What follows belongs to an exercise in optimizing a design on an open flow for small area, a short achievable clock period and few clock cycles per item; a production flow would make more cautious choices. The series may have gaps, and a smaller design here may also do less where the tests do not look. Function was not checked in any run shown here: the RTL went through the layout flow alone.

## design/flow/design.v

```verilog
module mac3_const (
  input  wire [7:0] x0, x1, x2,
  input  wire [7:0] g0, g1, g2,
  output wire [18:0] so, co
);
  wire t0 = ~(x0[0] & g0[0]);
  wire t1 = ~(x0[0] & g0[1]);
  wire t2 = ~(x0[0] & g0[2]);
  wire t3 = ~(x0[0] & g0[3]);
  wire t4 = ~(x0[0] & g0[4]);
  wire t5 = ~(x0[0] & g0[5]);
  wire t6 = ~(x0[0] & g0[6]);
  wire t7 = (x0[0] & g0[7]);
  wire t8 = ~(x0[1] & g0[0]);
  wire t9 = ~(x0[1] & g0[1]);
  wire t10 = ~(x0[1] & g0[2]);
  wire t11 = ~(x0[1] & g0[3]);
  wire t12 = ~(x0[1] & g0[4]);
  wire t13 = ~(x0[1] & g0[5]);
  wire t14 = ~(x0[1] & g0[6]);
  wire t15 = (x0[1] & g0[7]);
  wire t16 = ~(x0[2] & g0[0]);
  wire t17 = ~(x0[2] & g0[1]);
  wire t18 = ~(x0[2] & g0[2]);
  wire t19 = ~(x0[2] & g0[3]);
  wire t20 = ~(x0[2] & g0[4]);
  wire t21 = ~(x0[2] & g0[5]);
  wire t22 = ~(x0[2] & g0[6]);
  wire t23 = (x0[2] & g0[7]);
  wire t24 = ~(x0[3] & g0[0]);
  wire t25 = ~(x0[3] & g0[1]);
  wire t26 = ~(x0[3] & g0[2]);
  wire t27 = ~(x0[3] & g0[3]);
  wire t28 = ~(x0[3] & g0[4]);
  wire t29 = ~(x0[3] & g0[5]);
  wire t30 = ~(x0[3] & g0[6]);
  wire t31 = (x0[3] & g0[7]);
  wire t32 = ~(x0[4] & g0[0]);
  wire t33 = ~(x0[4] & g0[1]);
  wire t34 = ~(x0[4] & g0[2]);
  wire t35 = ~(x0[4] & g0[3]);
  wire t36 = ~(x0[4] & g0[4]);
  wire t37 = ~(x0[4] & g0[5]);
  wire t38 = ~(x0[4] & g0[6]);
  wire t39 = (x0[4] & g0[7]);
  wire t40 = ~(x0[5] & g0[0]);
  wire t41 = ~(x0[5] & g0[1]);
  wire t42 = ~(x0[5] & g0[2]);
  wire t43 = ~(x0[5] & g0[3]);
  wire t44 = ~(x0[5] & g0[4]);
  wire t45 = ~(x0[5] & g0[5]);
  wire t46 = ~(x0[5] & g0[6]);
  wire t47 = (x0[5] & g0[7]);
  wire t48 = ~(x0[6] & g0[0]);
  wire t49 = ~(x0[6] & g0[1]);
  wire t50 = ~(x0[6] & g0[2]);
  wire t51 = ~(x0[6] & g0[3]);
  wire t52 = ~(x0[6] & g0[4]);
  wire t53 = ~(x0[6] & g0[5]);
  wire t54 = ~(x0[6] & g0[6]);
  wire t55 = (x0[6] & g0[7]);
  wire t56 = (x0[7] & g0[0]);
  wire t57 = (x0[7] & g0[1]);
  wire t58 = (x0[7] & g0[2]);
  wire t59 = (x0[7] & g0[3]);
  wire t60 = (x0[7] & g0[4]);
  wire t61 = (x0[7] & g0[5]);
  wire t62 = (x0[7] & g0[6]);
  wire t63 = ~(x0[7] & g0[7]);
  wire t64 = ~(x1[0] & g1[0]);
  wire t65 = ~(x1[0] & g1[1]);
  wire t66 = ~(x1[0] & g1[2]);
  wire t67 = ~(x1[0] & g1[3]);
  wire t68 = ~(x1[0] & g1[4]);
  wire t69 = ~(x1[0] & g1[5]);
  wire t70 = ~(x1[0] & g1[6]);
  wire t71 = (x1[0] & g1[7]);
  wire t72 = ~(x1[1] & g1[0]);
  wire t73 = ~(x1[1] & g1[1]);
  wire t74 = ~(x1[1] & g1[2]);
  wire t75 = ~(x1[1] & g1[3]);
  wire t76 = ~(x1[1] & g1[4]);
  wire t77 = ~(x1[1] & g1[5]);
  wire t78 = ~(x1[1] & g1[6]);
  wire t79 = (x1[1] & g1[7]);
  wire t80 = ~(x1[2] & g1[0]);
  wire t81 = ~(x1[2] & g1[1]);
  wire t82 = ~(x1[2] & g1[2]);
  wire t83 = ~(x1[2] & g1[3]);
  wire t84 = ~(x1[2] & g1[4]);
  wire t85 = ~(x1[2] & g1[5]);
  wire t86 = ~(x1[2] & g1[6]);
  wire t87 = (x1[2] & g1[7]);
  wire t88 = ~(x1[3] & g1[0]);
  wire t89 = ~(x1[3] & g1[1]);
  wire t90 = ~(x1[3] & g1[2]);
  wire t91 = ~(x1[3] & g1[3]);
  wire t92 = ~(x1[3] & g1[4]);
  wire t93 = ~(x1[3] & g1[5]);
  wire t94 = ~(x1[3] & g1[6]);
  wire t95 = (x1[3] & g1[7]);
  wire t96 = ~(x1[4] & g1[0]);
  wire t97 = ~(x1[4] & g1[1]);
  wire t98 = ~(x1[4] & g1[2]);
  wire t99 = ~(x1[4] & g1[3]);
  wire t100 = ~(x1[4] & g1[4]);
  wire t101 = ~(x1[4] & g1[5]);
  wire t102 = ~(x1[4] & g1[6]);
  wire t103 = (x1[4] & g1[7]);
  wire t104 = ~(x1[5] & g1[0]);
  wire t105 = ~(x1[5] & g1[1]);
  wire t106 = ~(x1[5] & g1[2]);
  wire t107 = ~(x1[5] & g1[3]);
  wire t108 = ~(x1[5] & g1[4]);
  wire t109 = ~(x1[5] & g1[5]);
  wire t110 = ~(x1[5] & g1[6]);
  wire t111 = (x1[5] & g1[7]);
  wire t112 = ~(x1[6] & g1[0]);
  wire t113 = ~(x1[6] & g1[1]);
  wire t114 = ~(x1[6] & g1[2]);
  wire t115 = ~(x1[6] & g1[3]);
  wire t116 = ~(x1[6] & g1[4]);
  wire t117 = ~(x1[6] & g1[5]);
  wire t118 = ~(x1[6] & g1[6]);
  wire t119 = (x1[6] & g1[7]);
  wire t120 = (x1[7] & g1[0]);
  wire t121 = (x1[7] & g1[1]);
  wire t122 = (x1[7] & g1[2]);
  wire t123 = (x1[7] & g1[3]);
  wire t124 = (x1[7] & g1[4]);
  wire t125 = (x1[7] & g1[5]);
  wire t126 = (x1[7] & g1[6]);
  wire t127 = ~(x1[7] & g1[7]);
  wire t128 = ~(x2[0] & g2[0]);
  wire t129 = ~(x2[0] & g2[1]);
  wire t130 = ~(x2[0] & g2[2]);
  wire t131 = ~(x2[0] & g2[3]);
  wire t132 = ~(x2[0] & g2[4]);
  wire t133 = ~(x2[0] & g2[5]);
  wire t134 = ~(x2[0] & g2[6]);
  wire t135 = (x2[0] & g2[7]);
  wire t136 = ~(x2[1] & g2[0]);
  wire t137 = ~(x2[1] & g2[1]);
  wire t138 = ~(x2[1] & g2[2]);
  wire t139 = ~(x2[1] & g2[3]);
  wire t140 = ~(x2[1] & g2[4]);
  wire t141 = ~(x2[1] & g2[5]);
  wire t142 = ~(x2[1] & g2[6]);
  wire t143 = (x2[1] & g2[7]);
  wire t144 = ~(x2[2] & g2[0]);
  wire t145 = ~(x2[2] & g2[1]);
  wire t146 = ~(x2[2] & g2[2]);
  wire t147 = ~(x2[2] & g2[3]);
  wire t148 = ~(x2[2] & g2[4]);
  wire t149 = ~(x2[2] & g2[5]);
  wire t150 = ~(x2[2] & g2[6]);
  wire t151 = (x2[2] & g2[7]);
  wire t152 = ~(x2[3] & g2[0]);
  wire t153 = ~(x2[3] & g2[1]);
  wire t154 = ~(x2[3] & g2[2]);
  wire t155 = ~(x2[3] & g2[3]);
  wire t156 = ~(x2[3] & g2[4]);
  wire t157 = ~(x2[3] & g2[5]);
  wire t158 = ~(x2[3] & g2[6]);
  wire t159 = (x2[3] & g2[7]);
  wire t160 = ~(x2[4] & g2[0]);
  wire t161 = ~(x2[4] & g2[1]);
  wire t162 = ~(x2[4] & g2[2]);
  wire t163 = ~(x2[4] & g2[3]);
  wire t164 = ~(x2[4] & g2[4]);
  wire t165 = ~(x2[4] & g2[5]);
  wire t166 = ~(x2[4] & g2[6]);
  wire t167 = (x2[4] & g2[7]);
  wire t168 = ~(x2[5] & g2[0]);
  wire t169 = ~(x2[5] & g2[1]);
  wire t170 = ~(x2[5] & g2[2]);
  wire t171 = ~(x2[5] & g2[3]);
  wire t172 = ~(x2[5] & g2[4]);
  wire t173 = ~(x2[5] & g2[5]);
  wire t174 = ~(x2[5] & g2[6]);
  wire t175 = (x2[5] & g2[7]);
  wire t176 = ~(x2[6] & g2[0]);
  wire t177 = ~(x2[6] & g2[1]);
  wire t178 = ~(x2[6] & g2[2]);
  wire t179 = ~(x2[6] & g2[3]);
  wire t180 = ~(x2[6] & g2[4]);
  wire t181 = ~(x2[6] & g2[5]);
  wire t182 = ~(x2[6] & g2[6]);
  wire t183 = (x2[6] & g2[7]);
  wire t184 = (x2[7] & g2[0]);
  wire t185 = (x2[7] & g2[1]);
  wire t186 = (x2[7] & g2[2]);
  wire t187 = (x2[7] & g2[3]);
  wire t188 = (x2[7] & g2[4]);
  wire t189 = (x2[7] & g2[5]);
  wire t190 = (x2[7] & g2[6]);
  wire t191 = ~(x2[7] & g2[7]);
  wire t192 = ~(t0 ^ t64);
  wire t193 = t0 | t64;
  wire t194, t195;
  ha_bit u196 (.a(t128), .b(t192), .s(t194), .co(t195));
  wire t196, t197;
  fa_bit u198 (.a(t1), .b(t8), .c(t65), .s(t196), .co(t197));
  wire t198, t199;
  fa_bit u200 (.a(t72), .b(t129), .c(t136), .s(t198), .co(t199));
  wire t200, t201;
  fa_bit u202 (.a(t193), .b(t196), .c(t198), .s(t200), .co(t201));
  wire t202, t203;
  ha_bit u204 (.a(t195), .b(t200), .s(t202), .co(t203));
  wire t204 = ~(t2 ^ t9);
  wire t205 = t2 | t9;
  wire t206, t207;
  fa_bit u208 (.a(t16), .b(t66), .c(t73), .s(t206), .co(t207));
  wire t208, t209;
  fa_bit u210 (.a(t80), .b(t130), .c(t137), .s(t208), .co(t209));
  wire t210, t211;
  fa_bit u212 (.a(t144), .b(t197), .c(t199), .s(t210), .co(t211));
  wire t212, t213;
  fa_bit u214 (.a(t204), .b(t206), .c(t208), .s(t212), .co(t213));
  wire t214, t215;
  fa_bit u216 (.a(t201), .b(t210), .c(t212), .s(t214), .co(t215));
  wire t216, t217;
  ha_bit u218 (.a(t203), .b(t214), .s(t216), .co(t217));
  wire t218, t219;
  fa_bit u220 (.a(t3), .b(t10), .c(t17), .s(t218), .co(t219));
  wire t220, t221;
  fa_bit u222 (.a(t24), .b(t67), .c(t74), .s(t220), .co(t221));
  wire t222, t223;
  fa_bit u224 (.a(t81), .b(t88), .c(t131), .s(t222), .co(t223));
  wire t224, t225;
  fa_bit u226 (.a(t138), .b(t145), .c(t152), .s(t224), .co(t225));
  wire t226, t227;
  fa_bit u228 (.a(t205), .b(t207), .c(t209), .s(t226), .co(t227));
  wire t228, t229;
  fa_bit u230 (.a(t218), .b(t220), .c(t222), .s(t228), .co(t229));
  wire t230, t231;
  fa_bit u232 (.a(t224), .b(t211), .c(t213), .s(t230), .co(t231));
  wire t232, t233;
  fa_bit u234 (.a(t226), .b(t228), .c(t215), .s(t232), .co(t233));
  wire t234, t235;
  fa_bit u236 (.a(t230), .b(t217), .c(t232), .s(t234), .co(t235));
  wire t236 = ~(t4 ^ t11);
  wire t237 = t4 | t11;
  wire t238, t239;
  fa_bit u240 (.a(t18), .b(t25), .c(t32), .s(t238), .co(t239));
  wire t240, t241;
  fa_bit u242 (.a(t68), .b(t75), .c(t82), .s(t240), .co(t241));
  wire t242, t243;
  fa_bit u244 (.a(t89), .b(t96), .c(t132), .s(t242), .co(t243));
  wire t244, t245;
  fa_bit u246 (.a(t139), .b(t146), .c(t153), .s(t244), .co(t245));
  wire t246, t247;
  fa_bit u248 (.a(t160), .b(t219), .c(t221), .s(t246), .co(t247));
  wire t248, t249;
  fa_bit u250 (.a(t223), .b(t225), .c(t236), .s(t248), .co(t249));
  wire t250, t251;
  fa_bit u252 (.a(t238), .b(t240), .c(t242), .s(t250), .co(t251));
  wire t252, t253;
  fa_bit u254 (.a(t244), .b(t227), .c(t229), .s(t252), .co(t253));
  wire t254, t255;
  fa_bit u256 (.a(t246), .b(t248), .c(t250), .s(t254), .co(t255));
  wire t256, t257;
  fa_bit u258 (.a(t231), .b(t252), .c(t254), .s(t256), .co(t257));
  wire t258, t259;
  fa_bit u260 (.a(t233), .b(t256), .c(t235), .s(t258), .co(t259));
  wire t260 = ~(t5 ^ t12);
  wire t261 = t5 | t12;
  wire t262, t263;
  fa_bit u264 (.a(t19), .b(t26), .c(t33), .s(t262), .co(t263));
  wire t264, t265;
  fa_bit u266 (.a(t40), .b(t69), .c(t76), .s(t264), .co(t265));
  wire t266, t267;
  fa_bit u268 (.a(t83), .b(t90), .c(t97), .s(t266), .co(t267));
  wire t268, t269;
  fa_bit u270 (.a(t104), .b(t133), .c(t140), .s(t268), .co(t269));
  wire t270, t271;
  fa_bit u272 (.a(t147), .b(t154), .c(t161), .s(t270), .co(t271));
  wire t272, t273;
  fa_bit u274 (.a(t168), .b(t237), .c(t239), .s(t272), .co(t273));
  wire t274, t275;
  fa_bit u276 (.a(t241), .b(t243), .c(t245), .s(t274), .co(t275));
  wire t276, t277;
  fa_bit u278 (.a(t260), .b(t262), .c(t264), .s(t276), .co(t277));
  wire t278, t279;
  fa_bit u280 (.a(t266), .b(t268), .c(t270), .s(t278), .co(t279));
  wire t280, t281;
  fa_bit u282 (.a(t247), .b(t249), .c(t251), .s(t280), .co(t281));
  wire t282, t283;
  fa_bit u284 (.a(t272), .b(t274), .c(t276), .s(t282), .co(t283));
  wire t284, t285;
  fa_bit u286 (.a(t278), .b(t253), .c(t255), .s(t284), .co(t285));
  wire t286, t287;
  fa_bit u288 (.a(t280), .b(t282), .c(t257), .s(t286), .co(t287));
  wire t288, t289;
  fa_bit u290 (.a(t284), .b(t286), .c(t259), .s(t288), .co(t289));
  wire t290 = ~(t6 ^ t13);
  wire t291 = t6 | t13;
  wire t292, t293;
  fa_bit u294 (.a(t20), .b(t27), .c(t34), .s(t292), .co(t293));
  wire t294, t295;
  fa_bit u296 (.a(t41), .b(t48), .c(t70), .s(t294), .co(t295));
  wire t296, t297;
  fa_bit u298 (.a(t77), .b(t84), .c(t91), .s(t296), .co(t297));
  wire t298, t299;
  fa_bit u300 (.a(t98), .b(t105), .c(t112), .s(t298), .co(t299));
  wire t300, t301;
  fa_bit u302 (.a(t134), .b(t141), .c(t148), .s(t300), .co(t301));
  wire t302, t303;
  fa_bit u304 (.a(t155), .b(t162), .c(t169), .s(t302), .co(t303));
  wire t304, t305;
  fa_bit u306 (.a(t176), .b(t261), .c(t263), .s(t304), .co(t305));
  wire t306, t307;
  fa_bit u308 (.a(t265), .b(t267), .c(t269), .s(t306), .co(t307));
  wire t308, t309;
  fa_bit u310 (.a(t271), .b(t290), .c(t292), .s(t308), .co(t309));
  wire t310, t311;
  fa_bit u312 (.a(t294), .b(t296), .c(t298), .s(t310), .co(t311));
  wire t312, t313;
  fa_bit u314 (.a(t300), .b(t302), .c(t273), .s(t312), .co(t313));
  wire t314, t315;
  fa_bit u316 (.a(t275), .b(t277), .c(t279), .s(t314), .co(t315));
  wire t316, t317;
  fa_bit u318 (.a(t304), .b(t306), .c(t308), .s(t316), .co(t317));
  wire t318, t319;
  fa_bit u320 (.a(t310), .b(t312), .c(t281), .s(t318), .co(t319));
  wire t320, t321;
  fa_bit u322 (.a(t283), .b(t314), .c(t316), .s(t320), .co(t321));
  wire t322, t323;
  fa_bit u324 (.a(t318), .b(t285), .c(t320), .s(t322), .co(t323));
  wire t324, t325;
  ha_bit u326 (.a(t287), .b(t322), .s(t324), .co(t325));
  wire t326 = ~(t7 ^ t14);
  wire t327 = t7 | t14;
  wire t328, t329;
  fa_bit u330 (.a(t21), .b(t28), .c(t35), .s(t328), .co(t329));
  wire t330, t331;
  fa_bit u332 (.a(t42), .b(t49), .c(t56), .s(t330), .co(t331));
  wire t332, t333;
  fa_bit u334 (.a(t71), .b(t78), .c(t85), .s(t332), .co(t333));
  wire t334, t335;
  fa_bit u336 (.a(t92), .b(t99), .c(t106), .s(t334), .co(t335));
  wire t336, t337;
  fa_bit u338 (.a(t113), .b(t120), .c(t135), .s(t336), .co(t337));
  wire t338, t339;
  fa_bit u340 (.a(t142), .b(t149), .c(t156), .s(t338), .co(t339));
  wire t340, t341;
  fa_bit u342 (.a(t163), .b(t170), .c(t177), .s(t340), .co(t341));
  wire t342, t343;
  fa_bit u344 (.a(t184), .b(t291), .c(t293), .s(t342), .co(t343));
  wire t344, t345;
  fa_bit u346 (.a(t295), .b(t297), .c(t299), .s(t344), .co(t345));
  wire t346, t347;
  fa_bit u348 (.a(t301), .b(t303), .c(t326), .s(t346), .co(t347));
  wire t348, t349;
  fa_bit u350 (.a(t328), .b(t330), .c(t332), .s(t348), .co(t349));
  wire t350, t351;
  fa_bit u352 (.a(t334), .b(t336), .c(t338), .s(t350), .co(t351));
  wire t352, t353;
  fa_bit u354 (.a(t340), .b(t305), .c(t307), .s(t352), .co(t353));
  wire t354, t355;
  fa_bit u356 (.a(t309), .b(t311), .c(t342), .s(t354), .co(t355));
  wire t356, t357;
  fa_bit u358 (.a(t344), .b(t346), .c(t348), .s(t356), .co(t357));
  wire t358, t359;
  fa_bit u360 (.a(t350), .b(t313), .c(t315), .s(t358), .co(t359));
  wire t360, t361;
  fa_bit u362 (.a(t317), .b(t352), .c(t354), .s(t360), .co(t361));
  wire t362, t363;
  fa_bit u364 (.a(t356), .b(t319), .c(t358), .s(t362), .co(t363));
  wire t364, t365;
  fa_bit u366 (.a(t321), .b(t360), .c(t362), .s(t364), .co(t365));
  wire t366, t367;
  ha_bit u368 (.a(t323), .b(t325), .s(t366), .co(t367));
  wire t368, t369;
  fa_bit u370 (.a(t15), .b(t22), .c(t29), .s(t368), .co(t369));
  wire t370, t371;
  fa_bit u372 (.a(t36), .b(t43), .c(t50), .s(t370), .co(t371));
  wire t372, t373;
  fa_bit u374 (.a(t57), .b(t79), .c(t86), .s(t372), .co(t373));
  wire t374, t375;
  fa_bit u376 (.a(t93), .b(t100), .c(t107), .s(t374), .co(t375));
  wire t376, t377;
  fa_bit u378 (.a(t114), .b(t121), .c(t143), .s(t376), .co(t377));
  wire t378, t379;
  fa_bit u380 (.a(t150), .b(t157), .c(t164), .s(t378), .co(t379));
  wire t380, t381;
  fa_bit u382 (.a(t171), .b(t178), .c(t185), .s(t380), .co(t381));
  wire t382, t383;
  fa_bit u384 (.a(t327), .b(t329), .c(t331), .s(t382), .co(t383));
  wire t384, t385;
  fa_bit u386 (.a(t333), .b(t335), .c(t337), .s(t384), .co(t385));
  wire t386, t387;
  fa_bit u388 (.a(t339), .b(t341), .c(t368), .s(t386), .co(t387));
  wire t388, t389;
  fa_bit u390 (.a(t370), .b(t372), .c(t374), .s(t388), .co(t389));
  wire t390, t391;
  fa_bit u392 (.a(t376), .b(t378), .c(t380), .s(t390), .co(t391));
  wire t392, t393;
  fa_bit u394 (.a(t343), .b(t345), .c(t347), .s(t392), .co(t393));
  wire t394, t395;
  fa_bit u396 (.a(t349), .b(t351), .c(t382), .s(t394), .co(t395));
  wire t396, t397;
  fa_bit u398 (.a(t384), .b(t386), .c(t388), .s(t396), .co(t397));
  wire t398, t399;
  fa_bit u400 (.a(t390), .b(t353), .c(t355), .s(t398), .co(t399));
  wire t400, t401;
  fa_bit u402 (.a(t357), .b(t392), .c(t394), .s(t400), .co(t401));
  wire t402, t403;
  fa_bit u404 (.a(t396), .b(t359), .c(t361), .s(t402), .co(t403));
  wire t404, t405;
  fa_bit u406 (.a(t398), .b(t400), .c(t363), .s(t404), .co(t405));
  wire t406, t407;
  fa_bit u408 (.a(t402), .b(t404), .c(t365), .s(t406), .co(t407));
  wire t408, t409;
  fa_bit u410 (.a(t23), .b(t30), .c(t37), .s(t408), .co(t409));
  wire t410, t411;
  fa_bit u412 (.a(t44), .b(t51), .c(t58), .s(t410), .co(t411));
  wire t412, t413;
  fa_bit u414 (.a(t87), .b(t94), .c(t101), .s(t412), .co(t413));
  wire t414, t415;
  fa_bit u416 (.a(t108), .b(t115), .c(t122), .s(t414), .co(t415));
  wire t416, t417;
  fa_bit u418 (.a(t151), .b(t158), .c(t165), .s(t416), .co(t417));
  wire t418, t419;
  fa_bit u420 (.a(t172), .b(t179), .c(t186), .s(t418), .co(t419));
  wire t420, t421;
  fa_bit u422 (.a(t369), .b(t371), .c(t373), .s(t420), .co(t421));
  wire t422, t423;
  fa_bit u424 (.a(t375), .b(t377), .c(t379), .s(t422), .co(t423));
  wire t424, t425;
  fa_bit u426 (.a(t381), .b(t408), .c(t410), .s(t424), .co(t425));
  wire t426, t427;
  fa_bit u428 (.a(t412), .b(t414), .c(t416), .s(t426), .co(t427));
  wire t428, t429;
  fa_bit u430 (.a(t418), .b(t383), .c(t385), .s(t428), .co(t429));
  wire t430, t431;
  fa_bit u432 (.a(t387), .b(t389), .c(t391), .s(t430), .co(t431));
  wire t432, t433;
  fa_bit u434 (.a(t420), .b(t422), .c(t424), .s(t432), .co(t433));
  wire t434, t435;
  fa_bit u436 (.a(t426), .b(t393), .c(t395), .s(t434), .co(t435));
  wire t436, t437;
  fa_bit u438 (.a(t397), .b(t428), .c(t430), .s(t436), .co(t437));
  wire t438, t439;
  fa_bit u440 (.a(t432), .b(t399), .c(t401), .s(t438), .co(t439));
  wire t440, t441;
  fa_bit u442 (.a(t434), .b(t436), .c(t403), .s(t440), .co(t441));
  wire t442, t443;
  fa_bit u444 (.a(t438), .b(t405), .c(t440), .s(t442), .co(t443));
  wire t444, t445;
  fa_bit u446 (.a(t31), .b(t38), .c(t45), .s(t444), .co(t445));
  wire t446, t447;
  fa_bit u448 (.a(t52), .b(t59), .c(t95), .s(t446), .co(t447));
  wire t448, t449;
  fa_bit u450 (.a(t102), .b(t109), .c(t116), .s(t448), .co(t449));
  wire t450, t451;
  fa_bit u452 (.a(t123), .b(t159), .c(t166), .s(t450), .co(t451));
  wire t452, t453;
  fa_bit u454 (.a(t173), .b(t180), .c(t187), .s(t452), .co(t453));
  wire t454, t455;
  fa_bit u456 (.a(t409), .b(t411), .c(t413), .s(t454), .co(t455));
  wire t456, t457;
  fa_bit u458 (.a(t415), .b(t417), .c(t419), .s(t456), .co(t457));
  wire t458, t459;
  fa_bit u460 (.a(t444), .b(t446), .c(t448), .s(t458), .co(t459));
  wire t460, t461;
  fa_bit u462 (.a(t450), .b(t452), .c(t421), .s(t460), .co(t461));
  wire t462, t463;
  fa_bit u464 (.a(t423), .b(t425), .c(t427), .s(t462), .co(t463));
  wire t464, t465;
  fa_bit u466 (.a(t454), .b(t456), .c(t458), .s(t464), .co(t465));
  wire t466, t467;
  fa_bit u468 (.a(t460), .b(t429), .c(t431), .s(t466), .co(t467));
  wire t468, t469;
  fa_bit u470 (.a(t433), .b(t462), .c(t464), .s(t468), .co(t469));
  wire t470, t471;
  fa_bit u472 (.a(t435), .b(t437), .c(t466), .s(t470), .co(t471));
  wire t472, t473;
  fa_bit u474 (.a(t468), .b(t439), .c(t470), .s(t472), .co(t473));
  wire t474, t475;
  ha_bit u476 (.a(t441), .b(t472), .s(t474), .co(t475));
  wire t476 = ~(t39 ^ t46);
  wire t477 = t39 | t46;
  wire t478, t479;
  fa_bit u480 (.a(t53), .b(t60), .c(t103), .s(t478), .co(t479));
  wire t480, t481;
  fa_bit u482 (.a(t110), .b(t117), .c(t124), .s(t480), .co(t481));
  wire t482, t483;
  fa_bit u484 (.a(t167), .b(t174), .c(t181), .s(t482), .co(t483));
  wire t484, t485;
  fa_bit u486 (.a(t188), .b(t445), .c(t447), .s(t484), .co(t485));
  wire t486, t487;
  fa_bit u488 (.a(t449), .b(t451), .c(t453), .s(t486), .co(t487));
  wire t488, t489;
  fa_bit u490 (.a(t476), .b(t478), .c(t480), .s(t488), .co(t489));
  wire t490, t491;
  fa_bit u492 (.a(t482), .b(t455), .c(t457), .s(t490), .co(t491));
  wire t492, t493;
  fa_bit u494 (.a(t459), .b(t484), .c(t486), .s(t492), .co(t493));
  wire t494, t495;
  fa_bit u496 (.a(t488), .b(t461), .c(t463), .s(t494), .co(t495));
  wire t496, t497;
  fa_bit u498 (.a(t465), .b(t490), .c(t492), .s(t496), .co(t497));
  wire t498, t499;
  fa_bit u500 (.a(t494), .b(t467), .c(t469), .s(t498), .co(t499));
  wire t500, t501;
  fa_bit u502 (.a(t496), .b(t471), .c(t498), .s(t500), .co(t501));
  wire t502, t503;
  ha_bit u504 (.a(t473), .b(t500), .s(t502), .co(t503));
  wire t504, t505;
  fa_bit u506 (.a(t47), .b(t54), .c(t61), .s(t504), .co(t505));
  wire t506, t507;
  fa_bit u508 (.a(t111), .b(t118), .c(t125), .s(t506), .co(t507));
  wire t508, t509;
  fa_bit u510 (.a(t175), .b(t182), .c(t189), .s(t508), .co(t509));
  wire t510, t511;
  fa_bit u512 (.a(t477), .b(t479), .c(t481), .s(t510), .co(t511));
  wire t512, t513;
  fa_bit u514 (.a(t483), .b(t504), .c(t506), .s(t512), .co(t513));
  wire t514, t515;
  fa_bit u516 (.a(t508), .b(t485), .c(t487), .s(t514), .co(t515));
  wire t516, t517;
  fa_bit u518 (.a(t489), .b(t510), .c(t512), .s(t516), .co(t517));
  wire t518, t519;
  fa_bit u520 (.a(t491), .b(t493), .c(t514), .s(t518), .co(t519));
  wire t520, t521;
  fa_bit u522 (.a(t516), .b(t495), .c(t497), .s(t520), .co(t521));
  wire t522, t523;
  fa_bit u524 (.a(t518), .b(t520), .c(t499), .s(t522), .co(t523));
  wire t524, t525;
  ha_bit u526 (.a(t522), .b(t501), .s(t524), .co(t525));
  wire t526, t527;
  fa_bit u528 (.a(t55), .b(t62), .c(t119), .s(t526), .co(t527));
  wire t528, t529;
  fa_bit u530 (.a(t126), .b(t183), .c(t190), .s(t528), .co(t529));
  wire t530, t531;
  fa_bit u532 (.a(t505), .b(t507), .c(t509), .s(t530), .co(t531));
  wire t532, t533;
  fa_bit u534 (.a(t526), .b(t528), .c(t511), .s(t532), .co(t533));
  wire t534, t535;
  fa_bit u536 (.a(t513), .b(t530), .c(t532), .s(t534), .co(t535));
  wire t536, t537;
  fa_bit u538 (.a(t515), .b(t517), .c(t534), .s(t536), .co(t537));
  wire t538, t539;
  fa_bit u540 (.a(t519), .b(t536), .c(t521), .s(t538), .co(t539));
  wire t540, t541;
  ha_bit u542 (.a(t538), .b(t523), .s(t540), .co(t541));
  wire t542, t543;
  fa_bit u544 (.a(t63), .b(t127), .c(t191), .s(t542), .co(t543));
  wire t544, t545;
  fa_bit u546 (.a(t527), .b(t529), .c(t542), .s(t544), .co(t545));
  wire t546, t547;
  fa_bit u548 (.a(t531), .b(t544), .c(t533), .s(t546), .co(t547));
  wire t548, t549;
  fa_bit u550 (.a(t535), .b(t546), .c(t537), .s(t548), .co(t549));
  wire t550, t551;
  ha_bit u552 (.a(t548), .b(t539), .s(t550), .co(t551));
  wire t552 = ~(t543 ^ t545);
  wire t553 = t543 | t545;
  wire t554, t555;
  fa_bit u556 (.a(t552), .b(t547), .c(t549), .s(t554), .co(t555));
  wire t556 = ~t553;
  assign so = {1'b0, 1'b1, t556, t554, t550, t525, t503, t475, t443, t407, t367, t364, t324, t288, t258, t234, t216, t202, t194};
  assign co = {1'b0, t553, t555, t551, t541, t540, t524, t502, t474, t442, t406, t366, t289, 1'b0, 1'b0, 1'b0, 1'b0, 1'b0, 1'b0};
endmodule
module mac3_cs (
  input  wire [7:0] x0, x1, x2,
  input  wire [7:0] g0, g1, g2,
  input  wire [18:0] si, ci,
  output wire [18:0] so, co
);
  wire t0 = ~(x0[0] & g0[0]);
  wire t1 = ~(x0[0] & g0[1]);
  wire t2 = ~(x0[0] & g0[2]);
  wire t3 = ~(x0[0] & g0[3]);
  wire t4 = ~(x0[0] & g0[4]);
  wire t5 = ~(x0[0] & g0[5]);
  wire t6 = ~(x0[0] & g0[6]);
  wire t7 = (x0[0] & g0[7]);
  wire t8 = ~(x0[1] & g0[0]);
  wire t9 = ~(x0[1] & g0[1]);
  wire t10 = ~(x0[1] & g0[2]);
  wire t11 = ~(x0[1] & g0[3]);
  wire t12 = ~(x0[1] & g0[4]);
  wire t13 = ~(x0[1] & g0[5]);
  wire t14 = ~(x0[1] & g0[6]);
  wire t15 = (x0[1] & g0[7]);
  wire t16 = ~(x0[2] & g0[0]);
  wire t17 = ~(x0[2] & g0[1]);
  wire t18 = ~(x0[2] & g0[2]);
  wire t19 = ~(x0[2] & g0[3]);
  wire t20 = ~(x0[2] & g0[4]);
  wire t21 = ~(x0[2] & g0[5]);
  wire t22 = ~(x0[2] & g0[6]);
  wire t23 = (x0[2] & g0[7]);
  wire t24 = ~(x0[3] & g0[0]);
  wire t25 = ~(x0[3] & g0[1]);
  wire t26 = ~(x0[3] & g0[2]);
  wire t27 = ~(x0[3] & g0[3]);
  wire t28 = ~(x0[3] & g0[4]);
  wire t29 = ~(x0[3] & g0[5]);
  wire t30 = ~(x0[3] & g0[6]);
  wire t31 = (x0[3] & g0[7]);
  wire t32 = ~(x0[4] & g0[0]);
  wire t33 = ~(x0[4] & g0[1]);
  wire t34 = ~(x0[4] & g0[2]);
  wire t35 = ~(x0[4] & g0[3]);
  wire t36 = ~(x0[4] & g0[4]);
  wire t37 = ~(x0[4] & g0[5]);
  wire t38 = ~(x0[4] & g0[6]);
  wire t39 = (x0[4] & g0[7]);
  wire t40 = ~(x0[5] & g0[0]);
  wire t41 = ~(x0[5] & g0[1]);
  wire t42 = ~(x0[5] & g0[2]);
  wire t43 = ~(x0[5] & g0[3]);
  wire t44 = ~(x0[5] & g0[4]);
  wire t45 = ~(x0[5] & g0[5]);
  wire t46 = ~(x0[5] & g0[6]);
  wire t47 = (x0[5] & g0[7]);
  wire t48 = ~(x0[6] & g0[0]);
  wire t49 = ~(x0[6] & g0[1]);
  wire t50 = ~(x0[6] & g0[2]);
  wire t51 = ~(x0[6] & g0[3]);
  wire t52 = ~(x0[6] & g0[4]);
  wire t53 = ~(x0[6] & g0[5]);
  wire t54 = ~(x0[6] & g0[6]);
  wire t55 = (x0[6] & g0[7]);
  wire t56 = (x0[7] & g0[0]);
  wire t57 = (x0[7] & g0[1]);
  wire t58 = (x0[7] & g0[2]);
  wire t59 = (x0[7] & g0[3]);
  wire t60 = (x0[7] & g0[4]);
  wire t61 = (x0[7] & g0[5]);
  wire t62 = (x0[7] & g0[6]);
  wire t63 = ~(x0[7] & g0[7]);
  wire t64 = ~(x1[0] & g1[0]);
  wire t65 = ~(x1[0] & g1[1]);
  wire t66 = ~(x1[0] & g1[2]);
  wire t67 = ~(x1[0] & g1[3]);
  wire t68 = ~(x1[0] & g1[4]);
  wire t69 = ~(x1[0] & g1[5]);
  wire t70 = ~(x1[0] & g1[6]);
  wire t71 = (x1[0] & g1[7]);
  wire t72 = ~(x1[1] & g1[0]);
  wire t73 = ~(x1[1] & g1[1]);
  wire t74 = ~(x1[1] & g1[2]);
  wire t75 = ~(x1[1] & g1[3]);
  wire t76 = ~(x1[1] & g1[4]);
  wire t77 = ~(x1[1] & g1[5]);
  wire t78 = ~(x1[1] & g1[6]);
  wire t79 = (x1[1] & g1[7]);
  wire t80 = ~(x1[2] & g1[0]);
  wire t81 = ~(x1[2] & g1[1]);
  wire t82 = ~(x1[2] & g1[2]);
  wire t83 = ~(x1[2] & g1[3]);
  wire t84 = ~(x1[2] & g1[4]);
  wire t85 = ~(x1[2] & g1[5]);
  wire t86 = ~(x1[2] & g1[6]);
  wire t87 = (x1[2] & g1[7]);
  wire t88 = ~(x1[3] & g1[0]);
  wire t89 = ~(x1[3] & g1[1]);
  wire t90 = ~(x1[3] & g1[2]);
  wire t91 = ~(x1[3] & g1[3]);
  wire t92 = ~(x1[3] & g1[4]);
  wire t93 = ~(x1[3] & g1[5]);
  wire t94 = ~(x1[3] & g1[6]);
  wire t95 = (x1[3] & g1[7]);
  wire t96 = ~(x1[4] & g1[0]);
  wire t97 = ~(x1[4] & g1[1]);
  wire t98 = ~(x1[4] & g1[2]);
  wire t99 = ~(x1[4] & g1[3]);
  wire t100 = ~(x1[4] & g1[4]);
  wire t101 = ~(x1[4] & g1[5]);
  wire t102 = ~(x1[4] & g1[6]);
  wire t103 = (x1[4] & g1[7]);
  wire t104 = ~(x1[5] & g1[0]);
  wire t105 = ~(x1[5] & g1[1]);
  wire t106 = ~(x1[5] & g1[2]);
  wire t107 = ~(x1[5] & g1[3]);
  wire t108 = ~(x1[5] & g1[4]);
  wire t109 = ~(x1[5] & g1[5]);
  wire t110 = ~(x1[5] & g1[6]);
  wire t111 = (x1[5] & g1[7]);
  wire t112 = ~(x1[6] & g1[0]);
  wire t113 = ~(x1[6] & g1[1]);
  wire t114 = ~(x1[6] & g1[2]);
  wire t115 = ~(x1[6] & g1[3]);
  wire t116 = ~(x1[6] & g1[4]);
  wire t117 = ~(x1[6] & g1[5]);
  wire t118 = ~(x1[6] & g1[6]);
  wire t119 = (x1[6] & g1[7]);
  wire t120 = (x1[7] & g1[0]);
  wire t121 = (x1[7] & g1[1]);
  wire t122 = (x1[7] & g1[2]);
  wire t123 = (x1[7] & g1[3]);
  wire t124 = (x1[7] & g1[4]);
  wire t125 = (x1[7] & g1[5]);
  wire t126 = (x1[7] & g1[6]);
  wire t127 = ~(x1[7] & g1[7]);
  wire t128 = ~(x2[0] & g2[0]);
  wire t129 = ~(x2[0] & g2[1]);
  wire t130 = ~(x2[0] & g2[2]);
  wire t131 = ~(x2[0] & g2[3]);
  wire t132 = ~(x2[0] & g2[4]);
  wire t133 = ~(x2[0] & g2[5]);
  wire t134 = ~(x2[0] & g2[6]);
  wire t135 = (x2[0] & g2[7]);
  wire t136 = ~(x2[1] & g2[0]);
  wire t137 = ~(x2[1] & g2[1]);
  wire t138 = ~(x2[1] & g2[2]);
  wire t139 = ~(x2[1] & g2[3]);
  wire t140 = ~(x2[1] & g2[4]);
  wire t141 = ~(x2[1] & g2[5]);
  wire t142 = ~(x2[1] & g2[6]);
  wire t143 = (x2[1] & g2[7]);
  wire t144 = ~(x2[2] & g2[0]);
  wire t145 = ~(x2[2] & g2[1]);
  wire t146 = ~(x2[2] & g2[2]);
  wire t147 = ~(x2[2] & g2[3]);
  wire t148 = ~(x2[2] & g2[4]);
  wire t149 = ~(x2[2] & g2[5]);
  wire t150 = ~(x2[2] & g2[6]);
  wire t151 = (x2[2] & g2[7]);
  wire t152 = ~(x2[3] & g2[0]);
  wire t153 = ~(x2[3] & g2[1]);
  wire t154 = ~(x2[3] & g2[2]);
  wire t155 = ~(x2[3] & g2[3]);
  wire t156 = ~(x2[3] & g2[4]);
  wire t157 = ~(x2[3] & g2[5]);
  wire t158 = ~(x2[3] & g2[6]);
  wire t159 = (x2[3] & g2[7]);
  wire t160 = ~(x2[4] & g2[0]);
  wire t161 = ~(x2[4] & g2[1]);
  wire t162 = ~(x2[4] & g2[2]);
  wire t163 = ~(x2[4] & g2[3]);
  wire t164 = ~(x2[4] & g2[4]);
  wire t165 = ~(x2[4] & g2[5]);
  wire t166 = ~(x2[4] & g2[6]);
  wire t167 = (x2[4] & g2[7]);
  wire t168 = ~(x2[5] & g2[0]);
  wire t169 = ~(x2[5] & g2[1]);
  wire t170 = ~(x2[5] & g2[2]);
  wire t171 = ~(x2[5] & g2[3]);
  wire t172 = ~(x2[5] & g2[4]);
  wire t173 = ~(x2[5] & g2[5]);
  wire t174 = ~(x2[5] & g2[6]);
  wire t175 = (x2[5] & g2[7]);
  wire t176 = ~(x2[6] & g2[0]);
  wire t177 = ~(x2[6] & g2[1]);
  wire t178 = ~(x2[6] & g2[2]);
  wire t179 = ~(x2[6] & g2[3]);
  wire t180 = ~(x2[6] & g2[4]);
  wire t181 = ~(x2[6] & g2[5]);
  wire t182 = ~(x2[6] & g2[6]);
  wire t183 = (x2[6] & g2[7]);
  wire t184 = (x2[7] & g2[0]);
  wire t185 = (x2[7] & g2[1]);
  wire t186 = (x2[7] & g2[2]);
  wire t187 = (x2[7] & g2[3]);
  wire t188 = (x2[7] & g2[4]);
  wire t189 = (x2[7] & g2[5]);
  wire t190 = (x2[7] & g2[6]);
  wire t191 = ~(x2[7] & g2[7]);
  wire t192, t193;
  fa_bit u194 (.a(si[0]), .b(ci[0]), .c(t0), .s(t192), .co(t193));
  wire t194, t195;
  fa_bit u196 (.a(t64), .b(t128), .c(t192), .s(t194), .co(t195));
  wire t196, t197;
  fa_bit u198 (.a(si[1]), .b(ci[1]), .c(t1), .s(t196), .co(t197));
  wire t198, t199;
  fa_bit u200 (.a(t8), .b(t65), .c(t72), .s(t198), .co(t199));
  wire t200, t201;
  fa_bit u202 (.a(t129), .b(t136), .c(t193), .s(t200), .co(t201));
  wire t202, t203;
  fa_bit u204 (.a(t196), .b(t198), .c(t195), .s(t202), .co(t203));
  wire t204, t205;
  ha_bit u206 (.a(t200), .b(t202), .s(t204), .co(t205));
  wire t206, t207;
  fa_bit u208 (.a(si[2]), .b(ci[2]), .c(t2), .s(t206), .co(t207));
  wire t208, t209;
  fa_bit u210 (.a(t9), .b(t16), .c(t66), .s(t208), .co(t209));
  wire t210, t211;
  fa_bit u212 (.a(t73), .b(t80), .c(t130), .s(t210), .co(t211));
  wire t212, t213;
  fa_bit u214 (.a(t137), .b(t144), .c(t197), .s(t212), .co(t213));
  wire t214, t215;
  fa_bit u216 (.a(t206), .b(t199), .c(t208), .s(t214), .co(t215));
  wire t216, t217;
  fa_bit u218 (.a(t210), .b(t201), .c(t212), .s(t216), .co(t217));
  wire t218, t219;
  fa_bit u220 (.a(t214), .b(t203), .c(t216), .s(t218), .co(t219));
  wire t220, t221;
  ha_bit u222 (.a(t205), .b(t218), .s(t220), .co(t221));
  wire t222, t223;
  fa_bit u224 (.a(si[3]), .b(ci[3]), .c(t3), .s(t222), .co(t223));
  wire t224, t225;
  fa_bit u226 (.a(t10), .b(t17), .c(t24), .s(t224), .co(t225));
  wire t226, t227;
  fa_bit u228 (.a(t67), .b(t74), .c(t81), .s(t226), .co(t227));
  wire t228, t229;
  fa_bit u230 (.a(t88), .b(t131), .c(t138), .s(t228), .co(t229));
  wire t230, t231;
  fa_bit u232 (.a(t145), .b(t152), .c(t207), .s(t230), .co(t231));
  wire t232, t233;
  fa_bit u234 (.a(t222), .b(t209), .c(t211), .s(t232), .co(t233));
  wire t234, t235;
  fa_bit u236 (.a(t224), .b(t226), .c(t228), .s(t234), .co(t235));
  wire t236, t237;
  fa_bit u238 (.a(t213), .b(t230), .c(t215), .s(t236), .co(t237));
  wire t238, t239;
  fa_bit u240 (.a(t232), .b(t234), .c(t217), .s(t238), .co(t239));
  wire t240, t241;
  fa_bit u242 (.a(t236), .b(t238), .c(t219), .s(t240), .co(t241));
  wire t242, t243;
  ha_bit u244 (.a(t221), .b(t240), .s(t242), .co(t243));
  wire t244, t245;
  fa_bit u246 (.a(si[4]), .b(ci[4]), .c(t4), .s(t244), .co(t245));
  wire t246, t247;
  fa_bit u248 (.a(t11), .b(t18), .c(t25), .s(t246), .co(t247));
  wire t248, t249;
  fa_bit u250 (.a(t32), .b(t68), .c(t75), .s(t248), .co(t249));
  wire t250, t251;
  fa_bit u252 (.a(t82), .b(t89), .c(t96), .s(t250), .co(t251));
  wire t252, t253;
  fa_bit u254 (.a(t132), .b(t139), .c(t146), .s(t252), .co(t253));
  wire t254, t255;
  fa_bit u256 (.a(t153), .b(t160), .c(t223), .s(t254), .co(t255));
  wire t256, t257;
  fa_bit u258 (.a(t244), .b(t225), .c(t227), .s(t256), .co(t257));
  wire t258, t259;
  fa_bit u260 (.a(t229), .b(t246), .c(t248), .s(t258), .co(t259));
  wire t260, t261;
  fa_bit u262 (.a(t250), .b(t252), .c(t231), .s(t260), .co(t261));
  wire t262, t263;
  fa_bit u264 (.a(t254), .b(t233), .c(t235), .s(t262), .co(t263));
  wire t264, t265;
  fa_bit u266 (.a(t256), .b(t258), .c(t260), .s(t264), .co(t265));
  wire t266, t267;
  fa_bit u268 (.a(t237), .b(t262), .c(t239), .s(t266), .co(t267));
  wire t268, t269;
  fa_bit u270 (.a(t264), .b(t266), .c(t241), .s(t268), .co(t269));
  wire t270, t271;
  ha_bit u272 (.a(t243), .b(t268), .s(t270), .co(t271));
  wire t272, t273;
  fa_bit u274 (.a(si[5]), .b(ci[5]), .c(t5), .s(t272), .co(t273));
  wire t274, t275;
  fa_bit u276 (.a(t12), .b(t19), .c(t26), .s(t274), .co(t275));
  wire t276, t277;
  fa_bit u278 (.a(t33), .b(t40), .c(t69), .s(t276), .co(t277));
  wire t278, t279;
  fa_bit u280 (.a(t76), .b(t83), .c(t90), .s(t278), .co(t279));
  wire t280, t281;
  fa_bit u282 (.a(t97), .b(t104), .c(t133), .s(t280), .co(t281));
  wire t282, t283;
  fa_bit u284 (.a(t140), .b(t147), .c(t154), .s(t282), .co(t283));
  wire t284, t285;
  fa_bit u286 (.a(t161), .b(t168), .c(t245), .s(t284), .co(t285));
  wire t286, t287;
  fa_bit u288 (.a(t272), .b(t247), .c(t249), .s(t286), .co(t287));
  wire t288, t289;
  fa_bit u290 (.a(t251), .b(t253), .c(t274), .s(t288), .co(t289));
  wire t290, t291;
  fa_bit u292 (.a(t276), .b(t278), .c(t280), .s(t290), .co(t291));
  wire t292, t293;
  fa_bit u294 (.a(t282), .b(t255), .c(t284), .s(t292), .co(t293));
  wire t294, t295;
  fa_bit u296 (.a(t257), .b(t259), .c(t286), .s(t294), .co(t295));
  wire t296, t297;
  fa_bit u298 (.a(t288), .b(t261), .c(t290), .s(t296), .co(t297));
  wire t298, t299;
  fa_bit u300 (.a(t292), .b(t263), .c(t265), .s(t298), .co(t299));
  wire t300, t301;
  fa_bit u302 (.a(t294), .b(t296), .c(t267), .s(t300), .co(t301));
  wire t302, t303;
  fa_bit u304 (.a(t298), .b(t300), .c(t269), .s(t302), .co(t303));
  wire t304, t305;
  ha_bit u306 (.a(t271), .b(t302), .s(t304), .co(t305));
  wire t306, t307;
  fa_bit u308 (.a(si[6]), .b(ci[6]), .c(t6), .s(t306), .co(t307));
  wire t308, t309;
  fa_bit u310 (.a(t13), .b(t20), .c(t27), .s(t308), .co(t309));
  wire t310, t311;
  fa_bit u312 (.a(t34), .b(t41), .c(t48), .s(t310), .co(t311));
  wire t312, t313;
  fa_bit u314 (.a(t70), .b(t77), .c(t84), .s(t312), .co(t313));
  wire t314, t315;
  fa_bit u316 (.a(t91), .b(t98), .c(t105), .s(t314), .co(t315));
  wire t316, t317;
  fa_bit u318 (.a(t112), .b(t134), .c(t141), .s(t316), .co(t317));
  wire t318, t319;
  fa_bit u320 (.a(t148), .b(t155), .c(t162), .s(t318), .co(t319));
  wire t320, t321;
  fa_bit u322 (.a(t169), .b(t176), .c(t273), .s(t320), .co(t321));
  wire t322, t323;
  fa_bit u324 (.a(t306), .b(t275), .c(t277), .s(t322), .co(t323));
  wire t324, t325;
  fa_bit u326 (.a(t279), .b(t281), .c(t283), .s(t324), .co(t325));
  wire t326, t327;
  fa_bit u328 (.a(t308), .b(t310), .c(t312), .s(t326), .co(t327));
  wire t328, t329;
  fa_bit u330 (.a(t314), .b(t316), .c(t318), .s(t328), .co(t329));
  wire t330, t331;
  fa_bit u332 (.a(t285), .b(t320), .c(t287), .s(t330), .co(t331));
  wire t332, t333;
  fa_bit u334 (.a(t289), .b(t291), .c(t322), .s(t332), .co(t333));
  wire t334, t335;
  fa_bit u336 (.a(t324), .b(t326), .c(t328), .s(t334), .co(t335));
  wire t336, t337;
  fa_bit u338 (.a(t293), .b(t330), .c(t295), .s(t336), .co(t337));
  wire t338, t339;
  fa_bit u340 (.a(t297), .b(t332), .c(t334), .s(t338), .co(t339));
  wire t340, t341;
  fa_bit u342 (.a(t336), .b(t299), .c(t338), .s(t340), .co(t341));
  wire t342, t343;
  fa_bit u344 (.a(t301), .b(t340), .c(t303), .s(t342), .co(t343));
  wire t344, t345;
  fa_bit u346 (.a(si[7]), .b(ci[7]), .c(t7), .s(t344), .co(t345));
  wire t346, t347;
  fa_bit u348 (.a(t14), .b(t21), .c(t28), .s(t346), .co(t347));
  wire t348, t349;
  fa_bit u350 (.a(t35), .b(t42), .c(t49), .s(t348), .co(t349));
  wire t350, t351;
  fa_bit u352 (.a(t56), .b(t71), .c(t78), .s(t350), .co(t351));
  wire t352, t353;
  fa_bit u354 (.a(t85), .b(t92), .c(t99), .s(t352), .co(t353));
  wire t354, t355;
  fa_bit u356 (.a(t106), .b(t113), .c(t120), .s(t354), .co(t355));
  wire t356, t357;
  fa_bit u358 (.a(t135), .b(t142), .c(t149), .s(t356), .co(t357));
  wire t358, t359;
  fa_bit u360 (.a(t156), .b(t163), .c(t170), .s(t358), .co(t359));
  wire t360, t361;
  fa_bit u362 (.a(t177), .b(t184), .c(t307), .s(t360), .co(t361));
  wire t362, t363;
  fa_bit u364 (.a(t344), .b(t309), .c(t311), .s(t362), .co(t363));
  wire t364, t365;
  fa_bit u366 (.a(t313), .b(t315), .c(t317), .s(t364), .co(t365));
  wire t366, t367;
  fa_bit u368 (.a(t319), .b(t346), .c(t348), .s(t366), .co(t367));
  wire t368, t369;
  fa_bit u370 (.a(t350), .b(t352), .c(t354), .s(t368), .co(t369));
  wire t370, t371;
  fa_bit u372 (.a(t356), .b(t358), .c(t321), .s(t370), .co(t371));
  wire t372, t373;
  fa_bit u374 (.a(t360), .b(t323), .c(t325), .s(t372), .co(t373));
  wire t374, t375;
  fa_bit u376 (.a(t327), .b(t329), .c(t362), .s(t374), .co(t375));
  wire t376, t377;
  fa_bit u378 (.a(t364), .b(t366), .c(t368), .s(t376), .co(t377));
  wire t378, t379;
  fa_bit u380 (.a(t370), .b(t331), .c(t333), .s(t378), .co(t379));
  wire t380, t381;
  fa_bit u382 (.a(t372), .b(t335), .c(t374), .s(t380), .co(t381));
  wire t382, t383;
  fa_bit u384 (.a(t376), .b(t337), .c(t378), .s(t382), .co(t383));
  wire t384, t385;
  fa_bit u386 (.a(t339), .b(t380), .c(t382), .s(t384), .co(t385));
  wire t386, t387;
  ha_bit u388 (.a(t341), .b(t384), .s(t386), .co(t387));
  wire t388, t389;
  fa_bit u390 (.a(si[8]), .b(ci[8]), .c(t15), .s(t388), .co(t389));
  wire t390, t391;
  fa_bit u392 (.a(t22), .b(t29), .c(t36), .s(t390), .co(t391));
  wire t392, t393;
  fa_bit u394 (.a(t43), .b(t50), .c(t57), .s(t392), .co(t393));
  wire t394, t395;
  fa_bit u396 (.a(t79), .b(t86), .c(t93), .s(t394), .co(t395));
  wire t396, t397;
  fa_bit u398 (.a(t100), .b(t107), .c(t114), .s(t396), .co(t397));
  wire t398, t399;
  fa_bit u400 (.a(t121), .b(t143), .c(t150), .s(t398), .co(t399));
  wire t400, t401;
  fa_bit u402 (.a(t157), .b(t164), .c(t171), .s(t400), .co(t401));
  wire t402, t403;
  fa_bit u404 (.a(t178), .b(t185), .c(t345), .s(t402), .co(t403));
  wire t404, t405;
  fa_bit u406 (.a(t388), .b(t347), .c(t349), .s(t404), .co(t405));
  wire t406, t407;
  fa_bit u408 (.a(t351), .b(t353), .c(t355), .s(t406), .co(t407));
  wire t408, t409;
  fa_bit u410 (.a(t357), .b(t359), .c(t390), .s(t408), .co(t409));
  wire t410, t411;
  fa_bit u412 (.a(t392), .b(t394), .c(t396), .s(t410), .co(t411));
  wire t412, t413;
  fa_bit u414 (.a(t398), .b(t400), .c(t361), .s(t412), .co(t413));
  wire t414, t415;
  fa_bit u416 (.a(t402), .b(t363), .c(t365), .s(t414), .co(t415));
  wire t416, t417;
  fa_bit u418 (.a(t367), .b(t369), .c(t404), .s(t416), .co(t417));
  wire t418, t419;
  fa_bit u420 (.a(t406), .b(t408), .c(t371), .s(t418), .co(t419));
  wire t420, t421;
  fa_bit u422 (.a(t410), .b(t412), .c(t373), .s(t420), .co(t421));
  wire t422, t423;
  fa_bit u424 (.a(t375), .b(t414), .c(t377), .s(t422), .co(t423));
  wire t424, t425;
  fa_bit u426 (.a(t416), .b(t418), .c(t420), .s(t424), .co(t425));
  wire t426, t427;
  fa_bit u428 (.a(t379), .b(t381), .c(t422), .s(t426), .co(t427));
  wire t428, t429;
  fa_bit u430 (.a(t424), .b(t383), .c(t426), .s(t428), .co(t429));
  wire t430, t431;
  ha_bit u432 (.a(t385), .b(t428), .s(t430), .co(t431));
  wire t432, t433;
  fa_bit u434 (.a(si[9]), .b(ci[9]), .c(t23), .s(t432), .co(t433));
  wire t434, t435;
  fa_bit u436 (.a(t30), .b(t37), .c(t44), .s(t434), .co(t435));
  wire t436, t437;
  fa_bit u438 (.a(t51), .b(t58), .c(t87), .s(t436), .co(t437));
  wire t438, t439;
  fa_bit u440 (.a(t94), .b(t101), .c(t108), .s(t438), .co(t439));
  wire t440, t441;
  fa_bit u442 (.a(t115), .b(t122), .c(t151), .s(t440), .co(t441));
  wire t442, t443;
  fa_bit u444 (.a(t158), .b(t165), .c(t172), .s(t442), .co(t443));
  wire t444, t445;
  fa_bit u446 (.a(t179), .b(t186), .c(t389), .s(t444), .co(t445));
  wire t446, t447;
  fa_bit u448 (.a(t432), .b(t391), .c(t393), .s(t446), .co(t447));
  wire t448, t449;
  fa_bit u450 (.a(t395), .b(t397), .c(t399), .s(t448), .co(t449));
  wire t450, t451;
  fa_bit u452 (.a(t401), .b(t434), .c(t436), .s(t450), .co(t451));
  wire t452, t453;
  fa_bit u454 (.a(t438), .b(t440), .c(t442), .s(t452), .co(t453));
  wire t454, t455;
  fa_bit u456 (.a(t403), .b(t444), .c(t405), .s(t454), .co(t455));
  wire t456, t457;
  fa_bit u458 (.a(t407), .b(t409), .c(t411), .s(t456), .co(t457));
  wire t458, t459;
  fa_bit u460 (.a(t446), .b(t448), .c(t413), .s(t458), .co(t459));
  wire t460, t461;
  fa_bit u462 (.a(t450), .b(t452), .c(t454), .s(t460), .co(t461));
  wire t462, t463;
  fa_bit u464 (.a(t415), .b(t417), .c(t419), .s(t462), .co(t463));
  wire t464, t465;
  fa_bit u466 (.a(t456), .b(t458), .c(t460), .s(t464), .co(t465));
  wire t466, t467;
  fa_bit u468 (.a(t421), .b(t423), .c(t462), .s(t466), .co(t467));
  wire t468, t469;
  fa_bit u470 (.a(t464), .b(t425), .c(t427), .s(t468), .co(t469));
  wire t470, t471;
  fa_bit u472 (.a(t466), .b(t468), .c(t429), .s(t470), .co(t471));
  wire t472, t473;
  fa_bit u474 (.a(si[10]), .b(ci[10]), .c(t31), .s(t472), .co(t473));
  wire t474, t475;
  fa_bit u476 (.a(t38), .b(t45), .c(t52), .s(t474), .co(t475));
  wire t476, t477;
  fa_bit u478 (.a(t59), .b(t95), .c(t102), .s(t476), .co(t477));
  wire t478, t479;
  fa_bit u480 (.a(t109), .b(t116), .c(t123), .s(t478), .co(t479));
  wire t480, t481;
  fa_bit u482 (.a(t159), .b(t166), .c(t173), .s(t480), .co(t481));
  wire t482, t483;
  fa_bit u484 (.a(t180), .b(t187), .c(t433), .s(t482), .co(t483));
  wire t484, t485;
  fa_bit u486 (.a(t472), .b(t435), .c(t437), .s(t484), .co(t485));
  wire t486, t487;
  fa_bit u488 (.a(t439), .b(t441), .c(t443), .s(t486), .co(t487));
  wire t488, t489;
  fa_bit u490 (.a(t474), .b(t476), .c(t478), .s(t488), .co(t489));
  wire t490, t491;
  fa_bit u492 (.a(t480), .b(t445), .c(t482), .s(t490), .co(t491));
  wire t492, t493;
  fa_bit u494 (.a(t447), .b(t449), .c(t451), .s(t492), .co(t493));
  wire t494, t495;
  fa_bit u496 (.a(t453), .b(t484), .c(t486), .s(t494), .co(t495));
  wire t496, t497;
  fa_bit u498 (.a(t488), .b(t490), .c(t455), .s(t496), .co(t497));
  wire t498, t499;
  fa_bit u500 (.a(t457), .b(t459), .c(t492), .s(t498), .co(t499));
  wire t500, t501;
  fa_bit u502 (.a(t494), .b(t461), .c(t496), .s(t500), .co(t501));
  wire t502, t503;
  fa_bit u504 (.a(t463), .b(t498), .c(t465), .s(t502), .co(t503));
  wire t504, t505;
  fa_bit u506 (.a(t500), .b(t467), .c(t502), .s(t504), .co(t505));
  wire t506, t507;
  ha_bit u508 (.a(t469), .b(t504), .s(t506), .co(t507));
  wire t508, t509;
  fa_bit u510 (.a(si[11]), .b(ci[11]), .c(t39), .s(t508), .co(t509));
  wire t510, t511;
  fa_bit u512 (.a(t46), .b(t53), .c(t60), .s(t510), .co(t511));
  wire t512, t513;
  fa_bit u514 (.a(t103), .b(t110), .c(t117), .s(t512), .co(t513));
  wire t514, t515;
  fa_bit u516 (.a(t124), .b(t167), .c(t174), .s(t514), .co(t515));
  wire t516, t517;
  fa_bit u518 (.a(t181), .b(t188), .c(t473), .s(t516), .co(t517));
  wire t518, t519;
  fa_bit u520 (.a(t508), .b(t475), .c(t477), .s(t518), .co(t519));
  wire t520, t521;
  fa_bit u522 (.a(t479), .b(t481), .c(t510), .s(t520), .co(t521));
  wire t522, t523;
  fa_bit u524 (.a(t512), .b(t514), .c(t483), .s(t522), .co(t523));
  wire t524, t525;
  fa_bit u526 (.a(t516), .b(t485), .c(t487), .s(t524), .co(t525));
  wire t526, t527;
  fa_bit u528 (.a(t489), .b(t518), .c(t520), .s(t526), .co(t527));
  wire t528, t529;
  fa_bit u530 (.a(t522), .b(t491), .c(t493), .s(t528), .co(t529));
  wire t530, t531;
  fa_bit u532 (.a(t495), .b(t524), .c(t526), .s(t530), .co(t531));
  wire t532, t533;
  fa_bit u534 (.a(t497), .b(t528), .c(t499), .s(t532), .co(t533));
  wire t534, t535;
  fa_bit u536 (.a(t530), .b(t501), .c(t532), .s(t534), .co(t535));
  wire t536, t537;
  fa_bit u538 (.a(t503), .b(t534), .c(t505), .s(t536), .co(t537));
  wire t538, t539;
  fa_bit u540 (.a(si[12]), .b(ci[12]), .c(t47), .s(t538), .co(t539));
  wire t540, t541;
  fa_bit u542 (.a(t54), .b(t61), .c(t111), .s(t540), .co(t541));
  wire t542, t543;
  fa_bit u544 (.a(t118), .b(t125), .c(t175), .s(t542), .co(t543));
  wire t544, t545;
  fa_bit u546 (.a(t182), .b(t189), .c(t509), .s(t544), .co(t545));
  wire t546, t547;
  fa_bit u548 (.a(t538), .b(t511), .c(t513), .s(t546), .co(t547));
  wire t548, t549;
  fa_bit u550 (.a(t515), .b(t540), .c(t542), .s(t548), .co(t549));
  wire t550, t551;
  fa_bit u552 (.a(t517), .b(t544), .c(t519), .s(t550), .co(t551));
  wire t552, t553;
  fa_bit u554 (.a(t521), .b(t546), .c(t523), .s(t552), .co(t553));
  wire t554, t555;
  fa_bit u556 (.a(t548), .b(t550), .c(t525), .s(t554), .co(t555));
  wire t556, t557;
  fa_bit u558 (.a(t527), .b(t552), .c(t529), .s(t556), .co(t557));
  wire t558, t559;
  fa_bit u560 (.a(t554), .b(t531), .c(t556), .s(t558), .co(t559));
  wire t560, t561;
  fa_bit u562 (.a(t533), .b(t558), .c(t535), .s(t560), .co(t561));
  wire t562, t563;
  fa_bit u564 (.a(si[13]), .b(ci[13]), .c(t55), .s(t562), .co(t563));
  wire t564, t565;
  fa_bit u566 (.a(t62), .b(t119), .c(t126), .s(t564), .co(t565));
  wire t566, t567;
  fa_bit u568 (.a(t183), .b(t190), .c(t539), .s(t566), .co(t567));
  wire t568, t569;
  fa_bit u570 (.a(t562), .b(t541), .c(t543), .s(t568), .co(t569));
  wire t570, t571;
  fa_bit u572 (.a(t564), .b(t545), .c(t566), .s(t570), .co(t571));
  wire t572, t573;
  fa_bit u574 (.a(t547), .b(t549), .c(t568), .s(t572), .co(t573));
  wire t574, t575;
  fa_bit u576 (.a(t570), .b(t551), .c(t553), .s(t574), .co(t575));
  wire t576, t577;
  fa_bit u578 (.a(t572), .b(t555), .c(t574), .s(t576), .co(t577));
  wire t578, t579;
  fa_bit u580 (.a(t557), .b(t576), .c(t559), .s(t578), .co(t579));
  wire t580, t581;
  fa_bit u582 (.a(si[14]), .b(ci[14]), .c(t63), .s(t580), .co(t581));
  wire t582, t583;
  fa_bit u584 (.a(t127), .b(t191), .c(t563), .s(t582), .co(t583));
  wire t584, t585;
  fa_bit u586 (.a(t580), .b(t565), .c(t567), .s(t584), .co(t585));
  wire t586, t587;
  fa_bit u588 (.a(t582), .b(t569), .c(t584), .s(t586), .co(t587));
  wire t588, t589;
  fa_bit u590 (.a(t571), .b(t573), .c(t586), .s(t588), .co(t589));
  wire t590, t591;
  fa_bit u592 (.a(t575), .b(t588), .c(t577), .s(t590), .co(t591));
  wire t592, t593;
  fa_bit u594 (.a(si[15]), .b(ci[15]), .c(t581), .s(t592), .co(t593));
  wire t594, t595;
  fa_bit u596 (.a(t583), .b(t592), .c(t585), .s(t594), .co(t595));
  wire t596, t597;
  fa_bit u598 (.a(t587), .b(t594), .c(t589), .s(t596), .co(t597));
  wire t598, t599;
  fa_bit u600 (.a(si[16]), .b(ci[16]), .c(t593), .s(t598), .co(t599));
  wire t600, t601;
  ha_bit u602 (.a(t598), .b(t595), .s(t600), .co(t601));
  wire t602, t603;
  fa_bit u604 (.a(si[17]), .b(ci[17]), .c(t599), .s(t602), .co(t603));
  wire t604, t605;
  ha_bit u606 (.a(si[18]), .b(ci[18]), .s(t604), .co(t605));
  assign so = {t604, t602, t600, t596, t590, t578, t560, t507, t506, t431, t387, t386, t305, t304, t270, t242, t220, t204, t194};
  assign co = {t603, t601, t597, t591, t579, t561, t537, t536, t471, t470, t430, t343, t342, 1'b0, 1'b0, 1'b0, 1'b0, 1'b0, 1'b0};
endmodule
module fa_bit (input wire a, b, c, output wire s, co);
  assign s = a ^ b ^ c;
  assign co = (a & b) | (a & c) | (b & c);
endmodule
module ha_bit (input wire a, b, output wire s, co);
  assign s = a ^ b;
  assign co = a & b;
endmodule
module MyDesign (
  input   wire dut_run,
  output  wire dut_busy,
  input   wire reset_b,
  input   wire clk,
  output wire        input_sram_write_enable,
  output wire [11:0] input_sram_write_addresss,
  output wire [15:0] input_sram_write_data,
  output reg  [11:0] input_sram_read_address,
  input  wire [15:0] input_sram_read_data,
  output wire        output_sram_write_enable,
  output reg  [11:0] output_sram_write_addresss,
  output wire [15:0] output_sram_write_data,
  output wire [11:0] output_sram_read_address,
  input  wire [15:0] output_sram_read_data,
  output wire        scratchpad_sram_write_enable,
  output wire [11:0] scratchpad_sram_write_addresss,
  output wire [15:0] scratchpad_sram_write_data,
  output wire [11:0] scratchpad_sram_read_address,
  input  wire [15:0] scratchpad_sram_read_data,
  output wire        weights_sram_write_enable,
  output wire [11:0] weights_sram_write_addresss,
  output wire [15:0] weights_sram_write_data,
  output wire [11:0] weights_sram_read_address,
  input  wire [15:0] weights_sram_read_data
);
  assign input_sram_write_enable   = 1'b0;
  assign input_sram_write_addresss = 12'd0;
  assign input_sram_write_data     = 16'd0;
  reg        busy;
  reg        av;                  
  reg  [2:0] wcnt;                
  reg  [3:0] endsr;               
  wire       start = dut_run & ~busy;
  reg        pv, ph;
  reg  [5:0] pr;
  reg  [4:0] pj;
  reg  [6:0] nreg;
  wire [4:0] cmask = {nreg[6], |nreg[6:5], |nreg[6:4], |nreg[6:3], |nreg[6:2]};
  wire [5:0] rmask = {nreg[6], |nreg[6:5], |nreg[6:4], |nreg[6:3], |nreg[6:2], |nreg[6:1]};
  wire       lastcol = (pj == cmask);
  wire       lastrow = (pr == rmask);
  reg  [15:0] XR, XRp, XA, XAp, XB, XBp;
  reg         xv, xh, xlast, xn4;
  reg  [5:0]  xr;
  reg  [4:0]  xj;
  wire        endd = xh & (&XR);
  reg  [6:0]  wra;                
  reg  [4:0]  jA, jB, jC, jD;     
  always @(posedge clk) begin
    if (!reset_b) begin
      busy  <= 1'b0;
      av    <= 1'b0;
      pv    <= 1'b0;
      endsr <= 4'd0;
    end else begin
      endsr <= {endsr[2:0], endd};
      if (start) begin
        busy <= 1'b1;
        av   <= 1'b1;
        pv   <= 1'b0;
      end else begin
        if (endsr[3]) busy <= 1'b0;
        if (endd) begin
          av <= 1'b0;
          pv <= 1'b0;
        end else
          pv <= av;
      end
    end
  end
  always @(posedge clk) begin
    if (!reset_b) begin
      wcnt <= 3'd6;
    end else if (start) begin
      input_sram_read_address <= 12'd0;
      ph   <= 1'b1;
      wcnt <= 3'd0;
      wra  <= 7'd0;
    end else begin
      if (av) input_sram_read_address <= input_sram_read_address + 12'd1;
      if (wcnt != 3'd6) begin
        wcnt <= wcnt + 3'd1;
      end
      if (wcnt < 3'd4)
        wra <= {4'd0, wcnt + 3'd1};
      else
        wra <= {2'b10, pj};
      if (pv) begin
        if (ph) begin
          ph   <= 1'b0;
          pr   <= 6'd0;
          pj   <= 5'd0;
          nreg <= input_sram_read_data[6:0];
        end else if (lastcol) begin
          pj <= 5'd0;
          if (lastrow) ph <= 1'b1;
          else         pr <= pr + 6'd1;
        end else
          pj <= pj + 5'd1;
      end
    end
  end
  always @(posedge clk) begin
    XR  <= input_sram_read_data;
    XRp <= XR;
    XA  <= scratchpad_sram_read_data;
    XAp <= XA;
    XB  <= weights_sram_read_data;
    XBp <= XB;
    xh    <= pv & ph;
    xv    <= pv & ~ph;
    xr    <= pr;
    xj    <= pj;
    xlast <= lastcol & lastrow;
    xn4   <= ~|cmask[4:1];
    jA <= xj;
    jB <= jA;
    jC <= jB;
    jD <= jC;
  end
  assign scratchpad_sram_read_address   = {7'd0, pj};
  assign scratchpad_sram_write_enable   = busy;
  assign scratchpad_sram_write_addresss = {7'd0, xj};
  assign scratchpad_sram_write_data     = XR;
  assign weights_sram_read_address      = {5'd0, wra};
  assign weights_sram_write_enable      = busy;
  assign weights_sram_write_addresss    = {7'b0000010, jA};
  assign weights_sram_write_data        = XA;
  assign output_sram_read_address       = {7'b1000000, jB};
  reg [7:0] k00, k01, k02, k10, k11, k12, k20, k21, k22;
  always @(posedge clk) begin
    case (wcnt)
      3'd1: begin k00 <= weights_sram_read_data[15:8]; k01 <= weights_sram_read_data[7:0]; end
      3'd2: begin k02 <= weights_sram_read_data[15:8]; k10 <= weights_sram_read_data[7:0]; end
      3'd3: begin k11 <= weights_sram_read_data[15:8]; k12 <= weights_sram_read_data[7:0]; end
      3'd4: begin k20 <= weights_sram_read_data[15:8]; k21 <= weights_sram_read_data[7:0]; end
      3'd5: begin k22 <= weights_sram_read_data[15:8]; end
      default: ;
    endcase
  end
  wire [18:0] s1a, c1a, s1b, c1b, s2a, c2a, s2b, c2b, s3a, c3a, s3b, c3b;
  reg  [18:0] P1sa, P1ca, P1sb, P1cb, P2sa, P2ca, P2sb, P2cb, P3sa, P3ca, P3sb, P3cb;
  mac3_const m1a (.x0(XRp[15:8]), .x1(XRp[7:0]), .x2(XR[15:8]), .g0(k20), .g1(k21), .g2(k22), .so(s1a), .co(c1a));
  mac3_const m1b (.x0(XRp[7:0]), .x1(XR[15:8]), .x2(XR[7:0]),  .g0(k20), .g1(k21), .g2(k22), .so(s1b), .co(c1b));
  mac3_cs    m2a (.x0(XAp[15:8]), .x1(XAp[7:0]), .x2(XA[15:8]), .g0(k10), .g1(k11), .g2(k12),
                  .si(P1sa), .ci(P1ca), .so(s2a), .co(c2a));
  mac3_cs    m2b (.x0(XAp[7:0]), .x1(XA[15:8]), .x2(XA[7:0]),  .g0(k10), .g1(k11), .g2(k12),
                  .si(P1sb), .ci(P1cb), .so(s2b), .co(c2b));
  mac3_cs    m3a (.x0(XBp[15:8]), .x1(XBp[7:0]), .x2(XB[15:8]), .g0(k00), .g1(k01), .g2(k02),
                  .si(P2sa), .ci(P2ca), .so(s3a), .co(c3a));
  mac3_cs    m3b (.x0(XBp[7:0]), .x1(XB[15:8]), .x2(XB[7:0]),  .g0(k00), .g1(k01), .g2(k02),
                  .si(P2sb), .ci(P2cb), .so(s3b), .co(c3b));
  always @(posedge clk) begin
    P1sa <= s1a; P1ca <= c1a; P1sb <= s1b; P1cb <= c1b;
    P2sa <= s2a; P2ca <= c2a; P2sb <= s2b; P2cb <= c2b;
    P3sa <= s3a; P3ca <= c3a; P3sb <= s3b; P3cb <= c3b;
  end
  wire [18:0] sum0 = ~P3sa + ~P3ca;
  wire [18:0] sum1 = ~P3sb + ~P3cb;
  wire [6:0]  r0 = sum0[18] ? 7'd0 : (|sum0[17:7] ? 7'd127 : sum0[6:0]);
  wire [6:0]  r1 = sum1[18] ? 7'd0 : (|sum1[17:7] ? 7'd127 : sum1[6:0]);
  reg  [6:0]  H;
  always @(posedge clk) H <= (r1 > r0) ? r1 : r0;
  reg [4:0] T1, T2, T3, T4;
  wire [4:0] T0 = {xv & (|xr[5:1]) & (|xj), ~xr[0], xr[1] ^ xj[0], xlast, xn4};
  always @(posedge clk) begin
    if (!reset_b) begin
      T1 <= 5'd0; T2 <= 5'd0; T3 <= 5'd0; T4 <= 5'd0;
    end else begin
      T1 <= T0; T2 <= T1; T3 <= T2; T4 <= T3;
    end
  end
  wire t_ov = T4[4], t_even = T4[3], t_par = T4[2], t_last = T4[1], t_n4 = T4[0];
  reg  [6:0]  Creg, Hhold, pend;
  reg  [11:0] oaddr;
  reg         owe;
  reg  [6:0]  owh, owl;
  wire [6:0]  cv   = t_n4 ? Hhold : Creg;
  wire [6:0]  item = (H > cv) ? H : cv;
  always @(posedge clk) Creg <= output_sram_read_data[14:8];
  always @(posedge clk) begin
    if (!reset_b) begin
      owe <= 1'b0;
    end else begin
      owe <= t_ov & (t_even | t_par | t_last);
    end
  end
  always @(posedge clk) begin
    if (start) oaddr <= 12'd0;
    if (t_ov) begin
      if (t_even) begin
        Hhold <= H;
        owh   <= H;
        output_sram_write_addresss <= {7'b1000000, jD};
      end else begin
        output_sram_write_addresss <= oaddr;
        if (t_par) begin
          owh <= pend;
          owl <= item;
          oaddr <= oaddr + 12'd1;
        end else begin
          pend <= item;
          owh  <= item;
          owl  <= 7'd0;
          if (t_last) oaddr <= oaddr + 12'd1;
        end
      end
    end
  end
  assign output_sram_write_enable = owe;
  assign output_sram_write_data   = {1'b0, owh, 1'b0, owl};
  assign dut_busy = busy;
endmodule
```

## design/flow/constraint.sdc

```tcl
create_clock -name core_clock -period 12.0 [get_ports {clk}]
set_input_delay 2.4000 -clock core_clock [delete_from_list [all_inputs] [get_ports {clk}]]
set_output_delay 2.4000 -clock core_clock [all_outputs]
set_load 0.01 [all_outputs]
```

## design/flow/config.mk

```make
export PLATFORM = sky130hd
export DESIGN_NAME = MyDesign
export DESIGN_NICKNAME = MyDesign
export VERILOG_FILES = /design/flow/design.v
export SDC_FILE = /design/flow/constraint.sdc
export NUM_CORES = 4
export LEC_CHECK = 0
export CAP_MARGIN = 20
export CORE_MARGIN = 2
export CORE_UTILIZATION = 40
export SLEW_MARGIN = 20
export SYNTH_HIERARCHICAL = 1
```

## design/flow/run.sh

```bash
#!/bin/bash
# synth_recipe.tcl (not shown) runs the flow's synth.tcl, then flattens the netlist and writes it again
# the make line also repeats each setting of config.mk as NAME=value (left out here)
make -C /OpenROAD-flow-scripts/flow DESIGN_CONFIG=/design/flow/config.mk WORK_HOME=/design/flow/orfs CLKGATE_MAP_FILE= SYNTH_SCRIPT=/design/flow/synth_recipe.tcl finish
```

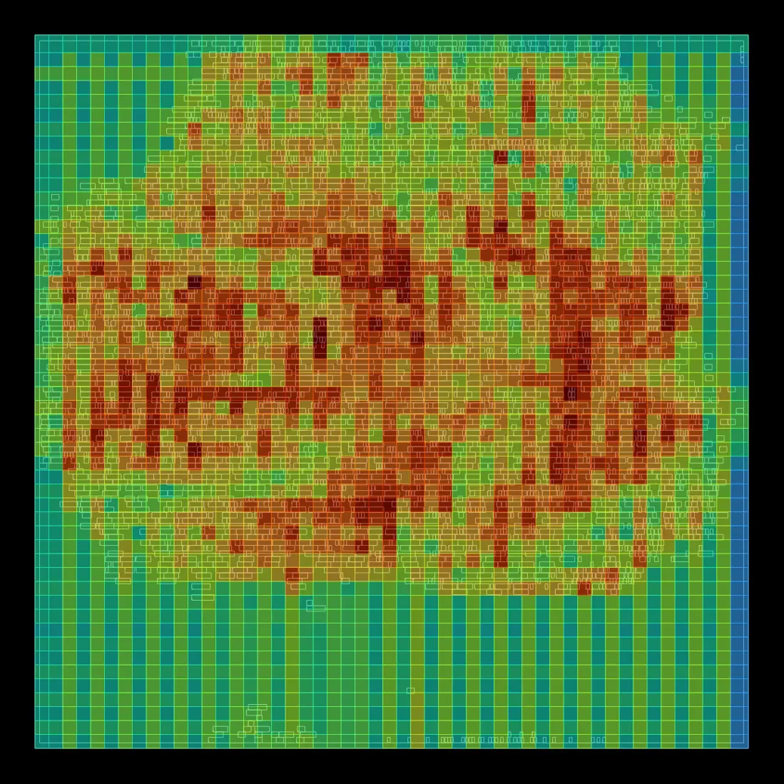
(run_1/congestion.png)
global routing usage on met3: 5.253%
Layout Utilization: 43.05%
met2 track demand over resource in global routing: 32.48%
average detailed-routed wire length per instance: 22.40 um
met1 layer usage reported by global route: 27.98%

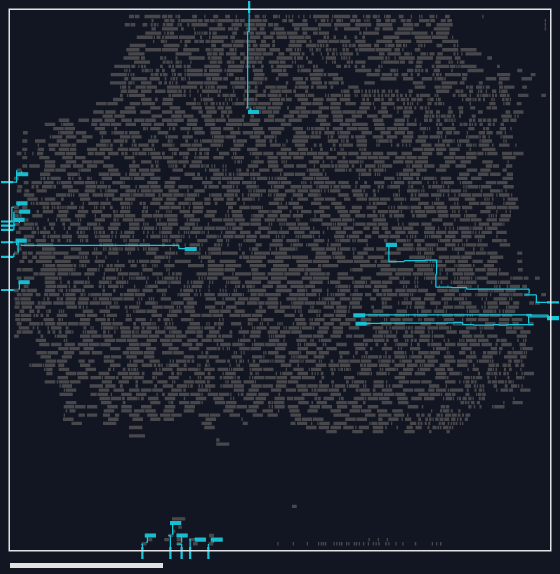
(run_1/io_fan.png)
The bar under the picture is 100 um long.
port	color	bits	direction	edge	end cells	buffers	wire
`scratchpad_sram_read_data`	cyan	16	input	7 west, 5 south, 3 east, 1 north	16	16	728 um

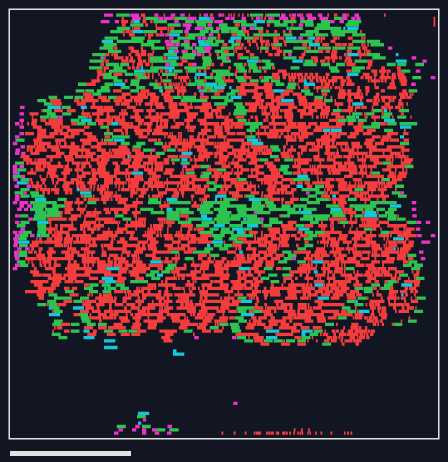
(run_1/placement_by_type.png)
The bar under the picture is 100 um long.
class	color	cells
clock drivers and dummy loads	cyan	130
remaining buffers and delay cells	magenta	171
sequential cells	green	564
combinational and other logic	red	3193

==> run notes, run 1 <==
Along the worst hold path, the cell count comes to 0. The worst setup path is captured at a flop. The sequential cell area fraction in the yosys report came out at 26.10%.

The count of state elements after synthesis came out at 564. Setup repair after global routing left no endpoint under its margin. The count of boundary I/O pins came out at 232. From bottom edge to top edge, the die measures around 350 um. The flow ran to the end and the layout has no timing, DRC or antenna violations. Grouping stages by cell kind, the critical path spends the most delay in simple AND/OR/NAND/NOR gates. TritonCTS built the clock tree. The final-report max-slew violation count came to 0. For this design, the sink count on the clock tree is 564.

The count of nets left with antenna violations once routing finished came out at 0. The async set-reset flop share out of synthesis is 0%.

The library cell used most frequently in the layout, excluding fill and tap cells, is sky130_fd_sc_hd__fa_1. The post-route minimum period is 5.172 ns. The share of layout cells above drive strength 1 came out at 4.534%.

No sink is reached through more buffers than the 3 on the longest clock path. The ratio of final minimum period to clock period is between 40% and 50%. The endpoint of the most critical setup path is H[3]$_DFF_P_. The die outline area came out at 125200 um^2. The quantity of gates resized following cts came out at 0.

The count of yosys warnings during synthesis is 7. The number of core rows came out at 128. The XOR/XNOR share of the synthesized area came out at 0.6801%.

The final standard cell count with taps included and fillers excluded came out at 5684. The maximum number of pins on one net before global-route repair is 34. The number of max-cap violations is 0.

The total routing usage reported by global routing came out at 20.90%. Summing the areas of all fa, ha and maj instances in the mapped netlist gives 49.24% of the synthesized area. The critical path launch point type is a flop. The total wire length after detailed routing is ~130000 um.

The detailed placement HPWL came out at 93790 um. The count of placed standard cells including taps came out at 5553. The placeable core area came out at 121600 um^2.

The routed via count divided by cell count is 5.197.

The synthesized netlist cell count came out at 4088. The post-synthesis mux area share is 0.7057%. The cell area that synthesis handed to floorplanning was 48940 um^2.

The highest cell delay on the worst timing path is 0.67 ns. The width of the chip is 353.8 um. met2 is the most crowded layer. The clock root buffer is sky130_fd_sc_hd__clkbuf_16. The max-slew headroom at the worst pin came out at 19.69%. The path class of the lowest-slack min-delay path is reg2reg.

The via count of the first global-routing pass is between 30000 and 40000. The clock arrives with 0.04996 ns of skew. The buffer and inverter count on the worst path is 2.

The register clock-pin slew on the reported worst setup and hold paths came out at 0.07 ns. Counting the buffers created by CTS gives 70. For this run, the detailed router's first-pass iteration total came to 5.

The number of fill cells in the layout came out at 11250. The worst setup path is of the reg2reg kind. The first-pass GRT wire length came out at 198300 um. The number of H-tree levels is 3. The synthesis-to-layout area growth came out at 6.942%.

Once the floorplan was initialized, standard cells occupied 40.26% of the core. The highest net fanout along the worst path came out at 7. The total overflow left after global routing is 0.

The final hold violation count is 0. Registers take 12780 um^2. Walking the worst path, the cells encountered are inv_1 -> ha_1 -> fa_1 -> a21o_1 -> a221oi_2 -> o21ai_0 -> xnor2_1 -> o2111ai_1 -> nor3_1 -> nand3b_1 -> and2_1 -> ha_1 -> inv_1 -> a21o_1 -> a21oi_1 -> o21ai_0 -> nor2_1 -> or3_1 -> o2bb2ai_1. The number of enable-type register cells in the synthesized netlist is 148.

The number of cells on the worst reg-to-reg path is 19. The most common flop cell mapped by yosys is sky130_fd_sc_hd__dfxtp_1. The cell at the slowest stage of the critical path is sky130_fd_sc_hd__nor3_1.
-- run 1: area by class of cell --
| type | count | area share [%] |
|---|---|---|
| multi-input combinational | 3057 | 62.83 |
| sequential | 564 | 24.41 |
| tap | 1625 | 3.885 |
| clock buffer | 92 | 3.856 |
| timing repair buffer | 171 | 3.204 |
| inverter | 136 | 0.9755 |
| clock inverter | 38 | 0.8320 |
| antenna | 1 | 0.004782 |
-- run 1: per-module statistics from Yosys, one instance, submodules excluded --
module | area, um^2 | flops+latches | cells inside | copies in the design
MyDesign | 17920 | 564 | 1360 | 1
mac3_const | 1404 | 0 | 270 | 2
mac3_cs | 1280 | 0 | 253 | 4
fa_bit | 20.02 | 0 | 1 | 1116
ha_bit | 12.51 | 0 | 1 | 60
-- run 1: flip-flops by register name, indices dropped and copies added (netlist names), 12 cells and up --
name,flops
XR,16
XBp,16
XAp,16
P2sb,19
P2sa,19
XB,16
XRp,16
P1sa,19
XA,16
P3sb,19
P2cb,19
input_sram_read_address,12
P3cb,19
P3ca,19
P2ca,19
P1ca,19
P1sb,19
output_sram_write_addresss,12
P3sa,19
oaddr,12
P1cb,19
-- run 1: Yosys cell counts (28+ instances only) --
cell type	count	area share, %
sky130_fd_sc_hd__buf_4	403	6.2
sky130_fd_sc_hd__and2_1	300	3.8
sky130_fd_sc_hd__nor2_1	75	0.58
sky130_fd_sc_hd__fa_1	1118	46
sky130_fd_sc_hd__nand3_1	28	0.29
sky130_fd_sc_hd__o21ai_0	62	0.63
sky130_fd_sc_hd__edfxtp_1	148	9.1
sky130_fd_sc_hd__dfxtp_1	416	17
sky130_fd_sc_hd__nand2_1	936	7.2
sky130_fd_sc_hd__a21oi_1	41	0.42
sky130_fd_sc_hd__inv_1	136	1.0
sky130_fd_sc_hd__ha_1	137	3.5
-- run 1: per-stage QoR --
stage | hold slack [ns] | area [um^2]
6_report | 0.3168 | 52330
4_1_cts | 0.2932 | 52330
3_3_place_gp | 0.3139 | 49870
3_5_place_dp | 0.3143 | 49870
5_1_grt | 0.3047 | 52330
2_1_floorplan | 0.3096 | 49300
-- run 1: metal layers --
metal	routed length [um]	up-vias	share of wire, %
li1	-	12230	-
met1	51800	15600	41
met2	58200	1407	46
met3	11890	304	9.3
met4	5426	0	4.3
met5	0	-	0
==> run_1/clk_routes.png <==
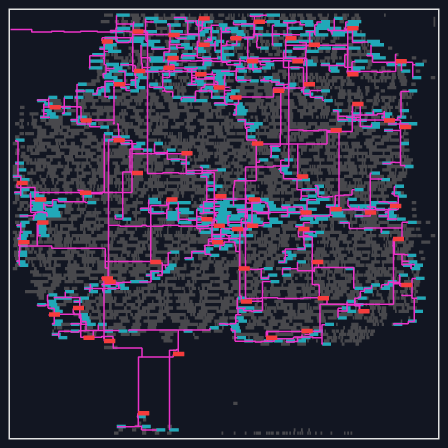

==> inputs of run 2 (changes only) <==
--- a/design/flow/config.mk
+++ b/design/flow/config.mk
@@ -5,8 +5,8 @@
 export SDC_FILE = /design/flow/constraint.sdc
 export NUM_CORES = 4
 export LEC_CHECK = 0
-export CAP_MARGIN = 20
+export CAP_MARGIN = 85
 export CORE_MARGIN = 2
 export CORE_UTILIZATION = 40
-export SLEW_MARGIN = 20
+export SLEW_MARGIN = 85
 export SYNTH_HIERARCHICAL = 1
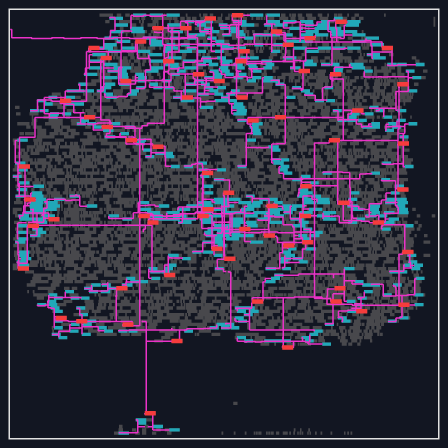
(run_2/clk_routes.png)
[flip-flops] cyan | count: 564
[clock drivers] red | count: 70
[clock wires] magenta | length: 8970 um
flops lie	spread over the die
routed clock nets	71

==> run 2 against run 1 <==
Core utilization grew 3.4 points. Wire length grew 2.3%. Final cell count grew 10%. Critical endpoint unchanged. Flip-flop and latch count is the same. Sequential share of layout area shrank 1.2 points. Synthesized cell count is the same. Maximum frequency shrank 14%. Critical path type unchanged. Worst hold slack gained 0.0085 ns.
==> run notes, run 2 <==
The detailed placement HPWL came out at 108600 um (+16%). The async set-reset flop share out of synthesis is 0% (unchanged). The count of placed standard cells including taps is 6108 (+10%). The sequential cell area fraction in the yosys report is 26.10% (unchanged).

The most repeated cell in the gate-level netlist after synthesis is sky130_fd_sc_hd__fa_1. The number of clock buffers inserted by TritonCTS came out at 70 (unchanged). The flow ran to the end and the layout has no timing, DRC or antenna violations.

The number of clock sinks is 564 (unchanged). The area after detailed placement was 53430 um^2 (+7.1%). By area the synthesized netlist is led by sky130_fd_sc_hd__fa_1 (46%), sky130_fd_sc_hd__dfxtp_1 (17%), sky130_fd_sc_hd__edfxtp_1 (9.1%). The CTS tree is yes.

The count of antenna-violating nets left after detailed routing was 0 (unchanged). The number of max-cap violations is 0 (unchanged). The area growth from synthesis to layout is 15.28%. The share of the synthesized area in the top cell type came out at 45.74% (unchanged). The buffer and inverter count on the worst path is 9 (+7).

The vertical die dimension is 353.8 um (unchanged). The ratio of final minimum period to clock period is 49.90% (+6.8 points). The worst clock skew is 0.05276 ns (+0.002799 ns). The summed area of non-filler cells in the final layout came out at 56420 um^2 (+7.8%). The library cell occupying the most area in the post-synthesis netlist is sky130_fd_sc_hd__fa_1. The first-pass GRT wire length came out at 205300 um (+3.5%). The number of core rows came out at 128 (unchanged). The width of the chip was 353.8 um (unchanged).

The number of H-tree levels is 3 (unchanged). The routed via count divided by cell count was 5.035 (-3.1%). The final-report max-slew violation count is 0 (unchanged). The number of enable-type register cells in the synthesized netlist was 148 (unchanged).

The worst setup path is launched from a flop. The highest cell delay on the worst timing path is 0.54 ns (-0.13 ns). The total routing usage reported by global routing came out at 21.41% (+0.52 points). By count the netlist is led by sky130_fd_sc_hd__fa_1 (1118), sky130_fd_sc_hd__nand2_1 (936), sky130_fd_sc_hd__dfxtp_1 (416). The final hold violation count came out at 0 (unchanged). The average wire length per cell after detail routing came out at 20.82 um (-7.1%). Broken down by cell family, the worst path's largest delay share belongs to buffers and inverters.

The most used flip-flop cell after synthesis is sky130_fd_sc_hd__dfxtp_1. The worst hold path belongs to the class reg2reg. The die outline area came out at 125200 um^2 (unchanged). Setup repair after global routing left no endpoint under its margin.

The maximum clock insertion buffer count came out at 3 (unchanged). The share of layout cells above drive strength 1 is 16.25% (+12 points). The synthesized netlist cell count is 4088 (unchanged). The count of yosys warnings during synthesis is 7 (unchanged). The highest net fanout along the worst path came out at 6 (-1).
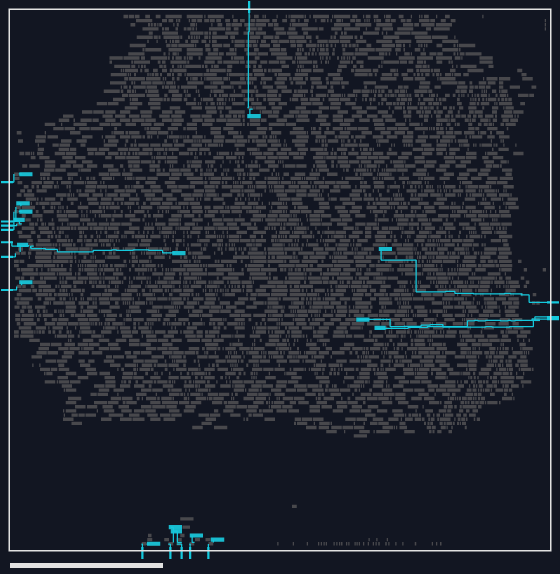
(run_2/io_fan.png)
The bar under the picture is 100 um long.
port	color	bits	direction	edge	end cells	buffers	wire
`scratchpad_sram_read_data`	cyan	16	input	7 west, 5 south, 3 east, 1 north	16	16	728 um

## run 2: cell counts after synthesis
Identical to the previous run, type by type.
## run 2: cell type report
type | count | area share [%]
Inverter | 136 | 0.9049
Clock buffer | 94 | 3.504
Timing Repair Buffer | 746 | 8.350
Multi-Input combinational cell | 3057 | 59.62
Sequential cell | 564 | 23.25
Clock inverter | 36 | 0.7607
Tap cell | 1625 | 3.604
## run 2: modules after synthesis, one instance, submodules excluded
module	flops+latches	times used	area (um^2)	cells
MyDesign	564	1	17920	1360
mac3_const	0	2	1404	270
mac3_cs	0	4	1280	253
fa_bit	0	1116	20.02	1
ha_bit	0	60	12.51	1
## run 2: per-layer routing
layer  wire, um  vias up  part of all wire (%)  global-route usage (%)
met5          0        -                     0                       0
met4       5522        0                   4.2                   8.562
met3      11380      324                   8.7                   4.691
met2      60340     1490                    46                   33.49
met1      53030    16320                    41                   29.08
li1           -    13380                     -                       -
## run 2: worst paths after layout
kind	start	end	depth (start not counted)
hold reg to reg	jC[1]$_DFF_P_	jD[1]$_DFF_P_	0
setup / recovery	P3sb[1]$_DFF_P_	H[3]$_DFF_P_	25
hold / removal	jC[1]$_DFF_P_	jD[1]$_DFF_P_	0
setup reg to reg	P3sb[1]$_DFF_P_	H[3]$_DFF_P_	25
## run 2: kinds of logic after synthesis
family | count (synthesis) | share of synthesized area (%)
AND/OR/NAND/NOR | 1426 | 13.06
buffers and inverters | 564 | 7.463
flip-flops | 564 | 26.10
multiplexers | 32 | 0.7057
adder cells (fa/ha/maj) | 1255 | 49.24
AO/OA/AOI/OAI | 199 | 2.675
other | 10 | 0.07671
XOR/XNOR | 38 | 0.6801
## run 2: per-stage QoR
step           hold slack (ns)  util (%)  setup WS [ns]
3_3_place_gp            0.3139     41.03          6.939
5_1_grt                 0.3331     46.41          5.644
3_5_place_dp            0.3144     43.95          5.979
2_1_floorplan           0.3096         -          7.621
6_report                0.3254     46.41          6.012
4_1_cts                 0.3281     45.93          5.953
==> run_2/congestion.png <==
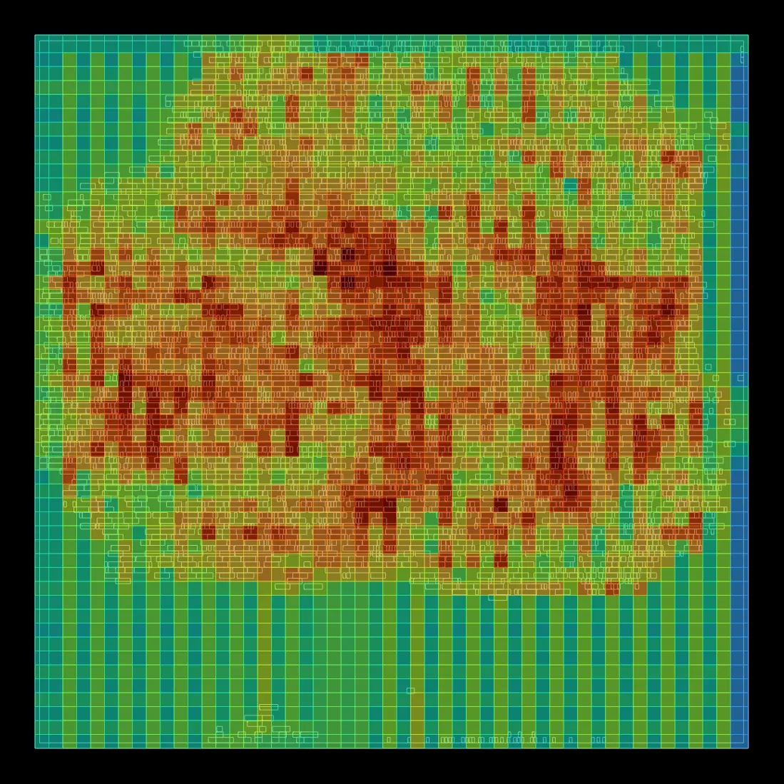

==> inputs of run 3 (changes only) <==
==> design/flow/config.mk (replaced) <==
export PLATFORM = sky130hd
export DESIGN_NAME = MyDesign
export DESIGN_NICKNAME = MyDesign
export VERILOG_FILES = /design/flow/design.v
export SDC_FILE = /design/flow/constraint.sdc
export NUM_CORES = 4
export LEC_CHECK = 0
export CAP_MARGIN = 70
export CORE_MARGIN = 2
export CORE_UTILIZATION = 60
export SLEW_MARGIN = 70
export SYNTH_HIERARCHICAL = 1
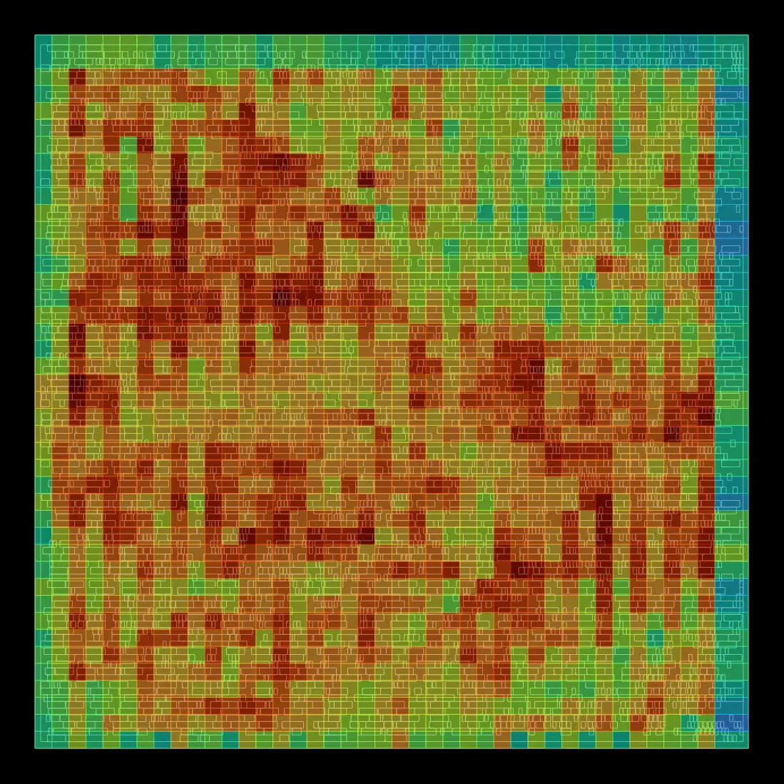
(run_3/congestion.png)
met2 track demand over resource in global routing: 53.34%
overall global routing resource usage: 32.98%
global routing usage on met3: 6.719%
met1 layer usage reported by global route: 42.81%

==> run 3 against run 2 <==
Synthesized cell count unchanged. Synthesized area unchanged. Critical path depth decreased by 5. Critical endpoint is now H[4]$_DFF_P_. Setup slack improved by 1.3 ns. Die area decreased by 33%.
==> run notes, run 3 <==
The total number of cells along the worst setup path was 20 (-20%). In the layout the commonest cells are sky130_fd_sc_hd__fa_1 (1118), sky130_fd_sc_hd__nand2_1 (936), sky130_fd_sc_hd__dfxtp_1 (338), sky130_fd_sc_hd__and2_1 (298), sky130_fd_sc_hd__edfxtp_1 (148). Each instance of the synthesized netlist takes up on average 11.97 um^2.

The number of H-tree levels is 2 (-1). Leaving out fill and tap cells, the most frequent cell in the layout is sky130_fd_sc_hd__fa_1. The slowest stage of the critical path is the sky130_fd_sc_hd__or3_1 cell. The worst clock skew was 0.04026 ns (-0.01250 ns). The initial antenna violation count is 6. By startpoint and endpoint, the worst setup path is classified as reg2reg. Once the clock tree was built, the resizer swapped 0 gates to a different size. The worst slack on hold paths is 0.3286 ns (+0.003255 ns).

The average wire length per cell after detail routing is 24.92 um (+20%). The number of cells on the worst reg-to-reg path came out at 20 (-20%). Summed over all layers, the routed wires come to 131800 um. The number of buffers inserted by post-CTS setup repair came out at 0. The number of max-cap violations came out at 0 (unchanged). The async set-reset flop share out of synthesis is 0% (unchanged). The largest total area in the synthesized netlist belongs to sky130_fd_sc_hd__fa_1.

Traced cell by cell, the critical path runs through inv_1 -> ha_1 -> fa_1 -> a21o_1 -> a22o_1 -> o211ai_1 -> a31oi_1 -> mux2_2 -> a211oi_4 -> buf_2 -> nand3b_1 -> and2_1 -> ha_1 -> inv_1 -> a21o_1 -> a21oi_1 -> o21ai_0 -> nor2_1 -> or3_1 -> o2bb2ai_1. The number of clock sinks was 564 (unchanged). The via count of the first global-routing pass is approximately 35000.

The critical path launch point type is a flop. The count of yosys warnings during synthesis is 7 (unchanged). The remaining routing DRC violations is 0. The number of unique standard cell types used by synthesis came out at 69. The number of failing setup endpoints in the final timing report is 0. The flow ran to the end and the layout has no timing, DRC or antenna violations. The highest cell delay on the worst timing path is 0.46 ns (-0.08 ns). In this run the worst hold path is classified as reg2reg. The CTS tree is yes.

Data on the critical path arrives at its endpoint at 5.30 ns. The vertical die dimension was 289.6 um (-18%). The ratio of final minimum period to clock period came out at 39.38% (-11 points). The placeable core area is 80680 um^2.

The share of the synthesized area in the top cell type came out at 45.74% (unchanged). The final-report max-slew violation count is 0 (unchanged). For the worst-skew pair, the clock arrives at the later sink with an insertion delay of 0.67 ns.

The fmax is about 210 MHz. The buffer and inverter count on the worst path was 3 (-6). The worst path required time came out at 12.58 ns. The final hold violation count is 0 (unchanged). The summed area of non-filler cells in the final layout came to 52680 um^2 (-6.6%). By instance count, the leading cell after synthesis is sky130_fd_sc_hd__fa_1. The maximum clock insertion buffer count came out at 3 (unchanged). The number of clock buffers inserted by TritonCTS came out at 61 (-13%). The startpoint identified for the worst hold timing path is jC[4]$_DFF_P_. Once the floorplan was initialized, standard cells occupied between 60% and 70% of the core. The cell depth of the worst min-delay path came out at 0 (unchanged). The highest net fanout along the worst path is 7 (+1).

The width of the chip came out at 289.6 um (-18%). The number of buffers added on ports is 157. The net count of the finished layout came out at 5496. The post-cts hold buffer count came out at 0. By count the netlist is led by sky130_fd_sc_hd__fa_1 (1118), sky130_fd_sc_hd__nand2_1 (936), sky130_fd_sc_hd__dfxtp_1 (416). The final weighted congestion in routability-driven placement is 0.9001. The most common flop cell mapped by yosys is sky130_fd_sc_hd__dfxtp_1. The post-layout utilization of the core is 65.29% (+19 points). The count of antenna-violating nets left after detailed routing is 0 (unchanged). The startpoint identified for the worst register-to-register timing path is P3sa[0]$_DFF_P_. Clock tree synthesis selected as its root buffer the cell sky130_fd_sc_hd__clkbuf_16. The kind of cell with the highest combined delay along the critical path is compound AO/OA/AOI/OAI gates. The summed instance area of the synthesized netlist came out at just under 50000 um^2.

The detailed router's first-iteration violation count came out at 2543. The share of layout cells above drive strength 1 came out at 10.69% (-5.6 points). The most congested layer reported by global routing is met2. The number of core rows is 104 (-19%). The area after detailed placement came out at 50440 um^2 (-5.6%). The post-route minimum period is about 4.7 ns. The detailed placement HPWL is 105400 um (-2.9%). After clock tree synthesis, the clock-pin slew on the worst setup and hold paths is 0.06 ns.

The first-pass GRT wire length is 204800 um (-0.23%). The worst setup path is captured at a flop. The number of fill cells in the layout is about 6300. Global routing finished with a remaining overflow of 0. The maximum number of pins on one net before global-route repair is 34.

The sequential cell area fraction in the yosys report is 26.10% (unchanged). The critical path starts at P3sa[0]$_DFF_P_. The routed via count divided by cell count is 5.793 (+15%). The synthesis-to-layout area growth is 7.642%. The final-layout setup total negative slack came out at 0 ns. Setup repair after global routing left no endpoint under its margin. Counting flops and latches in the post-synthesis netlist gives 564.

The number of enable-type register cells in the synthesized netlist came out at 148 (unchanged). The number of iterations in the first detailed-routing pass came out at 6.

After synthesis, the cell types taking the most area are sky130_fd_sc_hd__fa_1 (46%), sky130_fd_sc_hd__dfxtp_1 (17%), sky130_fd_sc_hd__edfxtp_1 (9.1%). The total via count in the routed design is 30630. The synthesized netlist cell count was 4088 (unchanged).

Pin placement for this block handled 232 I/O pins. The die outline area is 83860 um^2 (-33%).
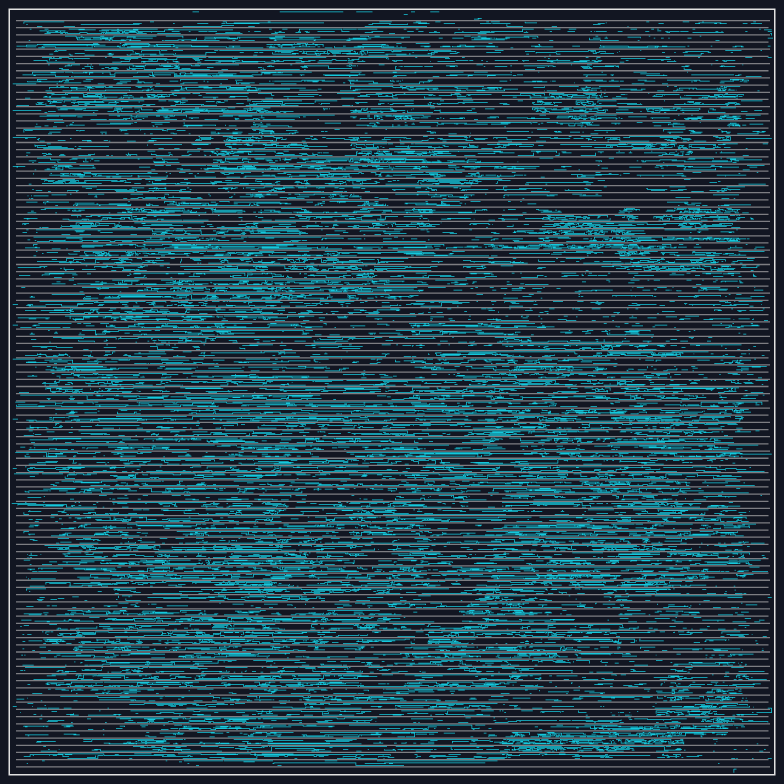
(run_3/layer_met1.png)
Supply wires on this layer in gray.
wire length on this layer	48.8 mm
longest straight run	93.8 um
share of all routed wire	37%
nets with wire on the layer	4783
main direction	horizontal

## run 3: cell counts after synthesis
No cell type changed its count.
## run 3: modules after synthesis (local to each module, per instance)
| module | area, um^2 | flops+latches | cells | times used |
|---|---|---|---|---|
| mac3_const | 1404 | 0 | 270 | 2 |
| MyDesign | 17920 | 564 | 1360 | 1 |
| ha_bit | 12.51 | 0 | 1 | 60 |
| fa_bit | 20.02 | 0 | 1 | 1116 |
| mac3_cs | 1280 | 0 | 253 | 4 |
## run 3: per-layer routing
metal,up-vias,part of all wire (%)
met2,1628,48
met1,16000,37
met3,427,8.8
li1,12570,-
met4,4,6.0
met5,-,0.024
## run 3: worst paths after layout
path	endpoint	slack [ns]
max	H[4]$_DFF_P_	7.27
min reg2reg	jD[4]$_DFF_P_	0.33
max reg2reg	H[4]$_DFF_P_	7.27
min	jD[4]$_DFF_P_	0.33
## run 3: metrics by stage
step / setup WS (ns) / cells
finish: 7.275 / 5288
global route: 7.012 / 5287
CTS: 7.291 / 5284
detailed placement: 7.341 / 5168
global placement: 7.040 / 4981
floorplan: 7.621 / 4185
## run 3: area by class of cell
cell class | instances | area, um^2 | share of cell area (%)
Antenna cell | 1 | 2.502 | 0.004751
Clock inverter | 35 | 367.9 | 0.6983
Inverter | 136 | 510.5 | 0.9691
Multi-Input combinational cell | 3057 | 33020 | 62.68
Timing Repair Buffer | 354 | 2693 | 5.112
Sequential cell | 564 | 12970 | 24.62
Tap cell | 1060 | 1326 | 2.518
Clock buffer | 81 | 1788 | 3.394
## run 3: kinds of logic (layout without fill, tap and decap cells)
kind of cell,Yosys count,after routing,synth area share [%]
compound gates,199,199,2.675
mux,32,32,0.7057
other cells,10,108,0.07671
simple gates,1426,1426,13.06
fa+ha+maj,1255,1255,49.24
flops,564,564,26.10
xor+xnor,38,38,0.6801
buf+inv,564,606,7.463
==> run_3/placement_by_type.png <==
The bar under the picture is 100 um long.
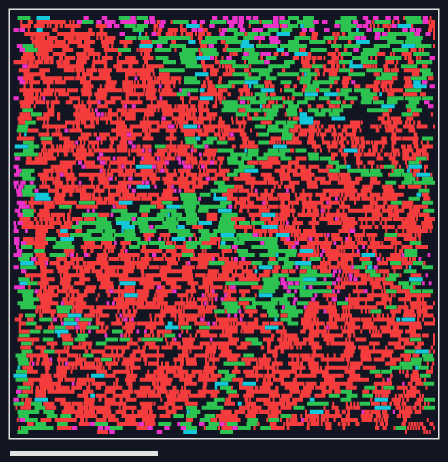

## Run 4: large edit since run 3, in outline
design/flow/design.v: 1402 -> 2002 lines; modules unchanged: 0
  mac_s1: new, 564 lines
  mac_s2: new, 602 lines
  mac_s3: new, 602 lines
  fin: new, 9 lines
  fa_bit: edited, 4 -> 4 lines
  ha_bit: edited, 4 -> 4 lines
  MyDesign: edited, 214 -> 217 lines
  removed: mac3_const, mac3_cs
==> module fa_bit as of run 4 <==
module fa_bit (input wire a, b, c, output wire s, co);
  assign s  = a ^ b ^ c;
  assign co = (a & b) | (a & c) | (b & c);
endmodule
==> module fin as of run 4 <==
module fin (
  input  wire [31:0] i,
  output wire [6:0] r
);
  wire [18:0] qa = {i[30], i[28], i[26], i[24], i[22], i[20], i[18], i[16], i[14], i[12], i[10], i[8], i[6], i[5], i[4], i[3], i[2], i[1], i[0]};
  wire [18:0] qb = {i[31], i[29], i[27], i[25], i[23], i[21], i[19], i[17], i[15], i[13], i[11], i[9], i[7], 1'b0, 1'b0, 1'b0, 1'b0, 1'b0, 1'b0};
  wire [18:0] s = ~qa + ~qb;
  assign r = s[18] ? 7'd0 : (|s[17:7] ? 7'd127 : s[6:0]);
endmodule
==> module ha_bit as of run 4 <==
module ha_bit (input wire a, b, output wire s, co);
  assign s  = a ^ b;
  assign co = a & b;
endmodule
==> module MyDesign as of run 4 <==
module MyDesign (
  input   wire dut_run,
  output  wire dut_busy,
  input   wire reset_b,
  input   wire clk,
  output wire        input_sram_write_enable,
  output wire [11:0] input_sram_write_addresss,
  output wire [15:0] input_sram_write_data,
  output reg  [11:0] input_sram_read_address,
  input  wire [15:0] input_sram_read_data,
  output wire        output_sram_write_enable,
  output reg  [11:0] output_sram_write_addresss,
  output wire [15:0] output_sram_write_data,
  output wire [11:0] output_sram_read_address,
  input  wire [15:0] output_sram_read_data,
  output wire        scratchpad_sram_write_enable,
  output wire [11:0] scratchpad_sram_write_addresss,
  output wire [15:0] scratchpad_sram_write_data,
  output wire [11:0] scratchpad_sram_read_address,
  input  wire [15:0] scratchpad_sram_read_data,
  output wire        weights_sram_write_enable,
  output wire [11:0] weights_sram_write_addresss,
  output wire [15:0] weights_sram_write_data,
  output wire [11:0] weights_sram_read_address,
  input  wire [15:0] weights_sram_read_data
);
  assign input_sram_write_enable   = 1'b0;
  assign input_sram_write_addresss = 12'd0;
  assign input_sram_write_data     = 16'd0;
  reg        busy;
  reg        av;                  
  reg  [2:0] wcnt;                
  reg  [3:0] endsr;               
  wire       start = dut_run & ~busy;
  reg        pv, ph;
  reg  [5:0] pr;
  reg  [4:0] pj;
  reg  [6:0] nreg;
  wire [4:0] cmask = {nreg[6], |nreg[6:5], |nreg[6:4], |nreg[6:3], |nreg[6:2]};
  wire [5:0] rmask = {nreg[6], |nreg[6:5], |nreg[6:4], |nreg[6:3], |nreg[6:2], |nreg[6:1]};
  wire       lastcol = (pj == cmask);
  wire       lastrow = (pr == rmask);
  reg  [15:0] XR, XRp, XA, XAp, XB, XBp;
  reg         xv, xh, xlast, xn4;
  reg  [5:0]  xr;
  reg  [4:0]  xj;
  wire        endd = xh & (&XR);
  reg  [6:0]  wra;                
  reg  [4:0]  jA, jB, jC, jD;     
  always @(posedge clk) begin
    if (!reset_b) begin
      busy  <= 1'b0;
      av    <= 1'b0;
      pv    <= 1'b0;
      endsr <= 4'd0;
    end else begin
      endsr <= {endsr[2:0], endd};
      if (start) begin
        busy <= 1'b1;
        av   <= 1'b1;
        pv   <= 1'b0;
      end else begin
        if (endsr[3]) busy <= 1'b0;
        if (endd) begin
          av <= 1'b0;
          pv <= 1'b0;
        end else
          pv <= av;
      end
    end
  end
  always @(posedge clk) begin
    if (!reset_b) begin
      wcnt <= 3'd6;
    end else if (start) begin
      input_sram_read_address <= 12'd0;
      ph   <= 1'b1;
      wcnt <= 3'd0;
      wra  <= 7'd0;
    end else begin
      if (av) input_sram_read_address <= input_sram_read_address + 12'd1;
      if (wcnt != 3'd6) begin
        wcnt <= wcnt + 3'd1;
      end
      if (wcnt < 3'd4)
        wra <= {4'd0, wcnt + 3'd1};
      else
        wra <= {2'b10, pj};
      if (pv) begin
        if (ph) begin
          ph   <= 1'b0;
          pr   <= 6'd0;
          pj   <= 5'd0;
          nreg <= input_sram_read_data[6:0];
        end else if (lastcol) begin
          pj <= 5'd0;
          if (lastrow) ph <= 1'b1;
          else         pr <= pr + 6'd1;
        end else
          pj <= pj + 5'd1;
      end
    end
  end
  always @(posedge clk) begin
    XR  <= input_sram_read_data;
    XRp <= XR;
    XA  <= scratchpad_sram_read_data;
    XAp <= XA;
    XB  <= weights_sram_read_data;
    XBp <= XB;
    xh    <= pv & ph;
    xv    <= pv & ~ph;
    xr    <= pr;
    xj    <= pj;
    xlast <= lastcol & lastrow;
    xn4   <= ~|cmask[4:1];
    jA <= xj;
    jB <= jA;
    jC <= jB;
    jD <= jC;
  end
  assign scratchpad_sram_read_address   = {7'd0, pj};
  assign scratchpad_sram_write_enable   = busy;
  assign scratchpad_sram_write_addresss = {7'd0, xj};
  assign scratchpad_sram_write_data     = XR;
  assign weights_sram_read_address      = {5'd0, wra};
  assign weights_sram_write_enable      = busy;
  assign weights_sram_write_addresss    = {7'b0000010, jA};
  assign weights_sram_write_data        = XA;
  assign output_sram_read_address       = {7'b1000000, jB};
  reg [7:0] k00, k01, k02, k10, k11, k12, k20, k21, k22;
  always @(posedge clk) begin
    case (wcnt)
      3'd1: begin k00 <= weights_sram_read_data[15:8]; k01 <= weights_sram_read_data[7:0]; end
      3'd2: begin k02 <= weights_sram_read_data[15:8]; k10 <= weights_sram_read_data[7:0]; end
      3'd3: begin k11 <= weights_sram_read_data[15:8]; k12 <= weights_sram_read_data[7:0]; end
      3'd4: begin k20 <= weights_sram_read_data[15:8]; k21 <= weights_sram_read_data[7:0]; end
      3'd5: begin k22 <= weights_sram_read_data[15:8]; end
      default: ;
    endcase
  end
  wire [28:0] s1a, s1b;
  wire [30:0] s2a, s2b;
  wire [31:0] s3a, s3b;
  reg  [28:0] P1a, P1b;
  reg  [30:0] P2a, P2b;
  reg  [31:0] P3a, P3b;
  mac_s1 m1a (.x0(XRp[15:8]), .x1(XRp[7:0]), .x2(XR[15:8]), .g0(k20), .g1(k21), .g2(k22), .o(s1a));
  mac_s1 m1b (.x0(XRp[7:0]), .x1(XR[15:8]), .x2(XR[7:0]),  .g0(k20), .g1(k21), .g2(k22), .o(s1b));
  mac_s2 m2a (.x0(XAp[15:8]), .x1(XAp[7:0]), .x2(XA[15:8]), .g0(k10), .g1(k11), .g2(k12), .i(P1a), .o(s2a));
  mac_s2 m2b (.x0(XAp[7:0]), .x1(XA[15:8]), .x2(XA[7:0]),  .g0(k10), .g1(k11), .g2(k12), .i(P1b), .o(s2b));
  mac_s3 m3a (.x0(XBp[15:8]), .x1(XBp[7:0]), .x2(XB[15:8]), .g0(k00), .g1(k01), .g2(k02), .i(P2a), .o(s3a));
  mac_s3 m3b (.x0(XBp[7:0]), .x1(XB[15:8]), .x2(XB[7:0]),  .g0(k00), .g1(k01), .g2(k02), .i(P2b), .o(s3b));
  always @(posedge clk) begin
    P1a <= s1a; P1b <= s1b;
    P2a <= s2a; P2b <= s2b;
    P3a <= s3a; P3b <= s3b;
  end
  wire [6:0] r0, r1;
  fin f0 (.i(P3a), .r(r0));
  fin f1 (.i(P3b), .r(r1));
  reg  [6:0]  R0, R1;
  always @(posedge clk) begin
    R0 <= r0;
    R1 <= r1;
  end
  wire [6:0]  H = (R1 > R0) ? R1 : R0;
  reg [4:0] T1, T2, T3, T4;
  wire [4:0] T0 = {xv & (|xr[5:1]) & (|xj), ~xr[0], xr[1] ^ xj[0], xlast, xn4};
  always @(posedge clk) begin
    if (!reset_b) begin
      T1 <= 5'd0; T2 <= 5'd0; T3 <= 5'd0; T4 <= 5'd0;
    end else begin
      T1 <= T0; T2 <= T1; T3 <= T2; T4 <= T3;
    end
  end
  wire t_ov = T4[4], t_even = T4[3], t_par = T4[2], t_last = T4[1], t_n4 = T4[0];
  reg  [6:0]  Creg, Hhold, pend;
  reg  [11:0] oaddr;
  reg         owe;
  reg  [6:0]  owh, owl;
  wire [6:0]  cv   = t_n4 ? Hhold : Creg;
  wire [6:0]  item = (H > cv) ? H : cv;
  always @(posedge clk) Creg <= output_sram_read_data[14:8];
  always @(posedge clk) begin
    if (!reset_b) begin
      owe <= 1'b0;
    end else begin
      owe <= t_ov & (t_even | t_par | t_last);
    end
  end
  always @(posedge clk) begin
    if (start) oaddr <= 12'd0;
    if (t_ov) begin
      if (t_even) begin
        Hhold <= H;
        owh   <= H;
        output_sram_write_addresss <= {7'b1000000, jD};
      end else begin
        output_sram_write_addresss <= oaddr;
        if (t_par) begin
          owh <= pend;
          owl <= item;
          oaddr <= oaddr + 12'd1;
        end else begin
          pend <= item;
          owh  <= item;
          owl  <= 7'd0;
          if (t_last) oaddr <= oaddr + 12'd1;
        end
      end
    end
  end
  assign output_sram_write_enable = owe;
  assign output_sram_write_data   = {1'b0, owh, 1'b0, owl};
  assign dut_busy = busy;
endmodule
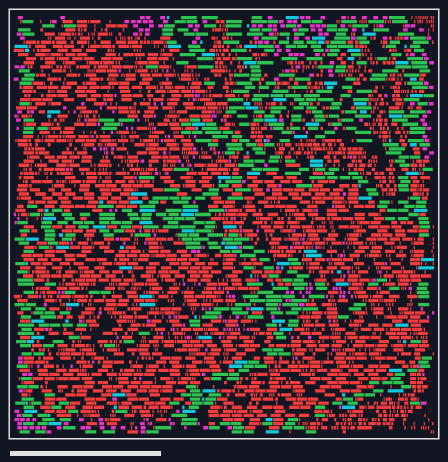
(run_4/placement_by_type.png)
The bar under the picture is 100 um long.
class	color	cells
sequential cells	green	527
clock drivers and dummy loads	cyan	114
remaining buffers and delay cells	magenta	339
combinational and other logic	red	3070

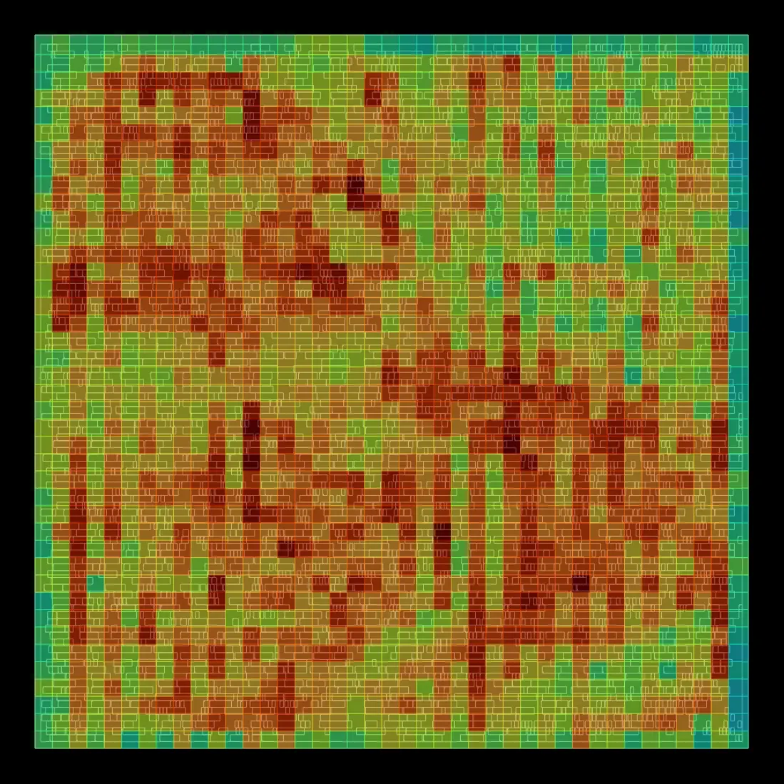
(run_4/congestion.png)
met2 track demand over resource in global routing: 52.70%
global routing usage on met3: 5.635%
average detailed-routed wire length per instance: 24.80 um
met1 layer usage reported by global route: 42.52%

==> run 4 against run 3 <==
Wire length shrank 4.2%. Register-to-register slack lost 0.02 ns. Worst hold slack lost 0.0063 ns. Clock skew grew 0.022 ns. First-iteration DRC count shrank 1.5%. Maximum frequency shrank 0.38%. Final area shrank 3.6%. Critical path depth shrank 8. Critical path type unchanged. Critical endpoint is now P3b[17]$_DFF_P_. Highest routed layer is now met4.
==> run notes, run 4 <==
The run finished with no timing, DRC or antenna violations. The count of boundary I/O pins came to 232 (unchanged). The sequential cell area was 12210 um^2 (-5.9%). The highest cell delay on the worst timing path is 0.53 ns (+0.07 ns). The synthesis-to-layout area growth came out at 8.052%. The number of buffers added on ports came out at 157 (unchanged).

The number of max-cap violations came out at 0 (unchanged). By instance count, the leading cell after synthesis is sky130_fd_sc_hd__fa_1. The placeable core area is 77470 um^2 (-4.0%). The number of cells on the worst reg-to-reg path was 12 (-40%).

The first-pass GRT wire length was 198000 um (-3.3%). The number of clock buffers inserted by TritonCTS was 60 (-1.6%).

The fmax came out at 210.8 MHz (-0.38%). Sorting the synthesized cells by how often they occur yields sky130_fd_sc_hd__fa_1 (1090), sky130_fd_sc_hd__nand2_1 (922), sky130_fd_sc_hd__dfxtp_1 (379). The ratio of final minimum period to clock period came out at 39.53% (+0.15 points).

The final hold violation count came to 0 (unchanged). The final-report max-slew violation count came to 0 (unchanged). The remaining global-route overflow is 0 (unchanged). The net count of the finished layout came out at 5284 (-3.9%).

The effective utilization at floorplan is 60.66% (about the same). The highest net fanout along the worst path was 7 (unchanged). In this run the most used layer during global routing was met2.

The maximum number of pins on one net before global-route repair is 34 (unchanged). The library cell used most frequently in the layout, excluding fill and tap cells, is sky130_fd_sc_hd__fa_1. The largest total area in the synthesized netlist belongs to sky130_fd_sc_hd__fa_1.

The average cell area after synthesis came out at 12.00 um^2 (+0.27%). The worst register-to-register path begins at k00[2]$_DFFE_PN_. The async set-reset flop share out of synthesis came to 0% (unchanged). The share of layout cells above drive strength 1 came out at 10.94% (+0.25 points). The post-cts hold buffer count came to 0 (unchanged). The via count of the first global-routing pass came out at 33890 (-2.5%). In the layout the commonest cells are sky130_fd_sc_hd__fa_1 (1090), sky130_fd_sc_hd__nand2_1 (922), sky130_fd_sc_hd__dfxtp_1 (304), sky130_fd_sc_hd__and2_1 (298), sky130_fd_sc_hd__edfxtp_1 (148).

Among cell families on the critical path, the largest total delay comes from adder cells. The synthesized netlist cell count was 3915 (-4.2%). The category of the critical setup timing path is reg2reg.

The signal on the critical path passes through buf_2 -> buf_2 -> buf_4 -> nand2_1 -> fa_1 -> fa_1 -> fa_1 -> fa_1 -> fa_1 -> fa_1 -> fa_1 -> fa_1. The critical path ends at P3b[17]$_DFF_P_. The detailed router's first-iteration violation count came out at 2505 (-1.5%).

Among all flip-flop cells after synthesis, the most frequent one is sky130_fd_sc_hd__dfxtp_1.
run 4: cell types whose count changed in the layout (fill, tap and decap cells not counted), moves of 11 or more:
cell	change
sky130_fd_sc_hd__a21o_1	-15
sky130_fd_sc_hd__fa_1	-28
sky130_fd_sc_hd__o21ai_0	-26
sky130_fd_sc_hd__buf_2	+11
sky130_fd_sc_hd__nand2_1	-14
sky130_fd_sc_hd__a21oi_1	+13
sky130_fd_sc_hd__buf_4	-21
sky130_fd_sc_hd__conb_1	-42
sky130_fd_sc_hd__dfxtp_1	-34
run 4: how the worst min path moves through the flow:
stage / start / endpoint / slack, ns / depth (start not counted)
final: jC[4]$_DFF_P_ / jD[4]$_DFF_P_ / 0.32 / 0
after global placement: P2a[30]$_DFF_P_ / P3a[30]$_DFF_P_ / 0.31 / 0
after CTS: jC[4]$_DFF_P_ / jD[4]$_DFF_P_ / 0.32 / 0
after detailed placement: jC[4]$_DFF_P_ / jD[4]$_DFF_P_ / 0.31 / 0
after global routing: jC[3]$_DFF_P_ / jD[3]$_DFF_P_ / 0.33 / 0
after floorplan: jC[0]$_DFF_P_ / jD[0]$_DFF_P_ / 0.31 / 0
run 4: area by class of cell:
class	count	share of cell area [%]
diodes	2	0.009857
clock buffers	87	3.418
clock inverters	27	0.6924
inverters	142	1.050
multi-input cells	2928	63.22
flip-flops and latches	527	24.04
well taps	1040	2.563
repair buffers	339	5.012
run 4: kinds of logic (layout without fill, tap and decap cells):
| family | Yosys count | count (layout) | share of synthesized area [%] |
|---|---|---|---|
| compound gates | 177 | 177 | 2.580 |
| simple gates | 1397 | 1397 | 13.40 |
| other cells | 2 | 67 | 0.01598 |
| xor+xnor | 40 | 40 | 0.7455 |
| mux | 30 | 30 | 0.6923 |
| flops | 527 | 527 | 25.60 |
| buf+inv | 523 | 595 | 7.088 |
| fa+ha+maj | 1219 | 1219 | 49.87 |
run 4: stage by stage:
stage | setup WS [ns] | hold WS (ns) | cell area, um^2 | utilization [%]
after detailed placement | 7.302 | 0.3136 | 48630 | 62.78
final | 7.257 | 0.3223 | 50770 | 65.54
after global placement | 7.271 | 0.3128 | 47390 | 61.18
after CTS | 7.289 | 0.3247 | 50720 | 65.47
after floorplan | 7.621 | 0.3096 | 47230 | -
after global routing | 7.138 | 0.3284 | 50770 | 65.54
==> run_4/layer_met1.png <==
Supply wires on this layer in gray.
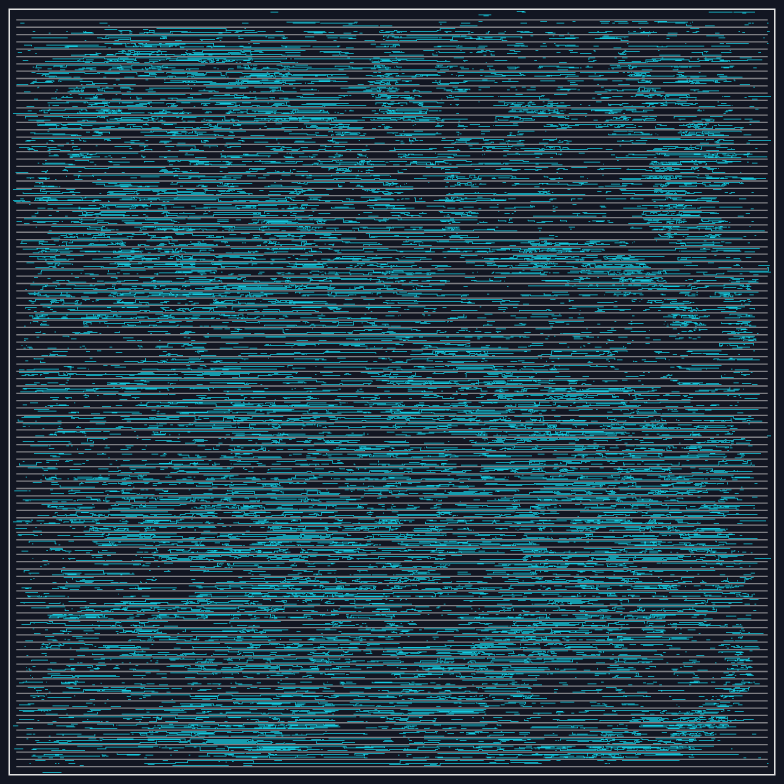

==> inputs of run 5 (changes only) <==
--- a/design/flow/config.mk
+++ b/design/flow/config.mk
@@ -8,5 +8,6 @@
 export CAP_MARGIN = 70
 export CORE_MARGIN = 2
 export CORE_UTILIZATION = 60
+export CTS_BUF_LIST = sky130_fd_sc_hd__clkbuf_4 sky130_fd_sc_hd__clkbuf_8
 export SLEW_MARGIN = 70
 export SYNTH_HIERARCHICAL = 1
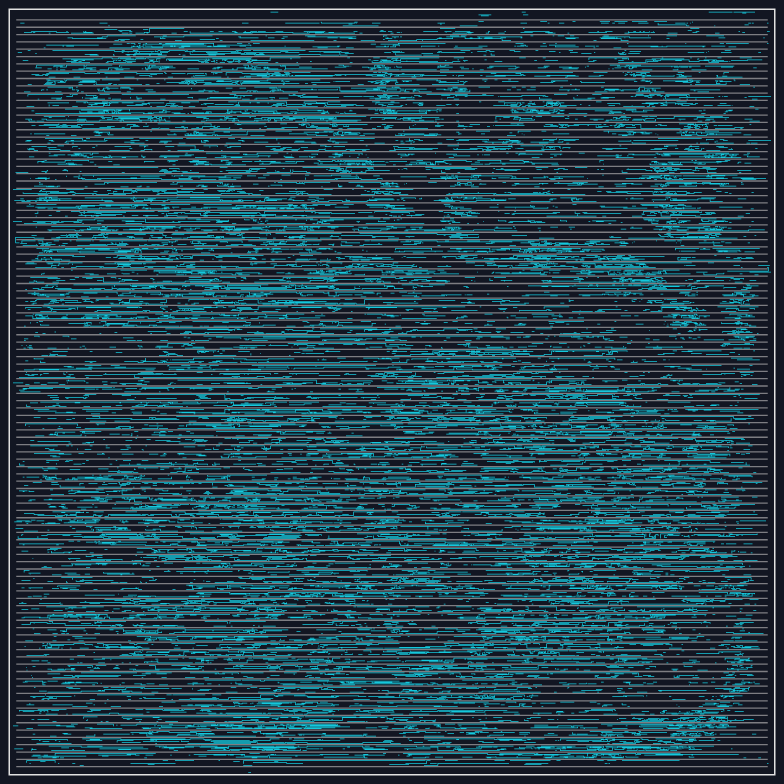
(run_5/layer_met1.png)
Supply wires on this layer in gray.
nets with wire on the layer	4652
longest straight run	111 um
main direction	horizontal

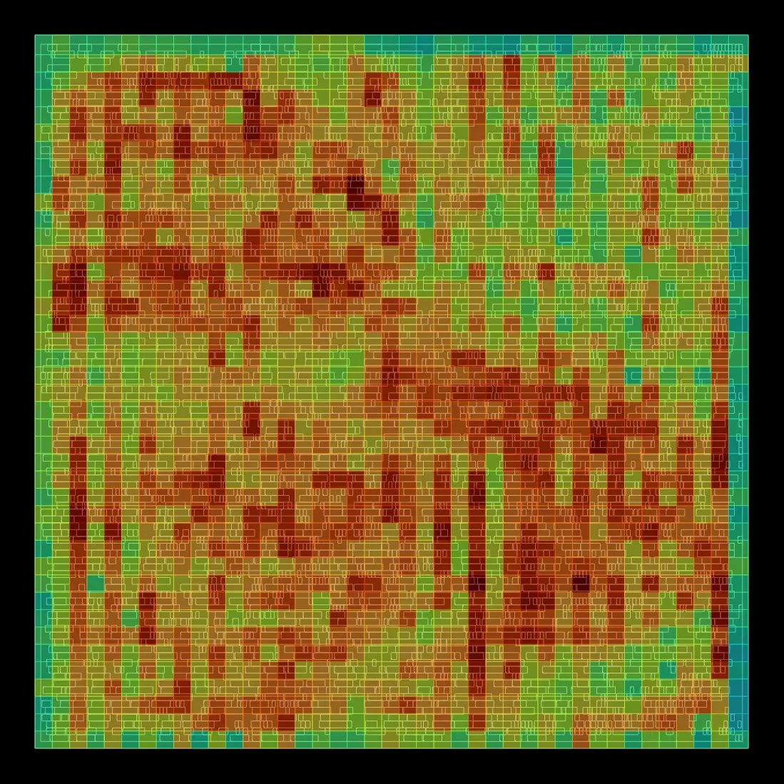
(run_5/congestion.png)
met2 track demand over resource in global routing: 53.21%
Layout Utilization: 65.77%
met1 layer usage reported by global route: 42.11%
global routing usage on met3: 6.865%

==> run 5 against run 4 <==
Still clean. Flip-flop and latch count unchanged. Synthesized area unchanged. Die area unchanged. Critical path depth down 1. First-iteration DRC count up 4.6%. Register-to-register slack about the same. Wire length up 0.40%. Critical endpoint is now P2b[17]$_DFF_P_.
==> run notes, run 5 <==
The register clock-pin slew on the reported worst setup and hold paths is 0.06 ns. The detailed router's first-iteration violation count came out at 2621 (+4.6%). The effective utilization at floorplan came out at 60.66% (unchanged). The most common cell after layout, fill and taps aside is sky130_fd_sc_hd__fa_1. By count the netlist is led by sky130_fd_sc_hd__fa_1 (1090), sky130_fd_sc_hd__nand2_1 (922), sky130_fd_sc_hd__dfxtp_1 (379). The fmax is 210.5 MHz (-0.17%). The CTS tree is yes.

After synthesis, the largest area contributor takes up a little under half of total cell area. The number of buffers added on ports came out at 157 (unchanged). The die outline area is 80570 um^2.

The total wire length after detailed routing is 126800 um. The most repeated cell in the gate-level netlist after synthesis is sky130_fd_sc_hd__fa_1. Leaving out fill and tap cells, the most frequent cells in the layout are sky130_fd_sc_hd__fa_1 (1090), sky130_fd_sc_hd__nand2_1 (922), sky130_fd_sc_hd__dfxtp_1 (304), sky130_fd_sc_hd__and2_1 (298), sky130_fd_sc_hd__edfxtp_1 (148). The share of layout cells above drive strength 1 is 12.59% (+1.6 points). The summed instance area of the synthesized netlist is roughly 47000 um^2. For this design, the sink count on the clock tree is 527. The worst path required time came out at 12.55 ns. The category of the critical setup timing path is reg2reg. The worst setup path is captured at a flop. The run finished with no timing, DRC or antenna violations.

The routed via count divided by cell count is about 5.7. The cell with the most instances on the worst path is sky130_fd_sc_hd__fa_1. The summed area of non-filler cells in the final layout came out at 50950 um^2 (+0.35%). The synthesis-to-layout area growth came out at 8.430%. The highest net fanout along the worst path came out at 7 (unchanged). The area after detailed placement was 48630 um^2 (unchanged). The highest cell delay on the worst timing path is 0.54 ns (about the same). The largest registers in the layout are P3a x32, P3b x32.

The average cell area after synthesis is 12.00 um^2 (unchanged). Row generation in the floorplan step produced 102 rows. The final-report max-slew violation count came to 0 (unchanged).

The count of yosys warnings during synthesis came out at 7. The floorplan step set the die height to 283.9 um. The maximum number of pins on one net before global-route repair came out at 34 (unchanged). The tree is rooted in a sky130_fd_sc_hd__clkbuf_8.

The maximum clock insertion buffer count is 3. The ratio of final minimum period to clock period is 39.59% (+0.067 points). The most used flip-flop cell after synthesis is sky130_fd_sc_hd__dfxtp_1.

The initial antenna violation count is 8. The critical path launch point type is a flop. The signal on the critical path passes through buf_4 -> buf_2 -> nand2_1 -> fa_1 -> fa_1 -> fa_1 -> fa_1 -> fa_1 -> fa_1 -> fa_1 -> fa_1.

The number of unique standard cell types used by synthesis is 72. The floorplan step set the die width to 283.9 um. The count of state elements after synthesis came out at around 530.

The critical path data arrival time came out at 5.30 ns. The final hold violation count came out at 0 (unchanged). The remaining routing DRC violations came out at 0. The synthesized netlist cell count came to 3915 (unchanged). The count of antenna-violating nets left after detailed routing is 0. The via count of the first global-routing pass is 34270 (+1.1%).

The worst slack on hold paths came out at 0.3268 ns (+0.004509 ns). On the critical path, the stage with the largest delay is an instance of sky130_fd_sc_hd__fa_1. The clock insertion delay at the later pin of the skew report is 0.73 ns.

The post-cts hold buffer count came out at 0 (unchanged). The placeable core area is 77470 um^2 (unchanged). The cell depth of the worst min-delay path is 0 (unchanged).

Setup repair after global routing left no endpoint under its margin. The net count of the finished layout was 5319 (+0.66%). The number of H-tree levels came out at 3. The number of clock buffers inserted by TritonCTS came out at 94 (+57%). The number of failing setup endpoints in the final timing report came out at 0. Post-CTS timing repair inserted 0 buffers for setup.

The detailed placement HPWL is roughly 100000 um. The average wire length per cell after detail routing came to 24.57 um (-0.91%). The first-pass GRT wire length came to 198800 um (+0.38%).

The total via count in the routed design came out at 29560. The number of iterations in the first detailed-routing pass came out at 6. The worst clock skew is 0.04588 ns. The remaining global-route overflow came to 0 (unchanged). The async set-reset flop share out of synthesis came out at 0% (unchanged). The number of enable-type register cells in the synthesized netlist is roughly 150. The number of max-cap violations came out at 0 (unchanged).

Counting I/O delays and the setup requirement, the final critical path takes 4.751 ns. The largest total area in the synthesized netlist belongs to sky130_fd_sc_hd__fa_1. The number of cells on the worst reg-to-reg path came out at 11 (-1). The final-layout setup total negative slack is 0 ns. By area the synthesized netlist is led by sky130_fd_sc_hd__fa_1 (46%), sky130_fd_sc_hd__dfxtp_1 (16%), sky130_fd_sc_hd__edfxtp_1 (9.5%). Global routing consumed, over all layers together, 32.81% of the routing resources. The quantity of gates resized following cts is 0. The path class of the lowest-slack min-delay path is reg2reg. The sequential cell area fraction in the yosys report came out at 25.60%. Routability-driven placement finished with a final weighted congestion of 0.9005.

The count of boundary I/O pins is 232 (unchanged).
## run 5: cells by family (layout without fill, tap and decap cells)
| family | after synthesis | after routing | synth area share (%) |
|---|---|---|---|
| compound gates | 177 | 177 | 2.580 |
| xor+xnor | 40 | 40 | 0.7455 |
| fa+ha+maj | 1219 | 1219 | 49.87 |
| buf+inv | 523 | 660 | 7.088 |
| flops | 527 | 527 | 25.60 |
| mux | 30 | 30 | 0.6923 |
| other cells | 2 | 69 | 0.01598 |
| simple gates | 1397 | 1397 | 13.40 |
## run 5: area by class of cell
type | count | area, um^2
clock buffers | 135 | 1727
fillers | 6027 | 26510
flip-flops and latches | 527 | 12200
repair buffers | 340 | 2559
diodes | 4 | 10.01
multi-input cells | 2928 | 32100
well taps | 1040 | 1301
clock inverters | 43 | 521.8
inverters | 142 | 533.0
## run 5: worst paths after layout
kind                                         to             start  slack (ns)
worst max-delay path            P2b[17]$_DFF_P_  k10[2]$_DFFE_PN_        7.25
worst min register to register    jD[4]$_DFF_P_     jC[4]$_DFF_P_        0.33
worst min-delay path              jD[4]$_DFF_P_     jC[4]$_DFF_P_        0.33
worst max register to register  P2b[17]$_DFF_P_  k10[2]$_DFFE_PN_        7.25
## run 5: stage by stage
stage / utilization [%] / setup WS [ns] / cells
finish: 65.77 / 7.249 / 5159
global route: 65.77 / 7.133 / 5159
CTS: 65.68 / 7.263 / 5154
detailed placement: 62.78 / 7.302 / 4976
global placement: 61.18 / 7.271 / 4805
floorplan: - / 7.621 / 3978
## run 5: modules after synthesis (local to each module, per instance)
module,times used,area [um^2],cells inside
fin,2,904.6,132
mac_s1,2,1329,259
mac_s3,2,1231,246
mac_s2,2,1251,250
MyDesign,1,14990,991
fa_bit,1090,20.02,1
ha_bit,60,12.51,1
## run 5: worst max-delay path: cells and delay by family, from the launching register on
| kind | cells | cell delay [ns] |
|---|---|---|
| fa+ha+maj | 8 | 3.55 |
| flops | 1 | 0.50 |
| buf+inv | 2 | 0.44 |
| simple gates | 1 | 0.10 |
## run 5: layer usage
layer	track usage, %	share of wire, %
met5	0	0.0087
met4	16.81	5.8
met3	6.865	8.8
met2	53.21	49
met1	42.11	37
==> run_5/io_fan.png <==
The bar under the picture is 100 um long.
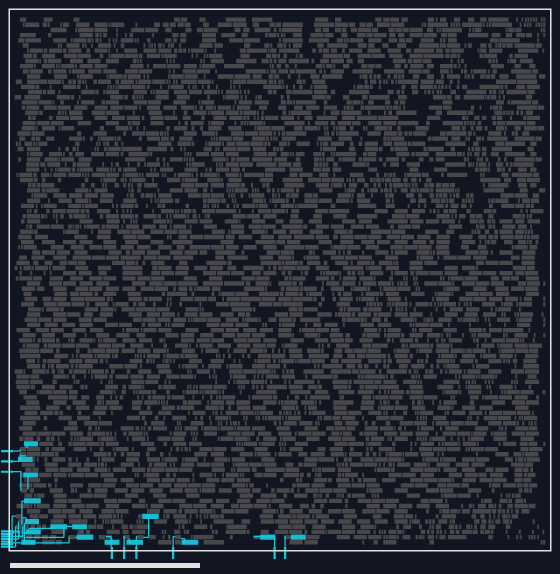

==> inputs of run 6 (changes only) <==
--- a/design/flow/design.v
+++ b/design/flow/design.v
@@ -1826,26 +1826,30 @@
   wire       lastcol = (pj == cmask);
   wire       lastrow = (pr == rmask);
   reg  [15:0] XR, XRp, XA, XAp, XB, XBp;
+  reg         weo;                
   reg         xv, xh, xlast, xn4;
   reg  [5:0]  xr;
   reg  [4:0]  xj;
-  wire        endd = xh & (&XR);
+  wire        endd = busy & xh & (&XR);
   reg  [6:0]  wra;                
   reg  [4:0]  jA, jB, jC, jD;     
   always @(posedge clk) begin
     if (!reset_b) begin
       busy  <= 1'b0;
+      weo   <= 1'b0;
       av    <= 1'b0;
       pv    <= 1'b0;
       endsr <= 4'd0;
     end else begin
       endsr <= {endsr[2:0], endd};
       if (start) begin
-        busy <= 1'b1;
+        busy  <= 1'b1;
+        weo   <= 1'b1;
         av   <= 1'b1;
         pv   <= 1'b0;
       end else begin
         if (endsr[3]) busy <= 1'b0;
+        if (endsr[0]) weo <= 1'b0;
         if (endd) begin
           av <= 1'b0;
           pv <= 1'b0;
@@ -1905,11 +1909,11 @@
     jD <= jC;
   end
   assign scratchpad_sram_read_address   = {7'd0, pj};
-  assign scratchpad_sram_write_enable   = busy;
+  assign scratchpad_sram_write_enable   = weo;
   assign scratchpad_sram_write_addresss = {7'd0, xj};
   assign scratchpad_sram_write_data     = XR;
   assign weights_sram_read_address      = {5'd0, wra};
-  assign weights_sram_write_enable      = busy;
+  assign weights_sram_write_enable      = weo;
   assign weights_sram_write_addresss    = {7'b0000010, jA};
   assign weights_sram_write_data        = XA;
   assign output_sram_read_address       = {7'b1000000, jB};
--- a/design/flow/config.mk
+++ b/design/flow/config.mk
@@ -8,6 +8,6 @@
 export CAP_MARGIN = 70
 export CORE_MARGIN = 2
 export CORE_UTILIZATION = 60
-export CTS_BUF_LIST = sky130_fd_sc_hd__clkbuf_4 sky130_fd_sc_hd__clkbuf_8
+export CTS_CLUSTER_SIZE = 30
 export SLEW_MARGIN = 70
 export SYNTH_HIERARCHICAL = 1
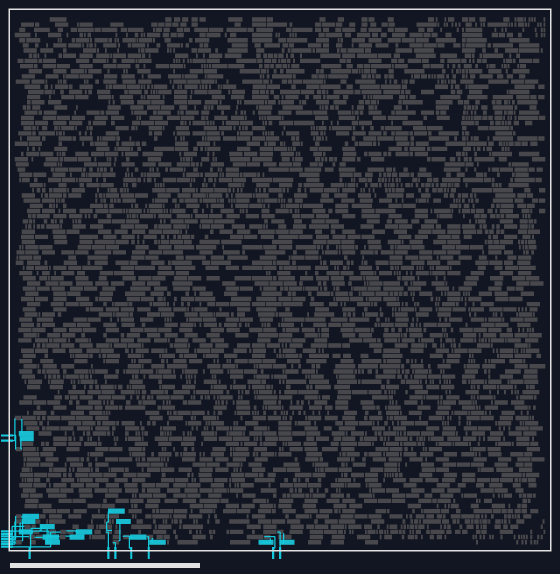
(run_6/io_fan.png)
The bar under the picture is 100 um long.
port	color	bits	direction	edge	end cells	buffers	wire
`scratchpad_sram_read_data`	cyan	16	input	9 west, 7 south	16	16	323 um

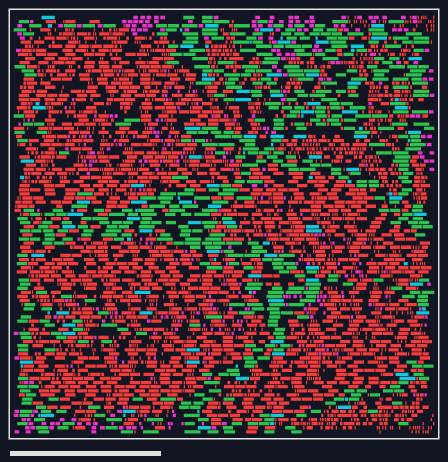
(run_6/placement_by_type.png)
The bar under the picture is 100 um long.
class	color	cells
combinational and other logic	red	3061
clock drivers and dummy loads	cyan	112
sequential cells	green	528
remaining buffers and delay cells	magenta	343

==> run 6 against run 5 <==
Still clean. Clock skew shrank 0.016 ns. Synthesized area hardly changed. Non-clock buffer count rose by 3.
==> run notes, run 6 <==
The critical path in this run is classified as reg2reg. The detailed placement HPWL came out at 101200 um (+0.88%). The final-report max-slew violation count came out at 0 (unchanged).

The maximum clock insertion buffer count is 3 (unchanged). The worst clock skew was 0.03032 ns (-0.01556 ns). The count of placed standard cells including taps is 4971 (-0.10%).

By count the netlist is led by sky130_fd_sc_hd__fa_1 (1090), sky130_fd_sc_hd__nand2_1 (919), sky130_fd_sc_hd__dfxtp_1 (380). The summed instance area of the synthesized netlist came out at 46970 um^2 (about the same). The sequential cell area fraction in the yosys report came out at 25.66% (+0.055 points).

The remaining global-route overflow is 0 (unchanged). The clock insertion delay at the later pin of the skew report is 0.67 ns (-0.06 ns). The routed via count divided by cell count was 5.808 (+1.4%). Sorting the synthesized cells by area gives the leading types as sky130_fd_sc_hd__fa_1 (46%), sky130_fd_sc_hd__dfxtp_1 (16%), sky130_fd_sc_hd__edfxtp_1 (9.5%). The share of the synthesized area in the top cell type came to 46.46% (about the same).

The number of buffers inserted by post-CTS setup repair came out at 0 (unchanged). The average cell area after synthesis came out at 12.02 um^2 (+0.18%). The final weighted congestion in routability-driven placement is 0.8969 (-0.40%).

The async set-reset flop share out of synthesis came to 0% (unchanged). The most repeated cell in the gate-level netlist after synthesis is sky130_fd_sc_hd__fa_1. The net count of the finished layout is 5279 (-0.75%). The summed area of non-filler cells in the final layout came out at 50930 um^2 (about the same).

The effective utilization at floorplan came out at 60.63% (about the same). The synthesized netlist cell count is 3906 (-0.23%). The total wire length after detailed routing was 127500 um (+0.54%). The area of the multi-input gates is 32120 um^2 (about the same). The count of state elements after synthesis came out at 528 (+0.19%).

The highest net fanout along the worst path is 6 (-1). TritonCTS built the clock tree. The worst setup path is launched from a flop. The root buffer cell chosen for the clock tree is sky130_fd_sc_hd__clkbuf_16. The post-layout utilization of the core came to 65.74% (about the same).

The die outline area is 80540 um^2 (about the same). The number of iterations in the first detailed-routing pass came out at 6 (unchanged). The number of H-tree levels is 2 (-1). Summed over all instances, the cell type with the most area after synthesis is sky130_fd_sc_hd__fa_1. The path class of the lowest-slack min-delay path is reg2reg.

The highest metal layer carrying signal wires in the routed design is met4. The remaining routing DRC violations came out at 0 (unchanged). The number of buffers added on ports is 157 (unchanged).

The number of clock buffers inserted by TritonCTS came out at 59 (-37%). STA classifies the critical path endpoint as a flop. The post-route minimum period is 4.698 ns (-0.05330 ns). The initial antenna violation count came out at 2 (-6). The placement-stage worst setup slack came out at 7.322 ns (+0.02056 ns). Leaving out fill and tap cells, the most frequent cell in the layout is sky130_fd_sc_hd__fa_1. The fmax is 212.9 MHz (+1.1%).

Setup repair after global routing left no endpoint under its margin. The number of clock sinks is 528 (+0.19%). The count of antenna-violating nets left after detailed routing is 0 (unchanged). The global-route met3 utilization came out at 6.752% (-0.11 points).

The share of layout cells above drive strength 1 is 11.13% (-1.5 points). The number of core rows came out at 102 (unchanged). The ratio of final minimum period to clock period is 39.15% (-0.44 points). The amount of wire on met3 after detailed routing is 11360 um (+1.5%). The routed metal-1 wirelength came out at 46350 um (-0.45%). The detailed router's first-iteration violation count is 2271 (-13%). The via count of the first global-routing pass came to 34250 (-0.076%).

The width of the chip was 283.8 um (about the same). The placeable core area is 77470 um^2 (unchanged). The minimum setup slack in the final design was 7.302 ns (+0.05330 ns).

The global routing stage identified its most utilized layer as met2. The worst slack on hold paths is 0.3274 ns (+0.0005580 ns). The met2 wire length came out at 61730 um (+0.11%). The worst setup slack for register-to-register paths came to 7.30 ns (+0.05 ns). The worst path required time was 12.53 ns (-0.02 ns). The final standard cell count with taps included and fillers excluded is 5085 (-1.4%).

The final hold violation count came out at 0 (unchanged). The vertical die dimension is 283.8 um (about the same). The met2 usage is 52.88% (-0.33 points).

The quantity of gates resized following cts came to 0 (unchanged). The final-layout setup total negative slack came out at 0 ns (unchanged). The count of boundary I/O pins is 232 (unchanged). The first-pass GRT wire length came out at 198800 um (about the same).

The number of enable-type register cells in the synthesized netlist came out at 148 (unchanged). The maximum number of pins on one net before global-route repair came to 35 (+2.9%).

The sequential cell area came out at 12230 um^2 (+0.24%). The post-cts hold buffer count is 0 (unchanged). The critical path data arrival time came to 5.23 ns (-0.07 ns).

The total via count in the routed design is 29530 (-0.091%). The total routing usage reported by global routing came out at 32.70% (-0.12 points). The largest registers in the layout are P3a x32, P3b x32. The count of yosys warnings during synthesis came to 7 (unchanged). Leaving out fill and tap cells, the most frequent cells in the layout are sky130_fd_sc_hd__fa_1 (1090), sky130_fd_sc_hd__nand2_1 (919), sky130_fd_sc_hd__dfxtp_1 (302), sky130_fd_sc_hd__and2_1 (299), sky130_fd_sc_hd__edfxtp_1 (148). The met1 usage came out at 41.60% (-0.51 points). The number of fill cells in the layout came to 5947 (-1.3%). The average wire length per cell after detail routing is 25.06 um (+2.0%).

The synthesis-to-layout area growth is 8.431% (about the same). The number of failing setup endpoints in the final timing report is 0 (unchanged). In the synthesized netlist the dominant register cell turns out to be sky130_fd_sc_hd__dfxtp_1. The number of max-cap violations was 0 (unchanged). The run finished with no timing, DRC or antenna violations. The number of unique standard cell types used by synthesis was 66 (-8.3%). The area after detailed placement was 48700 um^2 (+0.14%).

The register clock-pin slew on the reported worst setup and hold paths came out at 0.07 ns (about the same).
==> run 6: worst paths after layout <==
kind | from | endpoint | cells past startpoint
max | k00[4]$_DFFE_PN_ | P3b[17]$_DFF_P_ | 12
min | P2a[30]$_DFF_P_ | P3a[30]$_DFF_P_ | 0
max reg2reg | k00[4]$_DFFE_PN_ | P3b[17]$_DFF_P_ | 12
min reg2reg | P2a[30]$_DFF_P_ | P3a[30]$_DFF_P_ | 0
==> run 6: cells by family after synthesis <==
logic type      count (synthesis)  synth area share (%)
xor+xnor                       45                0.8391
other cells                     2               0.01599
flops                         528                 25.66
compound gates                163                 2.344
buf+inv                       516                 6.995
mux                            32                0.7379
fa+ha+maj                    1219                 49.89
simple gates                 1401                 13.51
==> run 6: per-module statistics from Yosys (local to each module, per instance) <==
| module | flops+latches | times used | cells inside | cell area (um^2) |
|---|---|---|---|---|
| MyDesign | 528 | 1 | 982 | 14970 |
| fa_bit | 0 | 1090 | 1 | 20.02 |
| fin | 0 | 2 | 132 | 904.6 |
| ha_bit | 0 | 60 | 1 | 12.51 |
| mac_s1 | 0 | 2 | 259 | 1329 |
| mac_s2 | 0 | 2 | 250 | 1251 |
| mac_s3 | 0 | 2 | 246 | 1231 |
==> run 6: layout make-up <==
cell class / instances / share of cell area (%)
multi-input combinational: 2925 / 63.07
sequential: 528 / 24.02
timing repair buffer: 343 / 5.093
clock buffer: 72 / 3.265
tap: 1040 / 2.555
inverter: 136 / 1.002
clock inverter: 40 / 0.9974
antenna: 1 / 0.004914
==> run 6: worst max-delay path, cell delays in order, from the launching register on <==
cell and delay (ns):
sky130_fd_sc_hd__edfxtp_1 0.38, sky130_fd_sc_hd__buf_2 0.23, sky130_fd_sc_hd__buf_4 0.21, sky130_fd_sc_hd__buf_4 0.18, sky130_fd_sc_hd__nand2_1 0.08, sky130_fd_sc_hd__fa_1 0.40
sky130_fd_sc_hd__fa_1 0.43, sky130_fd_sc_hd__fa_1 0.57, sky130_fd_sc_hd__fa_1 0.45, sky130_fd_sc_hd__fa_1 0.39, sky130_fd_sc_hd__fa_1 0.45, sky130_fd_sc_hd__fa_1 0.39
sky130_fd_sc_hd__fa_1 0.42
==> run_6/clk_routes.png <==
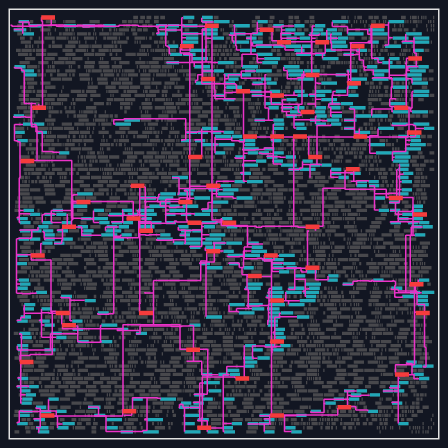

--- run 7: outline of the changes from run 6 ---
design/flow/design.v: 2006 -> 2022 lines; modules unchanged: 2
  mac_s1: edited, 564 -> 539 lines
  mac_s2: edited, 602 -> 572 lines
  mac_s3: edited, 602 -> 600 lines
  fin: edited, 9 -> 63 lines
  MyDesign: edited, 221 -> 240 lines
==> module MyDesign as of run 7 <==
module MyDesign (
  input   wire dut_run,
  output  wire dut_busy,
  input   wire reset_b,
  input   wire clk,
  output wire        input_sram_write_enable,
  output wire [11:0] input_sram_write_addresss,
  output wire [15:0] input_sram_write_data,
  output reg  [11:0] input_sram_read_address,
  input  wire [15:0] input_sram_read_data,
  output wire        output_sram_write_enable,
  output reg  [11:0] output_sram_write_addresss,
  output wire [15:0] output_sram_write_data,
  output wire [11:0] output_sram_read_address,
  input  wire [15:0] output_sram_read_data,
  output wire        scratchpad_sram_write_enable,
  output wire [11:0] scratchpad_sram_write_addresss,
  output wire [15:0] scratchpad_sram_write_data,
  output wire [11:0] scratchpad_sram_read_address,
  input  wire [15:0] scratchpad_sram_read_data,
  output wire        weights_sram_write_enable,
  output wire [11:0] weights_sram_write_addresss,
  output wire [15:0] weights_sram_write_data,
  output wire [11:0] weights_sram_read_address,
  input  wire [15:0] weights_sram_read_data
);
  assign input_sram_write_enable   = 1'b0;
  assign input_sram_write_addresss = 12'd0;
  assign input_sram_write_data     = 16'd0;
  reg        busy;
  reg        av;                  
  reg  [2:0] wcnt;                
  reg  [3:0] endsr;               
  wire       start = dut_run & ~busy;
  reg        pv, ph;
  reg  [5:0] pr;
  reg  [4:0] pj;
  reg  [6:0] nreg;
  wire [4:0] cmask = {nreg[6], |nreg[6:5], |nreg[6:4], |nreg[6:3], |nreg[6:2]};
  wire [5:0] rmask = {nreg[6], |nreg[6:5], |nreg[6:4], |nreg[6:3], |nreg[6:2], |nreg[6:1]};
  wire       lastcol = (pj == cmask);
  wire       lastrow = (pr == rmask);
  reg  [15:0] XR, XRp, XA, XAp, XB, XBp;
  reg  [15:0] XRo, XAo;           
  reg         weo;                
  reg         xv, xh, xlast, xn4;
  reg  [5:0]  xr;
  reg  [4:0]  xj;
  wire        endd = busy & xh & (&XR);
  reg  [11:0] ira;                
  reg  [4:0]  spra;               
  reg  [6:0]  wra;                
  reg  [4:0]  jA, jB, jC, jD;     
  always @(posedge clk) begin
    if (!reset_b) begin
      busy  <= 1'b0;
      weo   <= 1'b0;
      av    <= 1'b0;
      pv    <= 1'b0;
      endsr <= 4'd0;
    end else begin
      endsr <= {endsr[2:0], endd};
      if (start) begin
        busy  <= 1'b1;
        weo   <= 1'b1;
        av   <= 1'b1;
        pv   <= 1'b0;
      end else begin
        if (endsr[3]) busy <= 1'b0;
        if (endsr[0]) weo <= 1'b0;
        if (endd) begin
          av <= 1'b0;
          pv <= 1'b0;
        end else
          pv <= av;
      end
    end
  end
  always @(posedge clk) begin
    if (av) ira <= ira + 12'd1;
    else    ira <= 12'd0;
    if (!busy)              wcnt <= 3'd0;
    else if (wcnt != 3'd6)  wcnt <= wcnt + 3'd1;
    if (!busy)              wra <= 7'd0;
    else if (wcnt < 3'd4)   wra <= {4'd0, wcnt + 3'd1};
    else                    wra <= {2'b10, pj};
    if (!pv)
      ph <= 1'b1;
    else if (ph) begin
      ph   <= 1'b0;
      pr   <= 6'd0;
      pj   <= 5'd0;
      nreg <= input_sram_read_data[6:0];
    end else if (lastcol) begin
      pj <= 5'd0;
      if (lastrow) ph <= 1'b1;
      else         pr <= pr + 6'd1;
    end else
      pj <= pj + 5'd1;
  end
  always @(posedge clk) begin
    if (!reset_b) begin
      input_sram_read_address <= 12'd0;
      spra <= 5'd0;
    end else begin
      if (av) input_sram_read_address <= ira + 12'd1;
      else    input_sram_read_address <= 12'd0;
      if (pv) begin
        if (ph | lastcol) spra <= 5'd0;
        else              spra <= pj + 5'd1;
      end
    end
  end
  always @(posedge clk) begin
    XR  <= input_sram_read_data;
    XRp <= XR;
    XA  <= scratchpad_sram_read_data;
    XAp <= XA;
    XB  <= weights_sram_read_data;
    XBp <= XB;
    xh    <= pv & ph;
    xv    <= pv & ~ph;
    xr    <= pr;
    xj    <= pj;
    xlast <= lastcol & lastrow;
    xn4   <= ~|cmask[4:1];
    jA <= xj;
    jB <= jA;
    jC <= jB;
    jD <= jC;
  end
  always @(posedge clk) begin
    if (!reset_b) begin
      XRo <= 16'd0;
      XAo <= 16'd0;
    end else begin
      XRo <= input_sram_read_data;
      XAo <= scratchpad_sram_read_data;
    end
  end
  assign scratchpad_sram_read_address   = {7'd0, spra};
  assign scratchpad_sram_write_enable   = weo;
  assign scratchpad_sram_write_addresss = {7'd0, xj};
  assign scratchpad_sram_write_data     = XRo;
  assign weights_sram_read_address      = {5'd0, wra};
  assign weights_sram_write_enable      = weo;
  assign weights_sram_write_addresss    = {7'b0000010, jA};
  assign weights_sram_write_data        = XAo;
  assign output_sram_read_address       = {7'b1000000, jB};
  reg [7:0] k00, k01, k02, k10, k11, k12, k20, k21, k22;
  always @(posedge clk) begin
    case (wcnt)
      3'd1: begin k00 <= weights_sram_read_data[15:8]; k01 <= weights_sram_read_data[7:0]; end
      3'd2: begin k02 <= weights_sram_read_data[15:8]; k10 <= weights_sram_read_data[7:0]; end
      3'd3: begin k11 <= weights_sram_read_data[15:8]; k12 <= weights_sram_read_data[7:0]; end
      3'd4: begin k20 <= weights_sram_read_data[15:8]; k21 <= weights_sram_read_data[7:0]; end
      3'd5: begin k22 <= weights_sram_read_data[15:8]; end
      default: ;
    endcase
  end
  wire [40:0] s1a, s1b;
  wire [54:0] s2a, s2b;
  wire [57:0] s3a, s3b;
  reg  [40:0] P1a, P1b;
  reg  [54:0] P2a, P2b;
  reg  [57:0] P3a, P3b;
  mac_s1 m1a (.x0(XRp[15:8]), .x1(XRp[7:0]), .x2(XR[15:8]), .g0(k20), .g1(k21), .g2(k22), .o(s1a));
  mac_s1 m1b (.x0(XRp[7:0]), .x1(XR[15:8]), .x2(XR[7:0]),  .g0(k20), .g1(k21), .g2(k22), .o(s1b));
  mac_s2 m2a (.x0(XAp[15:8]), .x1(XAp[7:0]), .x2(XA[15:8]), .g0(k10), .g1(k11), .g2(k12), .i(P1a), .o(s2a));
  mac_s2 m2b (.x0(XAp[7:0]), .x1(XA[15:8]), .x2(XA[7:0]),  .g0(k10), .g1(k11), .g2(k12), .i(P1b), .o(s2b));
  mac_s3 m3a (.x0(XBp[15:8]), .x1(XBp[7:0]), .x2(XB[15:8]), .g0(k00), .g1(k01), .g2(k02), .i(P2a), .o(s3a));
  mac_s3 m3b (.x0(XBp[7:0]), .x1(XB[15:8]), .x2(XB[7:0]),  .g0(k00), .g1(k01), .g2(k02), .i(P2b), .o(s3b));
  always @(posedge clk) begin
    P1a <= s1a; P1b <= s1b;
    P2a <= s2a; P2b <= s2b;
    P3a <= s3a; P3b <= s3b;
  end
  wire [8:0] r0, r1;
  fin f0 (.i(P3a), .r(r0));
  fin f1 (.i(P3b), .r(r1));
  reg  [8:0]  R0, R1;
  always @(posedge clk) begin
    R0 <= r0;
    R1 <= r1;
  end
  reg [4:0] T1, T2, T3, T4;
  wire [4:0] T0 = {xv & (|xr[5:1]) & (|xj), ~xr[0], xr[1] ^ xj[0], xlast, xn4};
  always @(posedge clk) begin
    if (!reset_b) begin
      T1 <= 5'd0; T2 <= 5'd0; T3 <= 5'd0; T4 <= 5'd0;
    end else begin
      T1 <= T0; T2 <= T1; T3 <= T2; T4 <= T3;
    end
  end
  wire t_ov = T4[4], t_even = T4[3], t_par = T4[2], t_last = T4[1];
  reg  [6:0]  Creg, Hhold, pend;
  reg  [11:0] oaddr;
  reg         owe;
  reg  [6:0]  owh, owl;
  wire [6:0]  c0 = R0[8] ? 7'd0 : (R0[7] ? 7'd127 : R0[6:0]);
  wire [6:0]  c1 = R1[8] ? 7'd0 : (R1[7] ? 7'd127 : R1[6:0]);
  wire        g01 = c0 > c1;
  wire        g0c = c0 > Creg;
  wire        g1c = c1 > Creg;
  wire [6:0]  H    = g01 ? c0 : c1;
  wire [6:0]  item = (g01 & g0c) ? c0 : ((~g01 & g1c) ? c1 : Creg);
  always @(posedge clk) Creg <= T3[0] ? Hhold : output_sram_read_data[14:8];
  always @(posedge clk) begin
    if (!reset_b) begin
      owe <= 1'b0;
    end else begin
      owe <= t_ov & (t_even | t_par | t_last);
    end
  end
  always @(posedge clk) begin
    if (!busy) oaddr <= 12'd0;
    if (t_ov) begin
      if (t_even) begin
        Hhold <= H;
        owh   <= H;
        output_sram_write_addresss <= {7'b1000000, jD};
      end else begin
        output_sram_write_addresss <= oaddr;
        if (t_par) begin
          owh <= pend;
          owl <= item;
          oaddr <= oaddr + 12'd1;
        end else begin
          pend <= item;
          owh  <= item;
          owl  <= 7'd0;
          if (t_last) oaddr <= oaddr + 12'd1;
        end
      end
    end
  end
  assign output_sram_write_enable = owe;
  assign output_sram_write_data   = {1'b0, owh, 1'b0, owl};
  assign dut_busy = busy;
endmodule
==> module fin as of run 7 <==
module fin (
  input  wire [57:0] i,
  output wire [8:0] r
);
  wire t0, t1;
  fa_bit u2 (.a(i[4]), .b(i[5]), .c(i[6]), .s(t0), .co(t1));
  wire t2, t3;
  fa_bit u4 (.a(i[8]), .b(i[9]), .c(i[10]), .s(t2), .co(t3));
  wire t4, t5;
  ha_bit u6 (.a(i[11]), .b(t1), .s(t4), .co(t5));
  wire t6, t7;
  fa_bit u8 (.a(i[12]), .b(i[13]), .c(i[14]), .s(t6), .co(t7));
  wire t8, t9;
  fa_bit u10 (.a(i[15]), .b(t3), .c(t6), .s(t8), .co(t9));
  wire t10, t11;
  fa_bit u12 (.a(i[16]), .b(i[17]), .c(i[18]), .s(t10), .co(t11));
  wire t12, t13;
  fa_bit u14 (.a(i[19]), .b(t7), .c(t10), .s(t12), .co(t13));
  wire t14, t15;
  fa_bit u16 (.a(i[20]), .b(i[21]), .c(i[22]), .s(t14), .co(t15));
  wire t16, t17;
  fa_bit u18 (.a(i[23]), .b(t11), .c(t14), .s(t16), .co(t17));
  wire t18, t19;
  fa_bit u20 (.a(i[24]), .b(i[25]), .c(i[26]), .s(t18), .co(t19));
  wire t20, t21;
  fa_bit u22 (.a(i[27]), .b(t15), .c(t18), .s(t20), .co(t21));
  wire t22, t23;
  fa_bit u24 (.a(i[28]), .b(i[29]), .c(i[30]), .s(t22), .co(t23));
  wire t24, t25;
  fa_bit u26 (.a(i[31]), .b(t19), .c(t22), .s(t24), .co(t25));
  wire t26, t27;
  fa_bit u28 (.a(i[32]), .b(i[33]), .c(i[34]), .s(t26), .co(t27));
  wire t28, t29;
  fa_bit u30 (.a(i[35]), .b(t23), .c(t26), .s(t28), .co(t29));
  wire t30, t31;
  fa_bit u32 (.a(i[36]), .b(i[37]), .c(i[38]), .s(t30), .co(t31));
  wire t32, t33;
  fa_bit u34 (.a(i[39]), .b(t27), .c(t30), .s(t32), .co(t33));
  wire t34, t35;
  fa_bit u36 (.a(i[40]), .b(i[41]), .c(i[42]), .s(t34), .co(t35));
  wire t36, t37;
  fa_bit u38 (.a(i[43]), .b(t31), .c(t34), .s(t36), .co(t37));
  wire t38, t39;
  fa_bit u40 (.a(i[44]), .b(i[45]), .c(i[46]), .s(t38), .co(t39));
  wire t40, t41;
  fa_bit u42 (.a(i[47]), .b(t35), .c(t38), .s(t40), .co(t41));
  wire t42, t43;
  fa_bit u44 (.a(i[48]), .b(i[49]), .c(i[50]), .s(t42), .co(t43));
  wire t44, t45;
  fa_bit u46 (.a(i[51]), .b(t39), .c(t42), .s(t44), .co(t45));
  wire t46, t47;
  fa_bit u48 (.a(i[52]), .b(i[53]), .c(i[54]), .s(t46), .co(t47));
  wire t48, t49;
  fa_bit u50 (.a(i[55]), .b(t43), .c(t46), .s(t48), .co(t49));
  wire t50 = ~(i[56] ^ i[57]);
  wire t51 = i[56] | i[57];
  wire t52, t53;
  ha_bit u54 (.a(t50), .b(t47), .s(t52), .co(t53));
  wire [18:0] qa = {t51, t52, t45, t41, t37, t33, t29, t25, t21, t17, t13, t9, t5, t2, i[7], i[3], i[2], i[1], i[0]};
  wire [18:0] qb = {t53, t49, t48, t44, t40, t36, t32, t28, t24, t20, t16, t12, t8, t4, t0, 1'b0, 1'b0, 1'b0, 1'b0};
  wire [18:0] s = ~qa + ~qb;
  assign r = {s[18], |s[17:7], s[6:0]};
endmodule
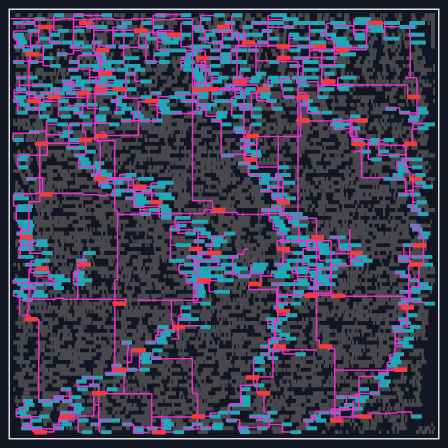
(run_7/clk_routes.png)
[clock drivers] red | count: 77
[flip-flops] cyan | count: 704
[clock wires] magenta | length: 9030 um
flops lie	spread over the die

==> run 7 against run 6 <==
Final cell count increased by 9.7%. Flip-flop and latch count increased by 176. Global-route usage down 2.9 points. Synthesized cell count is 12% higher. Still clean.
==> run notes, run 7 <==
The total via count in the routed design is 30820 (+4.4%). The synthesized netlist cell count is 4378 (+12%). The net count of the finished layout is 5646 (+7.0%).

The count of antenna-violating nets left after detailed routing came out at 0 (unchanged). The number of failing setup endpoints in the final timing report is 0 (unchanged). The post-route minimum period came to 4.250 ns (-0.4481 ns). sky130_fd_sc_hd__fa_1 is the most common cell in the netlist.

STA classifies the critical path endpoint as a primary output. The number of buffers added on ports is 157 (unchanged). The detailed router's first-iteration violation count was 2439 (+7.4%). The highest net fanout along the worst path is 15 (+9). The worst hold path belongs to the class reg2reg. The critical path goes through clkdlybuf4s50_1. The final hold violation count came out at 0 (unchanged). The area after detailed placement is 52980 um^2 (+8.8%).

The post-cts hold buffer count was 0 (unchanged). The number of enable-type register cells in the synthesized netlist is 129 (-13%). The critical path data arrival time is 1.85 ns (-3.38 ns). Compared with the post-synthesis result, the final layout area differs by 6.860%. The effective utilization at floorplan came out at 60.29% (-0.34 points). The number of H-tree levels came to 3 (+1).

The routed via count divided by cell count came out at 5.528 (-4.8%). The final weighted congestion in routability-driven placement is 0.8903 (-0.74%). TritonCTS built the clock tree. The ratio of final minimum period to clock period is 35.42% (-3.7 points). Among all flip-flop cells after synthesis, the most frequent one is sky130_fd_sc_hd__dfxtp_1. The total wire length after detailed routing came to 128400 um (+0.76%). The maximum clock insertion buffer count is 3 (unchanged). The worst register-to-register path begins at k20[4]$_DFFE_PP_. The flow ran to the end and the layout has no timing, DRC or antenna violations. The first-pass GRT wire length is 200300 um (+0.73%). The largest registers in the layout are P3a x58, P3b x58. The final-report max-slew violation count is 0 (unchanged).

The detailed placement HPWL came out at 102000 um (+0.79%). The count of boundary I/O pins is 232 (unchanged). The number of buffers inserted by post-CTS setup repair is 0 (unchanged). The remaining routing DRC violations came out at 0 (unchanged).

The via count of the first global-routing pass is 33780 (-1.4%). The worst setup path is launched from a flop. The most common cell after layout, fill and taps aside is sky130_fd_sc_hd__fa_1.

The number of clock sinks came out at 704 (+33%). The share of the synthesized area in the top cell type was 41.62% (-4.8 points). The buffer and inverter count on the worst path was 1 (-2).

The placeable core area is 86480 um^2 (+12%). The final-layout setup total negative slack is 0 ns (unchanged). The kind of cell with the highest combined delay along the critical path is buffers and inverters. The vertical die dimension is 298.8 um (+5.3%). The cell depth of the worst min-delay path is 0 (unchanged). The number of core rows came to 108 (+5.9%). Tracing the worst setup path back leads to its startpoint at busy$_SDFFE_PN0P_. The remaining global-route overflow is 0 (unchanged).

The async set-reset flop share out of synthesis came out at 0% (unchanged). The end of the worst register-to-register path is P1a[21]$_DFF_P_. The root buffer cell chosen for the clock tree is sky130_fd_sc_hd__clkbuf_16. Setup repair after global routing left no endpoint under its margin. The total number of cells along the worst setup path is 1 (-11). The share of layout cells above drive strength 1 is 10.34% (-0.78 points). The slowest stage of the critical path belongs to the cell sky130_fd_sc_hd__clkdlybuf4s50_1.
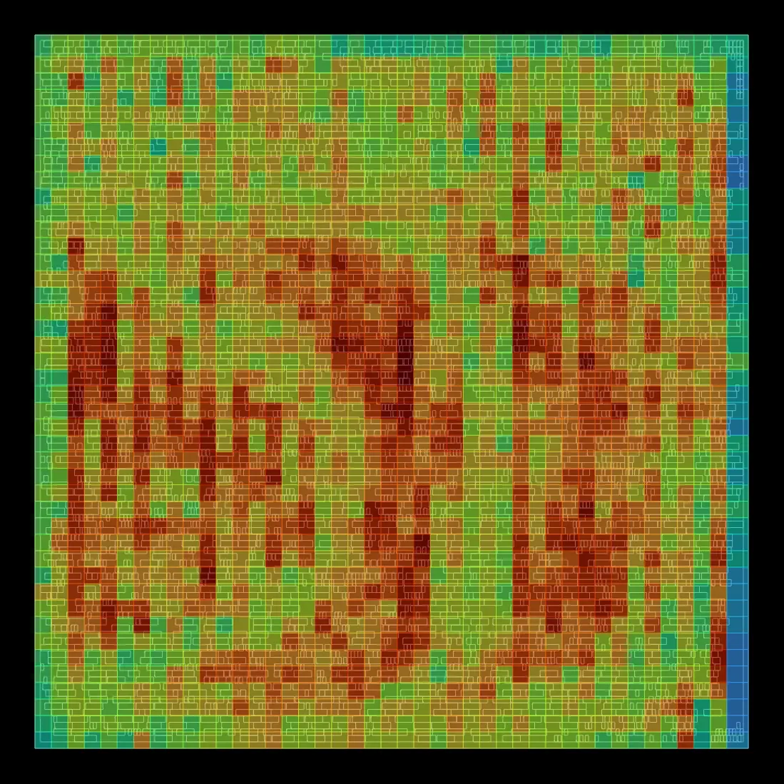
(run_7/congestion.png)
met1 layer usage reported by global route: 40.37%
average detailed-routed wire length per instance: 23.03 um

run 7: cell count changes after synthesis, moves of 14 or more:
cell                       before  now
sky130_fd_sc_hd__dfxtp_1      380  575
sky130_fd_sc_hd__buf_4        358  484
sky130_fd_sc_hd__and2_1       301  343
sky130_fd_sc_hd__edfxtp_1     148  129
sky130_fd_sc_hd__nor3b_1        4   23
sky130_fd_sc_hd__nand2_1      919  933
run 7: per-stage QoR:
step / instances / setup WS (ns)
2_1_floorplan: 4441 / 8.519
3_3_place_gp: 5254 / 7.992
3_5_place_dp: 5428 / 8.075
4_1_cts: 5572 / 7.718
5_1_grt: 5573 / 7.712
6_report: 5576 / 7.750
run 7: modules after synthesis (local to each module, per instance):
| module | flops+latches | area [um^2] |
|---|---|---|
| ha_bit | 0 | 12.51 |
| mac_s2 | 0 | 1404 |
| MyDesign | 704 | 19230 |
| fin | 0 | 954.7 |
| fa_bit | 0 | 20.02 |
| mac_s3 | 0 | 1454 |
| mac_s1 | 0 | 1406 |
run 7: cell type report:
type	instances	area [um^2]
Fill cell	6812	30760
Tap cell	1155	1445
Timing Repair Buffer	354	2689
Inverter	144	540.5
Sequential cell	704	15520
Clock inverter	42	581.8
Clock buffer	102	2143
Multi-Input combinational cell	3072	32790
Antenna cell	3	7.507
run 7: cell families (layout without fill, tap and decap cells):
| group | after synthesis | in the layout | share of synthesized area, % |
|---|---|---|---|
| AND/OR/NAND/NOR | 1548 | 1548 | 13.81 |
| XOR/XNOR | 44 | 44 | 0.7391 |
| other | 2 | 68 | 0.01440 |
| multiplexers | 20 | 20 | 0.4223 |
| adder cells (fa/ha/maj) | 1226 | 1226 | 45.03 |
| flip-flops | 704 | 704 | 29.51 |
| AO/OA/AOI/OAI | 169 | 169 | 2.186 |
| buffers and inverters | 665 | 642 | 8.291 |
run 7: metal layers:
metal	wire length, um	GRT usage (%)	vias to the layer above
met4	5600	11.69	0
met3	9522	5.663	358
met5	0	0	-
li1	-	-	13260
met1	52640	40.37	15870
met2	60660	48.07	1339
==> run_7/layer_met1.png <==
Supply wires on this layer in gray.
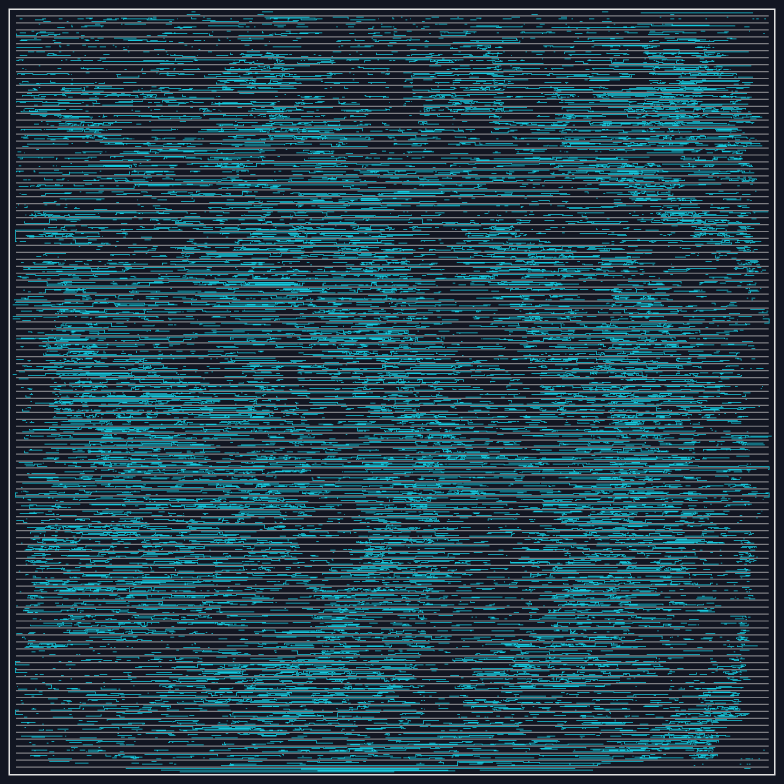

==> inputs of run 8 (changes only) <==
--- a/design/flow/design.v
+++ b/design/flow/design.v
@@ -1825,6 +1825,8 @@
   reg  [15:0] XR, XRp, XA, XAp, XB, XBp;
   reg  [15:0] XRo, XAo;           
   reg         weo;                
+  reg         busyo;              
+  reg  [4:0]  spwa;               
   reg         xv, xh, xlast, xn4;
   reg  [5:0]  xr;
   reg  [4:0]  xj;
@@ -1836,6 +1838,7 @@
   always @(posedge clk) begin
     if (!reset_b) begin
       busy  <= 1'b0;
+      busyo <= 1'b0;
       weo   <= 1'b0;
       av    <= 1'b0;
       pv    <= 1'b0;
@@ -1844,11 +1847,15 @@
       endsr <= {endsr[2:0], endd};
       if (start) begin
         busy  <= 1'b1;
+        busyo <= 1'b1;
         weo   <= 1'b1;
         av   <= 1'b1;
         pv   <= 1'b0;
       end else begin
-        if (endsr[3]) busy <= 1'b0;
+        if (endsr[3]) begin
+          busy  <= 1'b0;
+          busyo <= 1'b0;
+        end
         if (endsr[0]) weo <= 1'b0;
         if (endd) begin
           av <= 1'b0;
@@ -1884,7 +1891,9 @@
     if (!reset_b) begin
       input_sram_read_address <= 12'd0;
       spra <= 5'd0;
+      spwa <= 5'd0;
     end else begin
+      spwa <= pj;
       if (av) input_sram_read_address <= ira + 12'd1;
       else    input_sram_read_address <= 12'd0;
       if (pv) begin
@@ -1922,7 +1931,7 @@
   end
   assign scratchpad_sram_read_address   = {7'd0, spra};
   assign scratchpad_sram_write_enable   = weo;
-  assign scratchpad_sram_write_addresss = {7'd0, xj};
+  assign scratchpad_sram_write_addresss = {7'd0, spwa};
   assign scratchpad_sram_write_data     = XRo;
   assign weights_sram_read_address      = {5'd0, wra};
   assign weights_sram_write_enable      = weo;
@@ -2018,5 +2027,5 @@
   end
   assign output_sram_write_enable = owe;
   assign output_sram_write_data   = {1'b0, owh, 1'b0, owl};
-  assign dut_busy = busy;
+  assign dut_busy = busyo;
 endmodule
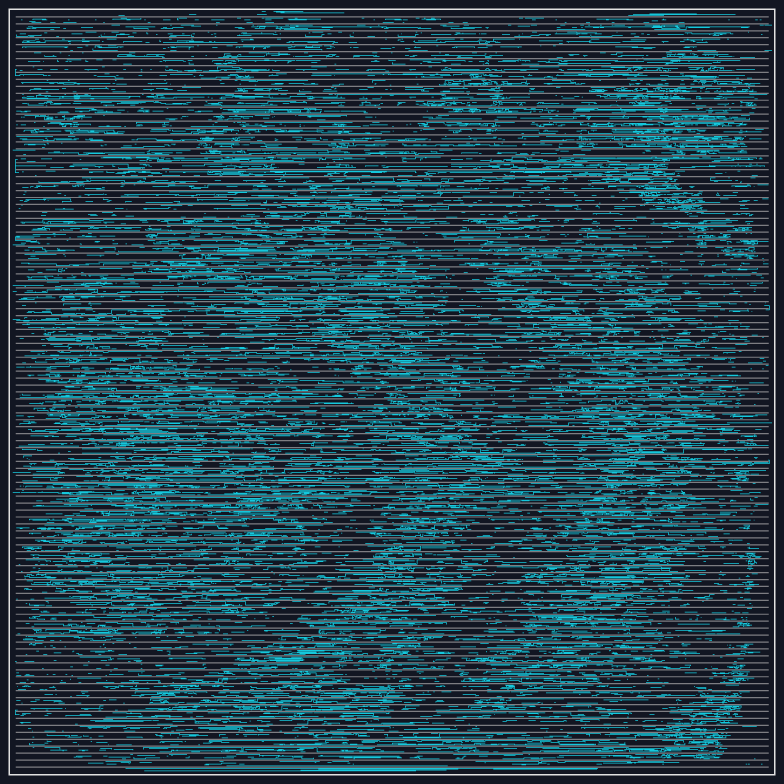
(run_8/layer_met1.png)
Supply wires on this layer in gray.
longest straight run	185 um
nets with wire on the layer	5003

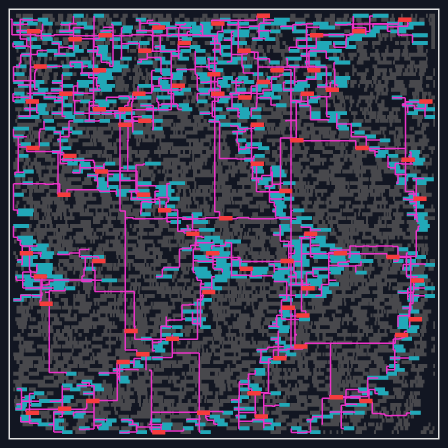
(run_8/clk_routes.png)
[clock drivers] red | count: 78
[flip-flops] cyan | count: 709
[clock wires] magenta | length: 8940 um
flops lie	spread over the die

==> run 8 against run 7 <==
Still clean on timing, DRC and antenna. Final cell count grew 0.18%. Clock skew rose by 0.0014 ns. Non-clock buffer count is 1 higher. Sequential share of layout area is 0.15 points higher. Worst hold slack got worse by 0.0011 ns. Critical path depth unchanged. Core utilization hardly changed. Final area about the same. Highest routed layer unchanged.
==> run notes, run 8 <==
The cell depth of the worst min-delay path came out at 0 (unchanged). TritonCTS built the clock tree. The number of fill cells in the layout came out at 6765 (-0.69%).

Broken down by cell family, the worst path's largest delay share belongs to buffers and inverters. The minimum setup slack in the final design is 7.813 ns (+0.06276 ns). The effective utilization at floorplan was 60.36% (+0.065 points). The flow ran to the end and the layout has no timing, DRC or antenna violations. The total via count in the routed design is 30990 (+0.53%). The path class of the lowest-slack min-delay path is reg2reg. The vertical die dimension came out at 299.2 um (+0.13%).

The critical path data arrival time is 1.79 ns (-0.06 ns). The number of enable-type register cells in the synthesized netlist came to 129 (unchanged). The clock root buffer is sky130_fd_sc_hd__clkbuf_16. The number of core rows is 108 (unchanged). The remaining routing DRC violations is 0 (unchanged).

The count of boundary I/O pins is 232 (unchanged). The via count of the first global-routing pass came out at 34240 (+1.4%). The routed via count divided by cell count is 5.547 (+0.35%). The maximum clock insertion buffer count is 3 (unchanged). The final-layout setup total negative slack came to 0 ns (unchanged). The final weighted congestion in routability-driven placement is 0.8830 (-0.82%). From synthesis to final layout, the design area changed by 6.685%. The highest net fanout along the worst path is 12 (-3). The total wire length after detailed routing came out at 128400 um (about the same).

The final-report max-slew violation count came out at 0 (unchanged). The detailed router's first-iteration violation count is 2276 (-6.7%). The net count of the finished layout is 5661 (+0.27%). The placeable core area was 86620 um^2 (+0.16%).

The worst register-to-register path ends at P1a[21]$_DFF_P_. The count of placed standard cells including taps came to 5443 (+0.28%). The critical path goes through clkdlybuf4s50_1. The average wire length per cell after detail routing came out at 22.98 um (-0.21%). The library cell used most frequently in the layout, excluding fill and tap cells, is sky130_fd_sc_hd__fa_1. The number of H-tree levels came out at 3 (unchanged). In this run, distinct cell masters in the synthesized netlist total 65.

The post-route minimum period was 4.187 ns (-0.06276 ns). The number of failing setup endpoints in the final timing report came to 0 (unchanged). The first element of the critical path is busy$_SDFFE_PN0P_.

The share of layout cells above drive strength 1 is 10.18% (-0.17 points). The kind of end point of the critical path is a primary output. The post-cts hold buffer count is 0 (unchanged). For this design, the slowest cell found on the critical path is sky130_fd_sc_hd__clkdlybuf4s50_1. The first-pass GRT wire length came to 200800 um (+0.28%).

Setup repair after global routing left no endpoint under its margin. The share of the synthesized area in the top cell type is 41.51% (-0.11 points). The critical path launch point type is a flop.

The count of antenna diodes in the layout is 0 (-3). The async set-reset flop share out of synthesis came to 0% (unchanged). The remaining global-route overflow is 0 (unchanged). The ratio of final minimum period to clock period is 34.89% (-0.52 points). The number of clock sinks came to 709 (+0.71%). The number of buffers added on ports is 157 (unchanged). The startpoint of the worst-slack reg-to-reg timing path is k21[4]$_DFFE_PP_.

The total number of cells along the worst setup path is 1 (unchanged). The largest registers in the layout are P3a x58, P3b x58. The detailed placement HPWL came out at 102500 um (+0.44%). The synthesized netlist cell count is 4394 (+0.37%).
[run 8: cell count changes after synthesis, sizes merged, moves of 2 or more]
cell / delta
and2: +4
o31ai: -2
clkbuf: +4
dfxtp: +5
a22o: -2
nand4: +3
a21oi: +2
mux2: -2
and3: +2
nand3: -3
o21ai: +3
[run 8: cell families (layout without fill, tap and decap cells)]
group / Yosys count / after routing / synth area share [%]
buffers and inverters: 669 / 643 / 8.298
AND/OR/NAND/NOR: 1556 / 1556 / 13.88
adder cells (fa/ha/maj): 1226 / 1226 / 44.91
AO/OA/AOI/OAI: 169 / 169 / 2.149
other: 2 / 65 / 0.01437
flip-flops: 709 / 709 / 29.62
multiplexers: 18 / 18 / 0.3781
XOR/XNOR: 45 / 45 / 0.7539
[run 8: metal layers]
layer  GRT usage [%]  up-vias  wire, um
met5               0        -         0
met4           12.23        0      5634
met3           5.429      355     10210
met2           47.70     1416     60560
met1           40.76    15930     51960
li1                -    13290         -
[run 8: worst min-delay path by stage]
stage,endpoint,slack (ns)
2_1_floorplan,jD[0]$_DFF_P_,0.31
3_3_place_gp,jD[0]$_DFF_P_,0.31
3_5_place_dp,P2a[52]$_DFF_P_,0.31
4_1_cts,jD[3]$_DFF_P_,0.32
5_1_grt,jD[3]$_DFF_P_,0.33
6_report,jD[3]$_DFF_P_,0.32
[run 8: cell type report]
type,instances,area (um^2),area share (%)
multi-input combinational,3079,32840,58.89
inverter,145,544.3,0.9759
clock buffer,108,2198,3.942
timing repair buffer,355,2708,4.855
clock inverter,35,412.9,0.7403
tap,1155,1445,2.591
sequential,709,15620,28.01
[run 8: modules after synthesis, one instance, submodules excluded, a selection]
module,copies in the design,cells,flops+latches,cell area (um^2)
fa_bit,1084,1,0,20.02
fin,2,148,0,954.7
ha_bit,62,1,0,12.51
mac_s1,2,270,0,1406
mac_s2,2,269,0,1404
mac_s3,2,277,0,1454
==> run_8/placement_by_type.png <==
The bar under the picture is 100 um long.
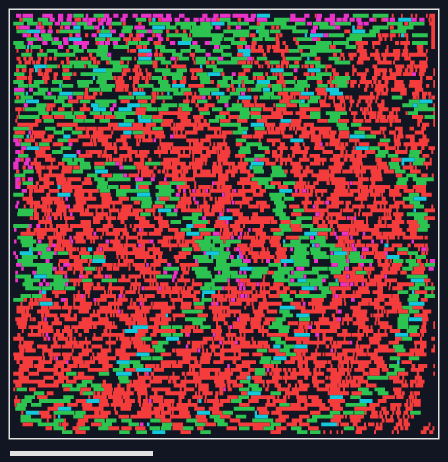

==> run 9: too many edits to list; what changed since run 8 <==
design/flow/design.v: 2031 -> 2060 lines; modules unchanged: 2
  mac_s1: edited, 539 -> 534 lines
  mac_s2: edited, 572 -> 598 lines
  mac_s3: edited, 600 -> 608 lines
  fin: edited, 63 -> 65 lines
  MyDesign: edited, 249 -> 247 lines
==> module fin as of run 9 <==
module fin (
  input  wire [55:0] i,
  output wire [8:0] r
);
  wire t0, t1;
  ha_bit u2 (.a(i[5]), .b(i[6]), .s(t0), .co(t1));
  wire t2, t3;
  fa_bit u4 (.a(i[8]), .b(i[9]), .c(i[10]), .s(t2), .co(t3));
  wire t4, t5;
  fa_bit u6 (.a(i[11]), .b(i[12]), .c(i[13]), .s(t4), .co(t5));
  wire t6, t7;
  ha_bit u8 (.a(i[14]), .b(t3), .s(t6), .co(t7));
  wire t8, t9;
  fa_bit u10 (.a(i[15]), .b(i[16]), .c(i[17]), .s(t8), .co(t9));
  wire t10, t11;
  fa_bit u12 (.a(i[18]), .b(t5), .c(t8), .s(t10), .co(t11));
  wire t12, t13;
  fa_bit u14 (.a(i[19]), .b(i[20]), .c(i[21]), .s(t12), .co(t13));
  wire t14, t15;
  fa_bit u16 (.a(i[22]), .b(i[23]), .c(t9), .s(t14), .co(t15));
  wire t16, t17;
  ha_bit u18 (.a(t12), .b(t11), .s(t16), .co(t17));
  wire t18, t19;
  fa_bit u20 (.a(i[24]), .b(i[25]), .c(i[26]), .s(t18), .co(t19));
  wire t20, t21;
  fa_bit u22 (.a(i[27]), .b(i[28]), .c(t13), .s(t20), .co(t21));
  wire t22, t23;
  fa_bit u24 (.a(t18), .b(t15), .c(t20), .s(t22), .co(t23));
  wire t24, t25;
  fa_bit u26 (.a(i[29]), .b(i[30]), .c(i[31]), .s(t24), .co(t25));
  wire t26, t27;
  fa_bit u28 (.a(i[32]), .b(i[33]), .c(t19), .s(t26), .co(t27));
  wire t28, t29;
  fa_bit u30 (.a(t24), .b(t21), .c(t26), .s(t28), .co(t29));
  wire t30, t31;
  fa_bit u32 (.a(i[34]), .b(i[35]), .c(i[36]), .s(t30), .co(t31));
  wire t32, t33;
  fa_bit u34 (.a(i[37]), .b(t25), .c(t30), .s(t32), .co(t33));
  wire t34, t35;
  ha_bit u36 (.a(t27), .b(t32), .s(t34), .co(t35));
  wire t36, t37;
  fa_bit u38 (.a(i[38]), .b(i[39]), .c(i[40]), .s(t36), .co(t37));
  wire t38, t39;
  fa_bit u40 (.a(t31), .b(t36), .c(t33), .s(t38), .co(t39));
  wire t40, t41;
  fa_bit u42 (.a(i[41]), .b(i[42]), .c(i[43]), .s(t40), .co(t41));
  wire t42, t43;
  fa_bit u44 (.a(i[44]), .b(t37), .c(t40), .s(t42), .co(t43));
  wire t44, t45;
  fa_bit u46 (.a(i[45]), .b(i[46]), .c(i[47]), .s(t44), .co(t45));
  wire t46, t47;
  ha_bit u48 (.a(t41), .b(t44), .s(t46), .co(t47));
  wire t48, t49;
  fa_bit u50 (.a(i[48]), .b(i[49]), .c(t45), .s(t48), .co(t49));
  wire t50, t51;
  ha_bit u52 (.a(i[50]), .b(i[51]), .s(t50), .co(t51));
  wire t52, t53;
  ha_bit u54 (.a(i[52]), .b(i[53]), .s(t52), .co(t53));
  wire t54, t55;
  ha_bit u56 (.a(i[54]), .b(i[55]), .s(t54), .co(t55));
  wire [18:0] qa = {t53, t51, t50, t47, t46, t42, t35, t29, t23, t17, t14, t7, t4, t1, i[7], i[3], i[2], i[1], i[0]};
  wire [18:0] qb = {t54, t52, t49, t48, t43, t39, t38, t34, t28, t22, t16, t10, t6, t2, t0, i[4], 1'b0, 1'b0, 1'b0};
  wire [18:0] s = ~qa + ~qb;
  assign r = {s[18], |s[17:7], s[6:0]};
endmodule
==> module MyDesign as of run 9 <==
module MyDesign (
  input   wire dut_run,
  output  wire dut_busy,
  input   wire reset_b,
  input   wire clk,
  output wire        input_sram_write_enable,
  output wire [11:0] input_sram_write_addresss,
  output wire [15:0] input_sram_write_data,
  output reg  [11:0] input_sram_read_address,
  input  wire [15:0] input_sram_read_data,
  output wire        output_sram_write_enable,
  output reg  [11:0] output_sram_write_addresss,
  output wire [15:0] output_sram_write_data,
  output wire [11:0] output_sram_read_address,
  input  wire [15:0] output_sram_read_data,
  output wire        scratchpad_sram_write_enable,
  output wire [11:0] scratchpad_sram_write_addresss,
  output wire [15:0] scratchpad_sram_write_data,
  output wire [11:0] scratchpad_sram_read_address,
  input  wire [15:0] scratchpad_sram_read_data,
  output wire        weights_sram_write_enable,
  output wire [11:0] weights_sram_write_addresss,
  output wire [15:0] weights_sram_write_data,
  output wire [11:0] weights_sram_read_address,
  input  wire [15:0] weights_sram_read_data
);
  assign input_sram_write_enable   = 1'b0;
  assign input_sram_write_addresss = 12'd0;
  assign input_sram_write_data     = 16'd0;
  reg        busy;                
  reg        run;                 
  reg        av;                  
  reg  [2:0] wcnt;                
  reg  [4:0] endsr;               
  wire       start = dut_run & ~busy;
  reg        pv, ph;
  reg  [5:0] pr;
  reg  [4:0] pj;
  reg  [6:0] nreg;
  wire [4:0] cmask = {nreg[6], |nreg[6:5], |nreg[6:4], |nreg[6:3], |nreg[6:2]};
  wire [5:0] rmask = {nreg[6], |nreg[6:5], |nreg[6:4], |nreg[6:3], |nreg[6:2], |nreg[6:1]};
  wire       lastcol = (pj == cmask);
  wire       lastrow = (pr == rmask);
  reg  [15:0] XR, XRp, XA, XAp, XB, XBp;
  reg  [15:0] XRo;                
  reg         weo;                
  reg  [4:0]  spwa;               
  reg         wbank;              
  reg         xv, xh, xlast, xn4;
  reg  [5:0]  xr;
  reg  [4:0]  xj;
  wire        endd = run & xh & (&XR);
  reg  [11:0] ira;                
  reg  [4:0]  spra;               
  reg  [6:0]  wra;                
  reg  [4:0]  jA, jB, jC, jD, jE;  
  always @(posedge clk) begin
    if (!reset_b) begin
      busy  <= 1'b0;
      run   <= 1'b0;
      weo   <= 1'b0;
      av    <= 1'b0;
      pv    <= 1'b0;
      endsr <= 5'd0;
    end else begin
      endsr <= {endsr[3:0], endd};
      if (start) begin
        busy  <= 1'b1;
        run   <= 1'b1;
        weo   <= 1'b1;
        av   <= 1'b1;
        pv   <= 1'b0;
      end else begin
        if (endsr[3]) run  <= 1'b0;
        if (endsr[4]) busy <= 1'b0;
        if (endsr[0]) weo <= 1'b0;
        if (endd) begin
          av <= 1'b0;
          pv <= 1'b0;
        end else
          pv <= av;
      end
    end
  end
  always @(posedge clk) begin
    if (av) ira <= ira + 12'd1;
    else    ira <= 12'd0;
    if (!run)               wcnt <= 3'd0;
    else if (wcnt != 3'd6)  wcnt <= wcnt + 3'd1;
    if (!run)               wra <= 7'd0;
    else if (wcnt < 3'd4)   wra <= {4'd0, wcnt + 3'd1};
    else                    wra <= {1'b1, pr[0], pj};
    if (!pv)
      ph <= 1'b1;
    else if (ph) begin
      ph   <= 1'b0;
      pr   <= 6'd0;
      pj   <= 5'd0;
      nreg <= input_sram_read_data[6:0];
    end else if (lastcol) begin
      pj <= 5'd0;
      if (lastrow) ph <= 1'b1;
      else         pr <= pr + 6'd1;
    end else
      pj <= pj + 5'd1;
  end
  always @(posedge clk) begin
    if (!reset_b) begin
      input_sram_read_address <= 12'd0;
      spra <= 5'd0;
      spwa <= 5'd0;
      wbank <= 1'b0;
    end else begin
      spwa <= pj;
      wbank <= pr[0];
      if (av) input_sram_read_address <= ira + 12'd1;
      else    input_sram_read_address <= 12'd0;
      if (pv) begin
        if (ph | lastcol) spra <= 5'd0;
        else              spra <= pj + 5'd1;
      end
    end
  end
  always @(posedge clk) begin
    XR  <= input_sram_read_data;
    XRp <= XR;
    XA  <= scratchpad_sram_read_data;
    XAp <= XA;
    XB  <= weights_sram_read_data;
    XBp <= XB;
    xh    <= pv & ph;
    xv    <= pv & ~ph;
    xr    <= pr;
    xj    <= pj;
    xlast <= lastcol & lastrow;
    xn4   <= ~|cmask[4:1];
    jA <= xj;
    jB <= jA;
    jC <= jB;
    jD <= jC;
    jE <= jD;
  end
  always @(posedge clk) begin
    if (!reset_b) begin
      XRo <= 16'd0;
    end else begin
      XRo <= input_sram_read_data;
    end
  end
  assign scratchpad_sram_read_address   = {7'd0, spra};
  assign scratchpad_sram_write_enable   = weo;
  assign scratchpad_sram_write_addresss = {7'd0, spwa};
  assign scratchpad_sram_write_data     = XRo;
  assign weights_sram_read_address      = {5'd0, wra};
  assign weights_sram_write_enable      = weo;
  assign weights_sram_write_addresss    = {6'b000001, wbank, spwa};
  assign weights_sram_write_data        = XRo;
  assign output_sram_read_address       = {7'b1000000, jC};
  reg [7:0] k00, k01, k02, k10, k11, k12, k20, k21, k22;
  always @(posedge clk) begin
    case (wcnt)
      3'd1: begin k00 <= weights_sram_read_data[15:8]; k01 <= weights_sram_read_data[7:0]; end
      3'd2: begin k02 <= weights_sram_read_data[15:8]; k10 <= weights_sram_read_data[7:0]; end
      3'd3: begin k11 <= weights_sram_read_data[15:8]; k12 <= weights_sram_read_data[7:0]; end
      3'd4: begin k20 <= weights_sram_read_data[15:8]; k21 <= weights_sram_read_data[7:0]; end
      3'd5: begin k22 <= weights_sram_read_data[15:8]; end
      default: ;
    endcase
  end
  wire [47:0] s1a, s1b;
  wire [53:0] s2a, s2b;
  wire [55:0] s3a, s3b;
  reg  [47:0] P1a, P1b;
  reg  [53:0] P2a, P2b;
  reg  [55:0] P3a, P3b;
  mac_s1 m1a (.x0(XRp[15:8]), .x1(XRp[7:0]), .x2(XR[15:8]), .g0(k20), .g1(k21), .g2(k22), .o(s1a));
  mac_s1 m1b (.x0(XRp[7:0]), .x1(XR[15:8]), .x2(XR[7:0]),  .g0(k20), .g1(k21), .g2(k22), .o(s1b));
  mac_s2 m2a (.x0(XAp[15:8]), .x1(XAp[7:0]), .x2(XA[15:8]), .g0(k10), .g1(k11), .g2(k12), .i(P1a), .o(s2a));
  mac_s2 m2b (.x0(XAp[7:0]), .x1(XA[15:8]), .x2(XA[7:0]),  .g0(k10), .g1(k11), .g2(k12), .i(P1b), .o(s2b));
  mac_s3 m3a (.x0(XBp[15:8]), .x1(XBp[7:0]), .x2(XB[15:8]), .g0(k00), .g1(k01), .g2(k02), .i(P2a), .o(s3a));
  mac_s3 m3b (.x0(XBp[7:0]), .x1(XB[15:8]), .x2(XB[7:0]),  .g0(k00), .g1(k01), .g2(k02), .i(P2b), .o(s3b));
  always @(posedge clk) begin
    P1a <= s1a; P1b <= s1b;
    P2a <= s2a; P2b <= s2b;
    P3a <= s3a; P3b <= s3b;
  end
  wire [8:0] r0, r1;
  fin f0 (.i(P3a), .r(r0));
  fin f1 (.i(P3b), .r(r1));
  reg  [8:0]  R0, R1;
  always @(posedge clk) begin
    R0 <= r0;
    R1 <= r1;
  end
  reg [4:0] T1, T2, T3, T4, T5;
  wire [4:0] T0 = {run & xv & (|xr[5:1]) & (|xj), ~xr[0], xr[1] ^ xj[0], xlast, xn4};
  always @(posedge clk) begin
    if (!reset_b) begin
      T1 <= 5'd0; T2 <= 5'd0; T3 <= 5'd0; T4 <= 5'd0; T5 <= 5'd0;
    end else begin
      T1 <= T0; T2 <= T1; T3 <= T2; T4 <= T3; T5 <= T4;
    end
  end
  wire t_ov = T5[4], t_even = T5[3], t_par = T5[2], t_last = T5[1];
  wire [6:0]  c0 = R0[8] ? 7'd0 : (R0[7] ? 7'd127 : R0[6:0]);
  wire [6:0]  c1 = R1[8] ? 7'd0 : (R1[7] ? 7'd127 : R1[6:0]);
  reg  [6:0]  HR;
  always @(posedge clk) HR <= (c0 > c1) ? c0 : c1;
  reg  [6:0]  Creg, Hhold, pend;
  reg  [11:0] oaddr;
  reg         owe;
  reg  [6:0]  owh, owl;
  wire [6:0]  item = (HR > Creg) ? HR : Creg;
  always @(posedge clk) Creg <= T4[0] ? Hhold : output_sram_read_data[14:8];
  always @(posedge clk) begin
    if (!reset_b) begin
      owe <= 1'b0;
    end else begin
      owe <= t_ov & (t_even | t_par | t_last);
    end
  end
  always @(posedge clk) begin
    if (!run) oaddr <= 12'd0;
    if (t_ov) begin
      if (t_even) begin
        Hhold <= HR;
        owh   <= HR;
        output_sram_write_addresss <= {7'b1000000, jE};
      end else begin
        output_sram_write_addresss <= oaddr;
        if (t_par) begin
          owh <= pend;
          owl <= item;
          oaddr <= oaddr + 12'd1;
        end else begin
          pend <= item;
          owh  <= item;
          owl  <= 7'd0;
          if (t_last) oaddr <= oaddr + 12'd1;
        end
      end
    end
  end
  assign output_sram_write_enable = owe;
  assign output_sram_write_data   = {1'b0, owh, 1'b0, owl};
  assign dut_busy = busy;
endmodule
==> design/flow/flow/run.sh (new file) <==
#!/bin/bash
# The standard layout (standard.sh, standard synthesis unchanged), with
# the port buffers inserted by buffer_ports made from buf_2 cells instead of
# the default choice. Each tool's output goes to ORFS's own logs under orfs/;
# this script's output goes to run_flow.log.
set -euo pipefail
export BUFFER_PORTS_ARGS="-buffer_cell sky130_fd_sc_hd__buf_2"
bash standard.sh > run_flow.log 2>&1
==> design/flow/standard.sh (new file) <==
#!/bin/bash
# synth_recipe.tcl (not shown) runs the flow's synth.tcl, then flattens the netlist and writes it again
# the make line also repeats each setting of config.mk as NAME=value (left out here)
make -C /OpenROAD-flow-scripts/flow DESIGN_CONFIG=/design/flow/config.mk WORK_HOME=/design/flow/orfs CLKGATE_MAP_FILE= SYNTH_SCRIPT=/design/flow/synth_recipe.tcl "${@:-finish}"
==> design/flow/config.mk (replaced) <==
export PLATFORM = sky130hd
export DESIGN_NAME = MyDesign
export DESIGN_NICKNAME = MyDesign
export VERILOG_FILES = /design/flow/design.v
export SDC_FILE = /design/flow/constraint.sdc
export NUM_CORES = 4
export LEC_CHECK = 0
export CAP_MARGIN = 50
export CORE_MARGIN = 2
export CORE_UTILIZATION = 80
export CTS_CLUSTER_DIAMETER = 150
export CTS_CLUSTER_SIZE = 25
export SLEW_MARGIN = 50
export SYNTH_HIERARCHICAL = 1
removed: design/flow/run.sh
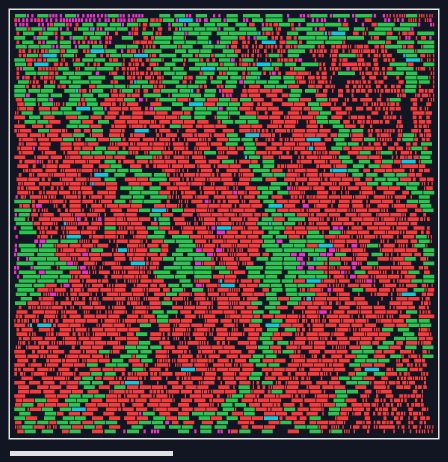
(run_9/placement_by_type.png)
The bar under the picture is 100 um long.
class	color	cells
remaining buffers and delay cells	magenta	214
combinational and other logic	red	3297
clock drivers and dummy loads	cyan	56
sequential cells	green	722

==> run 9 against run 8 <==
Still clean. Worst hold slack about the same. Final area is 4.3% lower. Via count rose by 3.3%. Synthesized cell count increased by 2.8%. Critical path depth increased by 11. Wire length fell by 4.8%. Synthesized area up 2.9%. Maximum frequency up 8.8%. Critical path type is now reg2reg. Highest routed layer unchanged.
==> run notes, run 9 <==
The number of core rows came out at 95 (-12%). The number of clock sinks was 722 (+1.8%). In the layout the commonest cells are sky130_fd_sc_hd__fa_1 (1082), sky130_fd_sc_hd__nand2_1 (934), sky130_fd_sc_hd__dfxtp_1 (556), sky130_fd_sc_hd__and2_1 (342), sky130_fd_sc_hd__ha_1 (170).

The worst setup path is captured at a flop. The final-layout setup total negative slack came to 0 ns (unchanged). The async set-reset flop share out of synthesis is 0% (unchanged). The signal on the critical path passes through fa_1 -> fa_1 -> fa_1 -> inv_1 -> ha_1 -> and4b_4 -> a2111oi_4 -> o2111ai_1 -> nor4_2 -> o2111ai_1 -> nor3_1 -> nand4_1. The detailed router's first-iteration violation count is 3060 (+34%).

The final hold violation count was 0. Synthesis inferred 722 register bits. The flow ran to the end and the layout has no timing, DRC or antenna violations. The routed metal-1 wirelength was 43450 um (-16%).

From synthesis to final layout, the design area changed by -0.7909%. The min-delay analysis places its worst path in the category reg2reg. The synthesized netlist cell count is 4519 (+2.8%). The number of H-tree levels came out at 2 (-1). The register clock-pin slew on the reported worst setup and hold paths is approximately 0.1 ns.

The total wire length after detailed routing came to 122300 um (-4.8%). The remaining routing DRC violations was 0 (unchanged). The total routing usage reported by global routing came out at 36.56%. The post-cts hold buffer count was 0 (unchanged). The maximum clock insertion buffer count came out at 3 (unchanged).

The first-pass GRT wire length came to 192300 um (-4.2%). Leaving out fill and tap cells, the most frequent cell in the layout is sky130_fd_sc_hd__fa_1. The placeable core area is 66920 um^2 (-23%).

The share of the synthesized area in the top cell type came out at 40.27% (-1.2 points). The met2 wire length was 59130 um (-2.4%). The count of antenna diodes in the layout came to 0 (unchanged). The share of layout cells above drive strength 1 came out at 8.184% (-2.0 points). The average cell area after synthesis is 11.90 um^2.

The detailed placement HPWL is 92500 um (-9.7%). The number of cells on the worst reg-to-reg path is 12. The net count of the finished layout was 5589 (-1.3%). The tree is rooted in a sky130_fd_sc_hd__clkbuf_16. The worst setup path is launched from a flop. The count of yosys warnings during synthesis came out at 7. The highest net fanout along the worst path is 11 (-1). The via count of the first global-routing pass is 35100 (+2.5%). The minimum setup slack in the final design is 8.151 ns (+0.3378 ns).

The average wire length per cell after detail routing came out at 23.68 um (+3.1%). The final-report max-slew violation count was 0 (unchanged). The remaining global-route overflow came out at 0 (unchanged). The total via count in the routed design is 32020 (+3.3%). Gates resized during post-CTS repair numbered 0. The effective utilization at floorplan is 80.37% (+20 points). The number of failing setup endpoints in the final timing report was 0 (unchanged). In the final layout, the registers with the most flip-flops are P3a x56, P3b x56. The worst clock skew came out at ~0.025 ns.

The number of unique standard cell types used by synthesis was 83 (+28%). The amount of wire on met3 after detailed routing is 12620 um (+24%). The count of placed standard cells including taps is 5092 (-6.4%).

The number of buffers added on ports came out at 159 (+1.3%). The routed via count divided by cell count is 6.204 (+12%). The ratio of final minimum period to clock period came out at 32.08% (-2.8 points). Setup repair after global routing left no endpoint under its margin.

Among all stages on the critical path, the largest delay is contributed by sky130_fd_sc_hd__fa_1. The most used flip-flop cell after synthesis is sky130_fd_sc_hd__dfxtp_1. The vertical die dimension is 263.3 um (-12%). The floorplan step defined a die boundary enclosing 69320 um^2. The critical path data arrival time came out at 4.32 ns (+2.53 ns). TritonCTS built the clock tree. By area the synthesized netlist is led by sky130_fd_sc_hd__fa_1 (40%), sky130_fd_sc_hd__dfxtp_1 (22%), sky130_fd_sc_hd__edfxtp_1 (7.2%). The cell depth of the worst min-delay path is 0 (unchanged). Ranked by instance count, the synthesized netlist is headed by sky130_fd_sc_hd__fa_1 (1082), sky130_fd_sc_hd__nand2_1 (934), sky130_fd_sc_hd__dfxtp_1 (593).

The number of buffers inserted by post-CTS setup repair is 0. The final weighted congestion in routability-driven placement is 0.9287 (+5.2%). In this run the top signal layer used is met4. The post-route minimum period is 3.849 ns (-0.3378 ns). The largest total area in the synthesized netlist belongs to sky130_fd_sc_hd__fa_1.

The number of iterations in the first detailed-routing pass came out at 8. The number of enable-type register cells in the synthesized netlist is 129 (unchanged). The worst setup slack for register-to-register paths is 8.15 ns. The count of boundary I/O pins is 232 (unchanged).

The width of the chip came out at around 260 um.
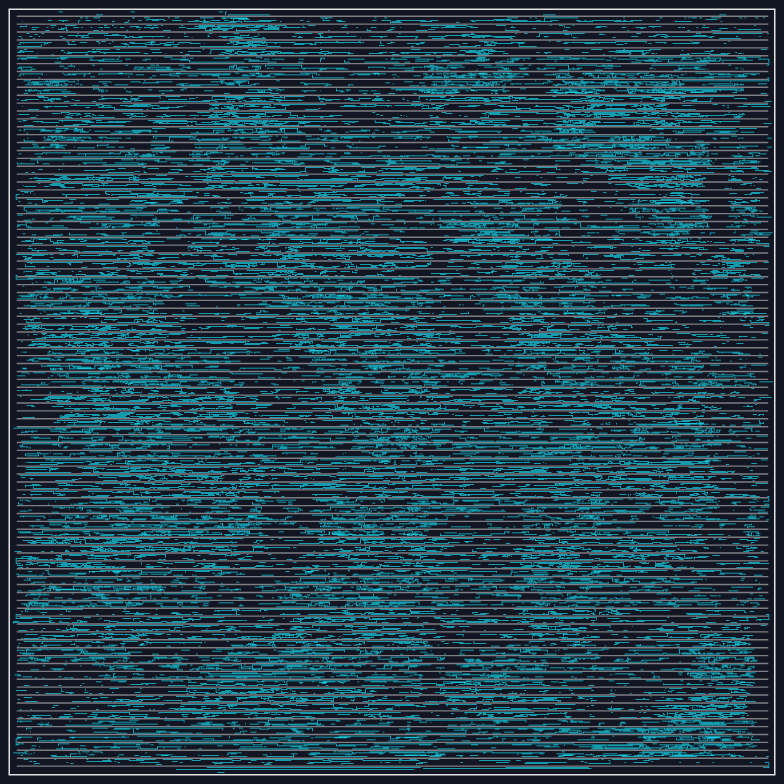
(run_9/layer_met1.png)
Supply wires on this layer in gray.
nets with wire on the layer	5050
longest straight run	81.9 um

-- run 9: per-layer routing --
| metal | up-vias | GRT usage, % |
|---|---|---|
| met5 | - | 0 |
| met4 | 0 | 17.71 |
| met3 | 585 | 8.054 |
| met2 | 1991 | 59.93 |
| met1 | 16200 | 47.03 |
| li1 | 13240 | - |
-- run 9: critical path, delay by kind of cell, from the launching register on --
family          cells  cell delay [ns]
fa+ha+maj           4             1.82
simple gates        4             0.82
compound gates      3             0.71
flops               1             0.33
buf+inv             1             0.05
-- run 9: through the flow --
step / utilization, % / cell area (um^2)
3_5_place_dp: 78.05 / 52230
4_1_cts: 79.48 / 53190
5_1_grt: 79.73 / 53360
6_report: 79.73 / 53360
3_3_place_gp: 77.51 / 51870
2_1_floorplan: - / 54010
-- run 9: area by class of cell --
class | count | area [um^2]
Clock buffer | 52 | 918.4
Multi-Input combinational cell | 3145 | 33610
Inverter | 152 | 570.5
Sequential cell | 722 | 15790
Fill cell | 4103 | 13560
Clock inverter | 4 | 38.79
Tap cell | 873 | 1092
Timing Repair Buffer | 214 | 1334
-- run 9: cell families (layout without fill, tap and decap cells) --
| family | count (synthesis) | count (layout) | share of synthesized area [%] |
|---|---|---|---|
| AO/OA/AOI/OAI | 229 | 229 | 3.206 |
| multiplexers | 37 | 37 | 0.7165 |
| AND/OR/NAND/NOR | 1526 | 1526 | 13.22 |
| adder cells (fa/ha/maj) | 1253 | 1253 | 44.25 |
| buffers and inverters | 713 | 422 | 8.712 |
| XOR/XNOR | 37 | 37 | 0.6025 |
| other | 2 | 63 | 0.01396 |
| flip-flops | 722 | 722 | 29.27 |
-- run 9: final timing paths --
path,endpoint,start
worst max-delay path,R1[7]$_DFF_P_,P3b[24]$_DFF_P_
worst min register to register,jE[2]$_DFF_P_,jD[2]$_DFF_P_
worst min-delay path,jE[2]$_DFF_P_,jD[2]$_DFF_P_
worst max register to register,R1[7]$_DFF_P_,P3b[24]$_DFF_P_
-- run 9: per-module statistics from Yosys, one instance, submodules excluded --
module	flip-flops and latches	times used	area, um^2	cells
mac_s2	0	2	1424	273
mac_s1	0	2	1471	278
ha_bit	0	96	12.51	1
mac_s3	0	2	1411	270
fa_bit	0	1082	20.02	1
MyDesign	722	1	19570	1309
fin	0	2	1368	195

what the ideal ports hide:
No port has a modelled driver above. Below, the same layouts with a new extraction and two added sets of constraints.
Step 1 assumes that a clkbuf_16 drives the clock port and a buf_2 every other input.
Step 2 times the ports against the registers' clock, not the clock port: input delays grow and output delays shrink by t, the midpoint of the rising clock arrivals with the driver on.
Slacks: ideal ports / drivers / drivers and shift; pairs: ideal ports / drivers.
| run | t, ns | slack for setup (ns) | pins driven straight from the clock port |
|---|---|---|---|
| run 1 | 0.728 | 6.828 / 6.828 / 6.828 | 1 |
| run 2 | 0.740 | 6.012 / 6.012 / 6.012 | 1 |
| run 3 | 0.724 | 7.275 / 7.275 / 7.275 | 1 |
| run 4 | 0.721 | 7.257 / 7.257 / 7.257 | 1 |
| run 5 | 0.768 | 7.249 / 7.249 / 7.249 | 1 |
| run 6 | 0.717 | 7.302 / 7.302 / 7.302 | 1 |
| run 7 | 0.719 | 7.750 / 7.681 / 8.028 | 1 |
| run 8 | 0.700 | 7.813 / 7.744 / 8.176 | 1 |
| run 9 | 0.662 | 8.151 / 8.151 / 8.151 | 1 |
After both steps setup and hold are still met in every run listed.
